This design comes from an exercise in tuning for small area on the open sky130 flow, not from production work.
Where RTL was checked, it was by simulation tests only, not by an equivalence proof against the original.
The series may have gaps, and a smaller design here may also do less where the tests do not look.
No functional check of the RTL was part of runs 5, 8 and 9.

$ cat flow/design.v
`timescale 1ns / 1ps
package opl3_pkg;
	 parameter int CLK_FREQ = 315/88*1e6*4;
	 parameter SAMPLE_FREQ = 315/88*1e6*4/288;
    parameter REG_FILE_ADDRESS_WIDTH = $clog2('hF5);
    parameter REG_FILE_DATA_WIDTH = 8;
    parameter REG_TIMER_WIDTH = 8;
    parameter REG_CONNECTION_SEL_WIDTH = 6;
    parameter REG_MULT_WIDTH = 4;
    parameter REG_FNUM_WIDTH = 10;
    parameter REG_BLOCK_WIDTH = 3;
    parameter REG_WS_WIDTH = 3;
    parameter REG_ENV_WIDTH = 4;
    parameter REG_TL_WIDTH = 6;
    parameter REG_KSL_WIDTH = 2;
    parameter REG_FB_WIDTH = 3;
    parameter SAMPLE_WIDTH = 16;
    parameter DAC_OUTPUT_WIDTH = 24;
    parameter ENV_WIDTH = 9;
    parameter OP_OUT_WIDTH = 13;
    parameter PHASE_ACC_WIDTH = 20;
    parameter AM_VAL_WIDTH = 5;
    parameter ENV_RATE_COUNTER_OVERFLOW_WIDTH = 8;
    parameter CHANNEL_ACCUMULATOR_WIDTH = 19;    
    parameter NUM_BANKS = 2;
    parameter NUM_OPERATORS_PER_BANK = 18;
    parameter NUM_CHANNELS_PER_BANK = 9;
    parameter BANK_NUM_WIDTH = $clog2(NUM_BANKS);
    parameter OP_NUM_WIDTH = $clog2(NUM_OPERATORS_PER_BANK);
    parameter INSTANTIATE_TIMERS = 0;  
    parameter TIMER1_TICK_INTERVAL = 80e-6;   
    parameter TIMER2_TICK_INTERVAL = 320e-6;  
    typedef enum logic [2:0] {
        OP_NORMAL,
        OP_BASS_DRUM,
        OP_HI_HAT,
        OP_TOM_TOM,
        OP_SNARE_DRUM,
        OP_TOP_CYMBAL
    } operator_t;
endpackage
`timescale 1ns / 1ps
`default_nettype none   
module edge_detector #(
    parameter EDGE_LEVEL = 1,  
    parameter CLK_DLY = 0,  
    parameter INITIAL_INPUT_LEVEL = 0
) (
    input wire clk,
    input wire rst,
    input wire clk_en,
    input wire in, 
    output logic edge_detected
);
    logic in_r0;
    logic in_r1;
    always_ff @(posedge clk)
        if (rst) begin
            in_r0 <= INITIAL_INPUT_LEVEL;
            in_r1 <= INITIAL_INPUT_LEVEL;
        end
    	else if (!CLK_DLY)
            in_r0 <= in;
        else if (clk_en) begin
            in_r0 <= in;
            in_r1 <= in_r0;
        end
    always_comb
        if (EDGE_LEVEL)
            if (!CLK_DLY)
                edge_detected = in && !in_r0;
            else
                edge_detected = in_r0 && !in_r1;
        else
            if (!CLK_DLY)
                edge_detected = !in && in_r0;
            else 
                edge_detected = !in_r0 && in_r1;        
endmodule
`default_nettype wire   
`timescale 1ns / 1ps
`default_nettype none   
module clk_div
(
    input wire clk,
    input wire rst, 
    output logic clk_en
);
    localparam int CLK_DIV_COUNT = 288;
    logic [$clog2(CLK_DIV_COUNT)-1:0] counter;
    always_ff @(posedge clk)
        if (rst)
            counter <= 0;
        else if (counter == CLK_DIV_COUNT - 1)
            counter <= 0;
        else
            counter <= counter + 1;
    always_ff @(posedge clk)
        clk_en <= !rst && (counter == CLK_DIV_COUNT - 1);
endmodule
`default_nettype wire   
`timescale 1ns / 1ps
`default_nettype none   
module opl3_exp_lut (
    input wire clk,
    input wire [7:0] in,
    output logic [9:0] out
);
    always_ff @(posedge clk)
        unique case(in)
        8'h0: out <= 0;
        8'h1: out <= 3;
        8'h2: out <= 6;
        8'h3: out <= 8;
        8'h4: out <= 11;
        8'h5: out <= 14;
        8'h6: out <= 17;
        8'h7: out <= 20;
        8'h8: out <= 22;
        8'h9: out <= 25;
        8'ha: out <= 28;
        8'hb: out <= 31;
        8'hc: out <= 34;
        8'hd: out <= 37;
        8'he: out <= 40;
        8'hf: out <= 42;
        8'h10: out <= 45;
        8'h11: out <= 48;
        8'h12: out <= 51;
        8'h13: out <= 54;
        8'h14: out <= 57;
        8'h15: out <= 60;
        8'h16: out <= 63;
        8'h17: out <= 66;
        8'h18: out <= 69;
        8'h19: out <= 72;
        8'h1a: out <= 75;
        8'h1b: out <= 78;
        8'h1c: out <= 81;
        8'h1d: out <= 84;
        8'h1e: out <= 87;
        8'h1f: out <= 90;
        8'h20: out <= 93;
        8'h21: out <= 96;
        8'h22: out <= 99;
        8'h23: out <= 102;
        8'h24: out <= 105;
        8'h25: out <= 108;
        8'h26: out <= 111;
        8'h27: out <= 114;
        8'h28: out <= 117;
        8'h29: out <= 120;
        8'h2a: out <= 123;
        8'h2b: out <= 126;
        8'h2c: out <= 130;
        8'h2d: out <= 133;
        8'h2e: out <= 136;
        8'h2f: out <= 139;
        8'h30: out <= 142;
        8'h31: out <= 145;
        8'h32: out <= 148;
        8'h33: out <= 152;
        8'h34: out <= 155;
        8'h35: out <= 158;
        8'h36: out <= 161;
        8'h37: out <= 164;
        8'h38: out <= 168;
        8'h39: out <= 171;
        8'h3a: out <= 174;
        8'h3b: out <= 177;
        8'h3c: out <= 181;
        8'h3d: out <= 184;
        8'h3e: out <= 187;
        8'h3f: out <= 190;
        8'h40: out <= 194;
        8'h41: out <= 197;
        8'h42: out <= 200;
        8'h43: out <= 204;
        8'h44: out <= 207;
        8'h45: out <= 210;
        8'h46: out <= 214;
        8'h47: out <= 217;
        8'h48: out <= 220;
        8'h49: out <= 224;
        8'h4a: out <= 227;
        8'h4b: out <= 231;
        8'h4c: out <= 234;
        8'h4d: out <= 237;
        8'h4e: out <= 241;
        8'h4f: out <= 244;
        8'h50: out <= 248;
        8'h51: out <= 251;
        8'h52: out <= 255;
        8'h53: out <= 258;
        8'h54: out <= 262;
        8'h55: out <= 265;
        8'h56: out <= 268;
        8'h57: out <= 272;
        8'h58: out <= 276;
        8'h59: out <= 279;
        8'h5a: out <= 283;
        8'h5b: out <= 286;
        8'h5c: out <= 290;
        8'h5d: out <= 293;
        8'h5e: out <= 297;
        8'h5f: out <= 300;
        8'h60: out <= 304;
        8'h61: out <= 308;
        8'h62: out <= 311;
        8'h63: out <= 315;
        8'h64: out <= 318;
        8'h65: out <= 322;
        8'h66: out <= 326;
        8'h67: out <= 329;
        8'h68: out <= 333;
        8'h69: out <= 337;
        8'h6a: out <= 340;
        8'h6b: out <= 344;
        8'h6c: out <= 348;
        8'h6d: out <= 352;
        8'h6e: out <= 355;
        8'h6f: out <= 359;
        8'h70: out <= 363;
        8'h71: out <= 367;
        8'h72: out <= 370;
        8'h73: out <= 374;
        8'h74: out <= 378;
        8'h75: out <= 382;
        8'h76: out <= 385;
        8'h77: out <= 389;
        8'h78: out <= 393;
        8'h79: out <= 397;
        8'h7a: out <= 401;
        8'h7b: out <= 405;
        8'h7c: out <= 409;
        8'h7d: out <= 412;
        8'h7e: out <= 416;
        8'h7f: out <= 420;
        8'h80: out <= 424;
        8'h81: out <= 428;
        8'h82: out <= 432;
        8'h83: out <= 436;
        8'h84: out <= 440;
        8'h85: out <= 444;
        8'h86: out <= 448;
        8'h87: out <= 452;
        8'h88: out <= 456;
        8'h89: out <= 460;
        8'h8a: out <= 464;
        8'h8b: out <= 468;
        8'h8c: out <= 472;
        8'h8d: out <= 476;
        8'h8e: out <= 480;
        8'h8f: out <= 484;
        8'h90: out <= 488;
        8'h91: out <= 492;
        8'h92: out <= 496;
        8'h93: out <= 501;
        8'h94: out <= 505;
        8'h95: out <= 509;
        8'h96: out <= 513;
        8'h97: out <= 517;
        8'h98: out <= 521;
        8'h99: out <= 526;
        8'h9a: out <= 530;
        8'h9b: out <= 534;
        8'h9c: out <= 538;
        8'h9d: out <= 542;
        8'h9e: out <= 547;
        8'h9f: out <= 551;
        8'ha0: out <= 555;
        8'ha1: out <= 560;
        8'ha2: out <= 564;
        8'ha3: out <= 568;
        8'ha4: out <= 572;
        8'ha5: out <= 577;
        8'ha6: out <= 581;
        8'ha7: out <= 585;
        8'ha8: out <= 590;
        8'ha9: out <= 594;
        8'haa: out <= 599;
        8'hab: out <= 603;
        8'hac: out <= 607;
        8'had: out <= 612;
        8'hae: out <= 616;
        8'haf: out <= 621;
        8'hb0: out <= 625;
        8'hb1: out <= 630;
        8'hb2: out <= 634;
        8'hb3: out <= 639;
        8'hb4: out <= 643;
        8'hb5: out <= 648;
        8'hb6: out <= 652;
        8'hb7: out <= 657;
        8'hb8: out <= 661;
        8'hb9: out <= 666;
        8'hba: out <= 670;
        8'hbb: out <= 675;
        8'hbc: out <= 680;
        8'hbd: out <= 684;
        8'hbe: out <= 689;
        8'hbf: out <= 693;
        8'hc0: out <= 698;
        8'hc1: out <= 703;
        8'hc2: out <= 708;
        8'hc3: out <= 712;
        8'hc4: out <= 717;
        8'hc5: out <= 722;
        8'hc6: out <= 726;
        8'hc7: out <= 731;
        8'hc8: out <= 736;
        8'hc9: out <= 741;
        8'hca: out <= 745;
        8'hcb: out <= 750;
        8'hcc: out <= 755;
        8'hcd: out <= 760;
        8'hce: out <= 765;
        8'hcf: out <= 770;
        8'hd0: out <= 774;
        8'hd1: out <= 779;
        8'hd2: out <= 784;
        8'hd3: out <= 789;
        8'hd4: out <= 794;
        8'hd5: out <= 799;
        8'hd6: out <= 804;
        8'hd7: out <= 809;
        8'hd8: out <= 814;
        8'hd9: out <= 819;
        8'hda: out <= 824;
        8'hdb: out <= 829;
        8'hdc: out <= 834;
        8'hdd: out <= 839;
        8'hde: out <= 844;
        8'hdf: out <= 849;
        8'he0: out <= 854;
        8'he1: out <= 859;
        8'he2: out <= 864;
        8'he3: out <= 869;
        8'he4: out <= 874;
        8'he5: out <= 880;
        8'he6: out <= 885;
        8'he7: out <= 890;
        8'he8: out <= 895;
        8'he9: out <= 900;
        8'hea: out <= 906;
        8'heb: out <= 911;
        8'hec: out <= 916;
        8'hed: out <= 921;
        8'hee: out <= 927;
        8'hef: out <= 932;
        8'hf0: out <= 937;
        8'hf1: out <= 942;
        8'hf2: out <= 948;
        8'hf3: out <= 953;
        8'hf4: out <= 959;
        8'hf5: out <= 964;
        8'hf6: out <= 969;
        8'hf7: out <= 975;
        8'hf8: out <= 980;
        8'hf9: out <= 986;
        8'hfa: out <= 991;
        8'hfb: out <= 996;
        8'hfc: out <= 1002;
        8'hfd: out <= 1007;
        8'hfe: out <= 1013;
        8'hff: out <= 1018;
        endcase
endmodule
`default_nettype wire   
`timescale 1ns / 1ps
`default_nettype none   
module opl3_log_sine_lut (
    input wire clk,
    input wire [7:0] theta,
    output logic [11:0] out
);
    always_ff @(posedge clk)
        unique case(theta) 
        8'h0: out <= 2137;
        8'h1: out <= 1731;
        8'h2: out <= 1543;
        8'h3: out <= 1419;
        8'h4: out <= 1326;
        8'h5: out <= 1252;
        8'h6: out <= 1190;
        8'h7: out <= 1137;
        8'h8: out <= 1091;
        8'h9: out <= 1050;
        8'ha: out <= 1013;
        8'hb: out <= 979;
        8'hc: out <= 949;
        8'hd: out <= 920;
        8'he: out <= 894;
        8'hf: out <= 869;
        8'h10: out <= 846;
        8'h11: out <= 825;
        8'h12: out <= 804;
        8'h13: out <= 785;
        8'h14: out <= 767;
        8'h15: out <= 749;
        8'h16: out <= 732;
        8'h17: out <= 717;
        8'h18: out <= 701;
        8'h19: out <= 687;
        8'h1a: out <= 672;
        8'h1b: out <= 659;
        8'h1c: out <= 646;
        8'h1d: out <= 633;
        8'h1e: out <= 621;
        8'h1f: out <= 609;
        8'h20: out <= 598;
        8'h21: out <= 587;
        8'h22: out <= 576;
        8'h23: out <= 566;
        8'h24: out <= 556;
        8'h25: out <= 546;
        8'h26: out <= 536;
        8'h27: out <= 527;
        8'h28: out <= 518;
        8'h29: out <= 509;
        8'h2a: out <= 501;
        8'h2b: out <= 492;
        8'h2c: out <= 484;
        8'h2d: out <= 476;
        8'h2e: out <= 468;
        8'h2f: out <= 461;
        8'h30: out <= 453;
        8'h31: out <= 446;
        8'h32: out <= 439;
        8'h33: out <= 432;
        8'h34: out <= 425;
        8'h35: out <= 418;
        8'h36: out <= 411;
        8'h37: out <= 405;
        8'h38: out <= 399;
        8'h39: out <= 392;
        8'h3a: out <= 386;
        8'h3b: out <= 380;
        8'h3c: out <= 375;
        8'h3d: out <= 369;
        8'h3e: out <= 363;
        8'h3f: out <= 358;
        8'h40: out <= 352;
        8'h41: out <= 347;
        8'h42: out <= 341;
        8'h43: out <= 336;
        8'h44: out <= 331;
        8'h45: out <= 326;
        8'h46: out <= 321;
        8'h47: out <= 316;
        8'h48: out <= 311;
        8'h49: out <= 307;
        8'h4a: out <= 302;
        8'h4b: out <= 297;
        8'h4c: out <= 293;
        8'h4d: out <= 289;
        8'h4e: out <= 284;
        8'h4f: out <= 280;
        8'h50: out <= 276;
        8'h51: out <= 271;
        8'h52: out <= 267;
        8'h53: out <= 263;
        8'h54: out <= 259;
        8'h55: out <= 255;
        8'h56: out <= 251;
        8'h57: out <= 248;
        8'h58: out <= 244;
        8'h59: out <= 240;
        8'h5a: out <= 236;
        8'h5b: out <= 233;
        8'h5c: out <= 229;
        8'h5d: out <= 226;
        8'h5e: out <= 222;
        8'h5f: out <= 219;
        8'h60: out <= 215;
        8'h61: out <= 212;
        8'h62: out <= 209;
        8'h63: out <= 205;
        8'h64: out <= 202;
        8'h65: out <= 199;
        8'h66: out <= 196;
        8'h67: out <= 193;
        8'h68: out <= 190;
        8'h69: out <= 187;
        8'h6a: out <= 184;
        8'h6b: out <= 181;
        8'h6c: out <= 178;
        8'h6d: out <= 175;
        8'h6e: out <= 172;
        8'h6f: out <= 169;
        8'h70: out <= 167;
        8'h71: out <= 164;
        8'h72: out <= 161;
        8'h73: out <= 159;
        8'h74: out <= 156;
        8'h75: out <= 153;
        8'h76: out <= 151;
        8'h77: out <= 148;
        8'h78: out <= 146;
        8'h79: out <= 143;
        8'h7a: out <= 141;
        8'h7b: out <= 138;
        8'h7c: out <= 136;
        8'h7d: out <= 134;
        8'h7e: out <= 131;
        8'h7f: out <= 129;
        8'h80: out <= 127;
        8'h81: out <= 125;
        8'h82: out <= 122;
        8'h83: out <= 120;
        8'h84: out <= 118;
        8'h85: out <= 116;
        8'h86: out <= 114;
        8'h87: out <= 112;
        8'h88: out <= 110;
        8'h89: out <= 108;
        8'h8a: out <= 106;
        8'h8b: out <= 104;
        8'h8c: out <= 102;
        8'h8d: out <= 100;
        8'h8e: out <= 98;
        8'h8f: out <= 96;
        8'h90: out <= 94;
        8'h91: out <= 92;
        8'h92: out <= 91;
        8'h93: out <= 89;
        8'h94: out <= 87;
        8'h95: out <= 85;
        8'h96: out <= 83;
        8'h97: out <= 82;
        8'h98: out <= 80;
        8'h99: out <= 78;
        8'h9a: out <= 77;
        8'h9b: out <= 75;
        8'h9c: out <= 74;
        8'h9d: out <= 72;
        8'h9e: out <= 70;
        8'h9f: out <= 69;
        8'ha0: out <= 67;
        8'ha1: out <= 66;
        8'ha2: out <= 64;
        8'ha3: out <= 63;
        8'ha4: out <= 62;
        8'ha5: out <= 60;
        8'ha6: out <= 59;
        8'ha7: out <= 57;
        8'ha8: out <= 56;
        8'ha9: out <= 55;
        8'haa: out <= 53;
        8'hab: out <= 52;
        8'hac: out <= 51;
        8'had: out <= 49;
        8'hae: out <= 48;
        8'haf: out <= 47;
        8'hb0: out <= 46;
        8'hb1: out <= 45;
        8'hb2: out <= 43;
        8'hb3: out <= 42;
        8'hb4: out <= 41;
        8'hb5: out <= 40;
        8'hb6: out <= 39;
        8'hb7: out <= 38;
        8'hb8: out <= 37;
        8'hb9: out <= 36;
        8'hba: out <= 35;
        8'hbb: out <= 34;
        8'hbc: out <= 33;
        8'hbd: out <= 32;
        8'hbe: out <= 31;
        8'hbf: out <= 30;
        8'hc0: out <= 29;
        8'hc1: out <= 28;
        8'hc2: out <= 27;
        8'hc3: out <= 26;
        8'hc4: out <= 25;
        8'hc5: out <= 24;
        8'hc6: out <= 23;
        8'hc7: out <= 23;
        8'hc8: out <= 22;
        8'hc9: out <= 21;
        8'hca: out <= 20;
        8'hcb: out <= 20;
        8'hcc: out <= 19;
        8'hcd: out <= 18;
        8'hce: out <= 17;
        8'hcf: out <= 17;
        8'hd0: out <= 16;
        8'hd1: out <= 15;
        8'hd2: out <= 15;
        8'hd3: out <= 14;
        8'hd4: out <= 13;
        8'hd5: out <= 13;
        8'hd6: out <= 12;
        8'hd7: out <= 12;
        8'hd8: out <= 11;
        8'hd9: out <= 10;
        8'hda: out <= 10;
        8'hdb: out <= 9;
        8'hdc: out <= 9;
        8'hdd: out <= 8;
        8'hde: out <= 8;
        8'hdf: out <= 7;
        8'he0: out <= 7;
        8'he1: out <= 7;
        8'he2: out <= 6;
        8'he3: out <= 6;
        8'he4: out <= 5;
        8'he5: out <= 5;
        8'he6: out <= 5;
        8'he7: out <= 4;
        8'he8: out <= 4;
        8'he9: out <= 4;
        8'hea: out <= 3;
        8'heb: out <= 3;
        8'hec: out <= 3;
        8'hed: out <= 2;
        8'hee: out <= 2;
        8'hef: out <= 2;
        8'hf0: out <= 2;
        8'hf1: out <= 1;
        8'hf2: out <= 1;
        8'hf3: out <= 1;
        8'hf4: out <= 1;
        8'hf5: out <= 1;
        8'hf6: out <= 1;
        8'hf7: out <= 1;
        8'hf8: out <= 0;
        8'hf9: out <= 0;
        8'hfa: out <= 0;
        8'hfb: out <= 0;
        8'hfc: out <= 0;
        8'hfd: out <= 0;
        8'hfe: out <= 0;
        8'hff: out <= 0;
        endcase
endmodule
`default_nettype wire   
`timescale 1ns / 1ps
`default_nettype none  
import opl3_pkg::*;
module ksl_add_rom # (
    KSL_ADD_WIDTH = 8  
) (
    input wire clk,
    input wire [REG_FNUM_WIDTH-1:0] fnum,
    input wire [REG_BLOCK_WIDTH-1:0] block,
    input wire [REG_KSL_WIDTH-1:0] ksl,
    output logic [KSL_ADD_WIDTH-1:0] ksl_add
);
    logic [6:0] rom_out;
    logic signed [KSL_ADD_WIDTH-1:0] tmp0;
    logic signed [KSL_ADD_WIDTH-1:0] tmp1;
    logic [REG_FNUM_WIDTH-6-1:0] fnum_shifted;
    always_comb fnum_shifted = fnum >> 6;
    always_ff @(posedge clk)
        unique case (fnum_shifted)
        0: rom_out <= 0;
        1: rom_out <= 32;
        2: rom_out <= 40;
        3: rom_out <= 45;
        4: rom_out <= 48;
        5: rom_out <= 51;
        6: rom_out <= 53;
        7: rom_out <= 55;
        8: rom_out <= 56;
        9: rom_out <= 58;
        10: rom_out <= 59;
        11: rom_out <= 60;
        12: rom_out <= 61;
        13: rom_out <= 62;
        14: rom_out <= 63;
        15: rom_out <= 64;
        endcase
    always_comb tmp0 = block - 8;            
    always_comb tmp1 = rom_out + (tmp0 << 3);
    always_ff @(posedge clk)
        unique case (ksl)
        0: ksl_add <= 0;
        1: ksl_add <= tmp1 <= 0 ? 0 : tmp1 << 1;
        2: ksl_add <= tmp1 <= 0 ? 0 : tmp1;
        3: ksl_add <= tmp1 <= 0 ? 0 : tmp1 << 2;
        endcase
endmodule
`default_nettype wire   
`timescale 1ns / 1ps
`default_nettype none  
import opl3_pkg::*;
module tremolo (
    input wire clk,
    input wire rst,
    input wire sample_clk_en,
    input wire [BANK_NUM_WIDTH-1:0] bank_num,
    input wire [OP_NUM_WIDTH-1:0] op_num,            
    input wire dam,  
    output logic [AM_VAL_WIDTH-1:0] am_val
);
    localparam TREMOLO_MAX_COUNT = 13*1024;
    localparam TREMOLO_INDEX_WIDTH = $clog2(TREMOLO_MAX_COUNT);
    logic [TREMOLO_INDEX_WIDTH-1:0] tremolo_index;
    logic [TREMOLO_INDEX_WIDTH-8-1:0] am_val_tmp0;
    logic [TREMOLO_INDEX_WIDTH-8-1:0] am_val_tmp1;
    always_ff @(posedge clk)
        if (rst)
            tremolo_index <= '0;
        else if (sample_clk_en && bank_num == 0 && op_num == 0)
            if (tremolo_index == TREMOLO_MAX_COUNT - 1)
                tremolo_index <= 0;
            else
                tremolo_index <= tremolo_index + 1;
    always_comb am_val_tmp0 = tremolo_index >> 8;
    always_comb 
        if (am_val_tmp0 > 26)
            am_val_tmp1 = 2*26 + ~am_val_tmp0;
        else
            am_val_tmp1 = am_val_tmp0;
    always_ff @(posedge clk)
        if (dam)
            am_val <= am_val_tmp1;
        else
            am_val <= am_val_tmp1 >> 2;
endmodule
`default_nettype wire   
`timescale 1ns / 1ps
`default_nettype none   
import opl3_pkg::*;
module vibrato (
    input wire clk,
    input wire rst,
    input wire sample_clk_en,
    input wire [BANK_NUM_WIDTH-1:0] bank_num,
    input wire [OP_NUM_WIDTH-1:0] op_num,            
    input wire [REG_FNUM_WIDTH-1:0] fnum,
    input wire vib,
    input wire dvb,    
    output logic [REG_FNUM_WIDTH-1:0] vib_val
);
    localparam VIBRATO_INDEX_WIDTH = 13;
    logic [VIBRATO_INDEX_WIDTH-1:0] vibrato_index;
    logic [REG_FNUM_WIDTH-1:0] delta0;
    logic [REG_FNUM_WIDTH-1:0] delta1;
    logic [REG_FNUM_WIDTH-1:0] delta2;
    always_ff @(posedge clk)
        if (rst)
            vibrato_index <= '0;
        else if (sample_clk_en)
            vibrato_index <= vibrato_index + 1;
    always_comb delta0 = fnum >> 7;
    always_comb delta1 = ((vibrato_index >> 10) & 3) == 3 ? delta0 >> 1 : delta0;
    always_comb delta2 = !dvb ? delta1 >> 1 : delta1;
    always_ff @(posedge clk)
        vib_val <= ((vibrato_index >> 10) & 4) != 0 ? ~delta2 : delta2;
endmodule
`default_nettype wire   
`timescale 1ns / 1ps
`default_nettype none  
import opl3_pkg::*;
module calc_rhythm_phase (
    input wire clk,
    input wire rst,
    input wire sample_clk_en,
    input wire [BANK_NUM_WIDTH-1:0] bank_num,
    input wire [OP_NUM_WIDTH-1:0] op_num,          
    input wire [PHASE_ACC_WIDTH-1:0] phase_acc_cur,
    input wire [PHASE_ACC_WIDTH-1:0] phase_acc_0_17,  
    input wire [PHASE_ACC_WIDTH-1:0] phase_acc_0_13,  
    input wire [2:0] op_type,    
    output logic [PHASE_ACC_WIDTH-1:0] rhythm_phase
);	
    localparam RAND_POLYNOMIAL = 'h800302;  
    localparam RAND_NUM_WIDTH = $clog2(RAND_POLYNOMIAL);
    logic [PHASE_ACC_WIDTH-10-1:0] friend_phase;
    logic [PHASE_ACC_WIDTH-10-1:0] phase_bit;
    logic [PHASE_ACC_WIDTH-10-1:0] upper_current_phase;
    logic [PHASE_ACC_WIDTH-10-1:0] noise_bit;    
    logic [RAND_NUM_WIDTH-1:0] rand_num;
    always_comb upper_current_phase = phase_acc_cur >> 10;
    always_comb
        unique case (op_type)
        OP_HI_HAT:     friend_phase = phase_acc_0_17 >> 10;
        OP_TOP_CYMBAL: friend_phase = phase_acc_0_13 >> 10;
        default:       friend_phase = '0;
        endcase
    always_comb
        phase_bit = (((upper_current_phase & 'h88) ^ ((upper_current_phase << 5) & 'h80)) |
         ((friend_phase ^ (friend_phase << 2)) & 'h20)) ? 'h02 : 'h00;
    always_comb
        unique case (op_type)
        OP_HI_HAT:     noise_bit = rand_num[0] << 1;
        OP_SNARE_DRUM: noise_bit = rand_num[0] << 8;
        default:       noise_bit = 0;
        endcase
    always_comb
        unique case (op_type)
        OP_NORMAL:     rhythm_phase = phase_acc_cur;
        OP_BASS_DRUM:  rhythm_phase = phase_acc_cur;
        OP_HI_HAT:     rhythm_phase = ((phase_bit << 8) | ('h34 << (phase_bit ^ noise_bit))) << 10;
        OP_TOM_TOM:    rhythm_phase = phase_acc_cur;
        OP_SNARE_DRUM: rhythm_phase = (('h100 + (upper_current_phase & 'h100)) ^ noise_bit) << 10;
        OP_TOP_CYMBAL: rhythm_phase = ((1 + phase_bit) << 8) << 10;
        default:       rhythm_phase = phase_acc_cur;
        endcase
    always_ff @(posedge clk)
        if (rst)
            rand_num <= 1;
        else if (sample_clk_en && bank_num == 0 && op_num == 0)
            if (rand_num & 1)
                rand_num <= (rand_num ^ RAND_POLYNOMIAL) >> 1;
            else
                rand_num <= rand_num >> 1;  
endmodule
`default_nettype wire   
`timescale 1ns / 1ps
`default_nettype none   
import opl3_pkg::*;
module calc_phase_inc (
    input wire clk,
    input wire rst,
    input wire sample_clk_en,
    input wire [BANK_NUM_WIDTH-1:0] bank_num,
    input wire [OP_NUM_WIDTH-1:0] op_num,                    
    input wire [REG_FNUM_WIDTH-1:0] fnum,
    input wire [REG_MULT_WIDTH-1:0] mult,
    input wire [REG_BLOCK_WIDTH-1:0] block,
    input wire vib,
    input wire dvb,
    input wire [ENV_WIDTH-1:0] env,
    output logic signed [PHASE_ACC_WIDTH-1:0] phase_inc
);   
    logic signed [PHASE_ACC_WIDTH-1:0] post_mult;
    wire signed [REG_FNUM_WIDTH-1:0] vib_val;
    logic [3:0] mm;
    logic [13:0] fnum_mult;
    logic [PHASE_ACC_WIDTH-1:0] shifted;
    always_comb begin
        unique case (mult)
        'h0: mm = 1;
        'hA, 'hB: mm = 10;
        'hC, 'hD: mm = 12;
        'hE, 'hF: mm = 15;
        default: mm = mult;
        endcase
        fnum_mult = fnum * mm;
        shifted = fnum_mult << block;
    end
    always_ff @(posedge clk)
        if (mult == 0)
            post_mult <= shifted >> 1;
        else
            post_mult <= shifted;
    always_comb
        if (vib)
            phase_inc = post_mult + vib_val;
        else
            phase_inc = post_mult;
    vibrato vibrato (
		  .vib_val(vib_val),
        .*
    );
endmodule
`default_nettype wire   
`timescale 1ns / 1ps
`default_nettype none   
import opl3_pkg::*;
module control_operators (
    input wire clk,
    input wire rst,
    input wire sample_clk_en,
    input wire [REG_CONNECTION_SEL_WIDTH-1:0] connection_sel,
    input wire is_new,
    input wire nts,                      
    input wire [NUM_BANKS-1:0][NUM_CHANNELS_PER_BANK-1:0][REG_FNUM_WIDTH-1:0] fnum,
    input wire [NUM_BANKS-1:0][NUM_OPERATORS_PER_BANK-1:0][REG_MULT_WIDTH-1:0] mult,
    input wire [NUM_BANKS-1:0][NUM_CHANNELS_PER_BANK-1:0][REG_BLOCK_WIDTH-1:0] block,
    input wire [NUM_BANKS-1:0][NUM_OPERATORS_PER_BANK-1:0][REG_WS_WIDTH-1:0] ws,
    input wire [NUM_BANKS-1:0][NUM_OPERATORS_PER_BANK-1:0] vib,
    input wire dvb,
    input wire [NUM_BANKS-1:0][NUM_CHANNELS_PER_BANK-1:0] kon,
    input wire [NUM_BANKS-1:0][NUM_OPERATORS_PER_BANK-1:0][REG_ENV_WIDTH-1:0] ar,  
    input wire [NUM_BANKS-1:0][NUM_OPERATORS_PER_BANK-1:0][REG_ENV_WIDTH-1:0] dr,  
    input wire [NUM_BANKS-1:0][NUM_OPERATORS_PER_BANK-1:0][REG_ENV_WIDTH-1:0] sl,  
    input wire [NUM_BANKS-1:0][NUM_OPERATORS_PER_BANK-1:0][REG_ENV_WIDTH-1:0] rr,  
    input wire [NUM_BANKS-1:0][NUM_OPERATORS_PER_BANK-1:0][REG_TL_WIDTH-1:0] tl,   
    input wire [NUM_BANKS-1:0][NUM_OPERATORS_PER_BANK-1:0] ksr,                     
    input wire [NUM_BANKS-1:0][NUM_OPERATORS_PER_BANK-1:0][REG_KSL_WIDTH-1:0] ksl,  
    input wire [NUM_BANKS-1:0][NUM_OPERATORS_PER_BANK-1:0] egt,                      
    input wire [NUM_BANKS-1:0][NUM_OPERATORS_PER_BANK-1:0] am,                       
    input wire dam,                              
    input wire ryt,
    input wire bd,
    input wire sd,
    input wire tom,
    input wire tc,
    input wire hh,
    input wire [NUM_BANKS-1:0][NUM_CHANNELS_PER_BANK-1:0][REG_FB_WIDTH-1:0] fb,
    input wire [NUM_BANKS-1:0][NUM_CHANNELS_PER_BANK-1:0] cnt,
    input wire mix_bank,
    input wire [3:0] mix_channel,
    output logic [OP_OUT_WIDTH-1:0] mix_p,
    output logic [OP_OUT_WIDTH-1:0] mix_q,
    output logic [OP_OUT_WIDTH-1:0] mix_r,
    output logic [OP_OUT_WIDTH-1:0] mix_s
);
    localparam OPERATOR_PIPELINE_DELAY = 7;
    localparam NUM_OPERATOR_UPDATE_STATES = NUM_BANKS*NUM_OPERATORS_PER_BANK + 1;  
    localparam RING = NUM_BANKS*NUM_OPERATORS_PER_BANK;
    localparam SILENCE = 511;
    localparam COUNTER_WIDTH = 15;
    typedef enum logic [1:0] {
        ATTACK    = 2'd0,
        DECAY     = 2'd1,
        SUSTAIN   = 2'd2,
        RELEASE   = 2'd3
    } env_state_t;
    logic [$clog2(OPERATOR_PIPELINE_DELAY)-1:0] delay_counter;
    logic [$clog2(NUM_OPERATOR_UPDATE_STATES)-1:0] state;
    logic [$clog2(NUM_OPERATOR_UPDATE_STATES)-1:0] next_state;
    logic [$clog2(NUM_BANKS)-1:0] bank_num;
    logic [$clog2(NUM_OPERATORS_PER_BANK)-1:0] op_num;
    logic idle;
    logic sce;       
    logic sce_d1;    
    logic sce_d2;    
    logic latch_out;
    always_ff @(posedge clk)
        if (rst)
            state <= 0;
        else
            state <= next_state;
    always_comb
        if (state == 0)
            next_state = sample_clk_en ? 1 : 0;
        else if (delay_counter == OPERATOR_PIPELINE_DELAY - 1)
            if (state == NUM_OPERATOR_UPDATE_STATES - 1)
                next_state = 0;
            else
                next_state = state + 1;
        else
            next_state = state;
    always_ff @(posedge clk)
        if (rst || next_state != state)
            delay_counter <= 0;
        else if (delay_counter == OPERATOR_PIPELINE_DELAY - 1)
            delay_counter <= 0;
        else
            delay_counter <= delay_counter + 1;
    always_comb bank_num = state > NUM_OPERATORS_PER_BANK;
    always_comb
        if (state == 0)
            op_num = 0;
        else if (state > NUM_OPERATORS_PER_BANK)
            op_num = state - NUM_OPERATORS_PER_BANK - 1;
        else
            op_num = state - 1;
    always_comb idle = state == 0;
    logic [RING-1:0] op_sel;
    always_comb
        for (int k = 0; k < RING; k++)
            op_sel[k] = state == k + 1 || (k == 0 && state == 0);
    always_comb sce = state != 0 && delay_counter == 0;
    always_ff @(posedge clk) begin
        sce_d1 <= sce;
        sce_d2 <= sce_d1;
    end
    always_comb latch_out = delay_counter == OPERATOR_PIPELINE_DELAY - 1;
    logic [NUM_BANKS-1:0][NUM_OPERATORS_PER_BANK-1:0][REG_FNUM_WIDTH-1:0] fnum_tmp;
    logic [NUM_BANKS-1:0][NUM_OPERATORS_PER_BANK-1:0][REG_BLOCK_WIDTH-1:0] block_tmp;
    logic [NUM_BANKS-1:0][NUM_OPERATORS_PER_BANK-1:0] kon_tmp;
    logic [NUM_BANKS-1:0][NUM_OPERATORS_PER_BANK-1:0][REG_FB_WIDTH-1:0] fb_tmp;
    logic [NUM_BANKS-1:0][NUM_OPERATORS_PER_BANK-1:0] use_feedback;
    logic [NUM_BANKS-1:0][NUM_OPERATORS_PER_BANK-1:0] mod_zero;   
    logic [NUM_BANKS-1:0][NUM_OPERATORS_PER_BANK-1:0][2:0] op_type_tmp;
    always_comb begin
        for (int b = 0; b < NUM_BANKS; b++) begin
            for (int j = 0; j < NUM_OPERATORS_PER_BANK; j++) begin
                op_type_tmp[b][j] = OP_NORMAL;
                fb_tmp[b][j] = 0;
                use_feedback[b][j] = 0;
                mod_zero[b][j] = 1;
            end
            for (int c = 0; c < 3; c++) begin
                fnum_tmp[b][c] = fnum[b][c];
                block_tmp[b][c] = block[b][c];
                kon_tmp[b][c] = kon[b][c];
                fb_tmp[b][c] = fb[b][c];
                use_feedback[b][c] = 1;
                fnum_tmp[b][c+3] = fnum[b][c];
                block_tmp[b][c+3] = block[b][c];
                kon_tmp[b][c+3] = kon[b][c];
                mod_zero[b][c+3] = cnt[b][c];
                fnum_tmp[b][c+12] = fnum[b][c+6];
                block_tmp[b][c+12] = block[b][c+6];
                kon_tmp[b][c+12] = kon[b][c+6];
                fnum_tmp[b][c+15] = fnum[b][c+6];
                block_tmp[b][c+15] = block[b][c+6];
                kon_tmp[b][c+15] = kon[b][c+6];
                if (connection_sel[3*b+c]) begin
                    fnum_tmp[b][c+6] = fnum[b][c];
                    block_tmp[b][c+6] = block[b][c];
                    kon_tmp[b][c+6] = kon[b][c];
                    mod_zero[b][c+6] = !cnt[b][c] && cnt[b][c+3];
                    fnum_tmp[b][c+9] = fnum[b][c];
                    block_tmp[b][c+9] = block[b][c];
                    kon_tmp[b][c+9] = kon[b][c];
                    mod_zero[b][c+9] = cnt[b][c] && cnt[b][c+3];
                end
                else begin
                    fnum_tmp[b][c+6] = fnum[b][c+3];
                    block_tmp[b][c+6] = block[b][c+3];
                    kon_tmp[b][c+6] = kon[b][c+3];
                    fb_tmp[b][c+6] = fb[b][c+3];
                    use_feedback[b][c+6] = 1;
                    fnum_tmp[b][c+9] = fnum[b][c+3];
                    block_tmp[b][c+9] = block[b][c+3];
                    kon_tmp[b][c+9] = kon[b][c+3];
                    mod_zero[b][c+9] = cnt[b][c+3];
                end
            end
            fb_tmp[b][12] = fb[b][6];
            use_feedback[b][12] = 1;
            mod_zero[b][15] = cnt[b][6];
            if (b == 0) begin
                fb_tmp[b][13] = ryt ? 0 : fb[b][7];
                use_feedback[b][13] = ryt ? 0 : 1;
                fb_tmp[b][14] = ryt ? 0 : fb[b][8];
                use_feedback[b][14] = ryt ? 0 : 1;
                mod_zero[b][16] = cnt[b][7] || ryt;
                mod_zero[b][17] = cnt[b][8] || ryt;
                op_type_tmp[b][12] = ryt ? OP_BASS_DRUM : OP_NORMAL;
                op_type_tmp[b][15] = ryt ? OP_BASS_DRUM : OP_NORMAL;
                op_type_tmp[b][13] = ryt ? OP_HI_HAT : OP_NORMAL;
                op_type_tmp[b][16] = ryt ? OP_SNARE_DRUM : OP_NORMAL;
                op_type_tmp[b][14] = ryt ? OP_TOM_TOM : OP_NORMAL;
                op_type_tmp[b][17] = ryt ? OP_TOP_CYMBAL : OP_NORMAL;
            end
            else begin
                fb_tmp[b][13] = fb[b][7];
                use_feedback[b][13] = 1;
                fb_tmp[b][14] = fb[b][8];
                use_feedback[b][14] = 1;
                mod_zero[b][16] = cnt[b][7];
                mod_zero[b][17] = cnt[b][8];
            end
        end
    end
    logic [REG_FNUM_WIDTH-1:0] fnum_cur;
    logic [REG_MULT_WIDTH-1:0] mult_cur;
    logic [REG_BLOCK_WIDTH-1:0] block_cur;
    logic [REG_WS_WIDTH-1:0] ws_cur;
    logic vib_cur;
    logic [REG_ENV_WIDTH-1:0] ar_cur, dr_cur, sl_cur, rr_cur;
    logic [REG_TL_WIDTH-1:0] tl_cur;
    logic ksr_cur;
    logic [REG_KSL_WIDTH-1:0] ksl_cur;
    logic egt_cur, am_cur, kon_cur, use_feedback_cur, mod_zero_cur;
    logic [REG_FB_WIDTH-1:0] fb_cur;
    logic [2:0] op_type;
    always_comb begin
        fnum_cur = '0; mult_cur = '0; block_cur = '0; ws_cur = '0; vib_cur = '0;
        ar_cur = '0; dr_cur = '0; sl_cur = '0; rr_cur = '0; tl_cur = '0; ksr_cur = '0;
        ksl_cur = '0; egt_cur = '0; am_cur = '0; kon_cur = '0; use_feedback_cur = '0;
        mod_zero_cur = '0; fb_cur = '0; op_type = '0;
        for (int bi = 0; bi < NUM_BANKS; bi++)
            for (int oi = 0; oi < NUM_OPERATORS_PER_BANK; oi++) begin
                fnum_cur = fnum_cur | (fnum_tmp[bi][oi] & {REG_FNUM_WIDTH{op_sel[18*bi+oi]}});
                mult_cur = mult_cur | (mult[bi][oi] & {REG_MULT_WIDTH{op_sel[18*bi+oi]}});
                block_cur = block_cur | (block_tmp[bi][oi] & {REG_BLOCK_WIDTH{op_sel[18*bi+oi]}});
                ws_cur = ws_cur | (ws[bi][oi] & {REG_WS_WIDTH{op_sel[18*bi+oi]}});
                vib_cur = vib_cur | (vib[bi][oi] & {1{op_sel[18*bi+oi]}});
                ar_cur = ar_cur | (ar[bi][oi] & {REG_ENV_WIDTH{op_sel[18*bi+oi]}});
                dr_cur = dr_cur | (dr[bi][oi] & {REG_ENV_WIDTH{op_sel[18*bi+oi]}});
                sl_cur = sl_cur | (sl[bi][oi] & {REG_ENV_WIDTH{op_sel[18*bi+oi]}});
                rr_cur = rr_cur | (rr[bi][oi] & {REG_ENV_WIDTH{op_sel[18*bi+oi]}});
                tl_cur = tl_cur | (tl[bi][oi] & {REG_TL_WIDTH{op_sel[18*bi+oi]}});
                ksr_cur = ksr_cur | (ksr[bi][oi] & {1{op_sel[18*bi+oi]}});
                ksl_cur = ksl_cur | (ksl[bi][oi] & {REG_KSL_WIDTH{op_sel[18*bi+oi]}});
                egt_cur = egt_cur | (egt[bi][oi] & {1{op_sel[18*bi+oi]}});
                am_cur = am_cur | (am[bi][oi] & {1{op_sel[18*bi+oi]}});
                kon_cur = kon_cur | (kon_tmp[bi][oi] & {1{op_sel[18*bi+oi]}});
                use_feedback_cur = use_feedback_cur | (use_feedback[bi][oi] & {1{op_sel[18*bi+oi]}});
                mod_zero_cur = mod_zero_cur | (mod_zero[bi][oi] & {1{op_sel[18*bi+oi]}});
                fb_cur = fb_cur | (fb_tmp[bi][oi] & {REG_FB_WIDTH{op_sel[18*bi+oi]}});
                op_type = op_type | (op_type_tmp[bi][oi] & {3{op_sel[18*bi+oi]}});
            end
    end
    logic [RING-1:0] r_kon0, r_kon1;                         
    logic [RING-1:0][1:0] r_state;                           
    logic [RING-1:0][ENV_WIDTH-1:0] r_env;                   
    logic [RING-1:0][COUNTER_WIDTH-1:0] r_cnt;               
    logic [RING-1:0][PHASE_ACC_WIDTH-1:0] r_phase;           
    logic [RING-1:0] r_fpmsb;                                
    logic [RING-1:0][OP_OUT_WIDTH-1:0] r_out;                
    logic [RING-1:0][OP_OUT_WIDTH-1:0] r_fb;                 
    logic [OP_OUT_WIDTH-1:0] out_00;
    logic [OP_OUT_WIDTH-1:0] fb_prev_00;
    logic [ENV_WIDTH-1:0] env_int_00;
    logic [PHASE_ACC_WIDTH-1:0] fp_00;
    wire bd_on_pulse, sd_on_pulse, tom_on_pulse, tc_on_pulse, hh_on_pulse;
    logic rhythm_kon_pulse;
    edge_detector #(.EDGE_LEVEL(1), .CLK_DLY(1)) bd_edge_detect (
        .clk, .rst, .clk_en(op_type == OP_BASS_DRUM && sce), .in(bd), .edge_detected(bd_on_pulse));
    edge_detector #(.EDGE_LEVEL(1), .CLK_DLY(1)) sd_edge_detect (
        .clk, .rst, .clk_en(op_type == OP_SNARE_DRUM && sce), .in(sd), .edge_detected(sd_on_pulse));
    edge_detector #(.EDGE_LEVEL(1), .CLK_DLY(1)) tom_edge_detect (
        .clk, .rst, .clk_en(op_type == OP_TOM_TOM && sce), .in(tom), .edge_detected(tom_on_pulse));
    edge_detector #(.EDGE_LEVEL(1), .CLK_DLY(1)) tc_edge_detect (
        .clk, .rst, .clk_en(op_type == OP_TOP_CYMBAL && sce), .in(tc), .edge_detected(tc_on_pulse));
    edge_detector #(.EDGE_LEVEL(1), .CLK_DLY(1)) hh_edge_detect (
        .clk, .rst, .clk_en(op_type == OP_HI_HAT && sce), .in(hh), .edge_detected(hh_on_pulse));
    always_comb rhythm_kon_pulse =
     (op_type == OP_BASS_DRUM && bd_on_pulse) ||
     (op_type == OP_SNARE_DRUM && sd_on_pulse) ||
     (op_type == OP_TOM_TOM && tom_on_pulse) ||
     (op_type == OP_TOP_CYMBAL && tc_on_pulse) ||
     (op_type == OP_HI_HAT && hh_on_pulse);
    logic [5:0] koff_r0, koff_r1;
    genvar gk;
    generate
    for (gk = 0; gk < 6; gk++) begin : rko
        always_ff @(posedge clk)
            if (rst) begin
                koff_r0[gk] <= 0;
                koff_r1[gk] <= 0;
            end
            else if (bank_num == 0 && op_num == gk + 12 && sce && op_type == OP_NORMAL) begin
                koff_r0[gk] <= kon_cur;
                koff_r1[gk] <= koff_r0[gk];
            end
    end
    endgenerate
    logic rhythm_op;
    logic koff_rhythm_pulse;
    always_comb begin
        rhythm_op = bank_num == 0 && op_num >= 12;
        koff_rhythm_pulse = 0;
        for (int k = 0; k < 6; k++)
            if (op_num == k + 12)
                koff_rhythm_pulse = !koff_r0[k] && koff_r1[k];
    end
    logic [2:0] key_on_pulse;    
    logic [2:0] key_off_pulse;
    always_comb
        for (int d = 0; d < 3; d++) begin
            key_on_pulse[d] = (r_kon0[d] && !r_kon1[d]) || rhythm_kon_pulse;
            key_off_pulse[d] = rhythm_op ? koff_rhythm_pulse : !r_kon0[d] && r_kon1[d];
        end
    env_state_t env_next_state;
    always_comb
        unique case (r_state[0])
        ATTACK: env_next_state = r_env[0] == 0 ? DECAY : ATTACK;
        DECAY: env_next_state = (r_env[0] >> 4) >= sl_cur ? SUSTAIN : DECAY;
        SUSTAIN: env_next_state = !egt_cur ? RELEASE : SUSTAIN;
        RELEASE: env_next_state = RELEASE;
        endcase
    function automatic [REG_ENV_WIDTH-1:0] req_rate(input [1:0] st);
        unique case (st)
        ATTACK: req_rate = ar_cur;
        DECAY: req_rate = dr_cur;
        SUSTAIN: req_rate = 0;
        RELEASE: req_rate = rr_cur;
        endcase
    endfunction
    logic [ENV_RATE_COUNTER_OVERFLOW_WIDTH-1:0] rate_tmp0;
    logic [ENV_RATE_COUNTER_OVERFLOW_WIDTH-1:0] rate_tmp1;
    logic [ENV_RATE_COUNTER_OVERFLOW_WIDTH-1:0] rate_tmp2;
    always_comb rate_tmp0 = nts ? fnum_cur[8] : fnum_cur[9];
    always_comb rate_tmp1 = rate_tmp0 | (block_cur << 1);
    always_comb rate_tmp2 = ksr_cur ? rate_tmp1 : rate_tmp1 >> 2;
    function automatic [17:0] rate_inc(input [REG_ENV_WIDTH-1:0] requested_rate);
        logic [ENV_RATE_COUNTER_OVERFLOW_WIDTH-1:0] effective_rate;
        logic [ENV_RATE_COUNTER_OVERFLOW_WIDTH-1:0] requested_rate_shifted;
        logic [ENV_RATE_COUNTER_OVERFLOW_WIDTH-1:0] rate_value;
        logic [1:0] rof;
        requested_rate_shifted = requested_rate << 2;
        if (rate_tmp2 + requested_rate_shifted > 60)
            effective_rate = 60;
        else
            effective_rate = rate_tmp2 + requested_rate_shifted;
        rate_value = effective_rate >> 2;
        rof = effective_rate[1:0];
        rate_inc = (4 | rof) << rate_value;
    endfunction
    logic [REG_ENV_WIDTH-1:0] requested_rate_sel;
    logic [17:0] overflow_tmp;
    logic [ENV_RATE_COUNTER_OVERFLOW_WIDTH-1:0] rate_counter_overflow;
    always_comb begin
        requested_rate_sel = req_rate(sce_d1 ? r_state[1] : r_state[2]);
        overflow_tmp = (sce_d1 ? r_cnt[1] : r_cnt[2]) + rate_inc(requested_rate_sel);
        rate_counter_overflow = overflow_tmp >> 15;
    end
    logic [ENV_WIDTH-1:0] env_int_cur;
    logic [ENV_WIDTH-1:0] env_int_new;
    always_comb begin
        env_int_cur = r_env[2];
        env_int_new = env_int_cur;
        if (r_state[2] == ATTACK && rate_counter_overflow != 0 && env_int_cur != 0)
            env_int_new = env_int_cur - (((env_int_cur*rate_counter_overflow) >> 3) + 1);
        else if (r_state[2] == DECAY || r_state[2] == RELEASE)
            if (env_int_cur + rate_counter_overflow > SILENCE)
                env_int_new = SILENCE;
            else
                env_int_new = env_int_cur + rate_counter_overflow;
    end
    logic [ENV_WIDTH-1:0] env_int_slot;
    always_ff @(posedge clk)
        if (sce_d2)
            env_int_slot <= env_int_new;
    logic [ENV_WIDTH-1:0] env_int_dp;
    always_comb env_int_dp = idle ? env_int_00 : env_int_slot;
    wire [7:0] ksl_add;
    wire [AM_VAL_WIDTH-1:0] am_val;
    ksl_add_rom ksl_add_rom (
        .clk,
        .fnum(fnum_cur),
        .block(block_cur),
        .ksl(ksl_cur),
        .ksl_add
    );
    tremolo tremolo (
        .clk,
        .rst,
        .sample_clk_en(sce),
        .bank_num,
        .op_num,
        .dam,
        .am_val
    );
    logic signed [ENV_WIDTH+1:0] env_tmp;  
    logic [ENV_WIDTH-1:0] env;
    always_comb
        if (am_cur)
            env_tmp = env_int_dp + (tl_cur << 2) + ksl_add + am_val;
        else
            env_tmp = env_int_dp + (tl_cur << 2) + ksl_add;
    always_ff @(posedge clk)
        if (env_tmp < 0)
            env <= 0;
        else if (env_tmp > SILENCE)
            env <= SILENCE;
        else
            env <= env_tmp;
    wire [PHASE_ACC_WIDTH-1:0] phase_inc;
    calc_phase_inc calc_phase_inc (
        .clk,
        .rst,
        .sample_clk_en(sce),
        .bank_num,
        .op_num,
        .fnum(fnum_cur),
        .mult(mult_cur),
        .block(block_cur),
        .vib(vib_cur),
        .dvb,
        .env,
        .phase_inc
    );
    logic is_00;
    always_comb is_00 = bank_num == 0 && op_num == 0;
    logic [1:0][OP_OUT_WIDTH-1:0] feedback_cur;
    always_comb begin
        feedback_cur[0] = is_00 ? out_00 : r_out[2];
        feedback_cur[1] = is_00 ? fb_prev_00 : r_fb[2];
    end
    logic signed [OP_OUT_WIDTH-1:0] feedback_result;
    logic signed [OP_OUT_WIDTH+1+2**REG_FB_WIDTH-1:0] feedback_result_p0;
    always_comb
        if (fb_cur == 0)
            feedback_result_p0 = 0;
        else
            feedback_result_p0 = (($signed(feedback_cur[0]) +
             $signed(feedback_cur[1])) <<< fb_cur);
    always_comb feedback_result = feedback_result_p0 >>> 9;
    logic [OP_OUT_WIDTH-1:0] modulation_in;
    logic [OP_OUT_WIDTH-1:0] modulation;
    always_comb modulation_in = mod_zero_cur ? '0 : r_out[23];
    always_comb modulation = use_feedback_cur ? feedback_result : modulation_in;
    localparam LOG_SIN_OUT_WIDTH = 12;
    localparam EXP_OUT_WIDTH = 10;
    localparam LOG_SIN_PLUS_GAIN_WIDTH = 13;
    logic [REG_WS_WIDTH-1:0] ws_post_opl;
    always_comb ws_post_opl = ws_cur & (is_new ? 'h7 : 'h3);
    wire [PHASE_ACC_WIDTH-1:0] rhythm_phase;
    calc_rhythm_phase calc_rhythm_phase (
        .clk,
        .rst,
        .sample_clk_en(sce),
        .bank_num,
        .op_num,
        .phase_acc_cur(r_phase[2]),
        .phase_acc_0_17(r_phase[10]),
        .phase_acc_0_13(r_phase[30]),
        .op_type,
        .rhythm_phase
    );
    logic [PHASE_ACC_WIDTH-1:0] phase_acc_new;
    logic [PHASE_ACC_WIDTH-1:0] final_phase_new;
    always_comb
        if (key_on_pulse[2]) begin
            phase_acc_new = 0;
            final_phase_new = 0;
        end
        else if (ws_post_opl == 4 || ws_post_opl == 5) begin
            phase_acc_new = r_phase[2] + (phase_inc << 1);
            final_phase_new = rhythm_phase + (phase_inc << 1) + (modulation << 10);
        end
        else begin
            phase_acc_new = r_phase[2] + phase_inc;
            final_phase_new = rhythm_phase + phase_inc + (modulation << 10);
        end
    logic [PHASE_ACC_WIDTH-1:0] fp_slot;
    always_ff @(posedge clk)
        if (sce_d2)
            fp_slot <= final_phase_new;
    logic [PHASE_ACC_WIDTH-1:0] final_phase_cur;
    always_comb
        if (idle)
            final_phase_cur = fp_00;
        else if (sce)
            final_phase_cur = {r_fpmsb[0], fp_slot[PHASE_ACC_WIDTH-2:0]};
        else if (sce_d1)
            final_phase_cur = {r_fpmsb[1], fp_slot[PHASE_ACC_WIDTH-2:0]};
        else if (sce_d2)
            final_phase_cur = {r_fpmsb[2], fp_slot[PHASE_ACC_WIDTH-2:0]};
        else
            final_phase_cur = fp_slot;
    logic is_odd_period;
    logic final_phase_msb_r0;
    always_ff @(posedge clk)
        if (rst) begin
            final_phase_msb_r0 <= 0;
            is_odd_period <= 0;
        end
        else begin
            final_phase_msb_r0 <= final_phase_cur[19];
            if (!final_phase_cur[19] && final_phase_msb_r0)
                is_odd_period <= !is_odd_period;
        end
    wire [LOG_SIN_OUT_WIDTH-1:0] log_sin_out;
    logic [LOG_SIN_PLUS_GAIN_WIDTH-1:0] log_sin_plus_gain;
    wire [EXP_OUT_WIDTH-1:0] exp_out;
    logic [OP_OUT_WIDTH-1:0] tmp_out0;
    logic signed [OP_OUT_WIDTH-1:0] tmp_out1;
    logic signed [OP_OUT_WIDTH-1:0] tmp_out2;
    logic signed [OP_OUT_WIDTH-1:0] tmp_ws2;
    logic signed [OP_OUT_WIDTH-1:0] tmp_ws4;
    logic [LOG_SIN_OUT_WIDTH-1:0] tmp_ws7;
    logic signed [OP_OUT_WIDTH-1:0] out;
    always_comb tmp_ws2 = tmp_out1 < 0 ? ~tmp_out1 : tmp_out1;
    always_comb tmp_ws4 = is_odd_period ? tmp_out1 : 0;
    opl3_log_sine_lut log_sine_lut_inst (
        .theta(final_phase_cur[18] ? ~final_phase_cur[17:10]
         : final_phase_cur[17:10]),
        .out(log_sin_out),
        .clk
    );
    always_comb
        unique case (final_phase_cur[19:18])
        0: tmp_ws7[11] = 0;
        1: tmp_ws7[11] = 1;
        2: tmp_ws7[11] = 1;
        3: tmp_ws7[11] = 0;
        endcase
    always_comb tmp_ws7[10:0] = final_phase_cur[19] ?
     ~final_phase_cur[17:10] << 3 : final_phase_cur[17:10] << 3;
    always_comb log_sin_plus_gain = (ws_post_opl == 7 ? tmp_ws7 : log_sin_out) + (env << 3);
    opl3_exp_lut exp_lut_inst (
        .in(~log_sin_plus_gain[7:0]),
        .out(exp_out),
        .clk
    );
    always_comb tmp_out0 = (2**10 + exp_out) << 1;
    always_comb
        if (final_phase_cur[19])
            tmp_out1 = ~(tmp_out0 >> log_sin_plus_gain[LOG_SIN_PLUS_GAIN_WIDTH-1:8]);
        else
            tmp_out1 = tmp_out0 >> log_sin_plus_gain[LOG_SIN_PLUS_GAIN_WIDTH-1:8];
    always_comb
        unique case (ws_post_opl)
        0: tmp_out2 = tmp_out1;
        1: tmp_out2 = tmp_out1 < 0 ? 0 : tmp_out1;
        2: tmp_out2 = tmp_ws2;
        3: tmp_out2 = final_phase_cur[PHASE_ACC_WIDTH-2] ? 0 : tmp_ws2;
        4: tmp_out2 = tmp_ws4;
        5: tmp_out2 = tmp_ws4 < 0 ? ~tmp_ws4 : tmp_ws4;
        6: tmp_out2 = tmp_out1 > 0 ? 2**(OP_OUT_WIDTH-1) - 1 : -2**(OP_OUT_WIDTH-1);
        7: tmp_out2 = tmp_out1;
        endcase
    always_ff @(posedge clk)
        unique case (op_type)
        OP_NORMAL:    out <= tmp_out2;
        OP_BASS_DRUM: out <= tmp_out2;
        default:      out <= tmp_out2 << 1;
        endcase
    logic w1_kon0, w1_kon1;
    logic [1:0] w1_state, w2_state;
    logic [COUNTER_WIDTH-1:0] w2_cnt;
    always_comb begin
        w1_kon0 = r_kon0[0];
        w1_kon1 = r_kon1[0];
        w1_state = r_state[0];
        if (sce) begin
            w1_kon0 = kon_cur;
            w1_kon1 = r_kon0[0];
            if (key_on_pulse[0])
                w1_state = ATTACK;
            else if (key_off_pulse[0])
                w1_state = RELEASE;
            else
                w1_state = env_next_state;
        end
        w2_state = r_state[1];
        w2_cnt = r_cnt[1];
        if (sce_d1) begin
            if (key_on_pulse[1])
                w2_state = ATTACK;
            else if (key_off_pulse[1])
                w2_state = RELEASE;
            if (requested_rate_sel != 0)
                w2_cnt = overflow_tmp[COUNTER_WIDTH-1:0];
        end
    end
    always_ff @(posedge clk) begin
        for (int p = 1; p < RING; p++) begin
            r_kon0[p] <= r_kon0[p-1];
            r_kon1[p] <= r_kon1[p-1];
            r_state[p] <= r_state[p-1];
            r_env[p] <= r_env[p-1];
            r_cnt[p] <= r_cnt[p-1];
            r_phase[p] <= r_phase[p-1];
            r_fpmsb[p] <= r_fpmsb[p-1];
            r_out[p] <= r_out[p-1];
            r_fb[p] <= r_fb[p-1];
        end
        r_kon0[0] <= r_kon0[RING-1];
        r_kon1[0] <= r_kon1[RING-1];
        r_state[0] <= r_state[RING-1];
        r_env[0] <= r_env[RING-1];
        r_cnt[0] <= r_cnt[RING-1];
        r_phase[0] <= r_phase[RING-1];
        r_fpmsb[0] <= r_fpmsb[RING-1];
        r_out[0] <= r_out[RING-1];
        r_fb[0] <= r_fb[RING-1];
        r_kon0[1] <= w1_kon0;
        r_kon1[1] <= w1_kon1;
        r_state[1] <= w1_state;
        if (!rst) begin
            r_state[2] <= w2_state;
            r_cnt[2] <= w2_cnt;
            if (sce_d2) begin
                r_env[3] <= env_int_new;
                r_phase[3] <= phase_acc_new;
                r_fpmsb[3] <= final_phase_new[PHASE_ACC_WIDTH-1];
            end
            if (!idle && latch_out) begin
                r_out[7] <= out;
                r_fb[7] <= r_out[6];
            end
        end
        for (int p = 1; p < RING; p += 12)
            if (rst) begin
                r_kon0[p] <= 0;
                r_kon1[p] <= 0;
                r_state[p] <= RELEASE;
                r_env[p] <= SILENCE;
                r_cnt[p] <= 0;
                r_phase[p] <= 0;
                r_fpmsb[p] <= 0;
                r_out[p] <= 0;
                r_fb[p] <= 0;
            end
    end
    always_ff @(posedge clk)
        if (rst) begin
            out_00 <= 0;
            fb_prev_00 <= 0;
            env_int_00 <= SILENCE;
            fp_00 <= 0;
        end
        else begin
            if (is_00 && latch_out) begin
                out_00 <= out;
                fb_prev_00 <= out_00;
            end
            if (is_00 && sce_d2) begin
                env_int_00 <= env_int_new;
                fp_00 <= final_phase_new;
            end
        end
    function automatic integer rpos(input integer c, input integer b, input integer j);
        rpos = ((c - 1 - 7*(18*b + j)) % RING + RING) % RING;
    endfunction
    logic [17:0] mix_sel;
    always_comb
        for (int c = 0; c < 18; c++)
            mix_sel[c] = {mix_bank, mix_channel} == {c / 9 == 1, 4'(c % 9)};
    always_comb begin
        mix_p = '0; mix_q = '0; mix_r = '0; mix_s = '0;
        for (int b = 0; b < NUM_BANKS; b++)
            for (int c = 0; c < 9; c++) begin
                if (b == 0 && c == 0)
                    mix_p = mix_p | (out_00 & {OP_OUT_WIDTH{mix_sel[9*b+c]}});
                else
                    mix_p = mix_p | (r_out[rpos(9*b+c, b, c < 3 ? c : c < 6 ? c + 3 : c + 6)] & {OP_OUT_WIDTH{mix_sel[9*b+c]}});
                mix_q = mix_q | (r_out[rpos(9*b+c, b, c < 3 ? c + 3 : c < 6 ? c + 6 : c + 9)] & {OP_OUT_WIDTH{mix_sel[9*b+c]}});
                if (c < 3) begin
                    mix_r = mix_r | (r_out[rpos(9*b+c, b, c + 6)] & {OP_OUT_WIDTH{mix_sel[9*b+c]}});
                    mix_s = mix_s | (r_out[rpos(9*b+c, b, c + 9)] & {OP_OUT_WIDTH{mix_sel[9*b+c]}});
                end
            end
    end
endmodule
`default_nettype wire   
`timescale 1ns / 1ps
`default_nettype none   
import opl3_pkg::*;
module channels (
    input wire clk,
    input wire rst,
    input wire sample_clk_en,
    input wire [REG_CONNECTION_SEL_WIDTH-1:0] connection_sel,
    input wire is_new,
    input wire nts,                      
    input wire [2-1:0][9-1:0][REG_FNUM_WIDTH-1:0] fnum,
    input wire [2-1:0][18-1:0][REG_MULT_WIDTH-1:0] mult,
    input wire [2-1:0][9-1:0][REG_BLOCK_WIDTH-1:0] block,
    input wire [2-1:0][18-1:0][REG_WS_WIDTH-1:0] ws,
    input wire [2-1:0][18-1:0] vib,
    input wire dvb,
    input wire [2-1:0][9-1:0] kon,  
    input wire [2-1:0][18-1:0][REG_ENV_WIDTH-1:0] ar,  
    input wire [2-1:0][18-1:0][REG_ENV_WIDTH-1:0] dr,  
    input wire [2-1:0][18-1:0][REG_ENV_WIDTH-1:0] sl,  
    input wire [2-1:0][18-1:0][REG_ENV_WIDTH-1:0] rr,  
    input wire [2-1:0][18-1:0][REG_TL_WIDTH-1:0] tl,   
    input wire [2-1:0][18-1:0] ksr,                     
    input wire [2-1:0][18-1:0][REG_KSL_WIDTH-1:0] ksl,  
    input wire [2-1:0][18-1:0] egt,                      
    input wire [2-1:0][18-1:0] am,                       
    input wire dam,                              
    input wire ryt,
    input wire bd,
    input wire sd,
    input wire tom,
    input wire tc,
    input wire hh,
    input wire [2-1:0][9-1:0] cha,
    input wire [2-1:0][9-1:0] chb,
    input wire [2-1:0][9-1:0] chc,
    input wire [2-1:0][9-1:0] chd,
    input wire [2-1:0][9-1:0][REG_FB_WIDTH-1:0] fb,
    input wire [2-1:0][9-1:0] cnt,
	 output logic signed [SAMPLE_WIDTH-1:0] channel_a,
    output logic signed [SAMPLE_WIDTH-1:0] channel_b,
    output logic signed [SAMPLE_WIDTH-1:0] channel_c,
    output logic signed [SAMPLE_WIDTH-1:0] channel_d
);      
    logic signed [CHANNEL_ACCUMULATOR_WIDTH-1:0] channel_a_acc_pre_clamp;
    logic signed [CHANNEL_ACCUMULATOR_WIDTH-1:0] channel_b_acc_pre_clamp;
    logic signed [CHANNEL_ACCUMULATOR_WIDTH-1:0] channel_c_acc_pre_clamp;
    logic signed [CHANNEL_ACCUMULATOR_WIDTH-1:0] channel_d_acc_pre_clamp;
    logic signed [CHANNEL_ACCUMULATOR_WIDTH-1:0] p_a, p_b, p_c, p_d;
    logic calc;       
    logic [3:0] channel;
    logic bank;
    logic [3:0] nchannel;
    logic nbank;
    always_comb begin
        if (rst || !calc || channel == 8)
            nchannel = 0;
        else
            nchannel = channel + 1;
        if (rst || !calc)
            nbank = 0;
        else if (channel == 8)
            nbank = 1;
        else
            nbank = bank;
    end
    always_ff @(posedge clk)
        if (rst)
            calc <= 0;
        else if (!calc)
            calc <= sample_clk_en;
        else if (bank == 1 && channel == 8)
            calc <= 0;
    always_ff @(posedge clk) begin
        channel <= nchannel;
        bank <= nbank;
    end
    logic [OP_OUT_WIDTH-1:0] op_p, op_q, op_r, op_s;
    control_operators control_operators (
        .mix_bank(nbank),
        .mix_channel(nchannel),
        .mix_p(op_p),
        .mix_q(op_q),
        .mix_r(op_r),
        .mix_s(op_s),
        .*
    );
    logic [NUM_CHANNELS_PER_BANK-1:0] cntb, chab, chbb, chcb, chdb;
    always_comb begin
        cntb = nbank ? cnt[1] : cnt[0];
        chab = nbank ? cha[1] : cha[0];
        chbb = nbank ? chb[1] : chb[0];
        chcb = nbank ? chc[1] : chc[0];
        chdb = nbank ? chd[1] : chd[0];
    end
    logic cnt_c, cnt_c3, four_op, ryt0;
    logic use_p, use_q, use_r, use_s;
    always_comb begin
        cnt_c = cntb[nchannel];
        cnt_c3 = '0;
        four_op = '0;
        for (int c = 0; c < 3; c++)
            if (nchannel == c) begin
                cnt_c3 = cntb[c + 3];
                four_op = connection_sel[c + 3*nbank] && is_new;
            end
        ryt0 = ryt && !nbank && nchannel >= 6;
        if (four_op) begin
            use_s = 1;
            use_r = cnt_c && cnt_c3;
            use_p = cnt_c;
            use_q = !cnt_c && cnt_c3;
        end
        else if (ryt0 && nchannel == 6) begin
            use_s = 0;
            use_r = 0;
            use_p = !cnt_c;
            use_q = cnt_c;
        end
        else begin
            use_s = 0;
            use_r = 0;
            use_p = cnt_c || ryt0;
            use_q = 1;
        end
    end
    logic signed [CHANNEL_ACCUMULATOR_WIDTH-1:0] chan_val;
    always_comb
        chan_val = (use_p ? $signed(op_p) : 13'sd0) + (use_q ? $signed(op_q) : 13'sd0)
         + (use_r ? $signed(op_r) : 13'sd0) + (use_s ? $signed(op_s) : 13'sd0);
    logic all_out;
    always_comb all_out = !is_new && !nbank;
    logic signed [CHANNEL_ACCUMULATOR_WIDTH-1:0] p_val;
    logic [3:0] p_en;
    always_ff @(posedge clk) begin
        p_val <= chan_val;
        p_en <= {chdb[nchannel] || all_out, chcb[nchannel] || all_out,
                 chbb[nchannel] || all_out, chab[nchannel] || all_out};
    end
    always_comb begin
        p_a = p_en[0] ? p_val : '0;
        p_b = p_en[1] ? p_val : '0;
        p_c = p_en[2] ? p_val : '0;
        p_d = p_en[3] ? p_val : '0;
    end
    always_ff @(posedge clk)
        if (sample_clk_en || rst) begin
            channel_a_acc_pre_clamp <= 0;
            channel_b_acc_pre_clamp <= 0;
            channel_c_acc_pre_clamp <= 0;
            channel_d_acc_pre_clamp <= 0;
        end
        else if (calc) begin
            channel_a_acc_pre_clamp <= channel_a_acc_pre_clamp + p_a;
            channel_b_acc_pre_clamp <= channel_b_acc_pre_clamp + p_b;
            channel_c_acc_pre_clamp <= channel_c_acc_pre_clamp + p_c;
            channel_d_acc_pre_clamp <= channel_d_acc_pre_clamp + p_d;
        end
    always_ff @(posedge clk)
        if (rst) begin
            channel_a <= 0;
            channel_b <= 0;
            channel_c <= 0;
            channel_d <= 0;
        end
        else if (sample_clk_en) begin
            if (channel_a_acc_pre_clamp > 2**15 - 1)
                channel_a <= 2**15 - 1;
            else if (channel_a_acc_pre_clamp < -2**15)
                channel_a <= -2**15;
            else
                channel_a <= channel_a_acc_pre_clamp;
            if (channel_b_acc_pre_clamp > 2**15 - 1)
                channel_b <= 2**15 - 1;
            else if (channel_b_acc_pre_clamp < -2**15)
                channel_b <= -2**15;
            else
                channel_b <= channel_b_acc_pre_clamp;              
            if (channel_c_acc_pre_clamp > 2**15 - 1)
                channel_c <= 2**15 - 1;
            else if (channel_c_acc_pre_clamp < -2**15)
                channel_c <= -2**15;
            else
                channel_c <= channel_c_acc_pre_clamp;              
            if (channel_d_acc_pre_clamp > 2**15 - 1)
                channel_d <= 2**15 - 1;
            else if (channel_d_acc_pre_clamp < -2**15)
                channel_d <= -2**15;
            else
                channel_d <= channel_d_acc_pre_clamp; 
        end        
endmodule
`default_nettype wire   
`timescale 1ns / 1ps
`default_nettype none   
import opl3_pkg::*;
module register_file_axi #(
    parameter integer C_S_AXI_DATA_WIDTH = 0,
    parameter NUM_AXI_REGISTERS = 128
) (
    input wire clk,
    input wire rst,
    input wire [NUM_AXI_REGISTERS*4-1:0][7:0] slv8_reg,
    input wire sample_clk_en,
    output logic [REG_TIMER_WIDTH-1:0] timer1,
    output logic [REG_TIMER_WIDTH-1:0] timer2,
    output logic irq_rst,
    output logic mt1,
    output logic mt2,
    output logic st1,
    output logic st2,
    output logic [REG_CONNECTION_SEL_WIDTH-1:0] connection_sel,
    output logic is_new,
    output logic nts,                      
    output logic [2-1:0][9-1:0][REG_FNUM_WIDTH-1:0] fnum,
    output logic [2-1:0][18-1:0][REG_MULT_WIDTH-1:0] mult,
    output logic [2-1:0][9-1:0][REG_BLOCK_WIDTH-1:0] block,
    output logic [2-1:0][18-1:0][REG_WS_WIDTH-1:0] ws,
    output logic [2-1:0][18-1:0] vib,
    output logic dvb,
    output logic [2-1:0][9-1:0] kon,  
    output logic [2-1:0][18-1:0][REG_ENV_WIDTH-1:0] ar,  
    output logic [2-1:0][18-1:0][REG_ENV_WIDTH-1:0] dr,  
    output logic [2-1:0][18-1:0][REG_ENV_WIDTH-1:0] sl,  
    output logic [2-1:0][18-1:0][REG_ENV_WIDTH-1:0] rr,  
    output logic [2-1:0][18-1:0][REG_TL_WIDTH-1:0] tl,   
    output logic [2-1:0][18-1:0] ksr,                     
    output logic [2-1:0][18-1:0][REG_KSL_WIDTH-1:0] ksl,  
    output logic [2-1:0][18-1:0] egt,                      
    output logic [2-1:0][18-1:0] am,                       
    output logic dam,                              
    output logic ryt,
    output logic bd,
    output logic sd,
    output logic tom,
    output logic tc,
    output logic hh,
    output logic [2-1:0][9-1:0] cha,
    output logic [2-1:0][9-1:0] chb,
    output logic [2-1:0][9-1:0] chc,
    output logic [2-1:0][9-1:0] chd,
    output logic [2-1:0][9-1:0][REG_FB_WIDTH-1:0] fb,
    output logic [2-1:0][9-1:0] cnt
);  
    localparam BANK2_OFFSET = 256;
    always_ff @(posedge clk)
        if (sample_clk_en || rst) begin
            timer1 <= slv8_reg[2];
            timer2 <= slv8_reg[3];
            irq_rst <= slv8_reg[4][7];
            mt1 <= slv8_reg[4][6];
            mt2 <= slv8_reg[4][5];
            st2 <= slv8_reg[4][1];
            st1 <= slv8_reg[4][0];
            connection_sel <= slv8_reg[BANK2_OFFSET+4][REG_CONNECTION_SEL_WIDTH-1:0];
            is_new <= slv8_reg[BANK2_OFFSET+5][0];
            nts <= slv8_reg[8][6];
            dam <= slv8_reg['hBD][7];
            dvb <= slv8_reg['hBD][6];
            ryt <= slv8_reg['hBD][5];
            bd  <= slv8_reg['hBD][4];
            sd  <= slv8_reg['hBD][3];
            tom <= slv8_reg['hBD][2];
            tc  <= slv8_reg['hBD][1];
            hh  <= slv8_reg['hBD][0];                               
        end
    genvar bank;
    genvar i;
    generate
    for (bank = 0; bank < 2; bank++) begin : rname001
        for (i = 0; i < 6; i++) begin  : rname002
            always_ff @(posedge clk)
                if (sample_clk_en || rst) begin
                    am[bank][i]   <= slv8_reg['h20+i+bank*BANK2_OFFSET][7];
                    vib[bank][i]  <= slv8_reg['h20+i+bank*BANK2_OFFSET][6];
                    egt[bank][i]  <= slv8_reg['h20+i+bank*BANK2_OFFSET][5];
                    ksr[bank][i]  <= slv8_reg['h20+i+bank*BANK2_OFFSET][4];
                    mult[bank][i] <= slv8_reg['h20+i+bank*BANK2_OFFSET][3:0];
                    ksl[bank][i] <= slv8_reg['h40+i+bank*BANK2_OFFSET][7:6];
                    tl[bank][i]  <= slv8_reg['h40+i+bank*BANK2_OFFSET][5:0];
                    ar[bank][i] <= slv8_reg['h60+i+bank*BANK2_OFFSET][7:4];
                    dr[bank][i] <= slv8_reg['h60+i+bank*BANK2_OFFSET][3:0]; 
                    sl[bank][i] <= slv8_reg['h80+i+bank*BANK2_OFFSET][7:4];
                    rr[bank][i] <= slv8_reg['h80+i+bank*BANK2_OFFSET][3:0];
                    ws[bank][i] <= slv8_reg['hE0+i+bank*BANK2_OFFSET][2:0];                   
                end
					end
        for (i = 8; i < 14; i++) begin : rname003
            always_ff @(posedge clk)
                if (sample_clk_en || rst) begin               
                    am[bank][i-2]   <= slv8_reg['h20+i+bank*BANK2_OFFSET][7];
                    vib[bank][i-2]  <= slv8_reg['h20+i+bank*BANK2_OFFSET][6];
                    egt[bank][i-2]  <= slv8_reg['h20+i+bank*BANK2_OFFSET][5];
                    ksr[bank][i-2]  <= slv8_reg['h20+i+bank*BANK2_OFFSET][4];
                    mult[bank][i-2] <= slv8_reg['h20+i+bank*BANK2_OFFSET][3:0];
                    ksl[bank][i-2] <= slv8_reg['h40+i+bank*BANK2_OFFSET][7:6];
                    tl[bank][i-2]  <= slv8_reg['h40+i+bank*BANK2_OFFSET][5:0];
                    ar[bank][i-2] <= slv8_reg['h60+i+bank*BANK2_OFFSET][7:4];
                    dr[bank][i-2] <= slv8_reg['h60+i+bank*BANK2_OFFSET][3:0];
                    sl[bank][i-2] <= slv8_reg['h80+i+bank*BANK2_OFFSET][7:4];
                    rr[bank][i-2] <= slv8_reg['h80+i+bank*BANK2_OFFSET][3:0];                      
                    ws[bank][i-2] <= slv8_reg['hE0+i+bank*BANK2_OFFSET][2:0];                 
                end
					end
        for (i = 16; i < 22; i++) begin : rname004
            always_ff @(posedge clk)
                if (sample_clk_en || rst) begin                        
                    am[bank][i-4]   <= slv8_reg['h20+i+bank*BANK2_OFFSET][7];
                    vib[bank][i-4]  <= slv8_reg['h20+i+bank*BANK2_OFFSET][6];
                    egt[bank][i-4]  <= slv8_reg['h20+i+bank*BANK2_OFFSET][5];
                    ksr[bank][i-4]  <= slv8_reg['h20+i+bank*BANK2_OFFSET][4];
                    mult[bank][i-4] <= slv8_reg['h20+i+bank*BANK2_OFFSET][3:0];
                    ksl[bank][i-4] <= slv8_reg['h40+i+bank*BANK2_OFFSET][7:6];
                    tl[bank][i-4]  <= slv8_reg['h40+i+bank*BANK2_OFFSET][5:0];
                    ar[bank][i-4] <= slv8_reg['h60+i+bank*BANK2_OFFSET][7:4];
                    dr[bank][i-4] <= slv8_reg['h60+i+bank*BANK2_OFFSET][3:0];
                    sl[bank][i-4] <= slv8_reg['h80+i+bank*BANK2_OFFSET][7:4];
                    rr[bank][i-4] <= slv8_reg['h80+i+bank*BANK2_OFFSET][3:0];
                    ws[bank][i-4] <= slv8_reg['hE0+i+bank*BANK2_OFFSET][2:0];                 
                end
					end
        for (i = 0; i < 9; i++) begin : rname005
            always_ff @(posedge clk)
                if (sample_clk_en || rst) begin
                    fnum[bank][i][7:0] <= slv8_reg['hA0+i+bank*BANK2_OFFSET];
                    kon[bank][i]       <= slv8_reg['hB0+i+bank*BANK2_OFFSET][5];
                    block[bank][i]     <= slv8_reg['hB0+i+bank*BANK2_OFFSET][4:2];
                    fnum[bank][i][9:8] <= slv8_reg['hB0+i+bank*BANK2_OFFSET][1:0];
                    chd[bank][i] <= slv8_reg['hC0+i+bank*BANK2_OFFSET][7];
                    chc[bank][i] <= slv8_reg['hC0+i+bank*BANK2_OFFSET][6];
                    chb[bank][i] <= slv8_reg['hC0+i+bank*BANK2_OFFSET][5];
                    cha[bank][i] <= slv8_reg['hC0+i+bank*BANK2_OFFSET][4];
                    fb[bank][i]  <= slv8_reg['hC0+i+bank*BANK2_OFFSET][3:1];
                    cnt[bank][i] <= slv8_reg['hC0+i+bank*BANK2_OFFSET][0];                                
                end
					end
    end                
    endgenerate   
endmodule
`default_nettype wire   
`timescale 1ns / 1ps
`default_nettype none
import opl3_pkg::*;
module opl3 (
    input wire clk,
    input wire rst,
    input wire wr,
    input wire [8:0] addr,
    input wire [7:0] din,
    output logic signed [SAMPLE_WIDTH-1:0] channel_a,
    output logic signed [SAMPLE_WIDTH-1:0] channel_b,
    output logic signed [SAMPLE_WIDTH-1:0] channel_c,
    output logic signed [SAMPLE_WIDTH-1:0] channel_d
);
    logic [511:0][7:0] slv8_reg;
    function automatic [7:0] reg_mask(input integer a);
        integer bank;
        integer off;
        begin
            bank = a / 256;
            off = a % 256;
            reg_mask = 8'h00;
            if (bank == 0 && off == 'h08)
                reg_mask = 8'h40;
            if (bank == 0 && off == 'hBD)
                reg_mask = 8'hFF;
            if (bank == 1 && off == 'h04)
                reg_mask = 8'h3F;
            if (bank == 1 && off == 'h05)
                reg_mask = 8'h01;
            if ((off % 8) < 6 && (off & 'h1F) < 'h16) begin
                if (off >= 'h20 && off < 'h36)
                    reg_mask = 8'hFF;
                if (off >= 'h40 && off < 'h56)
                    reg_mask = 8'hFF;
                if (off >= 'h60 && off < 'h76)
                    reg_mask = 8'hFF;
                if (off >= 'h80 && off < 'h96)
                    reg_mask = 8'hFF;
                if (off >= 'hE0 && off < 'hF6)
                    reg_mask = 8'h07;
            end
            if (off >= 'hA0 && off < 'hA9)
                reg_mask = 8'hFF;
            if (off >= 'hB0 && off < 'hB9)
                reg_mask = 8'h3F;
            if (off >= 'hC0 && off < 'hC9)
                reg_mask = 8'hFF;
        end
    endfunction
    logic [31:0] wr_grp;
    logic [15:0] wr_idx;
    logic [7:0] wr_data;
    always_comb begin
        wr_grp = '0;
        wr_idx = '0;
        for (int g = 0; g < 32; g++)
            if (addr[8:4] == g)
                wr_grp[g] = wr;
        for (int x = 0; x < 16; x++)
            if (addr[3:0] == x)
                wr_idx[x] = 1'b1;
        wr_data = rst ? 8'h00 : din;
    end
    genvar ra, rb;
    generate
    for (ra = 0; ra < 512; ra++) begin : reg_byte
        wire wr_en = rst || (wr_grp[ra / 16] && wr_idx[ra % 16]);
        for (rb = 0; rb < 8; rb++) begin : reg_bit
            if (reg_mask(ra) & (8'h01 << rb)) begin : stored
                always_ff @(posedge clk)
                    if (wr_en)
                        slv8_reg[ra][rb] <= wr_data[rb];
            end
            else begin : unused
                assign slv8_reg[ra][rb] = 1'b0;
            end
        end
    end
    endgenerate
    logic sample_clk_en;
    logic [REG_TIMER_WIDTH-1:0] timer1;
    logic [REG_TIMER_WIDTH-1:0] timer2;
    logic irq_rst;
    logic mt1;
    logic mt2;
    logic st1;
    logic st2;
    logic [REG_CONNECTION_SEL_WIDTH-1:0] connection_sel;
    logic is_new;
    logic nts;
    logic [1:0][8:0][REG_FNUM_WIDTH-1:0] fnum;
    logic [1:0][17:0][REG_MULT_WIDTH-1:0] mult;
    logic [1:0][8:0][REG_BLOCK_WIDTH-1:0] block;
    logic [1:0][17:0][REG_WS_WIDTH-1:0] ws;
    logic [1:0][17:0] vib;
    logic dvb;
    logic [1:0][8:0] kon;
    logic [1:0][17:0][REG_ENV_WIDTH-1:0] ar;
    logic [1:0][17:0][REG_ENV_WIDTH-1:0] dr;
    logic [1:0][17:0][REG_ENV_WIDTH-1:0] sl;
    logic [1:0][17:0][REG_ENV_WIDTH-1:0] rr;
    logic [1:0][17:0][REG_TL_WIDTH-1:0] tl;
    logic [1:0][17:0] ksr;
    logic [1:0][17:0][REG_KSL_WIDTH-1:0] ksl;
    logic [1:0][17:0] egt;
    logic [1:0][17:0] am;
    logic dam;
    logic ryt;
    logic bd;
    logic sd;
    logic tom;
    logic tc;
    logic hh;
    logic [1:0][8:0] cha;
    logic [1:0][8:0] chb;
    logic [1:0][8:0] chc;
    logic [1:0][8:0] chd;
    logic [1:0][8:0][REG_FB_WIDTH-1:0] fb;
    logic [1:0][8:0] cnt;
    clk_div sample_clk_gen (.clk(clk), .rst(rst), .clk_en(sample_clk_en));
    register_file_axi register_file_axi (.*);
    channels channels (.*);
endmodule
`default_nettype wire
$ cat flow/run.sh
#!/bin/bash
# synth_recipe.tcl (not shown) runs the flow's synth.tcl, then flattens the netlist and writes it again
# the make line also repeats each setting of config.mk as NAME=value (left out here)
make -C /OpenROAD-flow-scripts/flow DESIGN_CONFIG=/design/flow/config.mk WORK_HOME=/design/flow/orfs CLKGATE_MAP_FILE= SYNTH_SCRIPT=/design/flow/synth_recipe.tcl finish
$ cat flow/config.mk
export PLATFORM = sky130hd
export DESIGN_NAME = opl3
export DESIGN_NICKNAME = opl3
export VERILOG_FILES = /design/flow/design.v
export SDC_FILE = /design/flow/constraint.sdc
export NUM_CORES = 8
export LEC_CHECK = 0
export ABC_AREA = 1
export CAP_MARGIN = 20
export CORE_MARGIN = 2
export CORE_UTILIZATION = 50
export CTS_CLUSTER_DIAMETER = 100
export CTS_CLUSTER_SIZE = 20
export SLEW_MARGIN = 20
$ cat flow/constraint.sdc
create_clock -name core_clock -period 30.0 [get_ports {clk}]
set_input_delay 6.0000 -clock core_clock [delete_from_list [all_inputs] [get_ports {clk}]]
set_output_delay 6.0000 -clock core_clock [all_outputs]
set_load 0.01 [all_outputs]
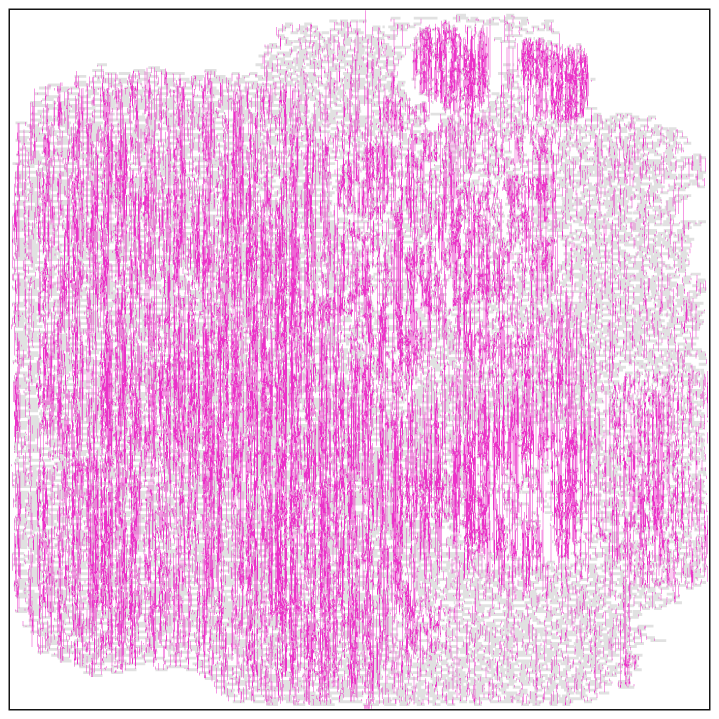
(run_1/met2.png)
wire length on this layer: 246 mm
main direction: vertical
share of all routed wire: 46%
longest straight run: 297 um
Routed WL: 532,000 um
Via Count: 117,756

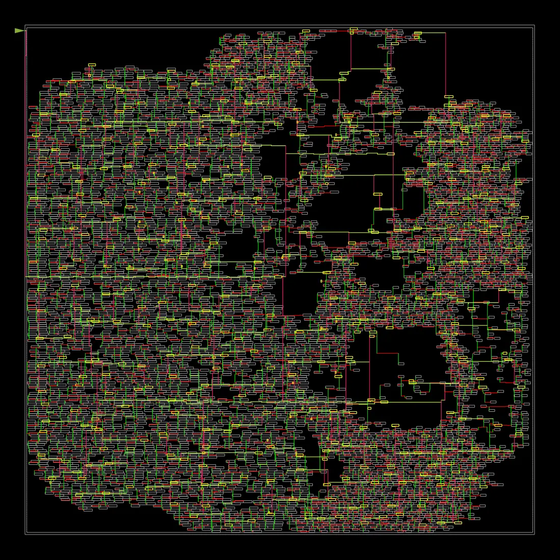
(run_1/final_clocks.png)
Sink Count: 6,460
Clock Skew: 0.0879 ns

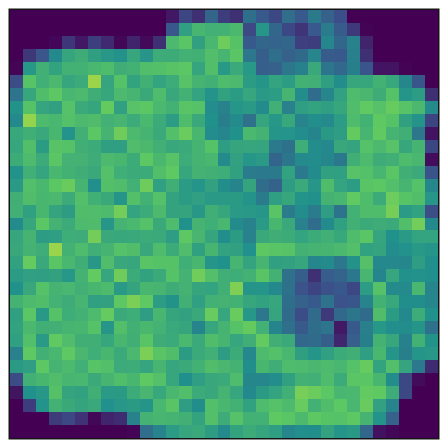
(run_1/density.png)
The die is cut into 33 by 33 equal tiles; dark purple is low, yellow is high, 0 to 100% covered.
nearly empty tiles: 7.9%
fullest tile: 85%
emptiest ninth of the die: north-east
Initial Util: 0.502
Core ar.: 0.420 mm^2
Finished Core Util: 0.548

-- run 1: routing by layer --
layer | GRT usage | vias up | routed length, um
met5 | 0 | - | 129
met4 | 0.0829 | 18 | 20400
met3 | 0.0349 | 846 | 41000
met2 | 0.395 | 4565 | 246000
met1 | 0.344 | 57666 | 225000
li1 | - | 54661 | -
-- run 1: layout by cell type, fill, tap and decap left out, types with 35 or more instances in the layout --
| cell type | count |
|---|---|
| clkdlybuf4s50_1 | 82 |
| fa_1 | 90 |
| nor4_1 | 35 |
| o31ai_1 | 45 |
| nor2_4 | 43 |
| edfxtp_1 | 3363 |
| xnor2_1 | 64 |
| nand3_1 | 365 |
| mux2i_1 | 35 |
| o22ai_1 | 156 |
| o2111ai_1 | 42 |
| o221ai_1 | 45 |
| a211oi_1 | 51 |
| o21bai_1 | 39 |
| nor3_1 | 72 |
| nor2_1 | 1087 |
| o211ai_1 | 66 |
| a21oi_1 | 502 |
| nand4_1 | 179 |
| clkbuf_1 | 59 |
| inv_1 | 1257 |
| or2_2 | 48 |
| xor2_1 | 173 |
| clkbuf_16 | 371 |
| a22o_1 | 93 |
| buf_4 | 354 |
| inv_2 | 39 |
| nand2_1 | 2333 |
| dfxtp_1 | 3095 |
| ha_1 | 347 |
| a22oi_1 | 77 |
| a221oi_1 | 109 |
| o21ai_0 | 917 |
| o21ai_1 | 108 |
-- run 1: worst max-delay path, delay by kind of cell --
| kind | cells | cell delay (ns) |
|---|---|---|
| compound gates | 11 | 2.24 |
| buf+inv | 12 | 2.61 |
| simple gates | 8 | 1.96 |
| fa+ha+maj | 3 | 1.59 |
-- run 1: worst paths after layout --
path | start | end | slack [ns] | cells past startpoint
worst max-delay path | rst | channels.p_val[15] | 16.45 | 34
worst min-delay path | channels.control_operators.r_phase[266] | channels.control_operators.r_phase[286] | 0.29 | 0
worst max register to register | channels.control_operators.state[0] | channels.control_operators.env_int_slot[8] | 16.78 | 65
worst min register to register | channels.control_operators.r_phase[266] | channels.control_operators.r_phase[286] | 0.29 | 0
-- run 1: final cells by class --
type | count | area [um^2] | area share
flip-flops and latches | 6460 | 163000 | 0.708
multi-input cells | 7427 | 41600 | 0.181
clock buffers | 431 | 9520 | 0.0413
well taps | 5640 | 7060 | 0.0306
inverters | 1316 | 4960 | 0.0215
repair buffers | 445 | 3640 | 0.0158
clock inverters | 32 | 563 | 0.00244
diodes | 10 | 25.0 | 0.000109
-- run 1: kinds of logic after synthesis --
group,count (synthesis)
AOI/OAI and AO/OA,2430
DFF,6460
xor gates and xnor gates,239
buffers and inverters,1781
muxes,64
adders and majority gates,437
and+or+nand+nor,4257
-- run 1: stage by stage --
| stage | util | cells | worst slack (ns) | instance area, um^2 |
|---|---|---|---|---|
| after CTS | 0.548 | 21748 | 16.63 | 230000 |
| after global placement | 0.524 | 21283 | 15.58 | 220000 |
| after detailed placement | 0.524 | 21285 | 15.57 | 220000 |
| after floorplan | - | 15668 | 1.34 | 211000 |
| after global routing | 0.548 | 21753 | 15.68 | 230000 |
| final | 0.548 | 21761 | 16.45 | 230000 |
==> flow_summary_export.csv, run 1 <==
group,metric,value,unit
status,outcome,"no timing/DRC/antenna violations",
placed_design,finalWeightedCongestion,0.909,
hold_path,hp-class,"flip-flop to flip-flop",
drt,post_drt_wl_per_cell,24.5,um
job,cap_violations,0,
drt,ant_nets,0,
synthesis,yosysTopAreaCell,"edfxtp_1",
synthesis,synth_compound_area_frac,0.0695,
synthesis,avgSynthCellArea,13.5,um^2
global_routing,grt_antenna_before_repair,33,
synthesis,muxShareOfSynthArea,0.00321,
drt,vias_per_cell,5.41,
clock_network,hold_buffers,0,
critical_path,cp-end-kind,"flip-flop",
timing,setup_viol,0,
synthesis,seq_area_frac_synth,0.772,
timing,tightest_slew,1.30,ns
clock_network,cts_resized,0,
floorplan,die_y,654,um
critical_path,cp.arrival,14.44,ns
timing,slew_viol_final,0,
final_layout,largest_reg_flops,1672,
final_layout,fill_cells,34687,
synthesis,synth_nets,16125,
clock_network,root_buffer,"clkbuf_16",
synthesis,synth-xor-area-share,0.00992,
final_layout,area_delta_synth_final,9.18,%
clock_network,clock_latency,1.01,ns
timing,rsz0062_at_grt,"false",
synthesis,syn_inst,15668,
clock_network,clk_pin_slew_worst_paths,0.07,ns
synthesis,synth_seq_cells,6460,
timing,finalCriticalPeriod,13.55,ns
synthesis,netlist.area_leader.share,0.479,
synthesis,synth_cell_types,77,
global_routing,grt_pass1_vias,111351,
synthesis,synthFlopType,"edfxtp_1",
final_layout,final_nets,16473,
floorplan,row_count,238,
global_routing,grt_overflow,0,
synthesis,yosysMostFrequentCell,"edfxtp_1",
global_routing,grtUsageTotal,0.245,
critical_path,cp_slowest_cell,"inv_1",
timing,hold_slack,0.291,ns
timing,finalHoldViolations,0,
critical_path,critPathRequiredTime,30.88,ns
clock_network,clock_path_buffers,4,
timing,period_share,0.452,
timing,fin_setup_tns,0,ns
final_layout,drive_above_1_share,0.0641,
floorplan,die_w,654,um
critical_path,critPathKind,"primary input to flip-flop",
drt,drt_first_iter_violations,13710,
synthesis,ys_warn_count,2368,
critical_path,crit_fanout,24,
synthesis,synth_top_cells_by_area,"edfxtp_1 48%, dfxtp_1 29%, nand2_1 4.2%",
synthesis,synthAdderAreaFrac,0.0291,
clock_network,cts_setup_buffers,0,
clock_network,cts_tree,"done",
timing,slew_headroom,0.133,
floorplan,die-area,0.427,mm^2
placed_design,portBuffers,83,
synthesis,synth-edff-count,3363,
clock_network,h-tree-depth,5,
critical_path,start_kind,"primary input",
drt,firstDrtPassIters,6,
drt,drcViolationCount,0,
synthesis,mappedNetlistArea,0.211,mm^2
synthesis,synth_top_family_by_area,"simple AND/OR/NAND/NOR gates",
critical_path,cpPeakStageDelay,0.58,ns
global_routing,grt_max_degree,191,
synthesis,ys_top_cells_by_count,"3,363 x edfxtp_1, 3,097 x dfxtp_1, 2,339 x nand2_1",
global_routing,grt_first_pass_wirelength,765000,um
timing,max_freq,0.0738,GHz
clock_network,cts_buffers,366,
placed_design,hpwl,349000,um
critical_path,path_common_cell,"inv_1",
synthesis,yosys.area_share.simple,0.0835,
floorplan,io_pins,84,
synthesis,synth-async-reset-ratio,0,
==> run_1/hierarchy.png <==
Scale bar: 200 um. Other cells in grey.
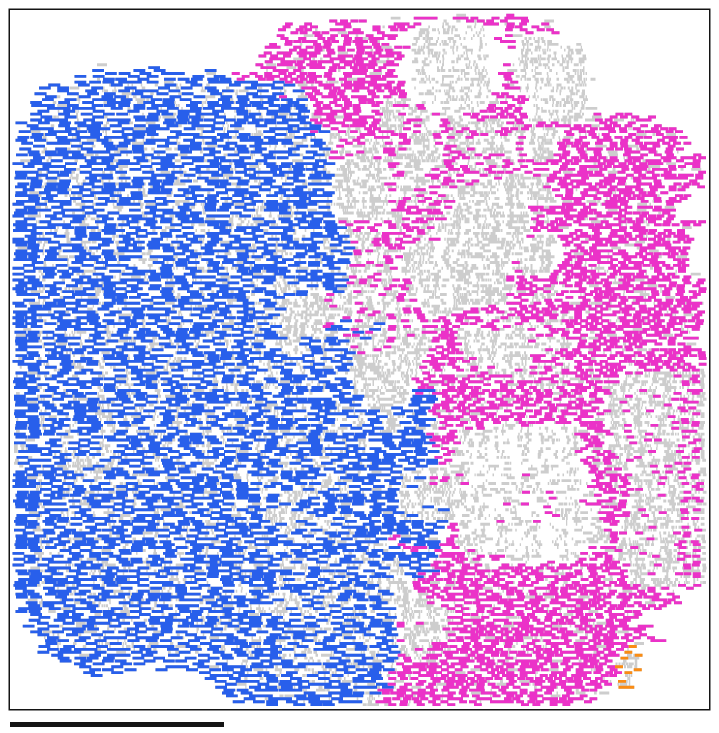

--- run 2 (diff from run 1) ---
==> flow/flow/run.sh (new file) <==
#!/bin/bash
set -euo pipefail
bash standard.sh \
  CTS_ARGS="-sink_clustering_enable -repair_clock_nets -sink_clustering_size 20 -sink_clustering_max_diameter 100 -dont_use_dummy_load" \
  finish > standard_flow.log 2>&1
==> flow/standard.sh (new file) <==
#!/bin/bash
# synth_recipe.tcl (not shown) runs the flow's synth.tcl, then flattens the netlist and writes it again
# the make line also repeats each setting of config.mk as NAME=value (left out here)
make -C /OpenROAD-flow-scripts/flow DESIGN_CONFIG=/design/flow/config.mk WORK_HOME=/design/flow/orfs CLKGATE_MAP_FILE= SYNTH_SCRIPT=/design/flow/synth_recipe.tcl "${@:-finish}"
removed: flow/run.sh
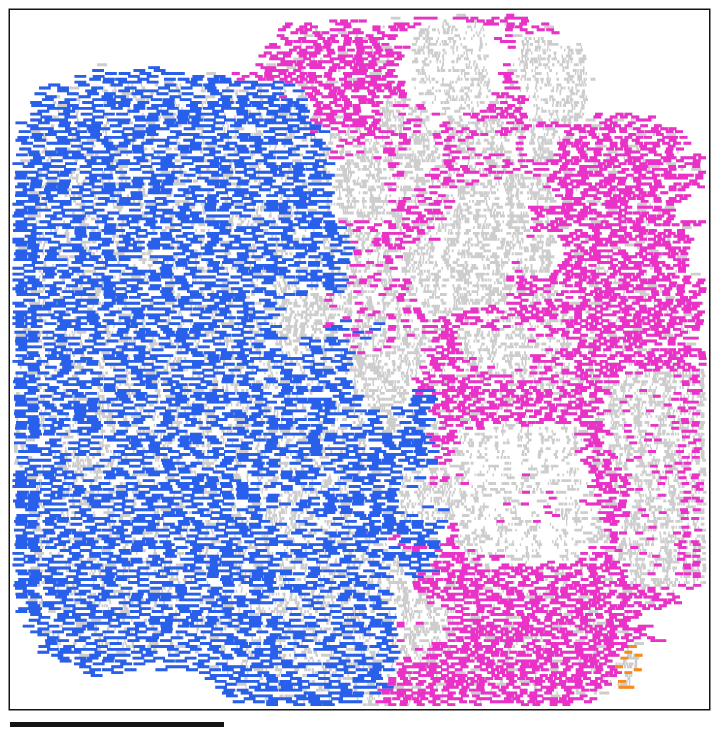
(run_2/hierarchy.png)
Scale bar: 200 um. Other cells in grey.
| colour | scope | flops |
|---|---|---|
| magenta | `channels` | 3,106 |
| blue | `register_file_axi` | 3,344 |
| orange | `sample_clk_gen` | 10 |

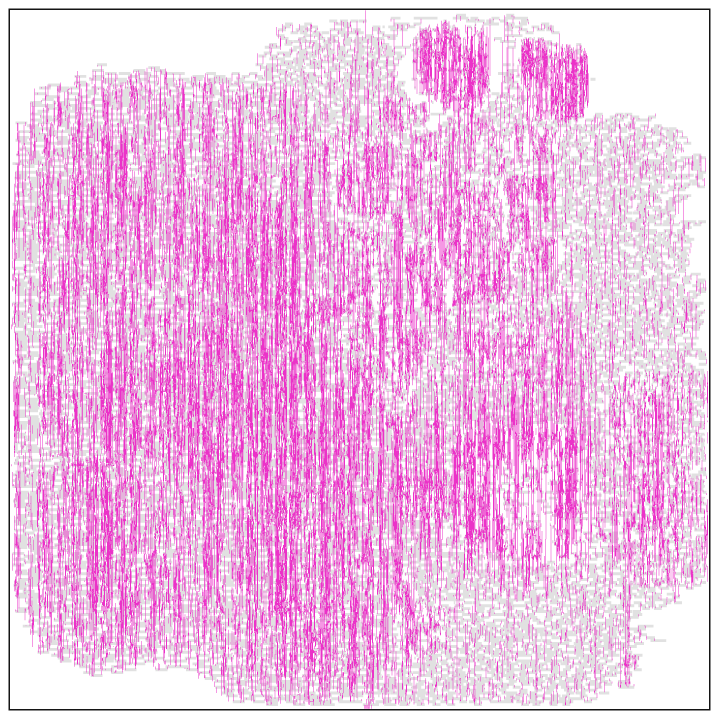
(run_2/met2.png)
longest straight run: 260 um
main direction: vertical

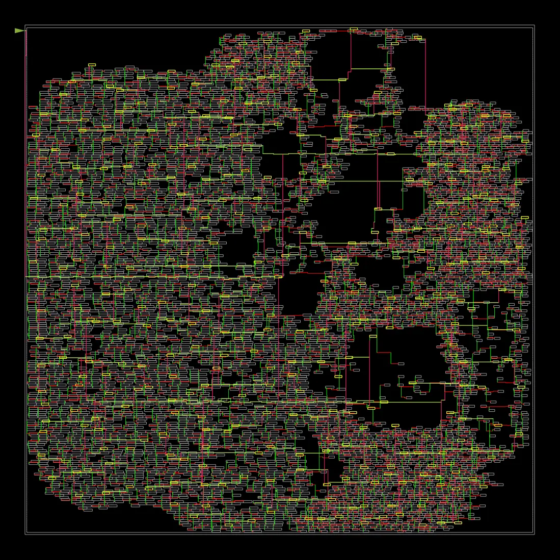
(run_2/final_clocks.png)
FFs & Latches: 6,460
Clock Skew: 0.116 ns

==> flow_summary_export.csv, run 2 <==
group,metric,value,unit
clock_network,clock_path_buffers,4,
global_routing,grtUsageTotal,0.245,
floorplan,die-area,0.427,mm^2
global_routing,grt_first_pass_wirelength,764000,um
synthesis,synth_top_cells_by_area,"edfxtp_1 48%, dfxtp_1 29%, nand2_1 4.2%",
synthesis,synth-async-reset-ratio,0,
final_layout,mostFrequentLayoutCell,"edfxtp_1",
global_routing,grt_overflow,0,
final_layout,largest_reg_flops,1672,
global_routing,grt_antenna_before_repair,30,
synthesis,netlist.area_leader.share,0.479,
synthesis,avgSynthCellArea,13.5,um^2
drt,ant_nets,0,
final_layout,final_cell_mix,"3,363 x edfxtp_1, 3,095 x dfxtp_1, 2,333 x nand2_1",
synthesis,synth-edff-count,3363,
job,cap_violations,0,
timing,setup_viol,0,
critical_path,cpPeakStageDelay,0.58,ns
clock_network,cts_setup_buffers,0,
timing,max_freq,0.0737,GHz
timing,fin_setup_tns,0,ns
synthesis,ys_warn_count,2368,
final_layout,area_delta_synth_final,8.74,%
synthesis,ys_top_cells_by_count,"3,363 x edfxtp_1, 3,097 x dfxtp_1, 2,339 x nand2_1",
clock_network,cts_tree,"done",
drt,vias_per_cell,5.42,
clock_network,cts_resized,0,
clock_network,cts_sinks,6460,
synthesis,synth_nets,16125,
placed_design,portBuffers,83,
final_layout,final_nets,16473,
timing,finalHoldViolations,0,
critical_path,critPathKind,"primary input to flip-flop",
critical_path,start_kind,"primary input",
synthesis,syn_inst,15668,
timing,slew_viol_final,0,
placed_design,dp_cells,21285,
critical_path,crit_family,"buffers and inverters",
synthesis,yosysTopAreaCell,"edfxtp_1",
placed_design,finalWeightedCongestion,0.909,
clock_network,root_buffer,"clkbuf_16",
floorplan,die_y,654,um
floorplan,die_w,654,um
synthesis,synthFlopType,"edfxtp_1",
clock_network,cts_buffers,366,
critical_path,cp-end-kind,"flip-flop",
timing,finalCriticalPeriod,13.57,ns
floorplan,core_area,0.420,mm^2
clock_network,clk_pin_slew_worst_paths,0.07,ns
final_layout,drive_above_1_share,0.0621,
status,outcome,"no timing/DRC/antenna violations",
clock_network,hold_buffers,0,
timing,tightest_slew,1.30,ns
placed_design,hpwl,349000,um
critical_path,cp_slowest_cell,"inv_1",
synthesis,seq_area_frac_synth,0.772,
drt,totalWireLength,532000,um
drt,drt_first_iter_violations,14017,
synthesis,mappedNetlistArea,0.211,mm^2
floorplan,row_count,238,
global_routing,grt_max_degree,191,
global_routing,grt_pass1_vias,111033,
drt,vias,117527,
final_layout,finalNonFillerCells,21667,
timing,rsz0062_at_grt,"false",
clock_network,h-tree-depth,5,
floorplan,io_pins,84,
critical_path,cp.arrival,14.42,ns
drt,post_drt_wl_per_cell,24.6,um
hold_path,hp-class,"flip-flop to flip-flop",
critical_path,cp_num_buf_inv,12,
synthesis,yosysMostFrequentCell,"edfxtp_1",
drt,drcViolationCount,0,
critical_path,crit_fanout,24,
timing,slew_headroom,0.128,
critical_path,critPathRequiredTime,30.84,ns
drt,firstDrtPassIters,6,
clock_network,clock_latency,1.00,ns
critical_path,path_common_cell,"inv_1",
floorplan,initial_core_util,0.502,
synthesis,synth_seq_cells,6460,
synthesis,synth_cell_types,77,
timing,period_share,0.452,
-- run 2: cell counts after synthesis --
Identical to the previous run, type by type.
-- run 2: cell type report --
class / count / area, um^2
fill: 34722 / 191000
sequential: 6460 / 163000
multi-input combinational: 7427 / 41600
clock buffer: 366 / 9160
tap: 5640 / 7060
inverter: 1316 / 4960
timing repair buffer: 445 / 3640
antenna: 13 / 32.5
-- run 2: cell families (layout without fill, tap and decap cells) --
logic type,Yosys count,after routing,share of synthesized area
buffers and inverters,1781,2127,0.0324
and+or+nand+nor,4257,4257,0.0835
DFF,6460,6460,0.772
AOI/OAI and AO/OA,2430,2430,0.0695
xor gates and xnor gates,239,239,0.00992
muxes,64,64,0.00321
adders and majority gates,437,437,0.0291
other,0,13,0
-- run 2: path summary, 6_finish.rpt --
check                                               start                                         end  slack [ns]  depth (start not counted)
setup reg to reg      channels.control_operators.state[0]  channels.control_operators.env_int_slot[8]       16.75                         65
setup / recovery                                      rst                          channels.p_val[15]       16.43                         34
hold / removal    channels.control_operators.r_phase[365]     channels.control_operators.r_phase[385]        0.27                          0
hold reg to reg   channels.control_operators.r_phase[365]     channels.control_operators.r_phase[385]        0.27                          0
-- run 2: worst register-to-register path, delay by kind of cell (launching register included) --
| family | cells | cell delay, ns |
|---|---|---|
| adders and majority gates | 9 | 3.28 |
| AOI/OAI and AO/OA | 12 | 2.11 |
| xor gates and xnor gates | 2 | 0.32 |
| DFF | 1 | 0.56 |
| and+or+nand+nor | 32 | 4.41 |
| buffers and inverters | 10 | 2.29 |
-- run 2: per-layer routing --
layer  track usage  part of all wire
met5             0           0.00020
met4        0.0796             0.037
met3        0.0349             0.076
met2         0.396              0.46
met1         0.344              0.42
-- run 2: stage by stage --
stage | instance area (um^2) | hold slack (ns) | worst slack [ns] | utilization
after floorplan | 211000 | 0.310 | 1.34 | -
after global placement | 220000 | 0.310 | 15.58 | 0.524
after detailed placement | 220000 | 0.312 | 15.57 | 0.524
after CTS | 229000 | 0.273 | 16.59 | 0.546
after global routing | 229000 | 0.276 | 15.71 | 0.546
final | 229000 | 0.272 | 16.43 | 0.546
--- run 3 (diff from run 2) ---
--- a/flow/design.v
+++ b/flow/design.v
@@ -963,8 +963,4 @@
     end
     always_comb latch_out = delay_counter == OPERATOR_PIPELINE_DELAY - 1;
-    logic [NUM_BANKS-1:0][NUM_OPERATORS_PER_BANK-1:0][REG_FNUM_WIDTH-1:0] fnum_tmp;
-    logic [NUM_BANKS-1:0][NUM_OPERATORS_PER_BANK-1:0][REG_BLOCK_WIDTH-1:0] block_tmp;
-    logic [NUM_BANKS-1:0][NUM_OPERATORS_PER_BANK-1:0] kon_tmp;
-    logic [NUM_BANKS-1:0][NUM_OPERATORS_PER_BANK-1:0][REG_FB_WIDTH-1:0] fb_tmp;
     logic [NUM_BANKS-1:0][NUM_OPERATORS_PER_BANK-1:0] use_feedback;
     logic [NUM_BANKS-1:0][NUM_OPERATORS_PER_BANK-1:0] mod_zero;   
@@ -974,53 +970,23 @@
             for (int j = 0; j < NUM_OPERATORS_PER_BANK; j++) begin
                 op_type_tmp[b][j] = OP_NORMAL;
-                fb_tmp[b][j] = 0;
                 use_feedback[b][j] = 0;
                 mod_zero[b][j] = 1;
             end
             for (int c = 0; c < 3; c++) begin
-                fnum_tmp[b][c] = fnum[b][c];
-                block_tmp[b][c] = block[b][c];
-                kon_tmp[b][c] = kon[b][c];
-                fb_tmp[b][c] = fb[b][c];
                 use_feedback[b][c] = 1;
-                fnum_tmp[b][c+3] = fnum[b][c];
-                block_tmp[b][c+3] = block[b][c];
-                kon_tmp[b][c+3] = kon[b][c];
                 mod_zero[b][c+3] = cnt[b][c];
-                fnum_tmp[b][c+12] = fnum[b][c+6];
-                block_tmp[b][c+12] = block[b][c+6];
-                kon_tmp[b][c+12] = kon[b][c+6];
-                fnum_tmp[b][c+15] = fnum[b][c+6];
-                block_tmp[b][c+15] = block[b][c+6];
-                kon_tmp[b][c+15] = kon[b][c+6];
                 if (connection_sel[3*b+c]) begin
-                    fnum_tmp[b][c+6] = fnum[b][c];
-                    block_tmp[b][c+6] = block[b][c];
-                    kon_tmp[b][c+6] = kon[b][c];
                     mod_zero[b][c+6] = !cnt[b][c] && cnt[b][c+3];
-                    fnum_tmp[b][c+9] = fnum[b][c];
-                    block_tmp[b][c+9] = block[b][c];
-                    kon_tmp[b][c+9] = kon[b][c];
                     mod_zero[b][c+9] = cnt[b][c] && cnt[b][c+3];
                 end
                 else begin
-                    fnum_tmp[b][c+6] = fnum[b][c+3];
-                    block_tmp[b][c+6] = block[b][c+3];
-                    kon_tmp[b][c+6] = kon[b][c+3];
-                    fb_tmp[b][c+6] = fb[b][c+3];
                     use_feedback[b][c+6] = 1;
-                    fnum_tmp[b][c+9] = fnum[b][c+3];
-                    block_tmp[b][c+9] = block[b][c+3];
-                    kon_tmp[b][c+9] = kon[b][c+3];
                     mod_zero[b][c+9] = cnt[b][c+3];
                 end
             end
-            fb_tmp[b][12] = fb[b][6];
             use_feedback[b][12] = 1;
             mod_zero[b][15] = cnt[b][6];
             if (b == 0) begin
-                fb_tmp[b][13] = ryt ? 0 : fb[b][7];
                 use_feedback[b][13] = ryt ? 0 : 1;
-                fb_tmp[b][14] = ryt ? 0 : fb[b][8];
                 use_feedback[b][14] = ryt ? 0 : 1;
                 mod_zero[b][16] = cnt[b][7] || ryt;
@@ -1034,7 +1000,5 @@
             end
             else begin
-                fb_tmp[b][13] = fb[b][7];
                 use_feedback[b][13] = 1;
-                fb_tmp[b][14] = fb[b][8];
                 use_feedback[b][14] = 1;
                 mod_zero[b][16] = cnt[b][7];
@@ -1055,14 +1019,31 @@
     logic [REG_FB_WIDTH-1:0] fb_cur;
     logic [2:0] op_type;
+    logic [2*NUM_CHANNELS_PER_BANK-1:0] chan_sel;
+    always_comb
+        for (int b = 0; b < NUM_BANKS; b++)
+            for (int c = 0; c < 3; c++) begin
+                chan_sel[9*b+c] = op_sel[18*b+c] || op_sel[18*b+c+3] ||
+                 (connection_sel[3*b+c] && (op_sel[18*b+c+6] || op_sel[18*b+c+9]));
+                chan_sel[9*b+c+3] = !connection_sel[3*b+c] && (op_sel[18*b+c+6] || op_sel[18*b+c+9]);
+                chan_sel[9*b+c+6] = op_sel[18*b+c+12] || op_sel[18*b+c+15];
+            end
     always_comb begin
-        fnum_cur = '0; mult_cur = '0; block_cur = '0; ws_cur = '0; vib_cur = '0;
+        fnum_cur = '0; block_cur = '0; kon_cur = '0; fb_cur = '0;
+        for (int b = 0; b < NUM_BANKS; b++)
+            for (int c = 0; c < NUM_CHANNELS_PER_BANK; c++) begin
+                fnum_cur = fnum_cur | (fnum[b][c] & {REG_FNUM_WIDTH{chan_sel[9*b+c]}});
+                block_cur = block_cur | (block[b][c] & {REG_BLOCK_WIDTH{chan_sel[9*b+c]}});
+                kon_cur = kon_cur | (kon[b][c] & chan_sel[9*b+c]);
+                fb_cur = fb_cur | (fb[b][c] & {REG_FB_WIDTH{chan_sel[9*b+c]}});
+            end
+    end
+    always_comb begin
+        mult_cur = '0; ws_cur = '0; vib_cur = '0;
         ar_cur = '0; dr_cur = '0; sl_cur = '0; rr_cur = '0; tl_cur = '0; ksr_cur = '0;
-        ksl_cur = '0; egt_cur = '0; am_cur = '0; kon_cur = '0; use_feedback_cur = '0;
-        mod_zero_cur = '0; fb_cur = '0; op_type = '0;
+        ksl_cur = '0; egt_cur = '0; am_cur = '0; use_feedback_cur = '0;
+        mod_zero_cur = '0; op_type = '0;
         for (int bi = 0; bi < NUM_BANKS; bi++)
             for (int oi = 0; oi < NUM_OPERATORS_PER_BANK; oi++) begin
-                fnum_cur = fnum_cur | (fnum_tmp[bi][oi] & {REG_FNUM_WIDTH{op_sel[18*bi+oi]}});
                 mult_cur = mult_cur | (mult[bi][oi] & {REG_MULT_WIDTH{op_sel[18*bi+oi]}});
-                block_cur = block_cur | (block_tmp[bi][oi] & {REG_BLOCK_WIDTH{op_sel[18*bi+oi]}});
                 ws_cur = ws_cur | (ws[bi][oi] & {REG_WS_WIDTH{op_sel[18*bi+oi]}});
                 vib_cur = vib_cur | (vib[bi][oi] & {1{op_sel[18*bi+oi]}});
@@ -1076,8 +1057,6 @@
                 egt_cur = egt_cur | (egt[bi][oi] & {1{op_sel[18*bi+oi]}});
                 am_cur = am_cur | (am[bi][oi] & {1{op_sel[18*bi+oi]}});
-                kon_cur = kon_cur | (kon_tmp[bi][oi] & {1{op_sel[18*bi+oi]}});
                 use_feedback_cur = use_feedback_cur | (use_feedback[bi][oi] & {1{op_sel[18*bi+oi]}});
                 mod_zero_cur = mod_zero_cur | (mod_zero[bi][oi] & {1{op_sel[18*bi+oi]}});
-                fb_cur = fb_cur | (fb_tmp[bi][oi] & {REG_FB_WIDTH{op_sel[18*bi+oi]}});
                 op_type = op_type | (op_type_tmp[bi][oi] & {3{op_sel[18*bi+oi]}});
             end
@@ -1090,5 +1069,4 @@
     logic [RING-1:0] r_fpmsb;                                
     logic [RING-1:0][OP_OUT_WIDTH-1:0] r_out;                
-    logic [RING-1:0][OP_OUT_WIDTH-1:0] r_fb;                 
     logic [OP_OUT_WIDTH-1:0] out_00;
     logic [OP_OUT_WIDTH-1:0] fb_prev_00;
@@ -1259,5 +1237,5 @@
     always_comb begin
         feedback_cur[0] = is_00 ? out_00 : r_out[2];
-        feedback_cur[1] = is_00 ? fb_prev_00 : r_fb[2];
+        feedback_cur[1] = is_00 ? fb_prev_00 : fb_queue[0];
     end
     logic signed [OP_OUT_WIDTH-1:0] feedback_result;
@@ -1429,5 +1407,4 @@
             r_fpmsb[p] <= r_fpmsb[p-1];
             r_out[p] <= r_out[p-1];
-            r_fb[p] <= r_fb[p-1];
         end
         r_kon0[0] <= r_kon0[RING-1];
@@ -1439,5 +1416,4 @@
         r_fpmsb[0] <= r_fpmsb[RING-1];
         r_out[0] <= r_out[RING-1];
-        r_fb[0] <= r_fb[RING-1];
         r_kon0[1] <= w1_kon0;
         r_kon1[1] <= w1_kon1;
@@ -1453,5 +1429,4 @@
             if (!idle && latch_out) begin
                 r_out[7] <= out;
-                r_fb[7] <= r_out[6];
             end
         end
@@ -1466,7 +1441,17 @@
                 r_fpmsb[p] <= 0;
                 r_out[p] <= 0;
-                r_fb[p] <= 0;
             end
     end
+    localparam FB_OPS = 17;
+    logic [FB_OPS-1:0][OP_OUT_WIDTH-1:0] fb_queue;
+    logic fb_shift;
+    always_comb fb_shift = !idle && latch_out && !is_00 &&
+     (op_num < 3 || (op_num >= 6 && op_num < 9) || (op_num >= 12 && op_num < 15));
+    always_ff @(posedge clk)
+        for (int i = 0; i < FB_OPS; i++)
+            if (rst && (i == FB_OPS-1 || i == FB_OPS/2))
+                fb_queue[i] <= '0;
+            else if (rst || fb_shift)
+                fb_queue[i] <= i == FB_OPS-1 ? r_out[6] : fb_queue[i+1];
     always_ff @(posedge clk)
         if (rst) begin
==> flow/flow/run.sh (replaced) <==
#!/bin/bash
# Layout flow: the standard synthesis, then the combinational logic is
# re-mapped with Yosys's default ABC script (which gives less cell area than
# the ORFS speed/area scripts); every flip-flop instance, its name and cell
# type, is kept as the standard synthesis made it. Then the standard
# layout from floorplan to finish, with clock tree synthesis told to add no
# dummy loads. Each tool's output goes to a log file of its own here.
set -euo pipefail
WORK=$(pwd)
R=$WORK/orfs/results/$FLOW_PLATFORM/opl3/base
LIB=$FLOW_HOME/platforms/$FLOW_PLATFORM/lib/sky130_fd_sc_hd__tt_025C_1v80.lib
YOSYS=$(command -v yosys || echo "$FLOW_HOME/../tools/install/yosys/bin/yosys")

bash standard.sh synth > synth.log 2>&1

DONT_USE=$(grep -o 'sky130_fd_sc_hd__lpflow\w*\|sky130_fd_sc_hd__probe\w*' \
  "$FLOW_HOME/platforms/$FLOW_PLATFORM/config.mk" | sort -u | sed 's/^/-dont_use /' | tr '\n' ' ')
mkdir -p reopt
cp "$R/1_2_yosys.v" reopt/standard_1_2_yosys.v
cat > reopt/reopt.ys <<EOT
read_liberty -ignore_miss_func $LIB
read_verilog $WORK/reopt/standard_1_2_yosys.v
hierarchy -top $FLOW_TOP
blackbox sky130_fd_sc_hd__dfxtp_1 sky130_fd_sc_hd__edfxtp_1 sky130_fd_sc_hd__conb_1
flatten
opt_clean
techmap
opt -fast
abc -liberty $LIB $DONT_USE
opt_clean -purge
splitnets
opt_clean -purge
hilomap -singleton -hicell sky130_fd_sc_hd__conb_1 HI -locell sky130_fd_sc_hd__conb_1 LO
insbuf -buf sky130_fd_sc_hd__buf_4 A X
opt_clean -purge
stat -liberty $LIB
write_verilog -noattr -nohex -nodec $WORK/reopt/1_2_yosys.v
EOT
"$YOSYS" -l reopt/reopt.log -q reopt/reopt.ys > reopt/yosys_stdout.log 2>&1
# the re-mapped netlist replaces the standard one; make then rebuilds
# 1_synth.odb from it and runs the rest of the flow
cp reopt/1_2_yosys.v "$R/1_2_yosys.v"
touch "$R/1_2_yosys.v"

bash standard.sh \
  CTS_ARGS="-sink_clustering_enable -repair_clock_nets -sink_clustering_size 20 -sink_clustering_max_diameter 100 -dont_use_dummy_load" \
  finish > layout.log 2>&1
==> flow_summary_export.csv, run 3 <==
group,metric,value,unit
global_routing,grtUsageTotal,0.268,
placed_design,portBuffers,83,
status,outcome,"no timing/DRC/antenna violations",
clock_network,root_buffer,"clkbuf_16",
critical_path,cpPeakStageDelay,0.50,ns
final_layout,final_cell_mix,"3,558 x edfxtp_1, 2,653 x dfxtp_1, 1,041 x nand2_1",
clock_network,hold_buffers,0,
final_layout,drive_above_1_share,0.0705,
final_layout,area_delta_synth_final,10.1,%
timing,slew_headroom,0.171,
synthesis,synth_nets,12435,
clock_network,clock_latency,1.03,ns
final_layout,largest_reg_flops,1672,
critical_path,crit_fanout,47,
global_routing,grt_overflow,0,
drt,drt_first_iter_violations,14879,
drt,post_drt_wl_per_cell,29.6,um
placed_design,place_area,0.209,mm^2
final_layout,multi_input_area,0.0376,mm^2
final_layout,regArea,0.160,mm^2
synthesis,avgSynthCellArea,15.9,um^2
floorplan,initial_core_util,0.503,
floorplan,row_count,230,
drt,vias_per_cell,5.97,
job,cap_violations,0,
synthesis,ys_warn_count,2368,
critical_path,critPathKind,"primary input to flip-flop",
drt,ant_nets,0,
clock_network,clk_pin_slew_worst_paths,0.08,ns
final_layout,final_nets,13237,
timing,rsz0062_at_grt,"false",
hold_path,hp-class,"flip-flop to flip-flop",
global_routing,grt_antenna_before_repair,28,
final_layout,fill_cells,30897,
floorplan,die-area,0.400,mm^2
timing,max_freq,0.0717,GHz
clock_network,cts_tree,"done",
drt,drcViolationCount,0,
timing,fin_ws,16.06,ns
critical_path,cp.arrival,14.78,ns
timing,finalHoldViolations,0,
final_layout,finalNonFillerCells,18448,
timing,slew_viol_final,0,
drt,firstDrtPassIters,14,
placed_design,hpwl,353000,um
synthesis,syn_inst,12415,
final_layout,mostFrequentLayoutCell,"edfxtp_1",
timing,finalCriticalPeriod,13.94,ns
floorplan,io_pins,84,
critical_path,path_common_cell,"maj3_1",
critical_path,cp_slowest_cell,"a21oi_1",
global_routing,grt_max_degree,202,
critical_path,start_kind,"primary input",
floorplan,die_w,633,um
clock_network,cts_resized,0,
placed_design,dp_cells,18080,
placed_design,dp_slack,15.18,ns
critical_path,critPathRequiredTime,30.84,ns
critical_path,cp-end-kind,"flip-flop",
floorplan,core_area,0.393,mm^2
placed_design,finalWeightedCongestion,0.912,
global_routing,grt_pass1_vias,105864,
clock_network,h-tree-depth,5,
synthesis,mappedNetlistArea,0.198,mm^2
clock_network,clock_path_buffers,4,
clock_network,cts_setup_buffers,0,
global_routing,grt_first_pass_wirelength,772000,um
final_layout,final_area,0.218,mm^2
timing,setup_viol,0,
timing,period_share,0.465,
timing,tightest_slew,1.23,ns
floorplan,die_y,633,um
timing,fin_setup_tns,0,ns
[run 3: routing by layer]
metal  vias to the layer above  global-route usage  routed length (um)
li1                      48403                   -                   -
met1                     55303               0.367              220000
met2                      5346               0.433              254000
met3                      1024              0.0391               45600
met4                         6               0.107               25100
met5                         -                   0                  39
[run 3: final timing paths]
check / from / end / slack [ns] / depth (start not counted)
setup reg to reg: channels.control_operators.state[3] / channels.control_operators.r_env[35] / 16.06 / 37
hold / removal: channels.control_operators.r_out[411] / channels.control_operators.r_out[424] / 0.27 / 0
hold reg to reg: channels.control_operators.r_out[411] / channels.control_operators.r_out[424] / 0.27 / 0
setup / recovery: rst / channels.p_val[16] / 16.06 / 37
[run 3: final cells by class]
class / count / share of cell area
well taps: 5220 / 0.0300
repair buffers: 513 / 0.0192
clock buffers: 352 / 0.0405
multi-input cells: 6017 / 0.173
diodes: 13 / 0.000149
flip-flops and latches: 6213 / 0.735
inverters: 120 / 0.00222
[run 3: metrics by stage]
stage,hold WS (ns),util
after floorplan,0.310,-
after global placement,0.310,0.531
after detailed placement,0.312,0.531
after CTS,0.276,0.554
after global routing,0.282,0.554
final,0.270,0.554
[run 3: worst max-delay path: cells and delay by family]
family	cells	cell delay [ns]
adders and majority gates	7	2.51
AOI/OAI and AO/OA	13	2.45
and+or+nand+nor	8	1.86
buffers and inverters	8	1.58
xor gates and xnor gates	1	0.23
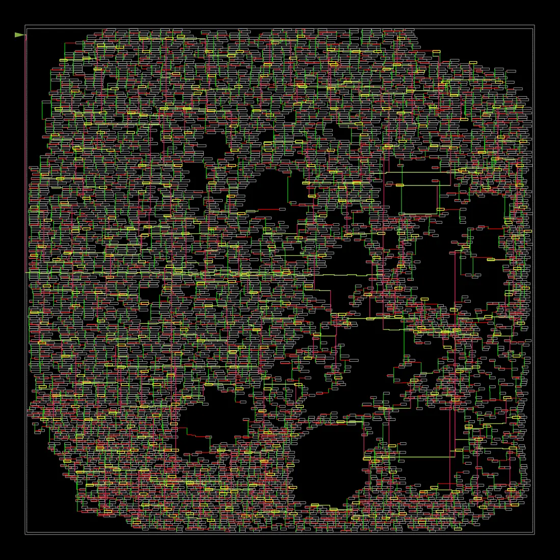
(run_3/final_clocks.png)
Sink Count: 6,213
Clock Skew: 0.145 ns
CTS Buf Count: 352

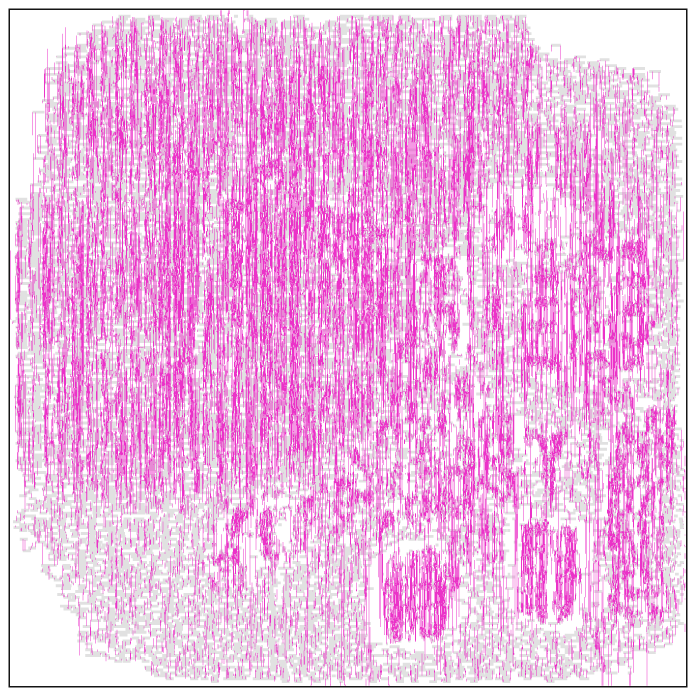
(run_3/met2.png)
wire length on this layer: 254 mm
share of all routed wire: 47%
main direction: vertical
nets with wire on the layer: 11,247
Via Count: 110,082
Routed WL: 545,000 um
met2 usage: 0.433

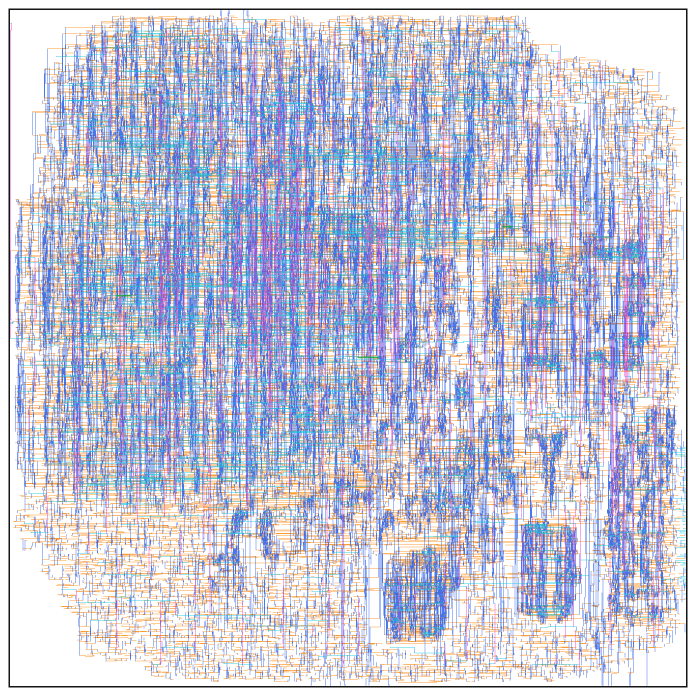
(run_3/metal_stack.png)
| colour | layer | wire length |
|---|---|---|
| orange | met1 | 220 mm |
| blue | met2 | 254 mm |
| magenta | met4 | 25.1 mm |
| green | met5 | 39.6 um |
| cyan | met3 | 45.6 mm |

--- run 4 (diff from run 3) ---
--- a/flow/flow/run.sh
+++ b/flow/flow/run.sh
@@ -22,5 +22,5 @@
 read_verilog $WORK/reopt/standard_1_2_yosys.v
 hierarchy -top $FLOW_TOP
-blackbox sky130_fd_sc_hd__dfxtp_1 sky130_fd_sc_hd__edfxtp_1 sky130_fd_sc_hd__conb_1
+blackbox sky130_fd_sc_hd__*df* sky130_fd_sc_hd__*dl*
 flatten
 opt_clean
==> flow_summary_export.csv, run 4 <==
group,metric,value,unit
drt,drt_first_iter_violations,14879,
critical_path,crit_fanout,47,
final_layout,final_cell_mix,"3,558 x edfxtp_1, 2,653 x dfxtp_1, 1,041 x nand2_1",
clock_network,cts_tree,"done",
critical_path,r2r_cells,37,
floorplan,row_count,230,
hold_path,hold_end,"channels.control_operators.r_out[424]",
final_layout,multi_input_area,0.0376,mm^2
clock_network,clk_pin_slew_worst_paths,0.08,ns
timing,slew_headroom,0.171,
timing,period_share,0.465,
hold_path,min_path_cells,0,
placed_design,finalWeightedCongestion,0.912,
drt,ant_nets,0,
floorplan,initial_core_util,0.503,
timing,tightest_slew,1.23,ns
global_routing,grt_max_degree,202,
final_layout,fill_cells,30897,
placed_design,dp_cells,18080,
placed_design,portBuffers,83,
clock_network,h-tree-depth,5,
final_layout,regArea,0.160,mm^2
synthesis,avgSynthCellArea,15.9,um^2
clock_network,clock_path_buffers,4,
critical_path,start_kind,"primary input",
drt,totalWireLength,545000,um
final_layout,finalNonFillerCells,18448,
drt,post_drt_wl_per_cell,29.6,um
drt,vias_per_cell,5.97,
critical_path,r2r-end,"channels.control_operators.r_env[35]",
timing,fin_ws,16.06,ns
clock_network,hold_buffers,0,
final_layout,mostFrequentLayoutCell,"edfxtp_1",
timing,max_freq,0.0717,GHz
synthesis,mappedNetlistArea,0.198,mm^2
critical_path,critPathRequiredTime,30.84,ns
floorplan,io_pins,84,
status,outcome,"no timing/DRC/antenna violations",
global_routing,grt_pass1_vias,105864,
clock_network,clock_latency,1.03,ns
timing,finClkSkew,0.145,ns
hold_path,hp-class,"flip-flop to flip-flop",
clock_network,cts_resized,0,
timing,slew_viol_final,0,
global_routing,grt_overflow,0,
floorplan,die_w,633,um
placed_design,dp_slack,15.18,ns
drt,drcViolationCount,0,
placed_design,hpwl,353000,um
critical_path,critPathKind,"primary input to flip-flop",
clock_network,root_buffer,"clkbuf_16",
synthesis,syn_inst,12415,
job,cap_violations,0,
critical_path,reg2reg_slack,16.06,ns
final_layout,final_nets,13237,
hold_path,min-delay-start,"channels.control_operators.r_out[411]",
final_layout,largest_reg_flops,1672,
critical_path,crit-reg2reg-launch,"channels.control_operators.state[3]",
drt,vias,110082,
timing,setup_viol,0,
critical_path,cp-end-kind,"flip-flop",
drt,firstDrtPassIters,14,
critical_path,cpPeakStageDelay,0.50,ns
critical_path,path_common_cell,"maj3_1",
global_routing,grtUsageTotal,0.268,
timing,hold_slack,0.270,ns
timing,fin_setup_tns,0,ns
clock_network,cts_buffers,352,
floorplan,core_area,0.393,mm^2
global_routing,grt_antenna_before_repair,28,
timing,finalHoldViolations,0,
synthesis,synth_nets,12435,
timing,rsz0062_at_grt,"false",
floorplan,die_y,633,um
clock_network,cts_sinks,6213,
clock_network,cts_setup_buffers,0,
floorplan,die-area,0.400,mm^2
critical_path,cp_slowest_cell,"a21oi_1",
critical_path,cp.arrival,14.78,ns
timing,finalCriticalPeriod,13.94,ns
global_routing,grt_first_pass_wirelength,772000,um
final_layout,drive_above_1_share,0.0705,
synthesis,ys_warn_count,2368,
final_layout,area_delta_synth_final,10.1,%
run 4: worst max-delay path, delay by kind of cell:
family | cells | cell delay (ns)
fa+ha+maj | 7 | 2.51
compound gates | 13 | 2.45
buf+inv | 8 | 1.58
xor+xnor | 1 | 0.23
simple gates | 8 | 1.86
run 4: worst max path at each step:
stage                                                    from                                    to  slack, ns  cells after the start
after floorplan                                           rst   channels.channel_d_acc_pre_clamp[1]       9.48                      4
after global routing      channels.control_operators.state[3]  channels.control_operators.r_env[35]      15.19                     37
after detailed placement                                  rst                    channels.p_val[16]      15.18                     37
after CTS                                                 rst                    channels.p_val[18]      16.14                     37
final                                                     rst                    channels.p_val[16]      16.06                     37
after global placement                                    rst                    channels.p_val[13]      14.87                     37
run 4: area by class of cell:
type | count | share of cell area
Clock buffer | 352 | 0.0405
Timing Repair Buffer | 513 | 0.0192
Inverter | 120 | 0.00222
Tap cell | 5220 | 0.0300
Multi-Input combinational cell | 6017 | 0.173
Antenna cell | 13 | 0.000149
Sequential cell | 6213 | 0.735
run 4: stage by stage:
stage               instance area [um^2]   util
global placement                  209000  0.531
global route                      218000  0.554
floorplan                         198000      -
finish                            218000  0.554
detailed placement                209000  0.531
CTS                               218000  0.554
run 4: per-layer routing:
layer | track usage | vias up | wire, um
li1 | - | 48403 | -
met5 | 0 | - | 39
met2 | 0.433 | 5346 | 254000
met3 | 0.0391 | 1024 | 45600
met4 | 0.107 | 6 | 25100
met1 | 0.367 | 55303 | 220000
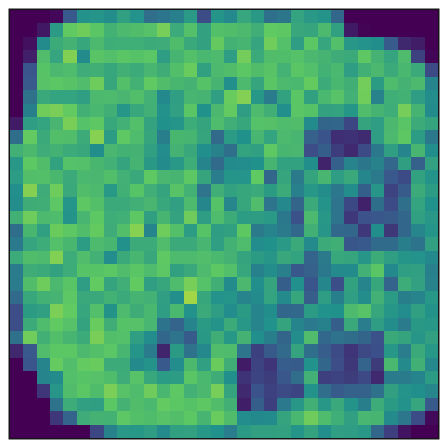
(run_4/density.png)
The die is cut into 32 by 32 equal tiles; dark purple is low, yellow is high, 0 to 100% covered.
nearly empty tiles: 4.4%
fullest tile: 86%
mean over tiles: 53%
tiles over 75% full: 5.6%

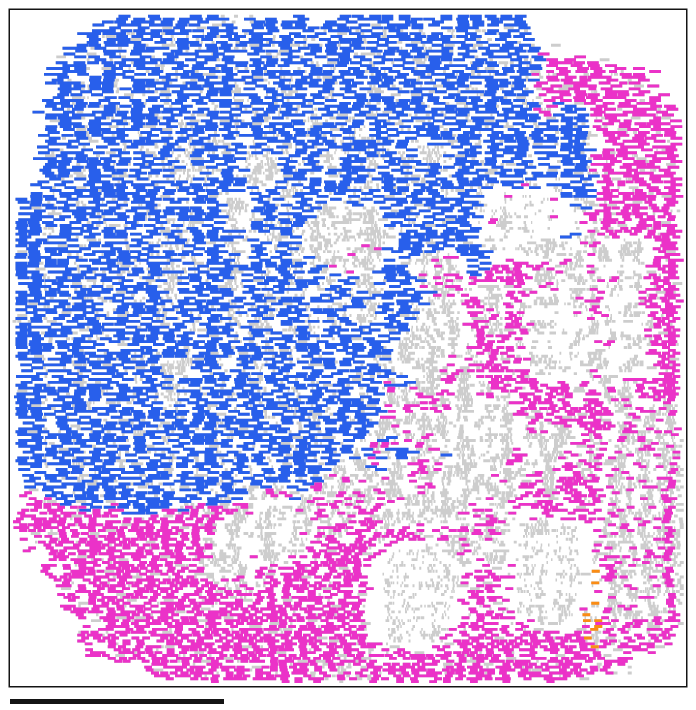
(run_4/hierarchy.png)
Scale bar: 200 um. Other cells in grey.
| colour | scope | flops |
|---|---|---|
| magenta | `channels` | 2,859 |
| orange | `sample_clk_gen` | 10 |
| blue | `register_file_axi` | 3,344 |

--- run 5 (diff from run 4) ---
--- a/flow/design.v
+++ b/flow/design.v
@@ -866,23 +866,12 @@
     input wire rst,
     input wire sample_clk_en,
+    input wire [511:0][7:0] slv8_reg,       
     input wire [REG_CONNECTION_SEL_WIDTH-1:0] connection_sel,
     input wire is_new,
     input wire nts,                      
     input wire [NUM_BANKS-1:0][NUM_CHANNELS_PER_BANK-1:0][REG_FNUM_WIDTH-1:0] fnum,
-    input wire [NUM_BANKS-1:0][NUM_OPERATORS_PER_BANK-1:0][REG_MULT_WIDTH-1:0] mult,
     input wire [NUM_BANKS-1:0][NUM_CHANNELS_PER_BANK-1:0][REG_BLOCK_WIDTH-1:0] block,
-    input wire [NUM_BANKS-1:0][NUM_OPERATORS_PER_BANK-1:0][REG_WS_WIDTH-1:0] ws,
-    input wire [NUM_BANKS-1:0][NUM_OPERATORS_PER_BANK-1:0] vib,
     input wire dvb,
     input wire [NUM_BANKS-1:0][NUM_CHANNELS_PER_BANK-1:0] kon,
-    input wire [NUM_BANKS-1:0][NUM_OPERATORS_PER_BANK-1:0][REG_ENV_WIDTH-1:0] ar,  
-    input wire [NUM_BANKS-1:0][NUM_OPERATORS_PER_BANK-1:0][REG_ENV_WIDTH-1:0] dr,  
-    input wire [NUM_BANKS-1:0][NUM_OPERATORS_PER_BANK-1:0][REG_ENV_WIDTH-1:0] sl,  
-    input wire [NUM_BANKS-1:0][NUM_OPERATORS_PER_BANK-1:0][REG_ENV_WIDTH-1:0] rr,  
-    input wire [NUM_BANKS-1:0][NUM_OPERATORS_PER_BANK-1:0][REG_TL_WIDTH-1:0] tl,   
-    input wire [NUM_BANKS-1:0][NUM_OPERATORS_PER_BANK-1:0] ksr,                     
-    input wire [NUM_BANKS-1:0][NUM_OPERATORS_PER_BANK-1:0][REG_KSL_WIDTH-1:0] ksl,  
-    input wire [NUM_BANKS-1:0][NUM_OPERATORS_PER_BANK-1:0] egt,                      
-    input wire [NUM_BANKS-1:0][NUM_OPERATORS_PER_BANK-1:0] am,                       
     input wire dam,                              
     input wire ryt,
@@ -1039,27 +1028,67 @@
     end
     always_comb begin
-        mult_cur = '0; ws_cur = '0; vib_cur = '0;
-        ar_cur = '0; dr_cur = '0; sl_cur = '0; rr_cur = '0; tl_cur = '0; ksr_cur = '0;
-        ksl_cur = '0; egt_cur = '0; am_cur = '0; use_feedback_cur = '0;
-        mod_zero_cur = '0; op_type = '0;
+        use_feedback_cur = '0; mod_zero_cur = '0; op_type = '0;
         for (int bi = 0; bi < NUM_BANKS; bi++)
             for (int oi = 0; oi < NUM_OPERATORS_PER_BANK; oi++) begin
-                mult_cur = mult_cur | (mult[bi][oi] & {REG_MULT_WIDTH{op_sel[18*bi+oi]}});
-                ws_cur = ws_cur | (ws[bi][oi] & {REG_WS_WIDTH{op_sel[18*bi+oi]}});
-                vib_cur = vib_cur | (vib[bi][oi] & {1{op_sel[18*bi+oi]}});
-                ar_cur = ar_cur | (ar[bi][oi] & {REG_ENV_WIDTH{op_sel[18*bi+oi]}});
-                dr_cur = dr_cur | (dr[bi][oi] & {REG_ENV_WIDTH{op_sel[18*bi+oi]}});
-                sl_cur = sl_cur | (sl[bi][oi] & {REG_ENV_WIDTH{op_sel[18*bi+oi]}});
-                rr_cur = rr_cur | (rr[bi][oi] & {REG_ENV_WIDTH{op_sel[18*bi+oi]}});
-                tl_cur = tl_cur | (tl[bi][oi] & {REG_TL_WIDTH{op_sel[18*bi+oi]}});
-                ksr_cur = ksr_cur | (ksr[bi][oi] & {1{op_sel[18*bi+oi]}});
-                ksl_cur = ksl_cur | (ksl[bi][oi] & {REG_KSL_WIDTH{op_sel[18*bi+oi]}});
-                egt_cur = egt_cur | (egt[bi][oi] & {1{op_sel[18*bi+oi]}});
-                am_cur = am_cur | (am[bi][oi] & {1{op_sel[18*bi+oi]}});
-                use_feedback_cur = use_feedback_cur | (use_feedback[bi][oi] & {1{op_sel[18*bi+oi]}});
-                mod_zero_cur = mod_zero_cur | (mod_zero[bi][oi] & {1{op_sel[18*bi+oi]}});
+                use_feedback_cur = use_feedback_cur | (use_feedback[bi][oi] & op_sel[18*bi+oi]);
+                mod_zero_cur = mod_zero_cur | (mod_zero[bi][oi] & op_sel[18*bi+oi]);
                 op_type = op_type | (op_type_tmp[bi][oi] & {3{op_sel[18*bi+oi]}});
             end
     end
+    localparam PARAM_WIDTH = 35;
+    logic [RING-1:0][PARAM_WIDTH-1:0] r_par;
+    function automatic integer op_reg_offset(input integer j);
+        op_reg_offset = j < 6 ? j : j < 12 ? j + 2 : j + 4;
+    endfunction
+    function automatic [PARAM_WIDTH-1:0] op_params(input integer k);
+        integer a;
+        a = 256*(k / NUM_OPERATORS_PER_BANK) + op_reg_offset(k % NUM_OPERATORS_PER_BANK);
+        op_params = {slv8_reg['h20+a], slv8_reg['h40+a], slv8_reg['h60+a],
+                     slv8_reg['h80+a], slv8_reg['hE0+a][REG_WS_WIDTH-1:0]};
+    endfunction
+    always_ff @(posedge clk)
+        for (int k = 0; k < RING; k++)
+            if (sample_clk_en || rst)
+                r_par[((-7*k) % RING + RING) % RING] <= op_params(k);
+            else
+                r_par[((-7*k) % RING + RING) % RING] <= r_par[((-1 - 7*k) % RING + RING) % RING];
+    function automatic [REG_MULT_WIDTH-1:0] p_mult(input [PARAM_WIDTH-1:0] p); p_mult = p[30:27]; endfunction
+    function automatic p_am(input [PARAM_WIDTH-1:0] p); p_am = p[34]; endfunction
+    function automatic p_vib(input [PARAM_WIDTH-1:0] p); p_vib = p[33]; endfunction
+    function automatic p_egt(input [PARAM_WIDTH-1:0] p); p_egt = p[32]; endfunction
+    function automatic p_ksr(input [PARAM_WIDTH-1:0] p); p_ksr = p[31]; endfunction
+    function automatic [REG_KSL_WIDTH-1:0] p_ksl(input [PARAM_WIDTH-1:0] p); p_ksl = p[26:25]; endfunction
+    function automatic [REG_TL_WIDTH-1:0] p_tl(input [PARAM_WIDTH-1:0] p); p_tl = p[24:19]; endfunction
+    function automatic [REG_ENV_WIDTH-1:0] p_ar(input [PARAM_WIDTH-1:0] p); p_ar = p[18:15]; endfunction
+    function automatic [REG_ENV_WIDTH-1:0] p_dr(input [PARAM_WIDTH-1:0] p); p_dr = p[14:11]; endfunction
+    function automatic [REG_ENV_WIDTH-1:0] p_sl(input [PARAM_WIDTH-1:0] p); p_sl = p[10:7]; endfunction
+    function automatic [REG_ENV_WIDTH-1:0] p_rr(input [PARAM_WIDTH-1:0] p); p_rr = p[6:3]; endfunction
+    function automatic [REG_WS_WIDTH-1:0] p_ws(input [PARAM_WIDTH-1:0] p); p_ws = p[2:0]; endfunction
+    logic [REG_TL_WIDTH-1:0] tl_00;
+    logic [REG_KSL_WIDTH-1:0] ksl_00;
+    logic am_00;
+    logic [REG_WS_WIDTH-1:0] ws_00;
+    always_ff @(posedge clk)
+        if (sample_clk_en || rst) begin
+            tl_00 <= p_tl(op_params(0));
+            ksl_00 <= p_ksl(op_params(0));
+            am_00 <= p_am(op_params(0));
+            ws_00 <= p_ws(op_params(0));
+        end
+    always_comb begin
+        sl_cur = p_sl(r_par[0]);
+        egt_cur = p_egt(r_par[0]);
+        ar_cur = sce_d1 ? p_ar(r_par[1]) : p_ar(r_par[2]);
+        dr_cur = sce_d1 ? p_dr(r_par[1]) : p_dr(r_par[2]);
+        rr_cur = sce_d1 ? p_rr(r_par[1]) : p_rr(r_par[2]);
+        ksr_cur = sce_d1 ? p_ksr(r_par[1]) : p_ksr(r_par[2]);
+        mult_cur = p_mult(r_par[1]);
+        vib_cur = p_vib(r_par[2]);
+        ksl_cur = idle ? ksl_00 : delay_counter == 2 ? p_ksl(r_par[2]) : p_ksl(r_par[3]);
+        tl_cur = idle ? tl_00 : delay_counter == 3 ? p_tl(r_par[3]) : p_tl(r_par[4]);
+        am_cur = idle ? am_00 : delay_counter == 3 ? p_am(r_par[3]) : p_am(r_par[4]);
+        ws_cur = idle ? ws_00 : delay_counter == 2 ? p_ws(r_par[2]) :
+         delay_counter == 4 ? p_ws(r_par[4]) : p_ws(r_par[5]);
+    end
     logic [RING-1:0] r_kon0, r_kon1;                         
     logic [RING-1:0][1:0] r_state;                           
@@ -1472,5 +1501,5 @@
         end
     function automatic integer rpos(input integer c, input integer b, input integer j);
-        rpos = ((c - 1 - 7*(18*b + j)) % RING + RING) % RING;
+        rpos = ((4*c - 1 - 7*(18*b + j)) % RING + RING) % RING;
     endfunction
     logic [17:0] mix_sel;
@@ -1502,23 +1531,12 @@
     input wire rst,
     input wire sample_clk_en,
+    input wire [511:0][7:0] slv8_reg,
     input wire [REG_CONNECTION_SEL_WIDTH-1:0] connection_sel,
     input wire is_new,
     input wire nts,                      
     input wire [2-1:0][9-1:0][REG_FNUM_WIDTH-1:0] fnum,
-    input wire [2-1:0][18-1:0][REG_MULT_WIDTH-1:0] mult,
     input wire [2-1:0][9-1:0][REG_BLOCK_WIDTH-1:0] block,
-    input wire [2-1:0][18-1:0][REG_WS_WIDTH-1:0] ws,
-    input wire [2-1:0][18-1:0] vib,
     input wire dvb,
     input wire [2-1:0][9-1:0] kon,  
-    input wire [2-1:0][18-1:0][REG_ENV_WIDTH-1:0] ar,  
-    input wire [2-1:0][18-1:0][REG_ENV_WIDTH-1:0] dr,  
-    input wire [2-1:0][18-1:0][REG_ENV_WIDTH-1:0] sl,  
-    input wire [2-1:0][18-1:0][REG_ENV_WIDTH-1:0] rr,  
-    input wire [2-1:0][18-1:0][REG_TL_WIDTH-1:0] tl,   
-    input wire [2-1:0][18-1:0] ksr,                     
-    input wire [2-1:0][18-1:0][REG_KSL_WIDTH-1:0] ksl,  
-    input wire [2-1:0][18-1:0] egt,                      
-    input wire [2-1:0][18-1:0] am,                       
     input wire dam,                              
     input wire ryt,
@@ -1543,32 +1561,28 @@
     logic signed [CHANNEL_ACCUMULATOR_WIDTH-1:0] channel_c_acc_pre_clamp;
     logic signed [CHANNEL_ACCUMULATOR_WIDTH-1:0] channel_d_acc_pre_clamp;
-    logic signed [CHANNEL_ACCUMULATOR_WIDTH-1:0] p_a, p_b, p_c, p_d;
-    logic calc;       
-    logic [3:0] channel;
-    logic bank;
+    localparam MIX_CYCLES = 4*2*NUM_CHANNELS_PER_BANK;
+    logic mix_active;
+    logic [6:0] mix_cnt;         
+    logic mix_take;
+    logic [4:0] mix_idx;         
     logic [3:0] nchannel;
     logic nbank;
-    always_comb begin
-        if (rst || !calc || channel == 8)
-            nchannel = 0;
-        else
-            nchannel = channel + 1;
-        if (rst || !calc)
-            nbank = 0;
-        else if (channel == 8)
-            nbank = 1;
-        else
-            nbank = bank;
-    end
     always_ff @(posedge clk)
         if (rst)
-            calc <= 0;
-        else if (!calc)
-            calc <= sample_clk_en;
-        else if (bank == 1 && channel == 8)
-            calc <= 0;
-    always_ff @(posedge clk) begin
-        channel <= nchannel;
-        bank <= nbank;
+            mix_active <= 0;
+        else if (sample_clk_en)
+            mix_active <= 1;
+        else if (mix_cnt == MIX_CYCLES - 1)
+            mix_active <= 0;
+    always_ff @(posedge clk)
+        if (sample_clk_en || !mix_active)
+            mix_cnt <= 0;
+        else
+            mix_cnt <= mix_cnt + 1;
+    always_comb begin
+        mix_take = sample_clk_en || (mix_active && mix_cnt[1:0] == 3 && mix_cnt != MIX_CYCLES - 1);
+        mix_idx = sample_clk_en ? 5'd0 : 5'(mix_cnt[6:2] + 1);
+        nbank = mix_idx >= NUM_CHANNELS_PER_BANK;
+        nchannel = nbank ? 4'(mix_idx - NUM_CHANNELS_PER_BANK) : 4'(mix_idx);
     end
     logic [OP_OUT_WIDTH-1:0] op_p, op_q, op_r, op_s;
@@ -1629,29 +1643,30 @@
     logic signed [CHANNEL_ACCUMULATOR_WIDTH-1:0] p_val;
     logic [3:0] p_en;
+    always_ff @(posedge clk)
+        if (mix_take) begin
+            p_val <= chan_val;
+            p_en <= {chdb[nchannel] || all_out, chcb[nchannel] || all_out,
+                     chbb[nchannel] || all_out, chab[nchannel] || all_out};
+        end
+    logic signed [3:0][CHANNEL_ACCUMULATOR_WIDTH-1:0] acc;
+    logic signed [CHANNEL_ACCUMULATOR_WIDTH-1:0] acc_in;
+    logic signed [CHANNEL_ACCUMULATOR_WIDTH-1:0] addend;
+    always_comb begin
+        addend = mix_active && p_en[mix_cnt[1:0]] ? p_val : '0;
+        acc_in = (mix_active && mix_cnt < 4 ? '0 : acc[3]) + addend;
+    end
     always_ff @(posedge clk) begin
-        p_val <= chan_val;
-        p_en <= {chdb[nchannel] || all_out, chcb[nchannel] || all_out,
-                 chbb[nchannel] || all_out, chab[nchannel] || all_out};
+        acc[0] <= rst ? '0 : acc_in;
+        acc[1] <= acc[0];
+        acc[2] <= acc[1];
+        acc[3] <= acc[2];
     end
     always_comb begin
-        p_a = p_en[0] ? p_val : '0;
-        p_b = p_en[1] ? p_val : '0;
-        p_c = p_en[2] ? p_val : '0;
-        p_d = p_en[3] ? p_val : '0;
+        channel_a_acc_pre_clamp = acc[2];
+        channel_b_acc_pre_clamp = acc[1];
+        channel_c_acc_pre_clamp = acc[0];
+        channel_d_acc_pre_clamp = acc[3];
     end
     always_ff @(posedge clk)
-        if (sample_clk_en || rst) begin
-            channel_a_acc_pre_clamp <= 0;
-            channel_b_acc_pre_clamp <= 0;
-            channel_c_acc_pre_clamp <= 0;
-            channel_d_acc_pre_clamp <= 0;
-        end
-        else if (calc) begin
-            channel_a_acc_pre_clamp <= channel_a_acc_pre_clamp + p_a;
-            channel_b_acc_pre_clamp <= channel_b_acc_pre_clamp + p_b;
-            channel_c_acc_pre_clamp <= channel_c_acc_pre_clamp + p_c;
-            channel_d_acc_pre_clamp <= channel_d_acc_pre_clamp + p_d;
-        end
-    always_ff @(posedge clk)
         if (rst) begin
             channel_a <= 0;
@@ -1710,19 +1725,7 @@
     output logic nts,                      
     output logic [2-1:0][9-1:0][REG_FNUM_WIDTH-1:0] fnum,
-    output logic [2-1:0][18-1:0][REG_MULT_WIDTH-1:0] mult,
     output logic [2-1:0][9-1:0][REG_BLOCK_WIDTH-1:0] block,
-    output logic [2-1:0][18-1:0][REG_WS_WIDTH-1:0] ws,
-    output logic [2-1:0][18-1:0] vib,
     output logic dvb,
     output logic [2-1:0][9-1:0] kon,  
-    output logic [2-1:0][18-1:0][REG_ENV_WIDTH-1:0] ar,  
-    output logic [2-1:0][18-1:0][REG_ENV_WIDTH-1:0] dr,  
-    output logic [2-1:0][18-1:0][REG_ENV_WIDTH-1:0] sl,  
-    output logic [2-1:0][18-1:0][REG_ENV_WIDTH-1:0] rr,  
-    output logic [2-1:0][18-1:0][REG_TL_WIDTH-1:0] tl,   
-    output logic [2-1:0][18-1:0] ksr,                     
-    output logic [2-1:0][18-1:0][REG_KSL_WIDTH-1:0] ksl,  
-    output logic [2-1:0][18-1:0] egt,                      
-    output logic [2-1:0][18-1:0] am,                       
     output logic dam,                              
     output logic ryt,
@@ -1765,55 +1768,4 @@
     generate
     for (bank = 0; bank < 2; bank++) begin : rname001
-        for (i = 0; i < 6; i++) begin  : rname002
-            always_ff @(posedge clk)
-                if (sample_clk_en || rst) begin
-                    am[bank][i]   <= slv8_reg['h20+i+bank*BANK2_OFFSET][7];
-                    vib[bank][i]  <= slv8_reg['h20+i+bank*BANK2_OFFSET][6];
-                    egt[bank][i]  <= slv8_reg['h20+i+bank*BANK2_OFFSET][5];
-                    ksr[bank][i]  <= slv8_reg['h20+i+bank*BANK2_OFFSET][4];
-                    mult[bank][i] <= slv8_reg['h20+i+bank*BANK2_OFFSET][3:0];
-                    ksl[bank][i] <= slv8_reg['h40+i+bank*BANK2_OFFSET][7:6];
-                    tl[bank][i]  <= slv8_reg['h40+i+bank*BANK2_OFFSET][5:0];
-                    ar[bank][i] <= slv8_reg['h60+i+bank*BANK2_OFFSET][7:4];
-                    dr[bank][i] <= slv8_reg['h60+i+bank*BANK2_OFFSET][3:0]; 
-                    sl[bank][i] <= slv8_reg['h80+i+bank*BANK2_OFFSET][7:4];
-                    rr[bank][i] <= slv8_reg['h80+i+bank*BANK2_OFFSET][3:0];
-                    ws[bank][i] <= slv8_reg['hE0+i+bank*BANK2_OFFSET][2:0];                   
-                end
-					end
-        for (i = 8; i < 14; i++) begin : rname003
-            always_ff @(posedge clk)
-                if (sample_clk_en || rst) begin               
-                    am[bank][i-2]   <= slv8_reg['h20+i+bank*BANK2_OFFSET][7];
-                    vib[bank][i-2]  <= slv8_reg['h20+i+bank*BANK2_OFFSET][6];
-                    egt[bank][i-2]  <= slv8_reg['h20+i+bank*BANK2_OFFSET][5];
-                    ksr[bank][i-2]  <= slv8_reg['h20+i+bank*BANK2_OFFSET][4];
-                    mult[bank][i-2] <= slv8_reg['h20+i+bank*BANK2_OFFSET][3:0];
-                    ksl[bank][i-2] <= slv8_reg['h40+i+bank*BANK2_OFFSET][7:6];
-                    tl[bank][i-2]  <= slv8_reg['h40+i+bank*BANK2_OFFSET][5:0];
-                    ar[bank][i-2] <= slv8_reg['h60+i+bank*BANK2_OFFSET][7:4];
-                    dr[bank][i-2] <= slv8_reg['h60+i+bank*BANK2_OFFSET][3:0];
-                    sl[bank][i-2] <= slv8_reg['h80+i+bank*BANK2_OFFSET][7:4];
-                    rr[bank][i-2] <= slv8_reg['h80+i+bank*BANK2_OFFSET][3:0];                      
-                    ws[bank][i-2] <= slv8_reg['hE0+i+bank*BANK2_OFFSET][2:0];                 
-                end
-					end
-        for (i = 16; i < 22; i++) begin : rname004
-            always_ff @(posedge clk)
-                if (sample_clk_en || rst) begin                        
-                    am[bank][i-4]   <= slv8_reg['h20+i+bank*BANK2_OFFSET][7];
-                    vib[bank][i-4]  <= slv8_reg['h20+i+bank*BANK2_OFFSET][6];
-                    egt[bank][i-4]  <= slv8_reg['h20+i+bank*BANK2_OFFSET][5];
-                    ksr[bank][i-4]  <= slv8_reg['h20+i+bank*BANK2_OFFSET][4];
-                    mult[bank][i-4] <= slv8_reg['h20+i+bank*BANK2_OFFSET][3:0];
-                    ksl[bank][i-4] <= slv8_reg['h40+i+bank*BANK2_OFFSET][7:6];
-                    tl[bank][i-4]  <= slv8_reg['h40+i+bank*BANK2_OFFSET][5:0];
-                    ar[bank][i-4] <= slv8_reg['h60+i+bank*BANK2_OFFSET][7:4];
-                    dr[bank][i-4] <= slv8_reg['h60+i+bank*BANK2_OFFSET][3:0];
-                    sl[bank][i-4] <= slv8_reg['h80+i+bank*BANK2_OFFSET][7:4];
-                    rr[bank][i-4] <= slv8_reg['h80+i+bank*BANK2_OFFSET][3:0];
-                    ws[bank][i-4] <= slv8_reg['hE0+i+bank*BANK2_OFFSET][2:0];                 
-                end
-					end
         for (i = 0; i < 9; i++) begin : rname005
             always_ff @(posedge clk)
@@ -1927,19 +1879,7 @@
     logic nts;
     logic [1:0][8:0][REG_FNUM_WIDTH-1:0] fnum;
-    logic [1:0][17:0][REG_MULT_WIDTH-1:0] mult;
     logic [1:0][8:0][REG_BLOCK_WIDTH-1:0] block;
-    logic [1:0][17:0][REG_WS_WIDTH-1:0] ws;
-    logic [1:0][17:0] vib;
     logic dvb;
     logic [1:0][8:0] kon;
-    logic [1:0][17:0][REG_ENV_WIDTH-1:0] ar;
-    logic [1:0][17:0][REG_ENV_WIDTH-1:0] dr;
-    logic [1:0][17:0][REG_ENV_WIDTH-1:0] sl;
-    logic [1:0][17:0][REG_ENV_WIDTH-1:0] rr;
-    logic [1:0][17:0][REG_TL_WIDTH-1:0] tl;
-    logic [1:0][17:0] ksr;
-    logic [1:0][17:0][REG_KSL_WIDTH-1:0] ksl;
-    logic [1:0][17:0] egt;
-    logic [1:0][17:0] am;
     logic dam;
     logic ryt;
--- a/flow/flow/run.sh
+++ b/flow/flow/run.sh
@@ -5,5 +5,6 @@
 # type, is kept as the standard synthesis made it. Then the standard
 # layout from floorplan to finish, with clock tree synthesis told to add no
-# dummy loads. Each tool's output goes to a log file of its own here.
+# dummy loads and with smaller clock buffers (clkbuf_8) driving clusters of at
+# most 15 flip-flops. Each tool's output goes to a log file of its own here.
 set -euo pipefail
 WORK=$(pwd)
@@ -32,5 +33,4 @@
 opt_clean -purge
 hilomap -singleton -hicell sky130_fd_sc_hd__conb_1 HI -locell sky130_fd_sc_hd__conb_1 LO
-insbuf -buf sky130_fd_sc_hd__buf_4 A X
 opt_clean -purge
 stat -liberty $LIB
@@ -44,4 +44,4 @@
 
 bash standard.sh \
-  CTS_ARGS="-sink_clustering_enable -repair_clock_nets -sink_clustering_size 20 -sink_clustering_max_diameter 100 -dont_use_dummy_load" \
+  CTS_ARGS="-sink_clustering_enable -repair_clock_nets -sink_clustering_size 15 -sink_clustering_max_diameter 100 -buf_list sky130_fd_sc_hd__clkbuf_8 -dont_use_dummy_load" \
   finish > layout.log 2>&1
--- a/flow/config.mk
+++ b/flow/config.mk
@@ -10,5 +10,3 @@
 export CORE_MARGIN = 2
 export CORE_UTILIZATION = 50
-export CTS_CLUSTER_DIAMETER = 100
-export CTS_CLUSTER_SIZE = 20
 export SLEW_MARGIN = 20
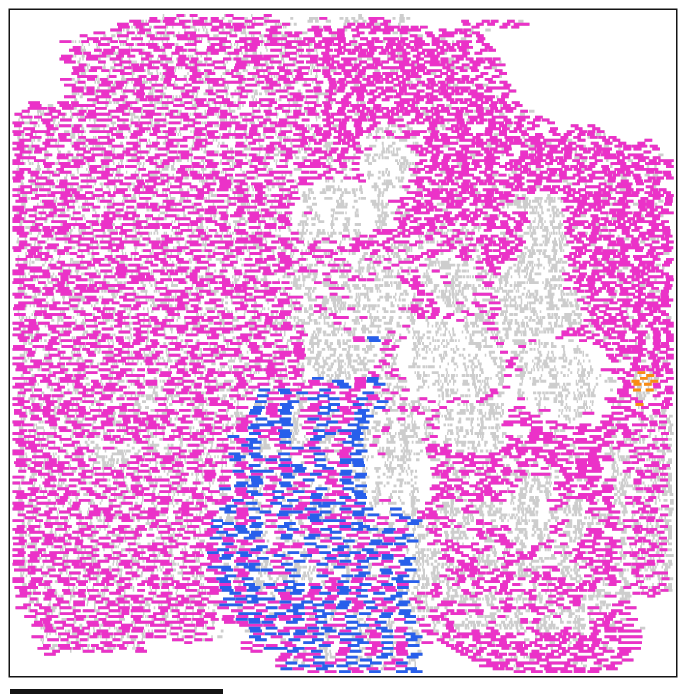
(run_5/hierarchy.png)
Scale bar: 200 um. Other cells in grey.
| colour | scope | flops | where |
|---|---|---|---|
| magenta | `channels` | 5,805 | all over the die |
| blue | `register_file_axi` | 412 | south |
| orange | `sample_clk_gen` | 10 | east |
Non-Filler Instances: 20,979
Finished Core Util: 0.544
die footprint: 0.389 mm^2

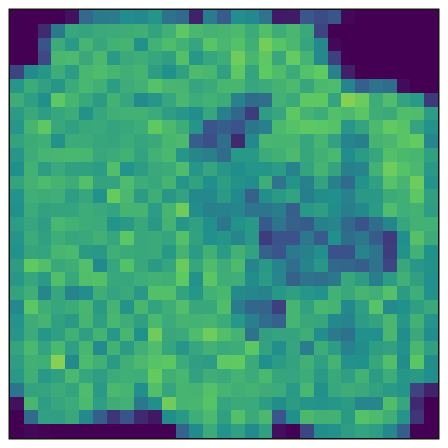
(run_5/density.png)
The die is cut into 31 by 31 equal tiles; dark purple is low, yellow is high, 0 to 100% covered.
tiles over 75% full: 2.2%
nearly empty tiles: 6.6%
fullest tile: 81%
emptiest ninth of the die: north-east
mean over tiles: 52%

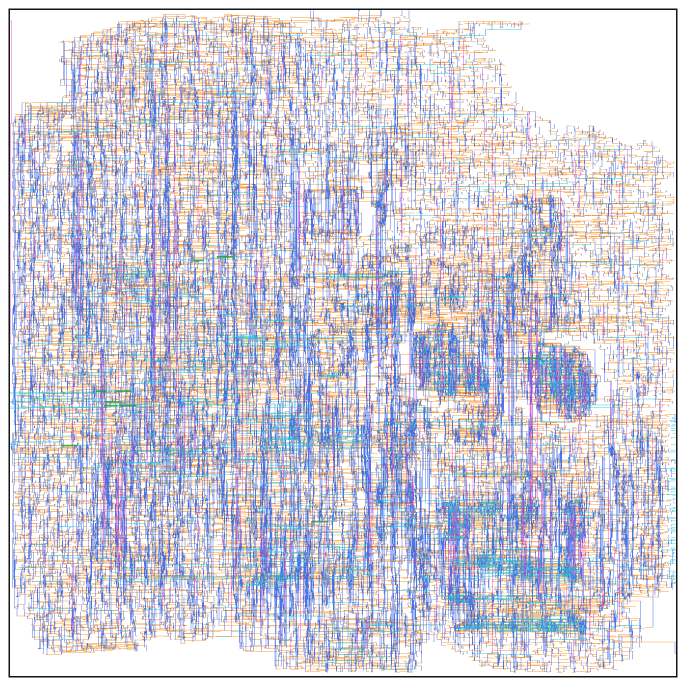
(run_5/metal_stack.png)
| colour | layer | wire length |
|---|---|---|
| green | met5 | 126 um |
| cyan | met3 | 24.9 mm |
| magenta | met4 | 12,700 um |
| orange | met1 | 196 mm |
| blue | met2 | 194 mm |
GRT Util Overall: 0.215
Routed WL: 428,000 um

==> flow_summary_export.csv, run 5 <==
group,metric,value,unit
final_layout,mostFrequentLayoutCell,"nand2_1",
hold_path,hp-class,"flip-flop to flip-flop",
floorplan,die_y,624,um
timing,finalCriticalPeriod,13.20,ns
drt,vias_per_cell,5.28,
critical_path,critPathRequiredTime,30.90,ns
placed_design,portBuffers,83,
clock_network,root_buffer,"clkbuf_8",
clock_network,h-tree-depth,5,
drt,wl_met3,24900,um
critical_path,cpPeakStageDelay,0.91,ns
timing,rsz0062_at_grt,"false",
critical_path,crit_family,"compound AO/OA/AOI/OAI gates",
final_layout,final_nets,15955,
clock_network,hold_buffers,0,
critical_path,cp.arrival,14.10,ns
clock_network,cts_tree,"done",
drt,drcViolationCount,0,
synthesis,ys_warn_count,2368,
final_layout,fill_cells,32330,
placed_design,hpwl,261000,um
drt,vias,110740,
critical_path,critPathKind,"flip-flop to flip-flop",
synthesis,avgSynthCellArea,12.7,um^2
floorplan,core_area,0.383,mm^2
timing,finClkSkew,0.137,ns
critical_path,start_kind,"flip-flop",
critical_path,crit_fanout,47,
synthesis,synth_nets,15124,
global_routing,grt_first_pass_wirelength,650000,um
clock_network,cts_sinks,6227,
timing,tightest_slew,1.16,ns
critical_path,reg2reg_slack,16.80,ns
final_layout,final_cell_mix,"4,663 x nand2_1, 3,893 x dfxtp_1, 2,333 x edfxtp_1",
global_routing,grt_overflow,0,
drt,drt_first_iter_violations,10961,
floorplan,row_count,227,
timing,fin_setup_tns,0,ns
job,cap_violations,0,
timing,finalHoldViolations,0,
critical_path,cp-end-kind,"flip-flop",
clock_network,cts_resized,0,
synthesis,mappedNetlistArea,0.192,mm^2
status,outcome,"no timing/DRC/antenna violations",
drt,firstDrtPassIters,10,
placed_design,finalWeightedCongestion,0.883,
critical_path,cp_num_buf_inv,3,
final_layout,area_delta_synth_final,8.40,%
drt,post_drt_wl_per_cell,20.4,um
clock_network,clock_latency,1.20,ns
drt,wl_met2,194000,um
clock_network,cts_buffers,457,
final_layout,largest_reg_flops,1672,
timing,slew_viol_final,0,
final_layout,drive_above_1_share,0.0513,
final_layout,multi_input_area,0.0441,mm^2
timing,period_share,0.440,
clock_network,clock_path_buffers,4,
drt,ant_nets,0,
global_routing,grt_pass1_vias,106256,
final_layout,regArea,0.148,mm^2
floorplan,die_w,624,um
drt,top_layer_used,"met5",
clock_network,clk_pin_slew_worst_paths,0.10,ns
floorplan,io_pins,84,
synthesis,syn_inst,15104,
critical_path,cp_slowest_cell,"a2111oi_2",
timing,setup_viol,0,
timing,max_freq,0.0758,GHz
global_routing,grt_antenna_before_repair,20,
timing,slew_headroom,0.229,
drt,drt-met1-wl,196000,um
global_routing,grt_max_degree,231,
clock_network,cts_setup_buffers,0,
floorplan,initial_core_util,0.502,
-- run 5: layout make-up --
class                      count  share of cell area
sequential                  6227               0.711
multi-input combinational   8765               0.212
tap                         5038              0.0303
clock buffer                 457              0.0302
timing repair buffer         373              0.0150
inverter                     111             0.00207
antenna                        8           0.0000961
-- run 5: per-stage QoR --
step,setup WS [ns],hold WS [ns],cell area (um^2),std cells,utilization
2_1_floorplan,-36.46,0.310,192000,15104,-
3_3_place_gp,16.84,0.309,202000,20506,0.528
3_5_place_dp,16.97,0.312,202000,20512,0.528
4_1_cts,16.89,0.213,208000,20969,0.544
5_1_grt,15.59,0.220,208000,20973,0.544
6_report,16.80,0.235,208000,20979,0.544
-- run 5: metal layers --
layer	global-route usage	vias to the layer above
li1	-	53576
met1	0.307	53306
met2	0.344	3074
met3	0.0301	764
met4	0.0635	20
met5	0	-
-- run 5: final timing paths --
check                                                                   to                                   from  cells after the start
worst min register to register       channels.control_operators.r_cnt[517]  channels.control_operators.r_cnt[502]                      0
worst max register to register  channels.control_operators.env_int_slot[7]    channels.control_operators.state[2]                     34
worst min-delay path                 channels.control_operators.r_cnt[517]  channels.control_operators.r_cnt[502]                      0
worst max-delay path            channels.control_operators.env_int_slot[7]    channels.control_operators.state[2]                     34
--- run 6 (diff from run 5) ---
--- a/flow/design.v
+++ b/flow/design.v
@@ -1045,12 +1045,12 @@
         a = 256*(k / NUM_OPERATORS_PER_BANK) + op_reg_offset(k % NUM_OPERATORS_PER_BANK);
         op_params = {slv8_reg['h20+a], slv8_reg['h40+a], slv8_reg['h60+a],
-                     slv8_reg['h80+a], slv8_reg['hE0+a][REG_WS_WIDTH-1:0]};
+                     slv8_reg['h80+a], slv8_reg['hE0+a][REG_WS_WIDTH-1:0]} ^ {PARAM_WIDTH{k % 2 == 0}};
     endfunction
     always_ff @(posedge clk)
         for (int k = 0; k < RING; k++)
             if (sample_clk_en || rst)
-                r_par[((-7*k) % RING + RING) % RING] <= op_params(k);
+                r_par[((-7*k) % RING + RING) % RING] <= op_params(k) ^ {PARAM_WIDTH{k % 2 == 1}};
             else
-                r_par[((-7*k) % RING + RING) % RING] <= r_par[((-1 - 7*k) % RING + RING) % RING];
+                r_par[((-7*k) % RING + RING) % RING] <= ~r_par[((-1 - 7*k) % RING + RING) % RING];
     function automatic [REG_MULT_WIDTH-1:0] p_mult(input [PARAM_WIDTH-1:0] p); p_mult = p[30:27]; endfunction
     function automatic p_am(input [PARAM_WIDTH-1:0] p); p_am = p[34]; endfunction
@@ -1079,15 +1079,15 @@
         sl_cur = p_sl(r_par[0]);
         egt_cur = p_egt(r_par[0]);
-        ar_cur = sce_d1 ? p_ar(r_par[1]) : p_ar(r_par[2]);
-        dr_cur = sce_d1 ? p_dr(r_par[1]) : p_dr(r_par[2]);
-        rr_cur = sce_d1 ? p_rr(r_par[1]) : p_rr(r_par[2]);
-        ksr_cur = sce_d1 ? p_ksr(r_par[1]) : p_ksr(r_par[2]);
-        mult_cur = p_mult(r_par[1]);
+        ar_cur = sce_d1 ? p_ar(~r_par[1]) : p_ar(r_par[2]);
+        dr_cur = sce_d1 ? p_dr(~r_par[1]) : p_dr(r_par[2]);
+        rr_cur = sce_d1 ? p_rr(~r_par[1]) : p_rr(r_par[2]);
+        ksr_cur = sce_d1 ? p_ksr(~r_par[1]) : p_ksr(r_par[2]);
+        mult_cur = p_mult(~r_par[1]);
         vib_cur = p_vib(r_par[2]);
-        ksl_cur = idle ? ksl_00 : delay_counter == 2 ? p_ksl(r_par[2]) : p_ksl(r_par[3]);
-        tl_cur = idle ? tl_00 : delay_counter == 3 ? p_tl(r_par[3]) : p_tl(r_par[4]);
-        am_cur = idle ? am_00 : delay_counter == 3 ? p_am(r_par[3]) : p_am(r_par[4]);
+        ksl_cur = idle ? ksl_00 : delay_counter == 2 ? p_ksl(r_par[2]) : p_ksl(~r_par[3]);
+        tl_cur = idle ? tl_00 : delay_counter == 3 ? p_tl(~r_par[3]) : p_tl(r_par[4]);
+        am_cur = idle ? am_00 : delay_counter == 3 ? p_am(~r_par[3]) : p_am(r_par[4]);
         ws_cur = idle ? ws_00 : delay_counter == 2 ? p_ws(r_par[2]) :
-         delay_counter == 4 ? p_ws(r_par[4]) : p_ws(r_par[5]);
+         delay_counter == 4 ? p_ws(r_par[4]) : p_ws(~r_par[5]);
     end
     logic [RING-1:0] r_kon0, r_kon1;                         
@@ -1851,4 +1851,16 @@
         wr_data = rst ? 8'h00 : din;
     end
+    function automatic op_byte_inverted(input integer a);
+        integer off;
+        integer row;
+        begin
+            off = a % 256;
+            row = off & 'hE0;
+            op_byte_inverted = 0;
+            if ((row == 'h20 || row == 'h40 || row == 'h60 || row == 'h80 || row == 'hE0) &&
+                (off % 8) < 6 && (off & 'h1F) < 'h16)
+                op_byte_inverted = (off & 'h1F) % 2 == 0;
+        end
+    endfunction
     genvar ra, rb;
     generate
@@ -1859,5 +1871,5 @@
                 always_ff @(posedge clk)
                     if (wr_en)
-                        slv8_reg[ra][rb] <= wr_data[rb];
+                        slv8_reg[ra][rb] <= op_byte_inverted(ra) ? !wr_data[rb] : wr_data[rb];
             end
             else begin : unused
--- a/flow/config.mk
+++ b/flow/config.mk
@@ -7,6 +7,7 @@
 export LEC_CHECK = 0
 export ABC_AREA = 1
-export CAP_MARGIN = 20
+export CAP_MARGIN = 10
 export CORE_MARGIN = 2
 export CORE_UTILIZATION = 50
-export SLEW_MARGIN = 20
+export GPL_TIMING_DRIVEN = 0
+export SLEW_MARGIN = 10
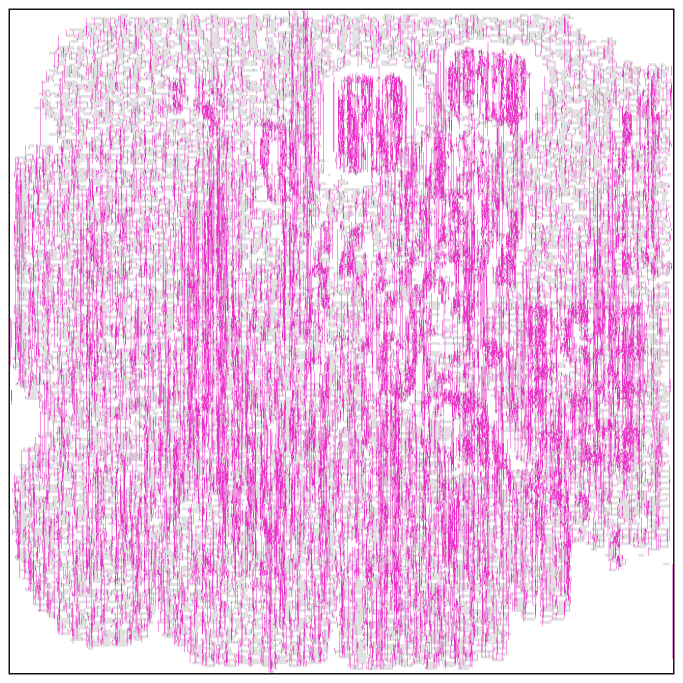
(run_6/met2.png)
nets with wire on the layer: 11,355
main direction: vertical
share of all routed wire: 48%

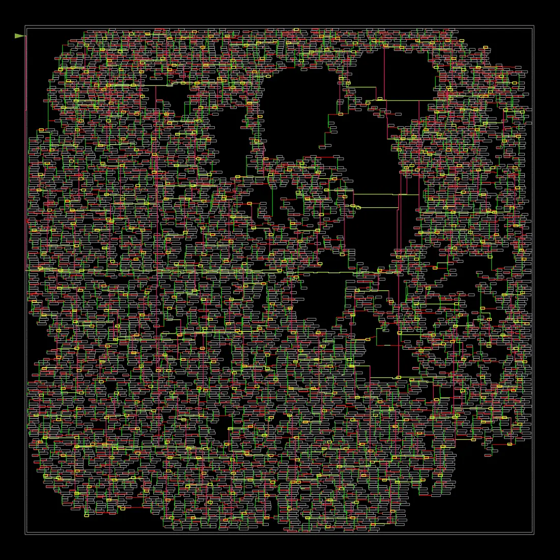
(run_6/final_clocks.png)
CTS Buf Count: 458
layout clock buffer count: 458

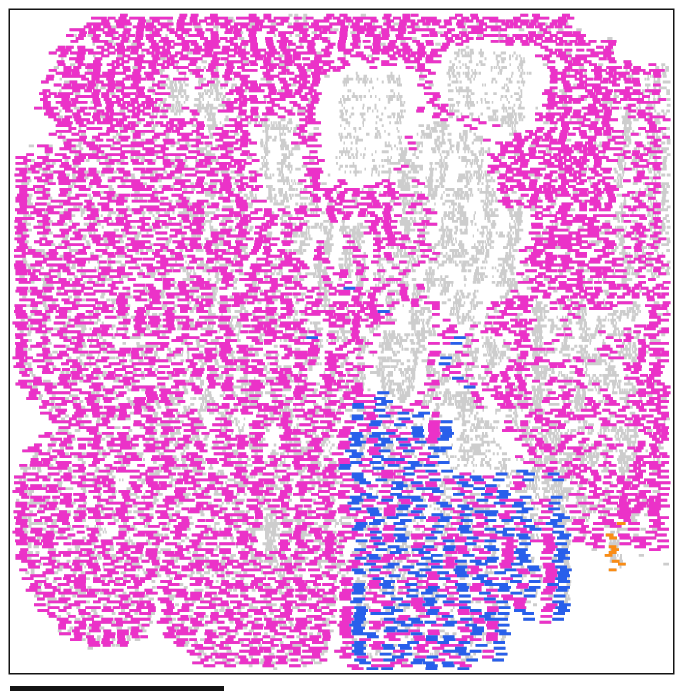
(run_6/hierarchy.png)
Scale bar: 200 um. Other cells in grey.
| colour | scope | flops |
|---|---|---|
| magenta | `channels` | 5,805 |
| blue | `register_file_axi` | 412 |
| orange | `sample_clk_gen` | 10 |

==> flow_summary_export.csv, run 6 <==
group,metric,value,unit
status,outcome,"no timing/DRC/antenna violations",
floorplan,io_pins,84,
final_layout,area_delta_synth_final,9.80,%
global_routing,grt_overflow,0,
critical_path,start_kind,"flip-flop",
placed_design,dp_cells,17892,
timing,period_share,0.483,
final_layout,drive_above_1_share,0.0634,
global_routing,grt_first_pass_wirelength,640000,um
timing,rsz0062_at_grt,"false",
drt,ant_nets,0,
global_routing,grt_antenna_before_repair,23,
final_layout,finish.utilization,0.552,
final_layout,final_area,0.209,mm^2
hold_path,hp-class,"flip-flop to flip-flop",
floorplan,die-area,0.386,mm^2
critical_path,cpPeakStageDelay,0.92,ns
global_routing,grtUsageTotal,0.219,
placed_design,portBuffers,83,
final_layout,final_nets,13361,
placed_design,hpwl,277000,um
clock_network,hold_buffers,0,
critical_path,cp.arrival,15.40,ns
floorplan,die_w,621,um
synthesis,synth_nets,12570,
drt,vias_per_cell,5.53,
floorplan,row_count,226,
floorplan,die_y,621,um
final_layout,largest_reg_flops,1672,
synthesis,mappedNetlistArea,0.190,mm^2
drt,firstDrtPassIters,14,
drt,post_drt_wl_per_cell,23.2,um
final_layout,finalNonFillerCells,18366,
timing,finalCriticalPeriod,14.50,ns
clock_network,clk_pin_slew_worst_paths,0.11,ns
timing,slew_headroom,0.137,
global_routing,grt_pass1_vias,101727,
clock_network,clock_latency,1.16,ns
critical_path,crit_fanout,30,
clock_network,cts_tree,"done",
timing,hold_slack,0.262,ns
final_layout,fill_cells,30185,
timing,setup_viol,0,
timing,fin_ws,15.50,ns
critical_path,cp-end-kind,"flip-flop",
placed_design,dp_slack,14.51,ns
synthesis,syn_inst,12550,
timing,finClkSkew,0.143,ns
clock_network,cts_setup_buffers,0,
final_layout,final_cell_mix,"3,889 x dfxtp_1, 2,333 x edfxtp_1, 1,429 x mux2i_1",
floorplan,initial_core_util,0.502,
synthesis,ys_warn_count,2368,
job,cap_violations,0,
placed_design,place_area,0.203,mm^2
floorplan,core_area,0.379,mm^2
clock_network,cts_sinks,6227,
drt,drcViolationCount,0,
timing,finalHoldViolations,0,
clock_network,cts_resized,0,
final_layout,mostFrequentLayoutCell,"dfxtp_1",
timing,max_freq,0.0690,GHz
clock_network,clock_path_buffers,4,
clock_network,h-tree-depth,5,
placed_design,finalWeightedCongestion,0.863,
critical_path,reg2reg_slack,15.50,ns
clock_network,root_buffer,"clkbuf_8",
drt,totalWireLength,426000,um
synthesis,avgSynthCellArea,15.2,um^2
drt,vias,101539,
timing,fin_setup_tns,0,ns
drt,drt_first_iter_violations,9562,
global_routing,grt_max_degree,102,
critical_path,critPathKind,"flip-flop to flip-flop",
timing,slew_viol_final,0,
critical_path,cp_slowest_cell,"or2_0",
timing,tightest_slew,1.29,ns
critical_path,critPathRequiredTime,30.90,ns
==> run 6: layer usage <==
layer / share of wire / up-vias / GRT usage / wire [um]
met4: 0.034 / 6 / 0.0709 / 14400
met2: 0.48 / 3125 / 0.365 / 203000
li1: - / 47103 / - / -
met3: 0.052 / 903 / 0.0267 / 22200
met1: 0.44 / 50402 / 0.298 / 187000
met5: 0.00011 / - / 0 / 45
==> run 6: critical path, delay by kind of cell, from the launching register on <==
kind | cells | cell delay [ns]
adder cells (fa/ha/maj) | 1 | 0.51
multiplexers | 1 | 0.43
AO/OA/AOI/OAI | 23 | 8.88
AND/OR/NAND/NOR | 8 | 3.34
flip-flops | 1 | 0.63
XOR/XNOR | 1 | 0.44
==> run 6: cell type report <==
type / count / area (um^2) / share of cell area
Sequential cell: 6227 / 148000 / 0.708
Tap cell: 5016 / 6280 / 0.0300
Inverter: 130 / 538 / 0.00257
Antenna cell: 11 / 27.5 / 0.000132
Multi-Input combinational cell: 6192 / 42600 / 0.204
Clock buffer: 458 / 6300 / 0.0302
Buffer: 1 / 3.75 / 0.0000180
Timing Repair Buffer: 331 / 5170 / 0.0247
==> run 6: path summary, 6_finish.rpt <==
| kind | startpoint | endpoint | cells after the start |
|---|---|---|---|
| max reg2reg | channels.control_operators.state[4] | channels.control_operators.env_int_slot[7] | 34 |
| max | channels.control_operators.state[4] | channels.control_operators.env_int_slot[7] | 34 |
| min reg2reg | channels.control_operators.r_env[291] | channels.control_operators.r_env[300] | 0 |
| min | channels.control_operators.r_env[291] | channels.control_operators.r_env[300] | 0 |
==> run_6/density.png <==
The die is cut into 31 by 31 equal tiles; dark purple is low, yellow is high, 0 to 100% covered.
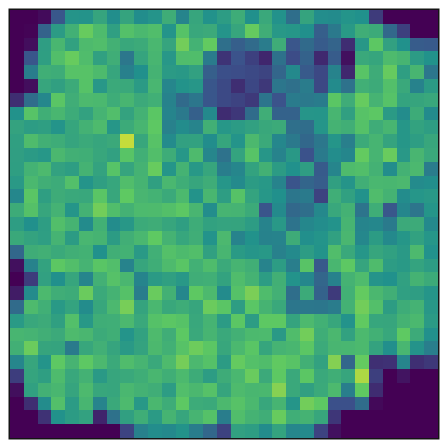

--- run 7 (diff from run 6) ---
--- a/flow/config.mk
+++ b/flow/config.mk
@@ -7,7 +7,6 @@
 export LEC_CHECK = 0
 export ABC_AREA = 1
-export CAP_MARGIN = 10
+export CAP_MARGIN = 20
 export CORE_MARGIN = 2
 export CORE_UTILIZATION = 50
-export GPL_TIMING_DRIVEN = 0
-export SLEW_MARGIN = 10
+export SLEW_MARGIN = 20
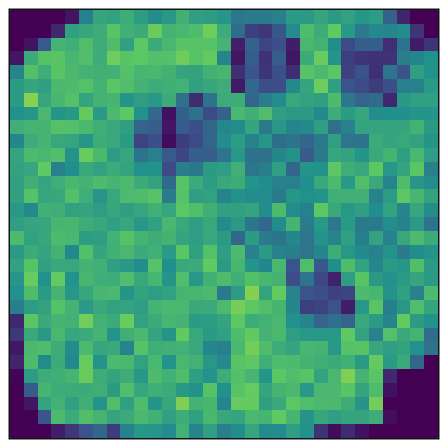
(run_7/density.png)
The die is cut into 31 by 31 equal tiles; dark purple is low, yellow is high, 0 to 100% covered.
mean over tiles: 52%
fullest tile: 81%
tiles over 75% full: 3.5%
nearly empty tiles: 4.0%
Finished Core Util: 0.545
Initial Util: 0.502
Core ar.: 0.379 mm^2

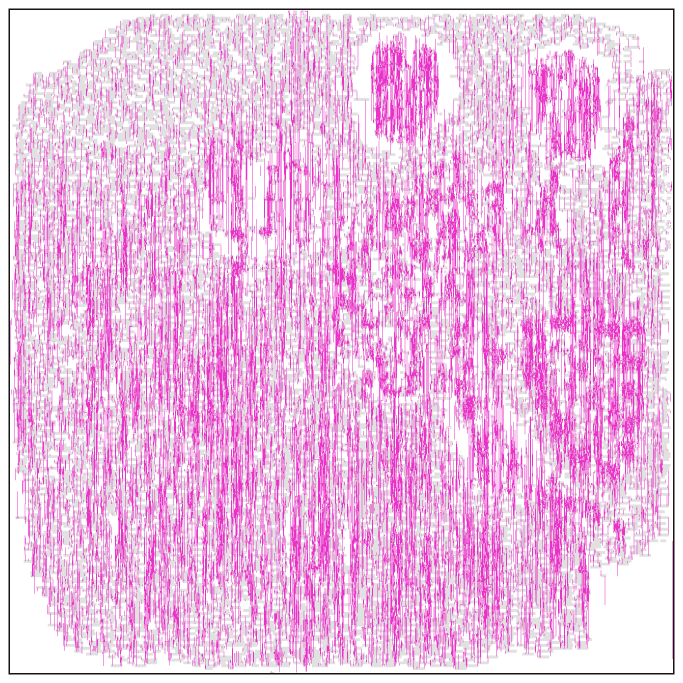
(run_7/met2.png)
wire length on this layer: 216 mm
main direction: vertical
nets with wire on the layer: 11,371

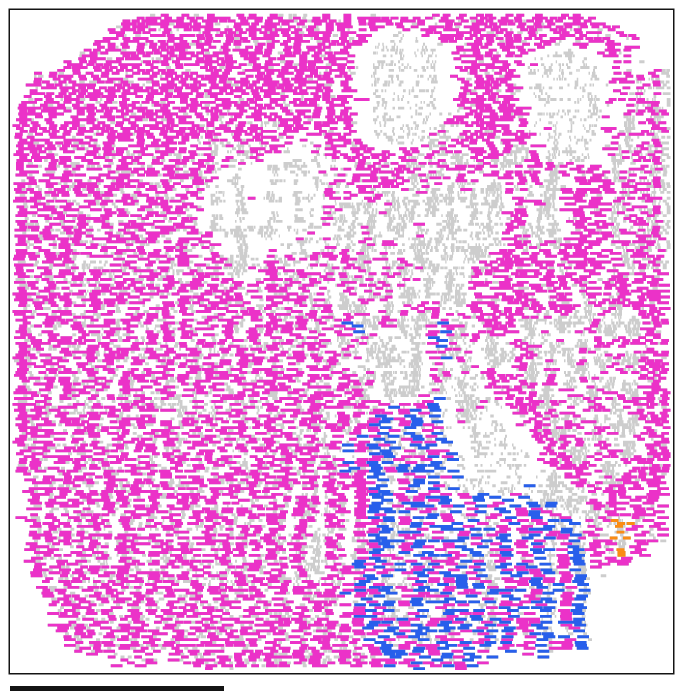
(run_7/hierarchy.png)
Scale bar: 200 um. Other cells in grey.
| colour | scope | flops |
|---|---|---|
| blue | `register_file_axi` | 412 |
| orange | `sample_clk_gen` | 10 |
| magenta | `channels` | 5,805 |

==> flow_summary_export.csv, run 7 <==
group,metric,value,unit
final_layout,largest_reg_flops,1672,
global_routing,grt_first_pass_wirelength,661000,um
clock_network,h-tree-depth,5,
clock_network,cts_setup_buffers,0,
global_routing,grt_antenna_before_repair,27,
critical_path,cp_slowest_cell,"dfxtp_1",
global_routing,grtUsageTotal,0.228,
hold_path,hp-class,"flip-flop to flip-flop",
critical_path,cp-end-kind,"flip-flop",
timing,finalCriticalPeriod,12.92,ns
final_layout,final_area,0.206,mm^2
timing,setup_viol,0,
timing,finalHoldViolations,0,
placed_design,portBuffers,83,
drt,firstDrtPassIters,17,
status,outcome,"no timing/DRC/antenna violations",
timing,finClkSkew,0.135,ns
floorplan,io_pins,84,
timing,rsz0062_at_grt,"false",
final_layout,drive_above_1_share,0.0608,
drt,post_drt_wl_per_cell,24.3,um
critical_path,cp_num_buf_inv,1,
placed_design,finalWeightedCongestion,0.863,
synthesis,ys_warn_count,2368,
critical_path,cpPeakStageDelay,0.88,ns
critical_path,critPathRequiredTime,30.93,ns
drt,drt_first_iter_violations,9917,
critical_path,crit-reg2reg-launch,"channels.control_operators.state[0]",
global_routing,grt_pass1_vias,102110,
clock_network,cts_sinks,6227,
timing,hold_slack,0.278,ns
drt,ant_nets,0,
placed_design,hpwl,277000,um
clock_network,cts_buffers,456,
drt,vias,101555,
global_routing,grt_max_degree,179,
timing,fin_setup_tns,0,ns
drt,vias_per_cell,5.52,
floorplan,row_count,226,
timing,tightest_slew,1.15,ns
timing,period_share,0.431,
critical_path,cp.arrival,13.85,ns
drt,totalWireLength,447000,um
clock_network,clock_path_buffers,4,
placed_design,place_area,0.200,mm^2
drt,drcViolationCount,0,
clock_network,clk_pin_slew_worst_paths,0.10,ns
final_layout,area_delta_synth_final,8.44,%
floorplan,die_y,621,um
critical_path,crit_fanout,29,
synthesis,mappedNetlistArea,0.190,mm^2
critical_path,start_kind,"flip-flop",
clock_network,root_buffer,"clkbuf_8",
critical_path,path_common_cell,"a211oi_1",
critical_path,crit_start,"channels.control_operators.state[0]",
synthesis,synth_nets,12570,
final_layout,mostFrequentLayoutCell,"dfxtp_1",
job,cap_violations,0,
clock_network,clock_latency,1.19,ns
timing,slew_viol_final,0,
hold_path,min-delay-start,"channels.control_operators.r_phase[68]",
final_layout,fill_cells,30546,
critical_path,crit_family,"compound AO/OA/AOI/OAI gates",
clock_network,hold_buffers,0,
-- run 7: changes by cell type in the layout (fill, tap and decap cells not counted), sizes merged --
cell,before,now
buf,248,276
clkbuf,460,458
clkinv,130,125
inv,0,5
diode,11,7
-- run 7: per-layer routing --
metal	global-route usage	routed length [um]	share of wire
met2	0.388	216000	0.48
met4	0.0774	15800	0.035
met1	0.304	191000	0.43
met5	0	92	0.00021
met3	0.0280	23700	0.053
-- run 7: final cells by class --
cell class | count | area, um^2 | area share
sequential | 6227 | 148000 | 0.717
tap | 5016 | 6280 | 0.0304
multi-input combinational | 6192 | 42300 | 0.205
clock buffer | 456 | 6280 | 0.0304
antenna | 7 | 17.5 | 0.0000849
inverter | 130 | 520 | 0.00252
timing repair buffer | 360 | 3030 | 0.0147
-- run 7: worst register-to-register path: cells and delay by family (launching register included) --
family / cells / cell delay, ns
AO/OA/AOI/OAI: 21 / 7.01
XOR/XNOR: 2 / 0.94
adder cells (fa/ha/maj): 1 / 0.41
buffers and inverters: 1 / 0.35
flip-flops: 1 / 0.88
multiplexers: 1 / 0.38
AND/OR/NAND/NOR: 9 / 2.74
-- run 7: worst paths after layout --
kind | end | slack [ns] | cells past startpoint
max | channels.control_operators.env_int_slot[7] | 17.08 | 35
min | channels.control_operators.r_phase[88] | 0.28 | 0
max reg2reg | channels.control_operators.env_int_slot[7] | 17.08 | 35
min reg2reg | channels.control_operators.r_phase[88] | 0.28 | 0
-- run 7: per-stage QoR --
stage	setup WS [ns]	instances	util
CTS	17.04	18377	0.544
global route	16.06	18382	0.545
floorplan	-31.27	12550	-
finish	17.08	18388	0.545
detailed placement	16.98	17921	0.528
global placement	16.99	17920	0.528
==> run 8: too many edits to list; what changed since run 7 <==
flow/design.v: 1913 -> 2523 lines; modules unchanged: 7
  env_rate_counter: new, 65 lines
  envelope_generator: new, 139 lines
  calc_rhythm_phase: edited, 54 -> 60 lines
  calc_phase_inc: edited, 45 -> 47 lines
  phase_generator: new, 179 lines
  operator: new, 174 lines
  control_operators: edited, 661 -> 623 lines
  channels: edited, 175 -> 192 lines
  register_file_axi: edited, 80 -> 143 lines
  opl3: edited, 121 -> 108 lines
==> module channels as of run 8 <==
module channels (
    input wire clk,
    input wire rst,
    input wire sample_clk_en,
    input wire [REG_CONNECTION_SEL_WIDTH-1:0] connection_sel,
    input wire is_new,
    input wire nts,                      
    input wire [2-1:0][9-1:0][REG_FNUM_WIDTH-1:0] fnum,
    input wire [2-1:0][18-1:0][REG_MULT_WIDTH-1:0] mult,
    input wire [2-1:0][9-1:0][REG_BLOCK_WIDTH-1:0] block,
    input wire [2-1:0][18-1:0][REG_WS_WIDTH-1:0] ws,
    input wire [2-1:0][18-1:0] vib,
    input wire dvb,
    input wire [2-1:0][9-1:0] kon,  
    input wire [2-1:0][18-1:0][REG_ENV_WIDTH-1:0] ar,  
    input wire [2-1:0][18-1:0][REG_ENV_WIDTH-1:0] dr,  
    input wire [2-1:0][18-1:0][REG_ENV_WIDTH-1:0] sl,  
    input wire [2-1:0][18-1:0][REG_ENV_WIDTH-1:0] rr,  
    input wire [2-1:0][18-1:0][REG_TL_WIDTH-1:0] tl,   
    input wire [2-1:0][18-1:0] ksr,                     
    input wire [2-1:0][18-1:0][REG_KSL_WIDTH-1:0] ksl,  
    input wire [2-1:0][18-1:0] egt,                      
    input wire [2-1:0][18-1:0] am,                       
    input wire dam,                              
    input wire ryt,
    input wire bd,
    input wire sd,
    input wire tom,
    input wire tc,
    input wire hh,
    input wire [2-1:0][9-1:0] cha,
    input wire [2-1:0][9-1:0] chb,
    input wire [2-1:0][9-1:0] chc,
    input wire [2-1:0][9-1:0] chd,
    input wire [2-1:0][9-1:0][REG_FB_WIDTH-1:0] fb,
    input wire [2-1:0][9-1:0] cnt,
	 output logic signed [SAMPLE_WIDTH-1:0] channel_a,
    output logic signed [SAMPLE_WIDTH-1:0] channel_b,
    output logic signed [SAMPLE_WIDTH-1:0] channel_c,
    output logic signed [SAMPLE_WIDTH-1:0] channel_d
);      
    logic signed [NUM_BANKS-1:0][NUM_OPERATORS_PER_BANK-1:0][OP_OUT_WIDTH-1:0] operator_out;
    logic signed [CHANNEL_ACCUMULATOR_WIDTH-1:0] channel_a_acc_pre_clamp;
    logic signed [CHANNEL_ACCUMULATOR_WIDTH-1:0] channel_b_acc_pre_clamp;
    logic signed [CHANNEL_ACCUMULATOR_WIDTH-1:0] channel_c_acc_pre_clamp;
    logic signed [CHANNEL_ACCUMULATOR_WIDTH-1:0] channel_d_acc_pre_clamp;
    logic signed [CHANNEL_ACCUMULATOR_WIDTH-1:0] p_a, p_b, p_c, p_d;
    logic calc;       
    logic [3:0] channel;
    logic bank;
    logic [3:0] nchannel;
    logic nbank;
    always_comb begin
        if (rst || !calc || channel == 8)
            nchannel = 0;
        else
            nchannel = channel + 1;
        if (rst || !calc)
            nbank = 0;
        else if (channel == 8)
            nbank = 1;
        else
            nbank = bank;
    end
    always_ff @(posedge clk)
        if (rst)
            calc <= 0;
        else if (!calc)
            calc <= sample_clk_en;
        else if (bank == 1 && channel == 8)
            calc <= 0;
    always_ff @(posedge clk) begin
        channel <= nchannel;
        bank <= nbank;
    end
    control_operators control_operators (
        .*
    );
    logic [NUM_OPERATORS_PER_BANK-1:0][OP_OUT_WIDTH-1:0] ob;
    always_comb ob = nbank ? operator_out[1] : operator_out[0];
    logic [OP_OUT_WIDTH-1:0] op_p, op_q, op_r, op_s;
    always_comb begin
        op_p = '0; op_q = '0; op_r = '0; op_s = '0;
        for (int c = 0; c < 9; c++)
            if (nchannel == c) begin
                op_p = ob[c < 3 ? c : c < 6 ? c + 3 : c + 6];
                op_q = ob[c < 3 ? c + 3 : c < 6 ? c + 6 : c + 9];
            end
        for (int c = 0; c < 3; c++)
            if (nchannel == c) begin
                op_r = ob[c + 6];
                op_s = ob[c + 9];
            end
    end
    logic [NUM_CHANNELS_PER_BANK-1:0] cntb, chab, chbb, chcb, chdb;
    always_comb begin
        cntb = nbank ? cnt[1] : cnt[0];
        chab = nbank ? cha[1] : cha[0];
        chbb = nbank ? chb[1] : chb[0];
        chcb = nbank ? chc[1] : chc[0];
        chdb = nbank ? chd[1] : chd[0];
    end
    logic cnt_c, cnt_c3, four_op, ryt0;
    logic use_p, use_q, use_r, use_s;
    always_comb begin
        cnt_c = cntb[nchannel];
        cnt_c3 = '0;
        four_op = '0;
        for (int c = 0; c < 3; c++)
            if (nchannel == c) begin
                cnt_c3 = cntb[c + 3];
                four_op = connection_sel[c + 3*nbank] && is_new;
            end
        ryt0 = ryt && !nbank && nchannel >= 6;
        if (four_op) begin
            use_s = 1;
            use_r = cnt_c && cnt_c3;
            use_p = cnt_c;
            use_q = !cnt_c && cnt_c3;
        end
        else if (ryt0 && nchannel == 6) begin
            use_s = 0;
            use_r = 0;
            use_p = !cnt_c;
            use_q = cnt_c;
        end
        else begin
            use_s = 0;
            use_r = 0;
            use_p = cnt_c || ryt0;
            use_q = 1;
        end
    end
    logic signed [CHANNEL_ACCUMULATOR_WIDTH-1:0] chan_val;
    always_comb
        chan_val = (use_p ? $signed(op_p) : 13'sd0) + (use_q ? $signed(op_q) : 13'sd0)
         + (use_r ? $signed(op_r) : 13'sd0) + (use_s ? $signed(op_s) : 13'sd0);
    logic all_out;
    always_comb all_out = !is_new && !nbank;
    always_ff @(posedge clk) begin
        p_a <= chab[nchannel] || all_out ? chan_val : '0;
        p_b <= chbb[nchannel] || all_out ? chan_val : '0;
        p_c <= chcb[nchannel] || all_out ? chan_val : '0;
        p_d <= chdb[nchannel] || all_out ? chan_val : '0;
    end
    always_ff @(posedge clk)
        if (sample_clk_en || rst) begin
            channel_a_acc_pre_clamp <= 0;
            channel_b_acc_pre_clamp <= 0;
            channel_c_acc_pre_clamp <= 0;
            channel_d_acc_pre_clamp <= 0;
        end
        else if (calc) begin
            channel_a_acc_pre_clamp <= channel_a_acc_pre_clamp + p_a;
            channel_b_acc_pre_clamp <= channel_b_acc_pre_clamp + p_b;
            channel_c_acc_pre_clamp <= channel_c_acc_pre_clamp + p_c;
            channel_d_acc_pre_clamp <= channel_d_acc_pre_clamp + p_d;
        end
    always_ff @(posedge clk)
        if (rst) begin
            channel_a <= 0;
            channel_b <= 0;
            channel_c <= 0;
            channel_d <= 0;
        end
        else if (sample_clk_en) begin
            if (channel_a_acc_pre_clamp > 2**15 - 1)
                channel_a <= 2**15 - 1;
            else if (channel_a_acc_pre_clamp < -2**15)
                channel_a <= -2**15;
            else
                channel_a <= channel_a_acc_pre_clamp;
            if (channel_b_acc_pre_clamp > 2**15 - 1)
                channel_b <= 2**15 - 1;
            else if (channel_b_acc_pre_clamp < -2**15)
                channel_b <= -2**15;
            else
                channel_b <= channel_b_acc_pre_clamp;              
            if (channel_c_acc_pre_clamp > 2**15 - 1)
                channel_c <= 2**15 - 1;
            else if (channel_c_acc_pre_clamp < -2**15)
                channel_c <= -2**15;
            else
                channel_c <= channel_c_acc_pre_clamp;              
            if (channel_d_acc_pre_clamp > 2**15 - 1)
                channel_d <= 2**15 - 1;
            else if (channel_d_acc_pre_clamp < -2**15)
                channel_d <= -2**15;
            else
                channel_d <= channel_d_acc_pre_clamp; 
        end        
endmodule
==> module calc_phase_inc as of run 8 <==
module calc_phase_inc (
    input wire clk,
    input wire rst,
    input wire sample_clk_en,
    input wire [BANK_NUM_WIDTH-1:0] bank_num,
    input wire [OP_NUM_WIDTH-1:0] op_num,                    
    input wire [REG_FNUM_WIDTH-1:0] fnum,
    input wire [REG_MULT_WIDTH-1:0] mult,
    input wire [REG_BLOCK_WIDTH-1:0] block,
    input wire vib,
    input wire dvb,
    input wire [ENV_WIDTH-1:0] env,
    output logic signed [PHASE_ACC_WIDTH-1:0] phase_inc
);   
    logic signed [PHASE_ACC_WIDTH-1:0] pre_mult;
    logic signed [PHASE_ACC_WIDTH-1:0] post_mult;
    wire signed [REG_FNUM_WIDTH-1:0] vib_val;
    always_comb pre_mult = fnum << block;
    always_ff @(posedge clk)
        unique case (mult)
        'h0: post_mult <= pre_mult >> 1;
        'h1: post_mult <= pre_mult;
        'h2: post_mult <= pre_mult*2;
        'h3: post_mult <= pre_mult*3;
        'h4: post_mult <= pre_mult*4;
        'h5: post_mult <= pre_mult*5;
        'h6: post_mult <= pre_mult*6;
        'h7: post_mult <= pre_mult*7;
        'h8: post_mult <= pre_mult*8;
        'h9: post_mult <= pre_mult*9;
        'hA: post_mult <= pre_mult*10;
        'hB: post_mult <= pre_mult*10;
        'hC: post_mult <= pre_mult*12;
        'hD: post_mult <= pre_mult*12;
        'hE: post_mult <= pre_mult*15;
        'hF: post_mult <= pre_mult*15;
        endcase
    always_comb
        if (vib)
            phase_inc = post_mult + vib_val;
        else
            phase_inc = post_mult;
    vibrato vibrato (
		  .vib_val(vib_val),
        .*
    );
endmodule
==> module envelope_generator as of run 8 <==
module envelope_generator #(
    parameter SILENCE = 511
)(
    input wire clk,
    input wire rst,
    input wire sample_clk_en,
    input wire [BANK_NUM_WIDTH-1:0] bank_num,
    input wire [OP_NUM_WIDTH-1:0] op_num,        
    input wire [REG_ENV_WIDTH-1:0] ar,  
    input wire [REG_ENV_WIDTH-1:0] dr,  
    input wire [REG_ENV_WIDTH-1:0] sl,  
    input wire [REG_ENV_WIDTH-1:0] rr,  
    input wire [REG_TL_WIDTH-1:0] tl,   
    input wire ksr,                     
    input wire [REG_KSL_WIDTH-1:0] ksl,  
    input wire egt,                      
    input wire am,                       
    input wire dam,                      
    input wire nts,                      
    input wire [REG_FNUM_WIDTH-1:0] fnum,
    input wire [REG_MULT_WIDTH-1:0] mult,
    input wire [REG_BLOCK_WIDTH-1:0] block,
    input wire key_on_pulse,
    input wire key_off_pulse,
    output logic [ENV_WIDTH-1:0] env
);
    localparam KSL_ADD_WIDTH = 8;
    localparam PIPELINE_DELAY = 2;
    typedef enum logic [1:0] {
        ATTACK    = 2'd0,
        DECAY     = 2'd1,
        SUSTAIN   = 2'd2,
        RELEASE   = 2'd3
    } state_t;
    logic [NUM_BANKS-1:0][NUM_OPERATORS_PER_BANK-1:0][1:0] state;
    state_t next_state;
    logic [1:0] state_cur;
    logic [ENV_WIDTH-1:0] env_int_cur;
    always_comb begin
        state_cur = '0;
        for (int bi = 0; bi < NUM_BANKS; bi++)
            for (int oi = 0; oi < NUM_OPERATORS_PER_BANK; oi++)
                if (bank_num == bi && op_num == oi)
                    state_cur = state[bi][oi];
    end
    always_comb begin
        env_int_cur = '0;
        for (int bi = 0; bi < NUM_BANKS; bi++)
            for (int oi = 0; oi < NUM_OPERATORS_PER_BANK; oi++)
                if (bank_num == bi && op_num == oi)
                    env_int_cur = env_int[bi][oi];
    end    
    wire [KSL_ADD_WIDTH-1:0] ksl_add;
    logic [NUM_BANKS-1:0][NUM_OPERATORS_PER_BANK-1:0][ENV_WIDTH-1:0] env_int;
    wire [AM_VAL_WIDTH-1:0] am_val;
    logic [REG_ENV_WIDTH-1:0] requested_rate;
    wire [ENV_RATE_COUNTER_OVERFLOW_WIDTH-1:0] rate_counter_overflow;
    logic signed [ENV_WIDTH+1:0] env_tmp;  
    logic [PIPELINE_DELAY-1:0] sample_clk_en_delayed;
    ksl_add_rom ksl_add_rom (
        .*
    );
    genvar gi_st, gj_st;
    generate
    for (gi_st = 0; gi_st < NUM_BANKS; gi_st++) begin : st_bank
        for (gj_st = 0; gj_st < NUM_OPERATORS_PER_BANK; gj_st++) begin : st_op
            always_ff @(posedge clk)
                if (rst) begin
                    state[gi_st][gj_st] <= RELEASE;
                end
                else if (bank_num == gi_st && op_num == gj_st) begin
        if (key_on_pulse)
                    state[gi_st][gj_st] <= ATTACK;
                else if (key_off_pulse)
                    state[gi_st][gj_st] <= RELEASE;
                else if (sample_clk_en)
                    state[gi_st][gj_st] <= next_state;
                end
        end
    end
    endgenerate
    always_comb
        unique case (state_cur)
        ATTACK: next_state = env_int_cur == 0 ? DECAY : ATTACK;
        DECAY: next_state = (env_int_cur >> 4) >= sl ? SUSTAIN : DECAY;
        SUSTAIN: next_state = !egt ? RELEASE : SUSTAIN;
        RELEASE: next_state = RELEASE;
        endcase
    always_comb
        unique case (state_cur)
        ATTACK: requested_rate = ar;
        DECAY: requested_rate = dr;
        SUSTAIN: requested_rate = 0;
        RELEASE: requested_rate = rr;
        endcase
    env_rate_counter env_rate_counter (
        .*
    );
    always_ff @(posedge clk) begin
        sample_clk_en_delayed <= sample_clk_en_delayed << 1;
        sample_clk_en_delayed[0] <= sample_clk_en;
    end        
    genvar gi_ei, gj_ei;
    generate
    for (gi_ei = 0; gi_ei < NUM_BANKS; gi_ei++) begin : ei_bank
        for (gj_ei = 0; gj_ei < NUM_OPERATORS_PER_BANK; gj_ei++) begin : ei_op
            always_ff @(posedge clk)
                if (rst) begin
                    env_int[gi_ei][gj_ei] <= SILENCE;
                end
                else if (bank_num == gi_ei && op_num == gj_ei) begin
        if (sample_clk_en_delayed[PIPELINE_DELAY-1])
                    if (state_cur == ATTACK && rate_counter_overflow != 0 && env_int_cur != 0)
                        env_int[gi_ei][gj_ei] <= env_int_cur - (((env_int_cur*rate_counter_overflow) >> 3) + 1);
                    else if (state_cur == DECAY || state_cur == RELEASE)
                        if (env_int_cur + rate_counter_overflow > SILENCE)
                            env_int[gi_ei][gj_ei] <= SILENCE;
                        else
                            env_int[gi_ei][gj_ei] <= env_int_cur + rate_counter_overflow;     
                end
        end
    end
    endgenerate
    tremolo tremolo (
        .*
    );
    always_comb
        if (am)
            env_tmp = env_int_cur + (tl << 2) + ksl_add + am_val;
        else
            env_tmp = env_int_cur + (tl << 2) + ksl_add;
    always_ff @(posedge clk)
        if (env_tmp < 0)
            env <= 0;
        else if (env_tmp > SILENCE) 
            env <= SILENCE;
        else
            env <= env_tmp;
endmodule
==> module opl3 as of run 8 <==
module opl3 (
    input wire clk,
    input wire rst,
    input wire wr,
    input wire [8:0] addr,
    input wire [7:0] din,
    output logic signed [SAMPLE_WIDTH-1:0] channel_a,
    output logic signed [SAMPLE_WIDTH-1:0] channel_b,
    output logic signed [SAMPLE_WIDTH-1:0] channel_c,
    output logic signed [SAMPLE_WIDTH-1:0] channel_d
);
    logic [511:0][7:0] slv8_reg;
    function automatic [7:0] reg_mask(input integer a);
        integer bank;
        integer off;
        begin
            bank = a / 256;
            off = a % 256;
            reg_mask = 8'h00;
            if (bank == 0 && off == 'h08)
                reg_mask = 8'h40;
            if (bank == 0 && off == 'hBD)
                reg_mask = 8'hFF;
            if (bank == 1 && off == 'h04)
                reg_mask = 8'h3F;
            if (bank == 1 && off == 'h05)
                reg_mask = 8'h01;
            if ((off % 8) < 6 && (off & 'h1F) < 'h16) begin
                if (off >= 'h20 && off < 'h36)
                    reg_mask = 8'hFF;
                if (off >= 'h40 && off < 'h56)
                    reg_mask = 8'hFF;
                if (off >= 'h60 && off < 'h76)
                    reg_mask = 8'hFF;
                if (off >= 'h80 && off < 'h96)
                    reg_mask = 8'hFF;
                if (off >= 'hE0 && off < 'hF6)
                    reg_mask = 8'h07;
            end
            if (off >= 'hA0 && off < 'hA9)
                reg_mask = 8'hFF;
            if (off >= 'hB0 && off < 'hB9)
                reg_mask = 8'h3F;
            if (off >= 'hC0 && off < 'hC9)
                reg_mask = 8'hFF;
        end
    endfunction
    genvar ra, rb;
    generate
    for (ra = 0; ra < 512; ra++) begin : reg_byte
        for (rb = 0; rb < 8; rb++) begin : reg_bit
            if (reg_mask(ra) & (8'h01 << rb)) begin : stored
                always_ff @(posedge clk)
                    if (rst)
                        slv8_reg[ra][rb] <= 1'b0;
                    else if (wr && addr == ra)
                        slv8_reg[ra][rb] <= din[rb];
            end
            else begin : unused
                assign slv8_reg[ra][rb] = 1'b0;
            end
        end
    end
    endgenerate
    logic sample_clk_en;
    logic [REG_TIMER_WIDTH-1:0] timer1;
    logic [REG_TIMER_WIDTH-1:0] timer2;
    logic irq_rst;
    logic mt1;
    logic mt2;
    logic st1;
    logic st2;
    logic [REG_CONNECTION_SEL_WIDTH-1:0] connection_sel;
    logic is_new;
    logic nts;
    logic [1:0][8:0][REG_FNUM_WIDTH-1:0] fnum;
    logic [1:0][17:0][REG_MULT_WIDTH-1:0] mult;
    logic [1:0][8:0][REG_BLOCK_WIDTH-1:0] block;
    logic [1:0][17:0][REG_WS_WIDTH-1:0] ws;
    logic [1:0][17:0] vib;
    logic dvb;
    logic [1:0][8:0] kon;
    logic [1:0][17:0][REG_ENV_WIDTH-1:0] ar;
    logic [1:0][17:0][REG_ENV_WIDTH-1:0] dr;
    logic [1:0][17:0][REG_ENV_WIDTH-1:0] sl;
    logic [1:0][17:0][REG_ENV_WIDTH-1:0] rr;
    logic [1:0][17:0][REG_TL_WIDTH-1:0] tl;
    logic [1:0][17:0] ksr;
    logic [1:0][17:0][REG_KSL_WIDTH-1:0] ksl;
    logic [1:0][17:0] egt;
    logic [1:0][17:0] am;
    logic dam;
    logic ryt;
    logic bd;
    logic sd;
    logic tom;
    logic tc;
    logic hh;
    logic [1:0][8:0] cha;
    logic [1:0][8:0] chb;
    logic [1:0][8:0] chc;
    logic [1:0][8:0] chd;
    logic [1:0][8:0][REG_FB_WIDTH-1:0] fb;
    logic [1:0][8:0] cnt;
    clk_div sample_clk_gen (.clk(clk), .rst(rst), .clk_en(sample_clk_en));
    register_file_axi register_file_axi (.*);
    channels channels (.*);
endmodule
==> flow/run.sh (new file) <==
#!/bin/bash
# synth_recipe.tcl (not shown) runs the flow's synth.tcl, then flattens the netlist and writes it again
# the make line also repeats each setting of config.mk as NAME=value (left out here)
make -C /OpenROAD-flow-scripts/flow DESIGN_CONFIG=/design/flow/config.mk WORK_HOME=/design/flow/orfs CLKGATE_MAP_FILE= SYNTH_SCRIPT=/design/flow/synth_recipe.tcl finish
--- a/flow/config.mk
+++ b/flow/config.mk
@@ -9,4 +9,4 @@
 export CAP_MARGIN = 20
 export CORE_MARGIN = 2
-export CORE_UTILIZATION = 50
+export CORE_UTILIZATION = 60
 export SLEW_MARGIN = 20
removed: flow/flow/run.sh
removed: flow/standard.sh
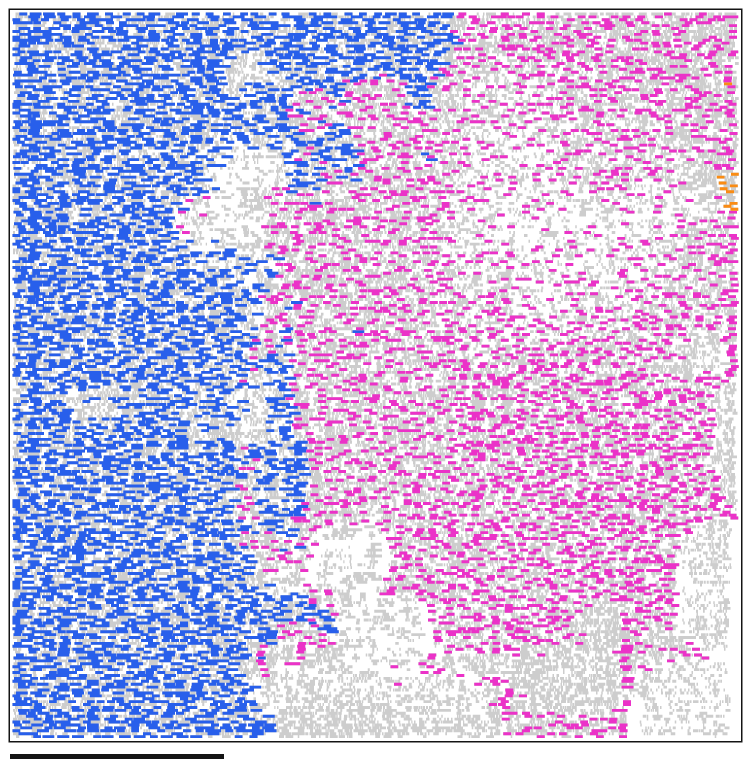
(run_8/hierarchy.png)
Scale bar: 200 um. Other cells in grey.
| colour | scope | flops |
|---|---|---|
| orange | `sample_clk_gen` | 10 |
| blue | `register_file_axi` | 3,344 |
| magenta | `channels` | 2,880 |

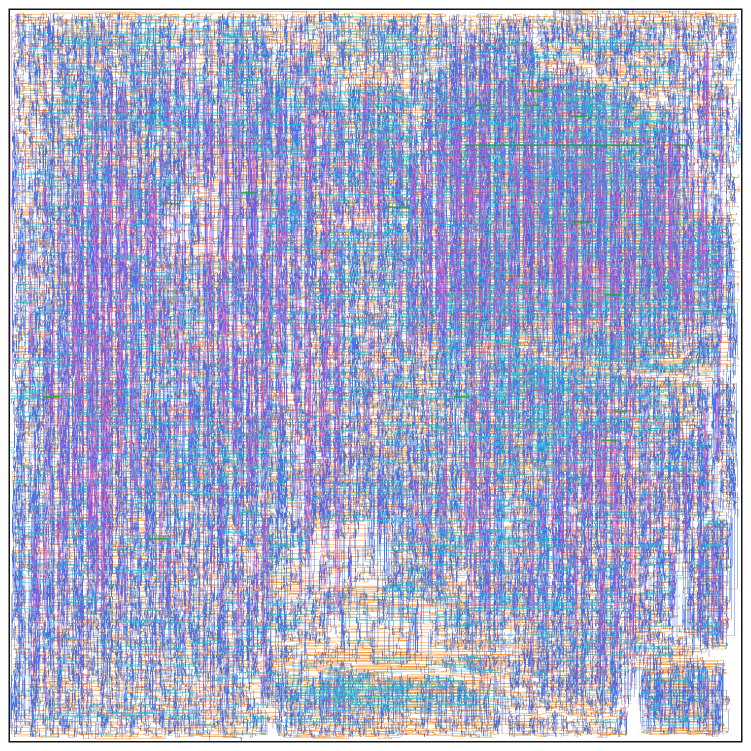
(run_8/metal_stack.png)
| colour | layer | wire length |
|---|---|---|
| magenta | met4 | 84.8 mm |
| cyan | met3 | 122 mm |
| orange | met1 | 390 mm |
| green | met5 | 374 um |
| blue | met2 | 448 mm |
wire length per cell: 26.2 um
Via Count: 249,625

==> flow_summary_export.csv, run 8 <==
group,metric,value,unit
hold_path,min-delay-start,"register_file_axi.slv8_reg[1349]",
hold_path,hold_end,"register_file_axi.fnum[85]",
drt,vias_per_cell,6.27,
timing,setup_viol,0,
global_routing,grt_overflow,0,
synthesis,yosysMostFrequentCell,"nand2_1",
status,outcome,"no timing/DRC/antenna violations",
placed_design,dp_cells,38594,
clock_network,clock_path_buffers,4,
critical_path,cpPeakStageDelay,0.56,ns
global_routing,grt_max_degree,264,
clock_network,cts_buffers,633,
critical_path,critPathRequiredTime,31.04,ns
final_layout,finalNonFillerCells,39831,
hold_path,min_path_cells,0,
synthesis,ys_top_cells_by_count,"6,169 x nand2_1, 4,552 x dfxtp_1, 4,152 x a21oi_1",
synthesis,mappedNetlistArea,0.276,mm^2
timing,finalCriticalPeriod,18.61,ns
clock_network,cts_sinks,6234,
drt,drt_first_iter_violations,34582,
global_routing,grt_antenna_before_repair,59,
floorplan,row_count,249,
synthesis,synth_seq_cells,6234,
global_routing,grt_pass1_vias,228542,
clock_network,clock_latency,1.12,ns
clock_network,hold_buffers,0,
clock_network,cts_tree,"done",
critical_path,crit_fanout,54,
drt,firstDrtPassIters,11,
critical_path,start_kind,"flip-flop",
critical_path,r2r_cells,92,
critical_path,reg2reg_slack,11.39,ns
clock_network,root_buffer,"clkbuf_16",
job,cap_violations,0,
clock_network,cts_resized,0,
final_layout,mostFrequentLayoutCell,"nand2_1",
synthesis,yosysTopAreaCell,"dfxtp_1",
synthesis,synth_cell_types,84,
critical_path,cp-end-kind,"flip-flop",
timing,slew_headroom,0.0819,
floorplan,die_w,682,um
global_routing,grt_first_pass_wirelength,1510000,um
timing,fin_ws,11.39,ns
floorplan,die-area,0.466,mm^2
placed_design,finalWeightedCongestion,1.02,
timing,fin_setup_tns,0,ns
timing,rsz0062_at_grt,"false",
placed_design,portBuffers,83,
floorplan,initial_core_util,0.601,
timing,tightest_slew,1.36,ns
critical_path,path_common_cell,"nand2_1",
timing,period_share,0.620,
floorplan,die_y,682,um
critical_path,critPathKind,"flip-flop to flip-flop",
synthesis,avgSynthCellArea,8.09,um^2
synthesis,synth-async-reset-ratio,0,
hold_path,hp-class,"flip-flop to flip-flop",
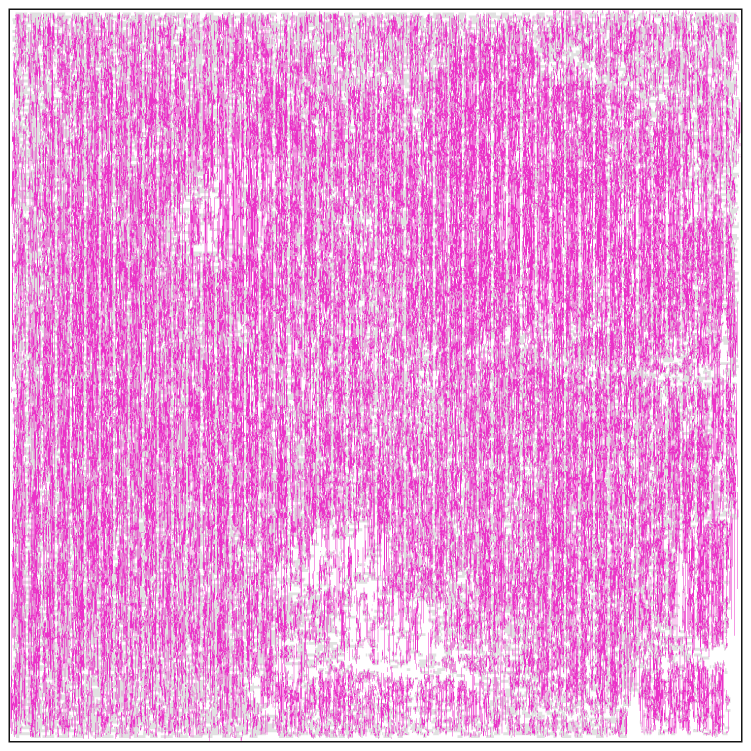
(run_8/met2.png)
main direction: vertical
nets with wire on the layer: 25,573
wire length on this layer: 448 mm
share of all routed wire: 43%
longest straight run: 158 um

run 8: cell type report:
| class | instances | area, um^2 |
|---|---|---|
| diodes | 53 | 133 |
| clock buffers | 930 | 18300 |
| clock inverters | 245 | 3150 |
| fillers | 38271 | 156000 |
| inverters | 3604 | 13700 |
| multi-input cells | 21922 | 112000 |
| flip-flops and latches | 6234 | 142000 |
| well taps | 6149 | 7690 |
| repair buffers | 694 | 5830 |
run 8: worst max-delay path by stage:
stage,from,to,slack [ns]
3_5_place_dp,channels.control_operators.state[0],flip-flop,11.61
2_1_floorplan,rst,register_file_axi.am[0],1.13
3_3_place_gp,channels.control_operators.state[0],flip-flop,11.52
4_1_cts,channels.control_operators.state[0],flip-flop,11.49
6_report,channels.control_operators.state[0],flip-flop,11.39
5_1_grt,channels.control_operators.state[0],flip-flop,10.20
run 8: layer usage:
layer	part of all wire	vias up	wire (um)	track usage
met1	0.37	117447	390000	0.556
met4	0.081	32	84800	0.295
met3	0.12	3555	122000	0.0948
met5	0.00036	-	374	0
li1	-	113037	-	-
met2	0.43	15554	448000	0.651
run 8: stage by stage:
| stage | cell area, um^2 | util | hold slack, ns |
|---|---|---|---|
| floorplan | 276000 | - | 0.329 |
| global placement | 281000 | 0.612 | 0.405 |
| detailed placement | 281000 | 0.612 | 0.408 |
| CTS | 303000 | 0.659 | 0.395 |
| global route | 303000 | 0.659 | 0.400 |
| finish | 303000 | 0.660 | 0.396 |
run 8: cell families after synthesis:
group                      synth area share
AOI/OAI and AO/OA                     0.190
xor gates and xnor gates            0.00910
adders and majority gates            0.0285
buffers and inverters                0.0835
DFF                                   0.513
muxes                               0.00121
and+or+nand+nor                       0.174
run 8: critical path, delay by kind of cell (launching register included):
| family | cells | cell delay [ns] |
|---|---|---|
| and+or+nand+nor | 41 | 5.99 |
| AOI/OAI and AO/OA | 24 | 5.85 |
| buffers and inverters | 16 | 3.06 |
| adders and majority gates | 9 | 2.77 |
| xor gates and xnor gates | 2 | 0.35 |
| DFF | 1 | 0.33 |
## Run 9: large edit since run 8, in outline
flow/design.v: 2523 -> 2707 lines; modules unchanged: 12
  envelope_generator: edited, 139 -> 141 lines
  phase_generator: edited, 179 -> 166 lines
  operator: edited, 174 -> 190 lines
  control_operators: edited, 623 -> 598 lines
  channels: edited, 192 -> 396 lines
==> module envelope_generator as of run 9 <==
module envelope_generator #(
    parameter SILENCE = 511
)(
    input wire clk,
    input wire rst,
    input wire sample_clk_en,
    input wire [BANK_NUM_WIDTH-1:0] bank_num,
    input wire [OP_NUM_WIDTH-1:0] op_num,        
    input wire [REG_ENV_WIDTH-1:0] ar,  
    input wire [REG_ENV_WIDTH-1:0] dr,  
    input wire [REG_ENV_WIDTH-1:0] sl,  
    input wire [REG_ENV_WIDTH-1:0] rr,  
    input wire [REG_TL_WIDTH-1:0] tl,   
    input wire ksr,                     
    input wire [REG_KSL_WIDTH-1:0] ksl,  
    input wire egt,                      
    input wire am,                       
    input wire dam,                      
    input wire nts,                      
    input wire [REG_FNUM_WIDTH-1:0] fnum,
    input wire [REG_MULT_WIDTH-1:0] mult,
    input wire [REG_BLOCK_WIDTH-1:0] block,
    input wire key_on_pulse,
    input wire key_off_pulse,
    output logic [ENV_WIDTH-1:0] env
);
    localparam KSL_ADD_WIDTH = 8;
    localparam PIPELINE_DELAY = 2;
    typedef enum logic [3:0] {
        ATTACK    = 4'b0001,
        DECAY     = 4'b0010,
        SUSTAIN   = 4'b0100,
        RELEASE   = 4'b1000
    } state_t;
    logic [NUM_BANKS-1:0][NUM_OPERATORS_PER_BANK-1:0][3:0] state;
    state_t next_state;
    logic [3:0] state_cur;
    logic [ENV_WIDTH-1:0] env_int_cur;
    always_comb begin
        state_cur = '0;
        for (int bi = 0; bi < NUM_BANKS; bi++)
            for (int oi = 0; oi < NUM_OPERATORS_PER_BANK; oi++)
                if (bank_num == bi && op_num == oi)
                    state_cur = state[bi][oi];
    end
    always_comb begin
        env_int_cur = '0;
        for (int bi = 0; bi < NUM_BANKS; bi++)
            for (int oi = 0; oi < NUM_OPERATORS_PER_BANK; oi++)
                if (bank_num == bi && op_num == oi)
                    env_int_cur = env_int[bi][oi];
    end    
    wire [KSL_ADD_WIDTH-1:0] ksl_add;
    logic [NUM_BANKS-1:0][NUM_OPERATORS_PER_BANK-1:0][ENV_WIDTH-1:0] env_int;
    wire [AM_VAL_WIDTH-1:0] am_val;
    logic [REG_ENV_WIDTH-1:0] requested_rate;
    wire [ENV_RATE_COUNTER_OVERFLOW_WIDTH-1:0] rate_counter_overflow;
    logic signed [ENV_WIDTH+1:0] env_tmp;  
    logic [PIPELINE_DELAY-1:0] sample_clk_en_delayed;
    ksl_add_rom ksl_add_rom (
        .*
    );
    genvar gi_st, gj_st;
    generate
    for (gi_st = 0; gi_st < NUM_BANKS; gi_st++) begin : st_bank
        for (gj_st = 0; gj_st < NUM_OPERATORS_PER_BANK; gj_st++) begin : st_op
            always_ff @(posedge clk)
                if (rst) begin
                    state[gi_st][gj_st] <= RELEASE;
                end
                else if (bank_num == gi_st && op_num == gj_st) begin
        if (key_on_pulse)
                    state[gi_st][gj_st] <= ATTACK;
                else if (key_off_pulse)
                    state[gi_st][gj_st] <= RELEASE;
                else if (sample_clk_en)
                    state[gi_st][gj_st] <= next_state;
                end
        end
    end
    endgenerate
    always_comb
        unique case (state_cur)
        ATTACK: next_state = env_int_cur == 0 ? DECAY : ATTACK;
        DECAY: next_state = (env_int_cur >> 4) >= sl ? SUSTAIN : DECAY;
        SUSTAIN: next_state = !egt ? RELEASE : SUSTAIN;
        RELEASE: next_state = RELEASE;
        default: next_state = RELEASE;
        endcase
    always_comb
        unique case (state_cur)
        ATTACK: requested_rate = ar;
        DECAY: requested_rate = dr;
        SUSTAIN: requested_rate = 0;
        RELEASE: requested_rate = rr;
        default: requested_rate = rr;
        endcase
    env_rate_counter env_rate_counter (
        .*
    );
    always_ff @(posedge clk) begin
        sample_clk_en_delayed <= sample_clk_en_delayed << 1;
        sample_clk_en_delayed[0] <= sample_clk_en;
    end        
    genvar gi_ei, gj_ei;
    generate
    for (gi_ei = 0; gi_ei < NUM_BANKS; gi_ei++) begin : ei_bank
        for (gj_ei = 0; gj_ei < NUM_OPERATORS_PER_BANK; gj_ei++) begin : ei_op
            always_ff @(posedge clk)
                if (rst) begin
                    env_int[gi_ei][gj_ei] <= SILENCE;
                end
                else if (bank_num == gi_ei && op_num == gj_ei) begin
        if (sample_clk_en_delayed[PIPELINE_DELAY-1])
                    if (state_cur == ATTACK && rate_counter_overflow != 0 && env_int_cur != 0)
                        env_int[gi_ei][gj_ei] <= env_int_cur - (((env_int_cur*rate_counter_overflow) >> 3) + 1);
                    else if (state_cur == DECAY || state_cur == RELEASE)
                        if (env_int_cur + rate_counter_overflow > SILENCE)
                            env_int[gi_ei][gj_ei] <= SILENCE;
                        else
                            env_int[gi_ei][gj_ei] <= env_int_cur + rate_counter_overflow;     
                end
        end
    end
    endgenerate
    tremolo tremolo (
        .*
    );
    always_comb
        if (am)
            env_tmp = env_int_cur + (tl << 2) + ksl_add + am_val;
        else
            env_tmp = env_int_cur + (tl << 2) + ksl_add;
    always_ff @(posedge clk)
        if (env_tmp < 0)
            env <= 0;
        else if (env_tmp > SILENCE) 
            env <= SILENCE;
        else
            env <= env_tmp;
endmodule
==> module operator as of run 9 <==
module operator (
    input wire clk,
    input wire rst,
    input wire sample_clk_en,
    input wire is_new,    
    input wire [BANK_NUM_WIDTH-1:0] bank_num,
    input wire [OP_NUM_WIDTH-1:0] op_num,              
    input wire [REG_FNUM_WIDTH-1:0] fnum,
    input wire [REG_MULT_WIDTH-1:0] mult,
    input wire [REG_BLOCK_WIDTH-1:0] block,
    input wire [REG_WS_WIDTH-1:0] ws,
    input wire vib,
    input wire dvb,
    input wire [NUM_BANKS-1:0][NUM_OPERATORS_PER_BANK-1:0] kon,  
    input wire [REG_ENV_WIDTH-1:0] ar,  
    input wire [REG_ENV_WIDTH-1:0] dr,  
    input wire [REG_ENV_WIDTH-1:0] sl,  
    input wire [REG_ENV_WIDTH-1:0] rr,  
    input wire [REG_TL_WIDTH-1:0] tl,   
    input wire ksr,                     
    input wire [REG_KSL_WIDTH-1:0] ksl,  
    input wire egt,                      
    input wire am,                       
    input wire dam,                      
    input wire nts,                      
    input wire bd,
    input wire sd,
    input wire tom,
    input wire tc,
    input wire hh,        
    input wire use_feedback,
    input wire [REG_FB_WIDTH-1:0] fb,
    input wire [OP_OUT_WIDTH-1:0] modulation,
    input wire latch_feedback_pulse,
    input wire [2:0] op_type,
    output logic signed [OP_OUT_WIDTH-1:0] out
);   
    wire [PHASE_ACC_WIDTH-1:0] phase_inc;
    logic key_on_pulse;
    wire [NUM_BANKS-1:0][NUM_OPERATORS_PER_BANK-1:0] key_on_pulse_array;
    logic key_off_pulse;
    wire [NUM_BANKS-1:0][NUM_OPERATORS_PER_BANK-1:0] key_off_pulse_array;
    wire [ENV_WIDTH-1:0] env;
    logic signed [NUM_BANKS-1:0][NUM_OPERATORS_PER_BANK-1:0][2-1:0][OP_OUT_WIDTH-1:0] feedback;
    logic signed [OP_OUT_WIDTH-1:0] feedback_result;
    logic signed [OP_OUT_WIDTH+1+2**REG_FB_WIDTH-1:0] feedback_result_p0;
    wire bd_on_pulse;
    wire sd_on_pulse;
    wire tom_on_pulse;
    wire tc_on_pulse;
    wire hh_on_pulse;
    logic rhythm_kon_pulse;
    logic [1:0][OP_OUT_WIDTH-1:0] feedback_cur;
    always_comb begin
        feedback_cur = '0;
        for (int bi = 0; bi < NUM_BANKS; bi++)
            for (int oi = 0; oi < NUM_OPERATORS_PER_BANK; oi++)
                if (bank_num == bi && op_num == oi)
                    feedback_cur = feedback[bi][oi];
    end
    logic  key_on_pulse_array_cur;
    always_comb begin
        key_on_pulse_array_cur = '0;
        for (int bi = 0; bi < NUM_BANKS; bi++)
            for (int oi = 0; oi < NUM_OPERATORS_PER_BANK; oi++)
                if (bank_num == bi && op_num == oi)
                    key_on_pulse_array_cur = key_on_pulse_array[bi][oi];
    end
    logic  key_off_pulse_array_cur;
    always_comb begin
        key_off_pulse_array_cur = '0;
        for (int bi = 0; bi < NUM_BANKS; bi++)
            for (int oi = 0; oi < NUM_OPERATORS_PER_BANK; oi++)
                if (bank_num == bi && op_num == oi)
                    key_off_pulse_array_cur = key_off_pulse_array[bi][oi];
    end
    genvar i, j;
    generate
        for (i = 0; i < NUM_BANKS; i ++) begin : ooname000
            for (j = 0; j < NUM_OPERATORS_PER_BANK; j++) begin : ooname001
                edge_detector #(
                    .EDGE_LEVEL(1), 
                    .CLK_DLY(1)
                ) key_on_edge_detect (
                    .clk_en(i == bank_num && j == op_num && sample_clk_en),
                    .in(kon[i][j]), 
                    .edge_detected(key_on_pulse_array[i][j]),
                    .*
                );
                edge_detector #(
                    .EDGE_LEVEL(0), 
                    .CLK_DLY(1)
                ) key_off_edge_detect (
                    .clk_en(i == bank_num && j == op_num && sample_clk_en && op_type == OP_NORMAL),
                    .in(kon[i][j]), 
                    .edge_detected(key_off_pulse_array[i][j]),
                    .*
                );                                   
            end            
			end
    endgenerate  
    edge_detector #(
        .EDGE_LEVEL(1), 
        .CLK_DLY(1)
    ) bd_edge_detect (
        .clk_en(op_type == OP_BASS_DRUM && sample_clk_en),
        .in(bd), 
        .edge_detected(bd_on_pulse),
        .*
    );
    edge_detector #(
        .EDGE_LEVEL(1), 
        .CLK_DLY(1)
    ) sd_edge_detect (
        .clk_en(op_type == OP_SNARE_DRUM && sample_clk_en),
        .in(sd), 
        .edge_detected(sd_on_pulse),
        .*
    );
    edge_detector #(
        .EDGE_LEVEL(1), 
        .CLK_DLY(1)
    ) tom_edge_detect (
        .clk_en(op_type == OP_TOM_TOM && sample_clk_en),
        .in(tom), 
        .edge_detected(tom_on_pulse),
        .*
    );       
    edge_detector #(
        .EDGE_LEVEL(1), 
        .CLK_DLY(1)
    ) tc_edge_detect (
        .clk_en(op_type == OP_TOP_CYMBAL && sample_clk_en),
        .in(tc), 
        .edge_detected(tc_on_pulse),
        .*
    );
    edge_detector #(
        .EDGE_LEVEL(1), 
        .CLK_DLY(1)
    ) hh_edge_detect (
        .clk_en(op_type == OP_HI_HAT && sample_clk_en),
        .in(hh), 
        .edge_detected(hh_on_pulse),
        .*
    ); 
    always_comb rhythm_kon_pulse =
     (op_type == OP_BASS_DRUM && bd_on_pulse) ||
     (op_type == OP_SNARE_DRUM && sd_on_pulse) ||
     (op_type == OP_TOM_TOM && tom_on_pulse) ||
     (op_type == OP_TOP_CYMBAL && tc_on_pulse) ||
     (op_type == OP_HI_HAT && hh_on_pulse);
    always_comb key_on_pulse = key_on_pulse_array_cur || rhythm_kon_pulse;
    always_comb key_off_pulse = key_off_pulse_array_cur;
    genvar gi_fb, gj_fb;
    generate
    for (gi_fb = 0; gi_fb < NUM_BANKS; gi_fb++) begin : fb_bank
        for (gj_fb = 0; gj_fb < NUM_OPERATORS_PER_BANK; gj_fb++) begin : fb_op
            always_ff @(posedge clk)
                if (rst) begin
                    feedback[gi_fb][gj_fb] <= '0;
                end
                else if (bank_num == gi_fb && op_num == gj_fb) begin
        if (latch_feedback_pulse) begin
                    feedback[gi_fb][gj_fb][0] <= out;
                    feedback[gi_fb][gj_fb][1] <= feedback[gi_fb][gj_fb][0];
                end
                end
        end
    end
    endgenerate
    always_comb
        if (fb == 0)
            feedback_result_p0 = 0;
        else
            feedback_result_p0 = (($signed(feedback_cur[0]) +
             $signed(feedback_cur[1])) <<< fb);
    always_comb feedback_result = feedback_result_p0 >>> 9;
    calc_phase_inc calc_phase_inc (
	     .phase_inc(phase_inc),
        .*
    ); 
    envelope_generator envelope_generator (
        .*
    );
    phase_generator phase_generator (
        .modulation(use_feedback ? feedback_result : modulation),
        .*
    );
endmodule
--- a/flow/config.mk
+++ b/flow/config.mk
@@ -6,7 +6,6 @@
 export NUM_CORES = 8
 export LEC_CHECK = 0
-export ABC_AREA = 1
 export CAP_MARGIN = 20
 export CORE_MARGIN = 2
-export CORE_UTILIZATION = 60
+export CORE_UTILIZATION = 35
 export SLEW_MARGIN = 20
==> flow_summary_export.csv, run 9 <==
group,metric,value,unit
global_routing,use_met1,0.415,
critical_path,cp.arrival,23.06,ns
synthesis,synth_seq_cells,7896,
timing,slew_viol_final,0,
status,outcome,"no timing/DRC/antenna violations",
synthesis,synth_nets,41093,
clock_network,clock_latency,1.26,ns
critical_path,cp_num_buf_inv,9,
synthesis,ys_top_cells_by_count,"7,570 x nand2_1, 6,224 x dfxtp_1, 5,462 x a21oi_1",
global_routing,met2_usage,0.469,
final_layout,drive_above_1_share,0.0820,
synthesis,synthFlopType,"dfxtp_1",
floorplan,die-area,1.01,mm^2
final_layout,mostFrequentLayoutCell,"nand2_1",
global_routing,grt_busiest_layer,"met2",
drt,drcViolationCount,0,
critical_path,crit_family,"compound AO/OA/AOI/OAI gates",
synthesis,muxShareOfSynthArea,0.0230,
timing,max_freq,0.0453,GHz
timing,finalCriticalPeriod,22.06,ns
synthesis,seq_area_frac_synth,0.498,
final_layout,area_delta_synth_final,13.1,%
synthesis,syn_inst,39969,
synthesis,synth_cell_types,124,
clock_network,hold_buffers,0,
critical_path,critPathRequiredTime,31.00,ns
synthesis,synth-edff-count,1672,
drt,post_drt_wl_per_cell,32.1,um
drt,ant_nets,0,
placed_design,hpwl,1190000,um
clock_network,cts_setup_buffers,0,
floorplan,io_pins,84,
floorplan,die_w,1010,um
placed_design,portBuffers,83,
timing,fin_setup_tns,0,ns
final_layout,final_cell_mix,"7,517 x nand2_1, 6,206 x dfxtp_1, 5,434 x a21oi_1",
global_routing,grt_pass1_vias,295952,
timing,hold_slack,0.334,ns
drt,vias_per_cell,6.10,
global_routing,grt_antenna_before_repair,142,
synthesis,synth_compound_area_frac,0.204,
global_routing,grt_first_pass_wirelength,2340000,um
synthesis,yosysTopAreaCell,"dfxtp_1",
job,cap_violations,0,
synthesis,netlist.area_leader.share,0.355,
global_routing,grtUsageTotal,0.322,
synthesis,mappedNetlistArea,0.351,mm^2
critical_path,cp-end-kind,"flip-flop",
floorplan,row_count,367,
global_routing,grt_overflow,0,
synthesis,synthAdderAreaFrac,0.0435,
drt,firstDrtPassIters,14,
timing,setup_viol,0,
synthesis,yosys.area_share.simple,0.174,
clock_network,clk_pin_slew_worst_paths,0.07,ns
timing,period_share,0.735,
synthesis,synth-xor-area-share,0.0172,
run 9: cell types whose count changed after synthesis, moves of 567 or more:
cell and change:
nand3b_1 +567, mux2i_1 +631, inv_1 -2934, a21oi_1 +1310, nand4_1 -699, nand2_1 +1401, dfxtp_1 +1672, o21ai_0 -2069
nor2b_1 +579, clkbuf_1 +620
run 9: logic make-up (layout without fill, tap and decap cells):
group / after synthesis / in the layout
xor+xnor: 687 / 687
buf+inv: 3668 / 3380
other cells: 0 / 139
flops: 7896 / 7896
fa+ha+maj: 1104 / 1104
mux: 756 / 756
compound gates: 11788 / 11788
simple gates: 14070 / 14070
run 9: final timing paths:
check	startpoint	endpoint	slack [ns]	cells past startpoint
setup / recovery	channels.control_operators.state[0]	flip-flop	7.94	65
hold / removal	register_file_axi.slv8_reg[1132]	register_file_axi.sl[44]	0.33	0
setup reg to reg	channels.control_operators.state[0]	flip-flop	7.94	65
hold reg to reg	register_file_axi.slv8_reg[1132]	register_file_axi.sl[44]	0.33	0
run 9: area by class of cell:
| cell class | instances | area, um^2 |
|---|---|---|
| well taps | 13284 | 16600 |
| repair buffers | 1290 | 10400 |
| fillers | 98468 | 602000 |
| inverters | 567 | 2140 |
| clock buffers | 1194 | 24300 |
| multi-input cells | 28405 | 165000 |
| flip-flops and latches | 7896 | 175000 |
| clock inverters | 329 | 3670 |
| diodes | 139 | 348 |
run 9: metal layers:
metal | wire length [um] | part of all wire
met1 | 656000 | 0.38
met2 | 708000 | 0.41
met3 | 205000 | 0.12
met4 | 138000 | 0.081
met5 | 335 | 0.00020
run 9: worst register-to-register path, delay by kind of cell, from the launching register on:
kind	cells	cell delay [ns]
AO/OA/AOI/OAI	33	10.08
XOR/XNOR	2	0.32
adder cells (fa/ha/maj)	7	3.17
buffers and inverters	9	3.84
flip-flops	1	0.57
multiplexers	2	0.39
AND/OR/NAND/NOR	12	3.51
run 9: stage by stage:
stage          area, um^2  std cells  setup slack [ns]
2_1_floorplan      351000      39969              1.09
3_3_place_gp       368000      51425              8.23
3_5_place_dp       369000      51433              8.47
4_1_cts            396000      52956              8.31
5_1_grt            397000      52998              7.24
6_report           397000      53104              7.94
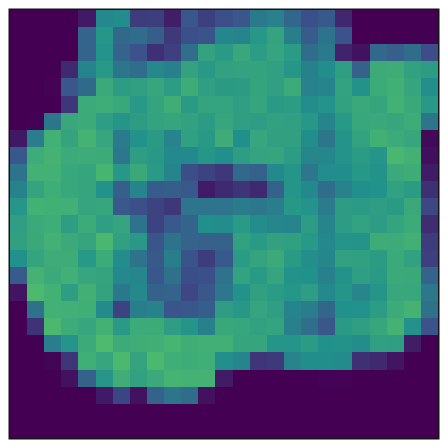
(run_9/density.png)
The die is cut into 25 by 25 equal tiles; dark purple is low, yellow is high, 0 to 100% covered.
nearly empty tiles: 20%
emptiest ninth of the die: south-east
mean over tiles: 38%
densest ninth of the die: west
fullest tile: 68%
Initial Util: 0.351
Core ar.: 0.999 mm^2
Finished Core Util: 0.397

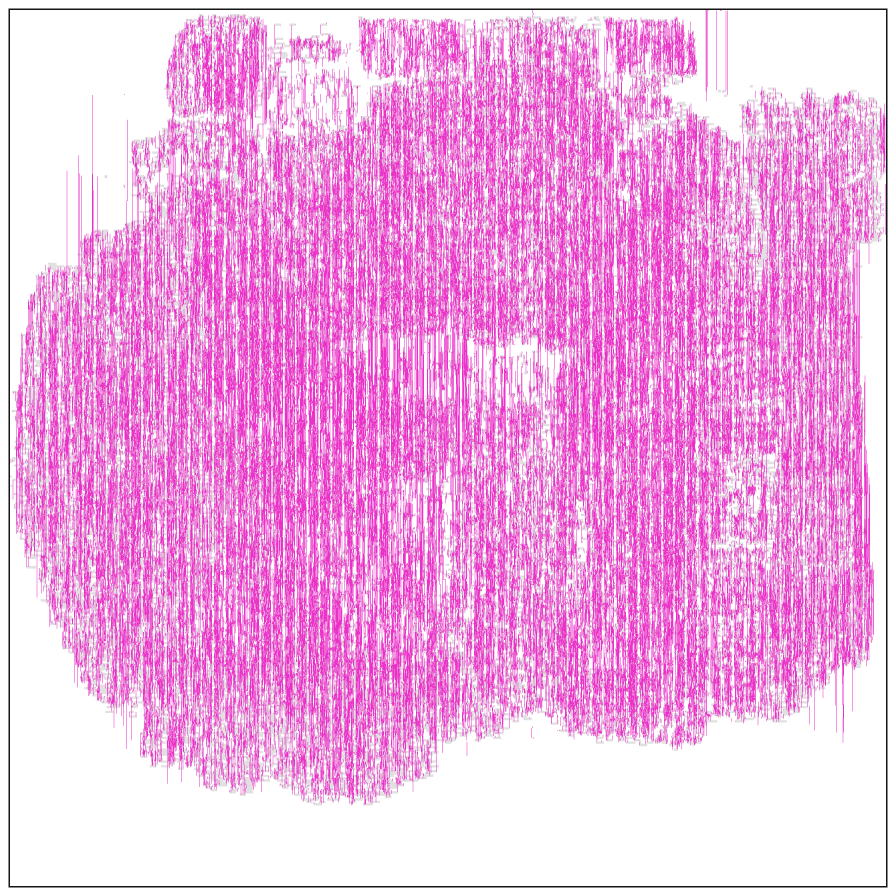
(run_9/met2.png)
longest straight run: 224 um
nets with wire on the layer: 31,525
main direction: vertical
share of all routed wire: 41%
wire length on this layer: 708 mm

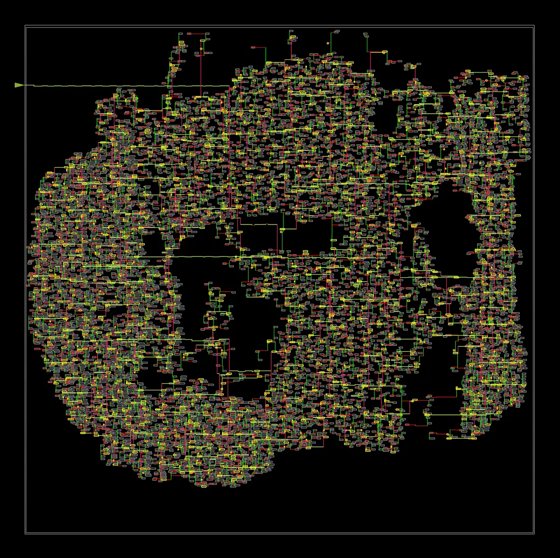
(run_9/final_clocks.png)
Clock Skew: 0.144 ns
CTS Buf Count: 838
layout clock buffer count: 1,194
Sink Count: 7,896

--- run 10: outline of the changes from run 9 ---
flow/design.v: 2707 -> 1941 lines; modules unchanged: 5
  opl3_exp_lut: edited, 265 -> 264 lines
  opl3_log_sine_lut: edited, 265 -> 264 lines
  calc_rhythm_phase: edited, 60 -> 54 lines
  calc_phase_inc: edited, 47 -> 45 lines
  control_operators: edited, 598 -> 633 lines
  channels: edited, 396 -> 178 lines
  register_file_axi: edited, 143 -> 80 lines
  opl3: edited, 108 -> 176 lines
  removed: env_rate_counter, envelope_generator, phase_generator, operator
==> module opl3_log_sine_lut as of run 10 <==
module opl3_log_sine_lut (
    input wire [7:0] theta,
    output logic [11:0] out
);
    always_comb
        unique case(theta) 
        8'h0: out = 2137;
        8'h1: out = 1731;
        8'h2: out = 1543;
        8'h3: out = 1419;
        8'h4: out = 1326;
        8'h5: out = 1252;
        8'h6: out = 1190;
        8'h7: out = 1137;
        8'h8: out = 1091;
        8'h9: out = 1050;
        8'ha: out = 1013;
        8'hb: out = 979;
        8'hc: out = 949;
        8'hd: out = 920;
        8'he: out = 894;
        8'hf: out = 869;
        8'h10: out = 846;
        8'h11: out = 825;
        8'h12: out = 804;
        8'h13: out = 785;
        8'h14: out = 767;
        8'h15: out = 749;
        8'h16: out = 732;
        8'h17: out = 717;
        8'h18: out = 701;
        8'h19: out = 687;
        8'h1a: out = 672;
        8'h1b: out = 659;
        8'h1c: out = 646;
        8'h1d: out = 633;
        8'h1e: out = 621;
        8'h1f: out = 609;
        8'h20: out = 598;
        8'h21: out = 587;
        8'h22: out = 576;
        8'h23: out = 566;
        8'h24: out = 556;
        8'h25: out = 546;
        8'h26: out = 536;
        8'h27: out = 527;
        8'h28: out = 518;
        8'h29: out = 509;
        8'h2a: out = 501;
        8'h2b: out = 492;
        8'h2c: out = 484;
        8'h2d: out = 476;
        8'h2e: out = 468;
        8'h2f: out = 461;
        8'h30: out = 453;
        8'h31: out = 446;
        8'h32: out = 439;
        8'h33: out = 432;
        8'h34: out = 425;
        8'h35: out = 418;
        8'h36: out = 411;
        8'h37: out = 405;
        8'h38: out = 399;
        8'h39: out = 392;
        8'h3a: out = 386;
        8'h3b: out = 380;
        8'h3c: out = 375;
        8'h3d: out = 369;
        8'h3e: out = 363;
        8'h3f: out = 358;
        8'h40: out = 352;
        8'h41: out = 347;
        8'h42: out = 341;
        8'h43: out = 336;
        8'h44: out = 331;
        8'h45: out = 326;
        8'h46: out = 321;
        8'h47: out = 316;
        8'h48: out = 311;
        8'h49: out = 307;
        8'h4a: out = 302;
        8'h4b: out = 297;
        8'h4c: out = 293;
        8'h4d: out = 289;
        8'h4e: out = 284;
        8'h4f: out = 280;
        8'h50: out = 276;
        8'h51: out = 271;
        8'h52: out = 267;
        8'h53: out = 263;
        8'h54: out = 259;
        8'h55: out = 255;
        8'h56: out = 251;
        8'h57: out = 248;
        8'h58: out = 244;
        8'h59: out = 240;
        8'h5a: out = 236;
        8'h5b: out = 233;
        8'h5c: out = 229;
        8'h5d: out = 226;
        8'h5e: out = 222;
        8'h5f: out = 219;
        8'h60: out = 215;
        8'h61: out = 212;
        8'h62: out = 209;
        8'h63: out = 205;
        8'h64: out = 202;
        8'h65: out = 199;
        8'h66: out = 196;
        8'h67: out = 193;
        8'h68: out = 190;
        8'h69: out = 187;
        8'h6a: out = 184;
        8'h6b: out = 181;
        8'h6c: out = 178;
        8'h6d: out = 175;
        8'h6e: out = 172;
        8'h6f: out = 169;
        8'h70: out = 167;
        8'h71: out = 164;
        8'h72: out = 161;
        8'h73: out = 159;
        8'h74: out = 156;
        8'h75: out = 153;
        8'h76: out = 151;
        8'h77: out = 148;
        8'h78: out = 146;
        8'h79: out = 143;
        8'h7a: out = 141;
        8'h7b: out = 138;
        8'h7c: out = 136;
        8'h7d: out = 134;
        8'h7e: out = 131;
        8'h7f: out = 129;
        8'h80: out = 127;
        8'h81: out = 125;
        8'h82: out = 122;
        8'h83: out = 120;
        8'h84: out = 118;
        8'h85: out = 116;
        8'h86: out = 114;
        8'h87: out = 112;
        8'h88: out = 110;
        8'h89: out = 108;
        8'h8a: out = 106;
        8'h8b: out = 104;
        8'h8c: out = 102;
        8'h8d: out = 100;
        8'h8e: out = 98;
        8'h8f: out = 96;
        8'h90: out = 94;
        8'h91: out = 92;
        8'h92: out = 91;
        8'h93: out = 89;
        8'h94: out = 87;
        8'h95: out = 85;
        8'h96: out = 83;
        8'h97: out = 82;
        8'h98: out = 80;
        8'h99: out = 78;
        8'h9a: out = 77;
        8'h9b: out = 75;
        8'h9c: out = 74;
        8'h9d: out = 72;
        8'h9e: out = 70;
        8'h9f: out = 69;
        8'ha0: out = 67;
        8'ha1: out = 66;
        8'ha2: out = 64;
        8'ha3: out = 63;
        8'ha4: out = 62;
        8'ha5: out = 60;
        8'ha6: out = 59;
        8'ha7: out = 57;
        8'ha8: out = 56;
        8'ha9: out = 55;
        8'haa: out = 53;
        8'hab: out = 52;
        8'hac: out = 51;
        8'had: out = 49;
        8'hae: out = 48;
        8'haf: out = 47;
        8'hb0: out = 46;
        8'hb1: out = 45;
        8'hb2: out = 43;
        8'hb3: out = 42;
        8'hb4: out = 41;
        8'hb5: out = 40;
        8'hb6: out = 39;
        8'hb7: out = 38;
        8'hb8: out = 37;
        8'hb9: out = 36;
        8'hba: out = 35;
        8'hbb: out = 34;
        8'hbc: out = 33;
        8'hbd: out = 32;
        8'hbe: out = 31;
        8'hbf: out = 30;
        8'hc0: out = 29;
        8'hc1: out = 28;
        8'hc2: out = 27;
        8'hc3: out = 26;
        8'hc4: out = 25;
        8'hc5: out = 24;
        8'hc6: out = 23;
        8'hc7: out = 23;
        8'hc8: out = 22;
        8'hc9: out = 21;
        8'hca: out = 20;
        8'hcb: out = 20;
        8'hcc: out = 19;
        8'hcd: out = 18;
        8'hce: out = 17;
        8'hcf: out = 17;
        8'hd0: out = 16;
        8'hd1: out = 15;
        8'hd2: out = 15;
        8'hd3: out = 14;
        8'hd4: out = 13;
        8'hd5: out = 13;
        8'hd6: out = 12;
        8'hd7: out = 12;
        8'hd8: out = 11;
        8'hd9: out = 10;
        8'hda: out = 10;
        8'hdb: out = 9;
        8'hdc: out = 9;
        8'hdd: out = 8;
        8'hde: out = 8;
        8'hdf: out = 7;
        8'he0: out = 7;
        8'he1: out = 7;
        8'he2: out = 6;
        8'he3: out = 6;
        8'he4: out = 5;
        8'he5: out = 5;
        8'he6: out = 5;
        8'he7: out = 4;
        8'he8: out = 4;
        8'he9: out = 4;
        8'hea: out = 3;
        8'heb: out = 3;
        8'hec: out = 3;
        8'hed: out = 2;
        8'hee: out = 2;
        8'hef: out = 2;
        8'hf0: out = 2;
        8'hf1: out = 1;
        8'hf2: out = 1;
        8'hf3: out = 1;
        8'hf4: out = 1;
        8'hf5: out = 1;
        8'hf6: out = 1;
        8'hf7: out = 1;
        8'hf8: out = 0;
        8'hf9: out = 0;
        8'hfa: out = 0;
        8'hfb: out = 0;
        8'hfc: out = 0;
        8'hfd: out = 0;
        8'hfe: out = 0;
        8'hff: out = 0;
        endcase
endmodule
==> flow/flow/run.sh (new file) <==
#!/bin/bash
# Layout flow: the standard synthesis, then the combinational logic is
# re-mapped with Yosys's default ABC script (which gives less cell area than
# the ORFS speed/area scripts); every flip-flop instance, its name and cell
# type, is kept as the standard synthesis made it. Then the standard
# layout from floorplan to finish, with clock tree synthesis told to add no
# dummy loads and with smaller clock buffers (clkbuf_8) driving clusters of at
# most 15 flip-flops. Each tool's output goes to a log file of its own here.
set -euo pipefail
WORK=$(pwd)
R=$WORK/orfs/results/$FLOW_PLATFORM/opl3/base
LIB=$FLOW_HOME/platforms/$FLOW_PLATFORM/lib/sky130_fd_sc_hd__tt_025C_1v80.lib
YOSYS=$(command -v yosys || echo "$FLOW_HOME/../tools/install/yosys/bin/yosys")

bash standard.sh synth > synth.log 2>&1

DONT_USE=$(grep -o 'sky130_fd_sc_hd__lpflow\w*\|sky130_fd_sc_hd__probe\w*' \
  "$FLOW_HOME/platforms/$FLOW_PLATFORM/config.mk" | sort -u | sed 's/^/-dont_use /' | tr '\n' ' ')
mkdir -p reopt
cp "$R/1_2_yosys.v" reopt/standard_1_2_yosys.v
cat > reopt/reopt.ys <<EOT
read_liberty -ignore_miss_func $LIB
read_verilog $WORK/reopt/standard_1_2_yosys.v
hierarchy -top $FLOW_TOP
blackbox sky130_fd_sc_hd__*df* sky130_fd_sc_hd__*dl*
flatten
opt_clean
techmap
opt -fast
abc -liberty $LIB $DONT_USE
opt_clean -purge
splitnets
opt_clean -purge
hilomap -singleton -hicell sky130_fd_sc_hd__conb_1 HI -locell sky130_fd_sc_hd__conb_1 LO
opt_clean -purge
stat -liberty $LIB
write_verilog -noattr -nohex -nodec $WORK/reopt/1_2_yosys.v
EOT
"$YOSYS" -l reopt/reopt.log -q reopt/reopt.ys > reopt/yosys_stdout.log 2>&1
# the re-mapped netlist replaces the standard one; make then rebuilds
# 1_synth.odb from it and runs the rest of the flow
cp reopt/1_2_yosys.v "$R/1_2_yosys.v"
touch "$R/1_2_yosys.v"

bash standard.sh \
  CTS_ARGS="-sink_clustering_enable -repair_clock_nets -sink_clustering_size 15 -sink_clustering_max_diameter 100 -buf_list sky130_fd_sc_hd__clkbuf_8 -dont_use_dummy_load" \
  finish > layout.log 2>&1
==> flow/standard.sh (new file) <==
#!/bin/bash
# synth_recipe.tcl (not shown) runs the flow's synth.tcl, then flattens the netlist and writes it again
# the make line also repeats each setting of config.mk as NAME=value (left out here)
make -C /OpenROAD-flow-scripts/flow DESIGN_CONFIG=/design/flow/config.mk WORK_HOME=/design/flow/orfs CLKGATE_MAP_FILE= SYNTH_SCRIPT=/design/flow/synth_recipe.tcl "${@:-finish}"
--- a/flow/config.mk
+++ b/flow/config.mk
@@ -6,6 +6,7 @@
 export NUM_CORES = 8
 export LEC_CHECK = 0
+export ABC_AREA = 1
 export CAP_MARGIN = 20
 export CORE_MARGIN = 2
-export CORE_UTILIZATION = 35
+export CORE_UTILIZATION = 50
 export SLEW_MARGIN = 20
removed: flow/run.sh
==> flow_summary_export.csv, run 10 <==
group,metric,value,unit
clock_network,hold_buffers,0,
critical_path,r2r-end,"channels.control_operators.r_out[66]",
timing,slew_viol_final,0,
drt,vias_per_cell,6.19,
floorplan,io_pins,84,
hold_path,hp-class,"flip-flop to flip-flop",
timing,period_share,0.432,
status,outcome,"no timing/DRC/antenna violations",
critical_path,start_kind,"primary input",
timing,setup_viol,0,
critical_path,r2r_cells,27,
critical_path,cp.arrival,13.97,ns
global_routing,grt_pass1_vias,103388,
clock_network,clock_latency,1.23,ns
global_routing,grt_antenna_before_repair,69,
global_routing,grt_overflow,0,
clock_network,clk_pin_slew_worst_paths,0.09,ns
final_layout,mostFrequentLayoutCell,"dfxtp_1",
timing,slew_headroom,0.0905,
critical_path,crit_fanout,36,
critical_path,path_common_cell,"a21oi_1",
critical_path,cp_slowest_cell,"nand3_1",
final_layout,final_nets,13012,
global_routing,met2_usage,0.467,
final_layout,finish.utilization,0.551,
timing,finalHoldViolations,0,
floorplan,core_area,0.350,mm^2
placed_design,hpwl,387000,um
synthesis,mappedNetlistArea,0.176,mm^2
floorplan,die_y,597,um
global_routing,grt_max_degree,121,
synthesis,ys_warn_count,2368,
critical_path,critPathKind,"primary input to flip-flop",
final_layout,area_delta_synth_final,9.76,%
clock_network,cts_tree,"done",
placed_design,portBuffers,83,
floorplan,row_count,217,
floorplan,die_w,597,um
drt,ant_nets,0,
clock_network,cts_buffers,420,
critical_path,reg2reg_slack,21.05,ns
floorplan,initial_core_util,0.502,
drt,drt_first_iter_violations,15859,
job,cap_violations,0,
drt,totalWireLength,579000,um
critical_path,cpPeakStageDelay,0.65,ns
clock_network,cts_setup_buffers,0,
clock_network,h-tree-depth,5,
synthesis,avgSynthCellArea,14.5,um^2
final_layout,final_cell_mix,"3,368 x dfxtp_1, 2,297 x edfxtp_1, 933 x nand2_1",
critical_path,worstSetupEndpoint,"channels.p_val[13]",
timing,tightest_slew,1.36,ns
run 10: worst max-delay path, delay by kind of cell:
family	cells	cell delay [ns]
buffers and inverters	3	0.77
adder cells (fa/ha/maj)	3	1.10
AND/OR/NAND/NOR	7	2.22
XOR/XNOR	3	0.52
AO/OA/AOI/OAI	13	3.23
run 10: how the worst min path moves through the flow:
stage | slack, ns | end | from
floorplan | 0.31 | channels.control_operators.fb2[0] | channels.control_operators.fb1[0]
global placement | 0.31 | channels.control_operators.r_state[52] | channels.control_operators.r_state[50]
detailed placement | 0.31 | channels.control_operators.r_cnt[210] | channels.control_operators.r_cnt[195]
CTS | 0.24 | channels.control_operators.r_phase[405] | channels.control_operators.r_phase[385]
global route | 0.23 | channels.control_operators.r_phase[405] | channels.control_operators.r_phase[385]
finish | 0.24 | channels.control_operators.r_phase[405] | channels.control_operators.r_phase[385]
run 10: final cells by class:
class                   count  area [um^2]  area share
clock buffers             420         5780      0.0300
well taps                4599         5750      0.0298
flip-flops and latches   5666       136000       0.707
repair buffers            452         3720      0.0193
multi-input cells        6298        40400       0.210
inverters                 154          593     0.00308
diodes                     66          165    0.000856
run 10: per-stage QoR:
stage / setup slack [ns] / hold WS (ns) / cells / cell area (um^2)
2_1_floorplan: 8.54 / 0.310 / 12119 / 176000
3_3_place_gp: 15.73 / 0.310 / 17160 / 187000
3_5_place_dp: 15.85 / 0.312 / 17163 / 187000
4_1_cts: 17.10 / 0.239 / 17583 / 193000
5_1_grt: 16.29 / 0.228 / 17590 / 193000
6_report: 17.04 / 0.245 / 17655 / 193000
run 10: routing by layer:
metal,vias to the layer above,wire [um]
met5,-,163
met4,24,34000
met3,1497,67600
met2,6645,246000
met1,54347,231000
li1,46734,-
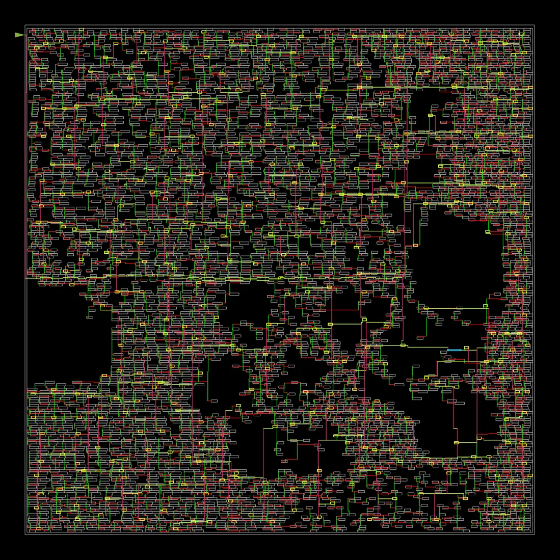
(run_10/final_clocks.png)
Clock Skew: 0.167 ns
Sink Count: 5,666

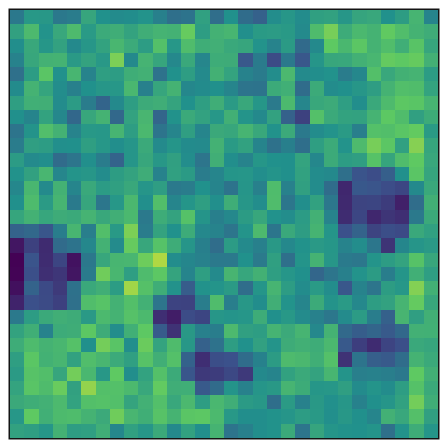
(run_10/density.png)
The die is cut into 30 by 30 equal tiles; dark purple is low, yellow is high, 0 to 100% covered.
fullest tile: 88%
tiles over 75% full: 2.9%
mean over tiles: 53%
nearly empty tiles: 0.20%

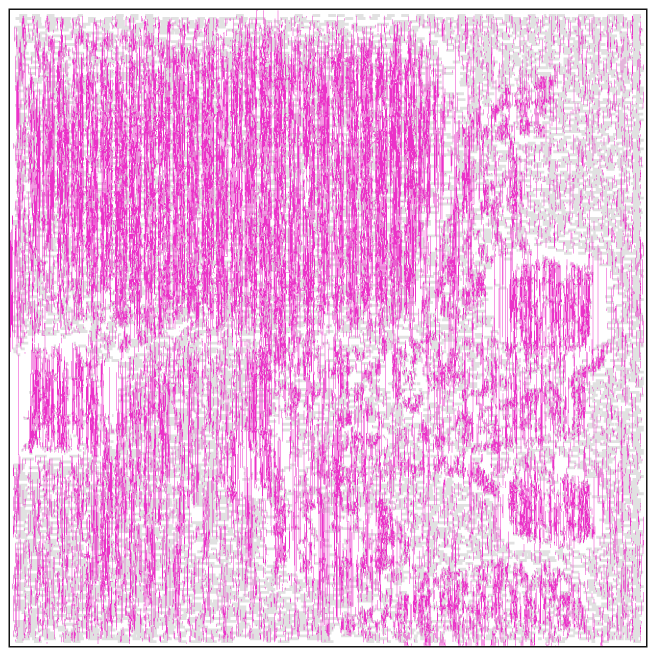
(run_10/met2.png)
share of all routed wire: 43%
longest straight run: 181 um
wire length on this layer: 246 mm
main direction: vertical
nets with wire on the layer: 11,269

==> run 11: too many edits to list; what changed since run 10 <==
flow/design.v: 1941 -> 1980 lines; modules unchanged: 9
  control_operators: edited, 633 -> 633 lines
  channels: edited, 178 -> 197 lines
  register_file_axi: edited, 80 -> 63 lines
  opl3: edited, 176 -> 213 lines
==> module register_file_axi as of run 11 <==
module register_file_axi #(
    parameter integer C_S_AXI_DATA_WIDTH = 0,
    parameter NUM_AXI_REGISTERS = 128
) (
    input wire clk,
    input wire rst,
    input wire [NUM_AXI_REGISTERS*4-1:0][7:0] slv8_reg,
    input wire sample_clk_en,
    output logic [REG_TIMER_WIDTH-1:0] timer1,
    output logic [REG_TIMER_WIDTH-1:0] timer2,
    output logic irq_rst,
    output logic mt1,
    output logic mt2,
    output logic st1,
    output logic st2,
    output logic [REG_CONNECTION_SEL_WIDTH-1:0] connection_sel,
    output logic is_new,
    output logic nts,                      
    output logic dvb,
    output logic dam,                              
    output logic ryt,
    output logic bd,
    output logic sd,
    output logic tom,
    output logic tc,
    output logic hh,
    output logic [2-1:0][9-1:0] cnt
);  
    localparam BANK2_OFFSET = 256;
    always_ff @(posedge clk)
        if (sample_clk_en || rst) begin
            timer1 <= slv8_reg[2];
            timer2 <= slv8_reg[3];
            irq_rst <= slv8_reg[4][7];
            mt1 <= slv8_reg[4][6];
            mt2 <= slv8_reg[4][5];
            st2 <= slv8_reg[4][1];
            st1 <= slv8_reg[4][0];
            connection_sel <= slv8_reg[BANK2_OFFSET+4][REG_CONNECTION_SEL_WIDTH-1:0];
            is_new <= slv8_reg[BANK2_OFFSET+5][0];
            nts <= slv8_reg[8][6];
            dam <= slv8_reg['hBD][7];
            dvb <= slv8_reg['hBD][6];
            ryt <= slv8_reg['hBD][5];
            bd  <= slv8_reg['hBD][4];
            sd  <= slv8_reg['hBD][3];
            tom <= slv8_reg['hBD][2];
            tc  <= slv8_reg['hBD][1];
            hh  <= slv8_reg['hBD][0];                               
        end
    genvar bank;
    genvar i;
    generate
    for (bank = 0; bank < 2; bank++) begin : rname001
        for (i = 0; i < 9; i++) begin : rname005
            always_ff @(posedge clk)
                if (sample_clk_en || rst) begin
                    cnt[bank][i] <= slv8_reg['hC0+i+bank*BANK2_OFFSET][0];                                
                end
					end
    end                
    endgenerate   
endmodule
--- a/flow/flow/run.sh
+++ b/flow/flow/run.sh
@@ -6,5 +6,5 @@
 # layout from floorplan to finish, with clock tree synthesis told to add no
 # dummy loads and with smaller clock buffers (clkbuf_8) driving clusters of at
-# most 15 flip-flops. Each tool's output goes to a log file of its own here.
+# most 15 flip-flops within 60 um. Each tool's output goes to a log file of its own here.
 set -euo pipefail
 WORK=$(pwd)
@@ -44,4 +44,4 @@
 
 bash standard.sh \
-  CTS_ARGS="-sink_clustering_enable -repair_clock_nets -sink_clustering_size 15 -sink_clustering_max_diameter 100 -buf_list sky130_fd_sc_hd__clkbuf_8 -dont_use_dummy_load" \
+  CTS_ARGS="-sink_clustering_enable -repair_clock_nets -sink_clustering_size 15 -sink_clustering_max_diameter 60 -buf_list sky130_fd_sc_hd__clkbuf_8 -dont_use_dummy_load" \
   finish > layout.log 2>&1
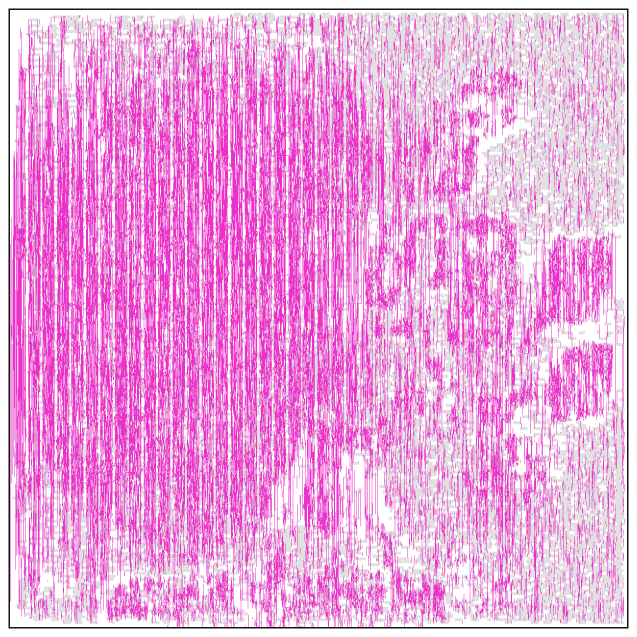
(run_11/met2.png)
main direction: vertical
nets with wire on the layer: 11,082
longest straight run: 336 um
Via Count: 107,801
met2 usage: 0.574
Routed WL: 672,000 um

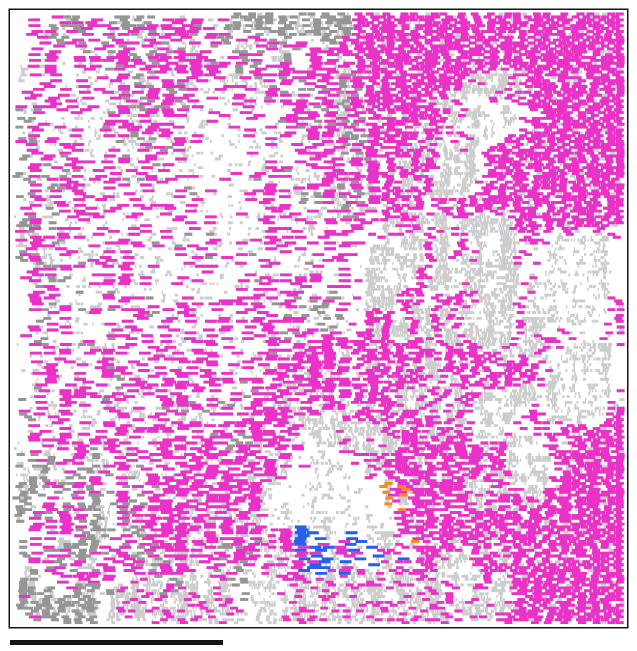
(run_11/hierarchy.png)
Scale bar: 200 um. Other sequential cells in the stronger grey, the rest of the logic in the fainter grey.
| colour | scope | flops |
|---|---|---|
| orange | `sample_clk_gen` | 10 |
| magenta | `channels` | 4,765 |
| blue | `register_file_axi` | 34 |
not coloured: 612
Non-Filler Instances: 16,996
Finished Core Util: 0.548
die footprint: 0.335 mm^2

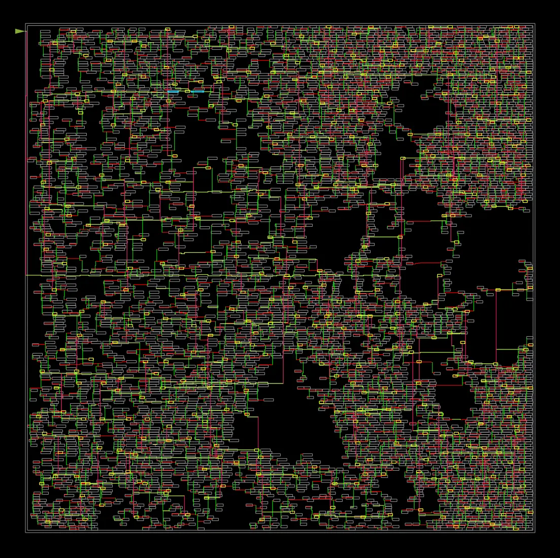
(run_11/final_clocks.png)
CTS Buf Count: 436
Clock Skew: 0.182 ns

==> flow_summary_export.csv, run 11 <==
group,metric,value,unit
global_routing,grt_first_pass_wirelength,883000,um
floorplan,die_w,579,um
clock_network,hold_buffers,0,
final_layout,final_nets,12536,
critical_path,cpPeakStageDelay,0.82,ns
timing,period_share,0.317,
clock_network,clk_pin_slew_worst_paths,0.10,ns
critical_path,critPathRequiredTime,31.03,ns
final_layout,drive_above_1_share,0.0658,
critical_path,cp_num_buf_inv,2,
synthesis,syn_inst,11729,
timing,tightest_slew,1.37,ns
critical_path,critPathKind,"flip-flop to flip-flop",
critical_path,cp_slowest_cell,"nor2_2",
synthesis,synth_nets,11749,
drt,ant_nets,0,
timing,slew_viol_final,0,
clock_network,cts_setup_buffers,0,
floorplan,row_count,211,
placed_design,hpwl,498000,um
critical_path,crit_fanout,22,
job,cap_violations,0,
drt,vias_per_cell,6.34,
clock_network,cts_resized,0,
clock_network,cts_sinks,5421,
global_routing,grtUsageTotal,0.397,
critical_path,cp-end-kind,"flip-flop",
clock_network,h-tree-depth,5,
final_layout,area_delta_synth_final,9.34,%
synthesis,ys_warn_count,2368,
drt,firstDrtPassIters,13,
placed_design,finalWeightedCongestion,1.14,
hold_path,hp-class,"flip-flop to flip-flop",
timing,fin_setup_tns,0,ns
global_routing,grt_antenna_before_repair,109,
drt,post_drt_wl_per_cell,39.5,um
status,outcome,"no timing/DRC/antenna violations",
timing,hold_slack,0.244,ns
floorplan,io_pins,84,
timing,max_freq,0.105,GHz
critical_path,crit_family,"simple AND/OR/NAND/NOR gates",
timing,rsz0062_at_grt,"false",
timing,setup_viol,0,
global_routing,grt_pass1_vias,99316,
clock_network,clock_latency,1.29,ns
critical_path,cp.arrival,10.54,ns
final_layout,mostFrequentLayoutCell,"dfxtp_1",
clock_network,clock_path_buffers,4,
floorplan,die_y,579,um
global_routing,grt_overflow,0,
synthesis,mappedNetlistArea,0.165,mm^2
## run 11: final cells by class
type | instances | area (um^2)
antenna | 116 | 290
inverter | 139 | 534
sequential | 5421 | 128000
tap | 4366 | 5460
fill | 26315 | 149000
clock buffer | 436 | 6000
timing repair buffer | 350 | 2960
multi-input combinational | 6168 | 37900
## run 11: final timing paths
kind         slack [ns]                                     from                                 endpoint  depth (start not counted)
min reg2reg        0.24  channels.control_operators.r_phase[263]  channels.control_operators.r_phase[283]                          0
min                0.24  channels.control_operators.r_phase[263]  channels.control_operators.r_phase[283]                          0
max reg2reg       20.48                    channels.mix_phase[0]                       channels.p_val[16]                         29
max               20.48                    channels.mix_phase[0]                       channels.p_val[16]                         29
## run 11: worst register-to-register path, delay by kind of cell, from the launching register on
kind / cells / cell delay [ns]
flops: 1 / 0.40
fa+ha+maj: 2 / 0.82
compound gates: 13 / 3.12
buf+inv: 2 / 0.58
xor+xnor: 2 / 0.82
simple gates: 10 / 3.67
## run 11: per-layer routing
layer  GRT usage  share of wire  vias up
li1            -              -    44787
met1       0.465           0.35    53307
met2       0.574           0.43     7668
met3       0.143           0.12     2003
met4       0.349           0.11       36
met5     0.00652        0.00040        -
## run 11: stage by stage
stage / setup WS, ns / std cells / util / area (um^2)
after floorplan: 16.80 / 11729 / - / 165000
after global placement: 20.35 / 16420 / 0.528 / 174000
after detailed placement: 20.34 / 16426 / 0.528 / 174000
after CTS: 20.42 / 16862 / 0.547 / 180000
after global routing: 19.46 / 16908 / 0.548 / 181000
final: 20.48 / 16996 / 0.548 / 181000

==> screenshots <==
The clock network.
Plate I
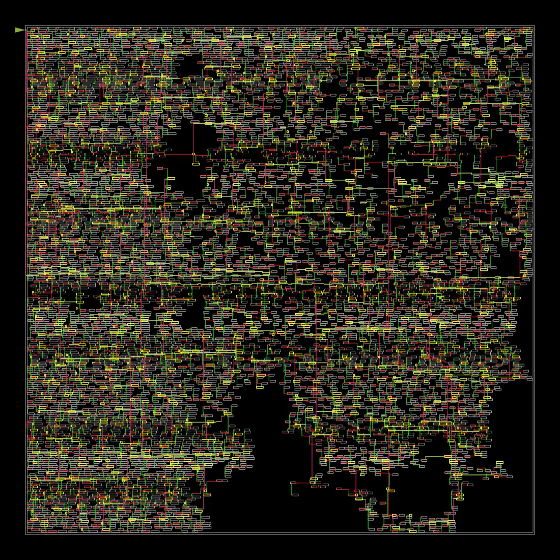
Plate II
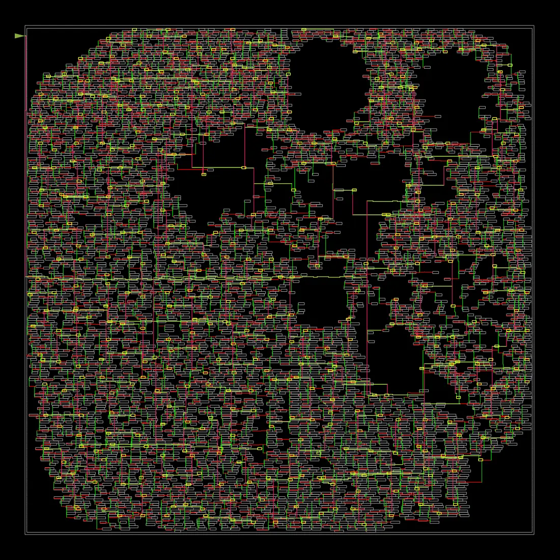
Plate III
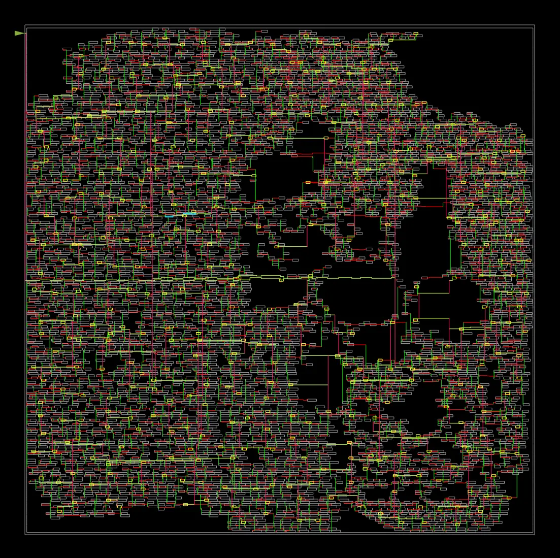
| from | picture |
|---|---|
| run 5 | Plate III |
| run 7 | Plate II |
| run 8 | Plate I |
Of these, most clock buffers: Plate I


==> notes/layouts.md <==
Pictures saved along the way, in no particular order.

Metal layers overlaid.
shot_01.png
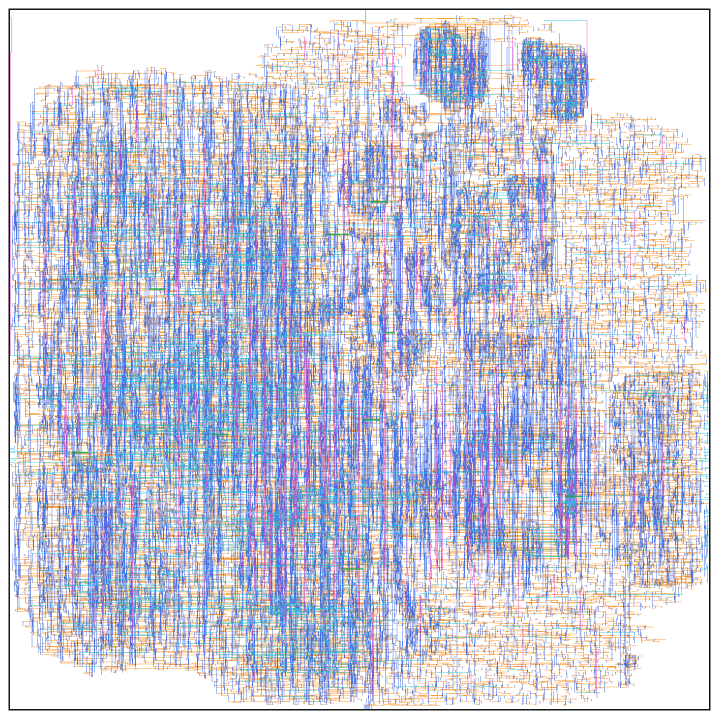
shot_02.png
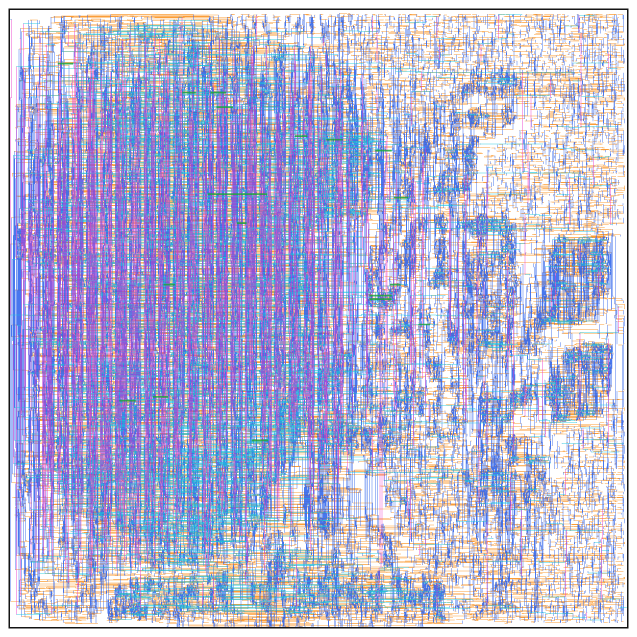
shot_03.png
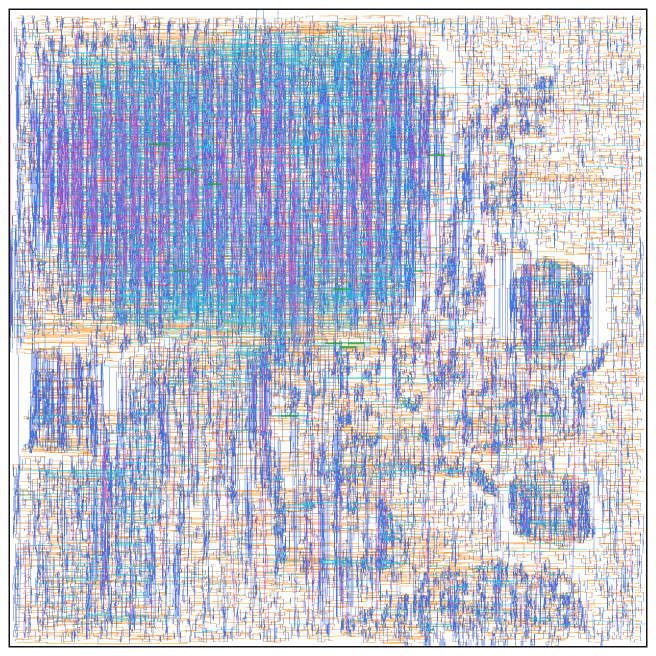
shot_04.png
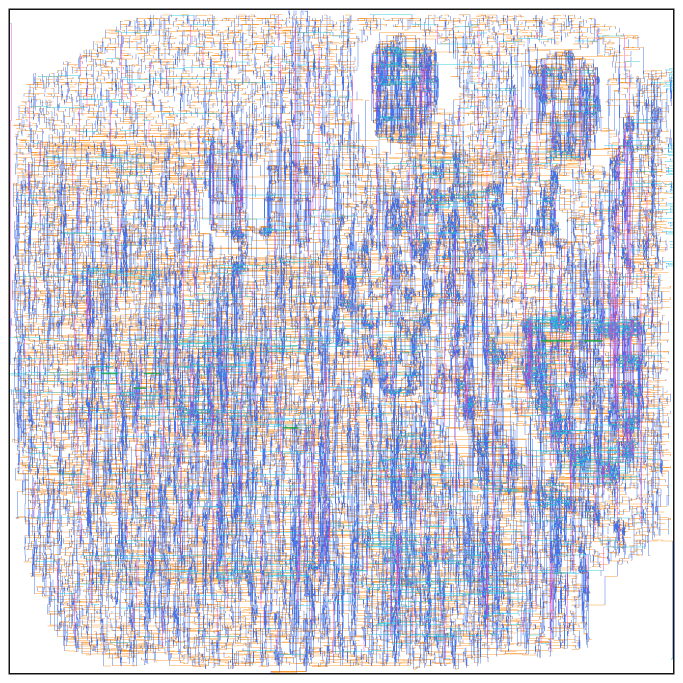
- most wire: shot_02.png
- least wire: shot_04.png
shot_04.png: run 7
shot_02.png: run 11
shot_03.png: run 10
shot_01.png: run 1

Key to shot_04.png:
| colour | layer | wire length |
|---|---|---|
| orange | met1 | 191 mm |
| magenta | met4 | 15,800 um |
| blue | met2 | 216 mm |
| green | met5 | 92.9 um |
| cyan | met3 | 23.7 mm |

==> static timing again, ports no longer ideal <==
No port has a modelled driver above. Below, the same layouts with a new extraction and two added sets of constraints. Step 1 (the two cells are an assumption about what drives the block):
set clk [get_ports {clk}]
set_driving_cell -lib_cell sky130_fd_sc_hd__clkbuf_16 $clk
set_driving_cell -lib_cell sky130_fd_sc_hd__buf_2 [delete_from_list [all_inputs] $clk]
Step 2 adds t to the input delays and takes it off the output delays; t is the mean of the earliest and latest rising clock arrival at the registers after step 1. Input paths then give back, and output paths get back, about the clock's delay inside the block. Three values: ideal, step 1, step 2; two values: the first two.
| run | t, ns | slack for setup (ns) | hold slack, ns | worst setup path at the end | worst data-port slew with drivers (ns) |
|---|---|---|---|---|---|
| run 1 | 1.079 | 16.448 / 16.522 / 15.443 | 0.291 / 0.291 / 0.291 | input to register | 0.08 |
| run 2 | 1.038 | 16.426 / 16.501 / 15.464 | 0.272 / 0.272 / 0.272 | input to register | 0.08 |
| run 3 | 1.071 | 16.057 / 16.059 / 15.048 | 0.270 / 0.270 / 0.270 | input to register | 0.30 |
| run 4 | 1.071 | 16.057 / 16.059 / 15.048 | 0.270 / 0.270 / 0.270 | input to register | 0.30 |
| run 5 | 1.238 | 16.801 / 16.801 / 16.801 | 0.235 / 0.235 / 0.235 | register to register | 0.14 |
| run 6 | 1.202 | 15.499 / 15.499 / 15.499 | 0.262 / 0.262 / 0.262 | register to register | 0.19 |
| run 7 | 1.240 | 17.079 / 17.079 / 17.079 | 0.278 / 0.278 / 0.278 | register to register | 0.20 |
| run 8 | 1.220 | 11.389 / 11.389 / 11.389 | 0.396 / 0.396 / 0.396 | register to register | 0.08 |
| run 9 | 1.335 | 7.939 / 7.939 / 7.939 | 0.334 / 0.334 / 0.334 | register to register | 0.08 |
| run 10 | 1.247 | 17.044 / 17.096 / 15.849 | 0.245 / 0.245 / 0.245 | input to register | 0.11 |
| run 11 | 1.323 | 20.483 / 20.483 / 20.222 | 0.244 / 0.244 / 0.244 | input to register | 0.07 |
After both steps every run listed still meets setup and hold. The setup slack of run 10, which loses most, moves by +0.052 ns with the drivers and by -1.195 ns with both steps.
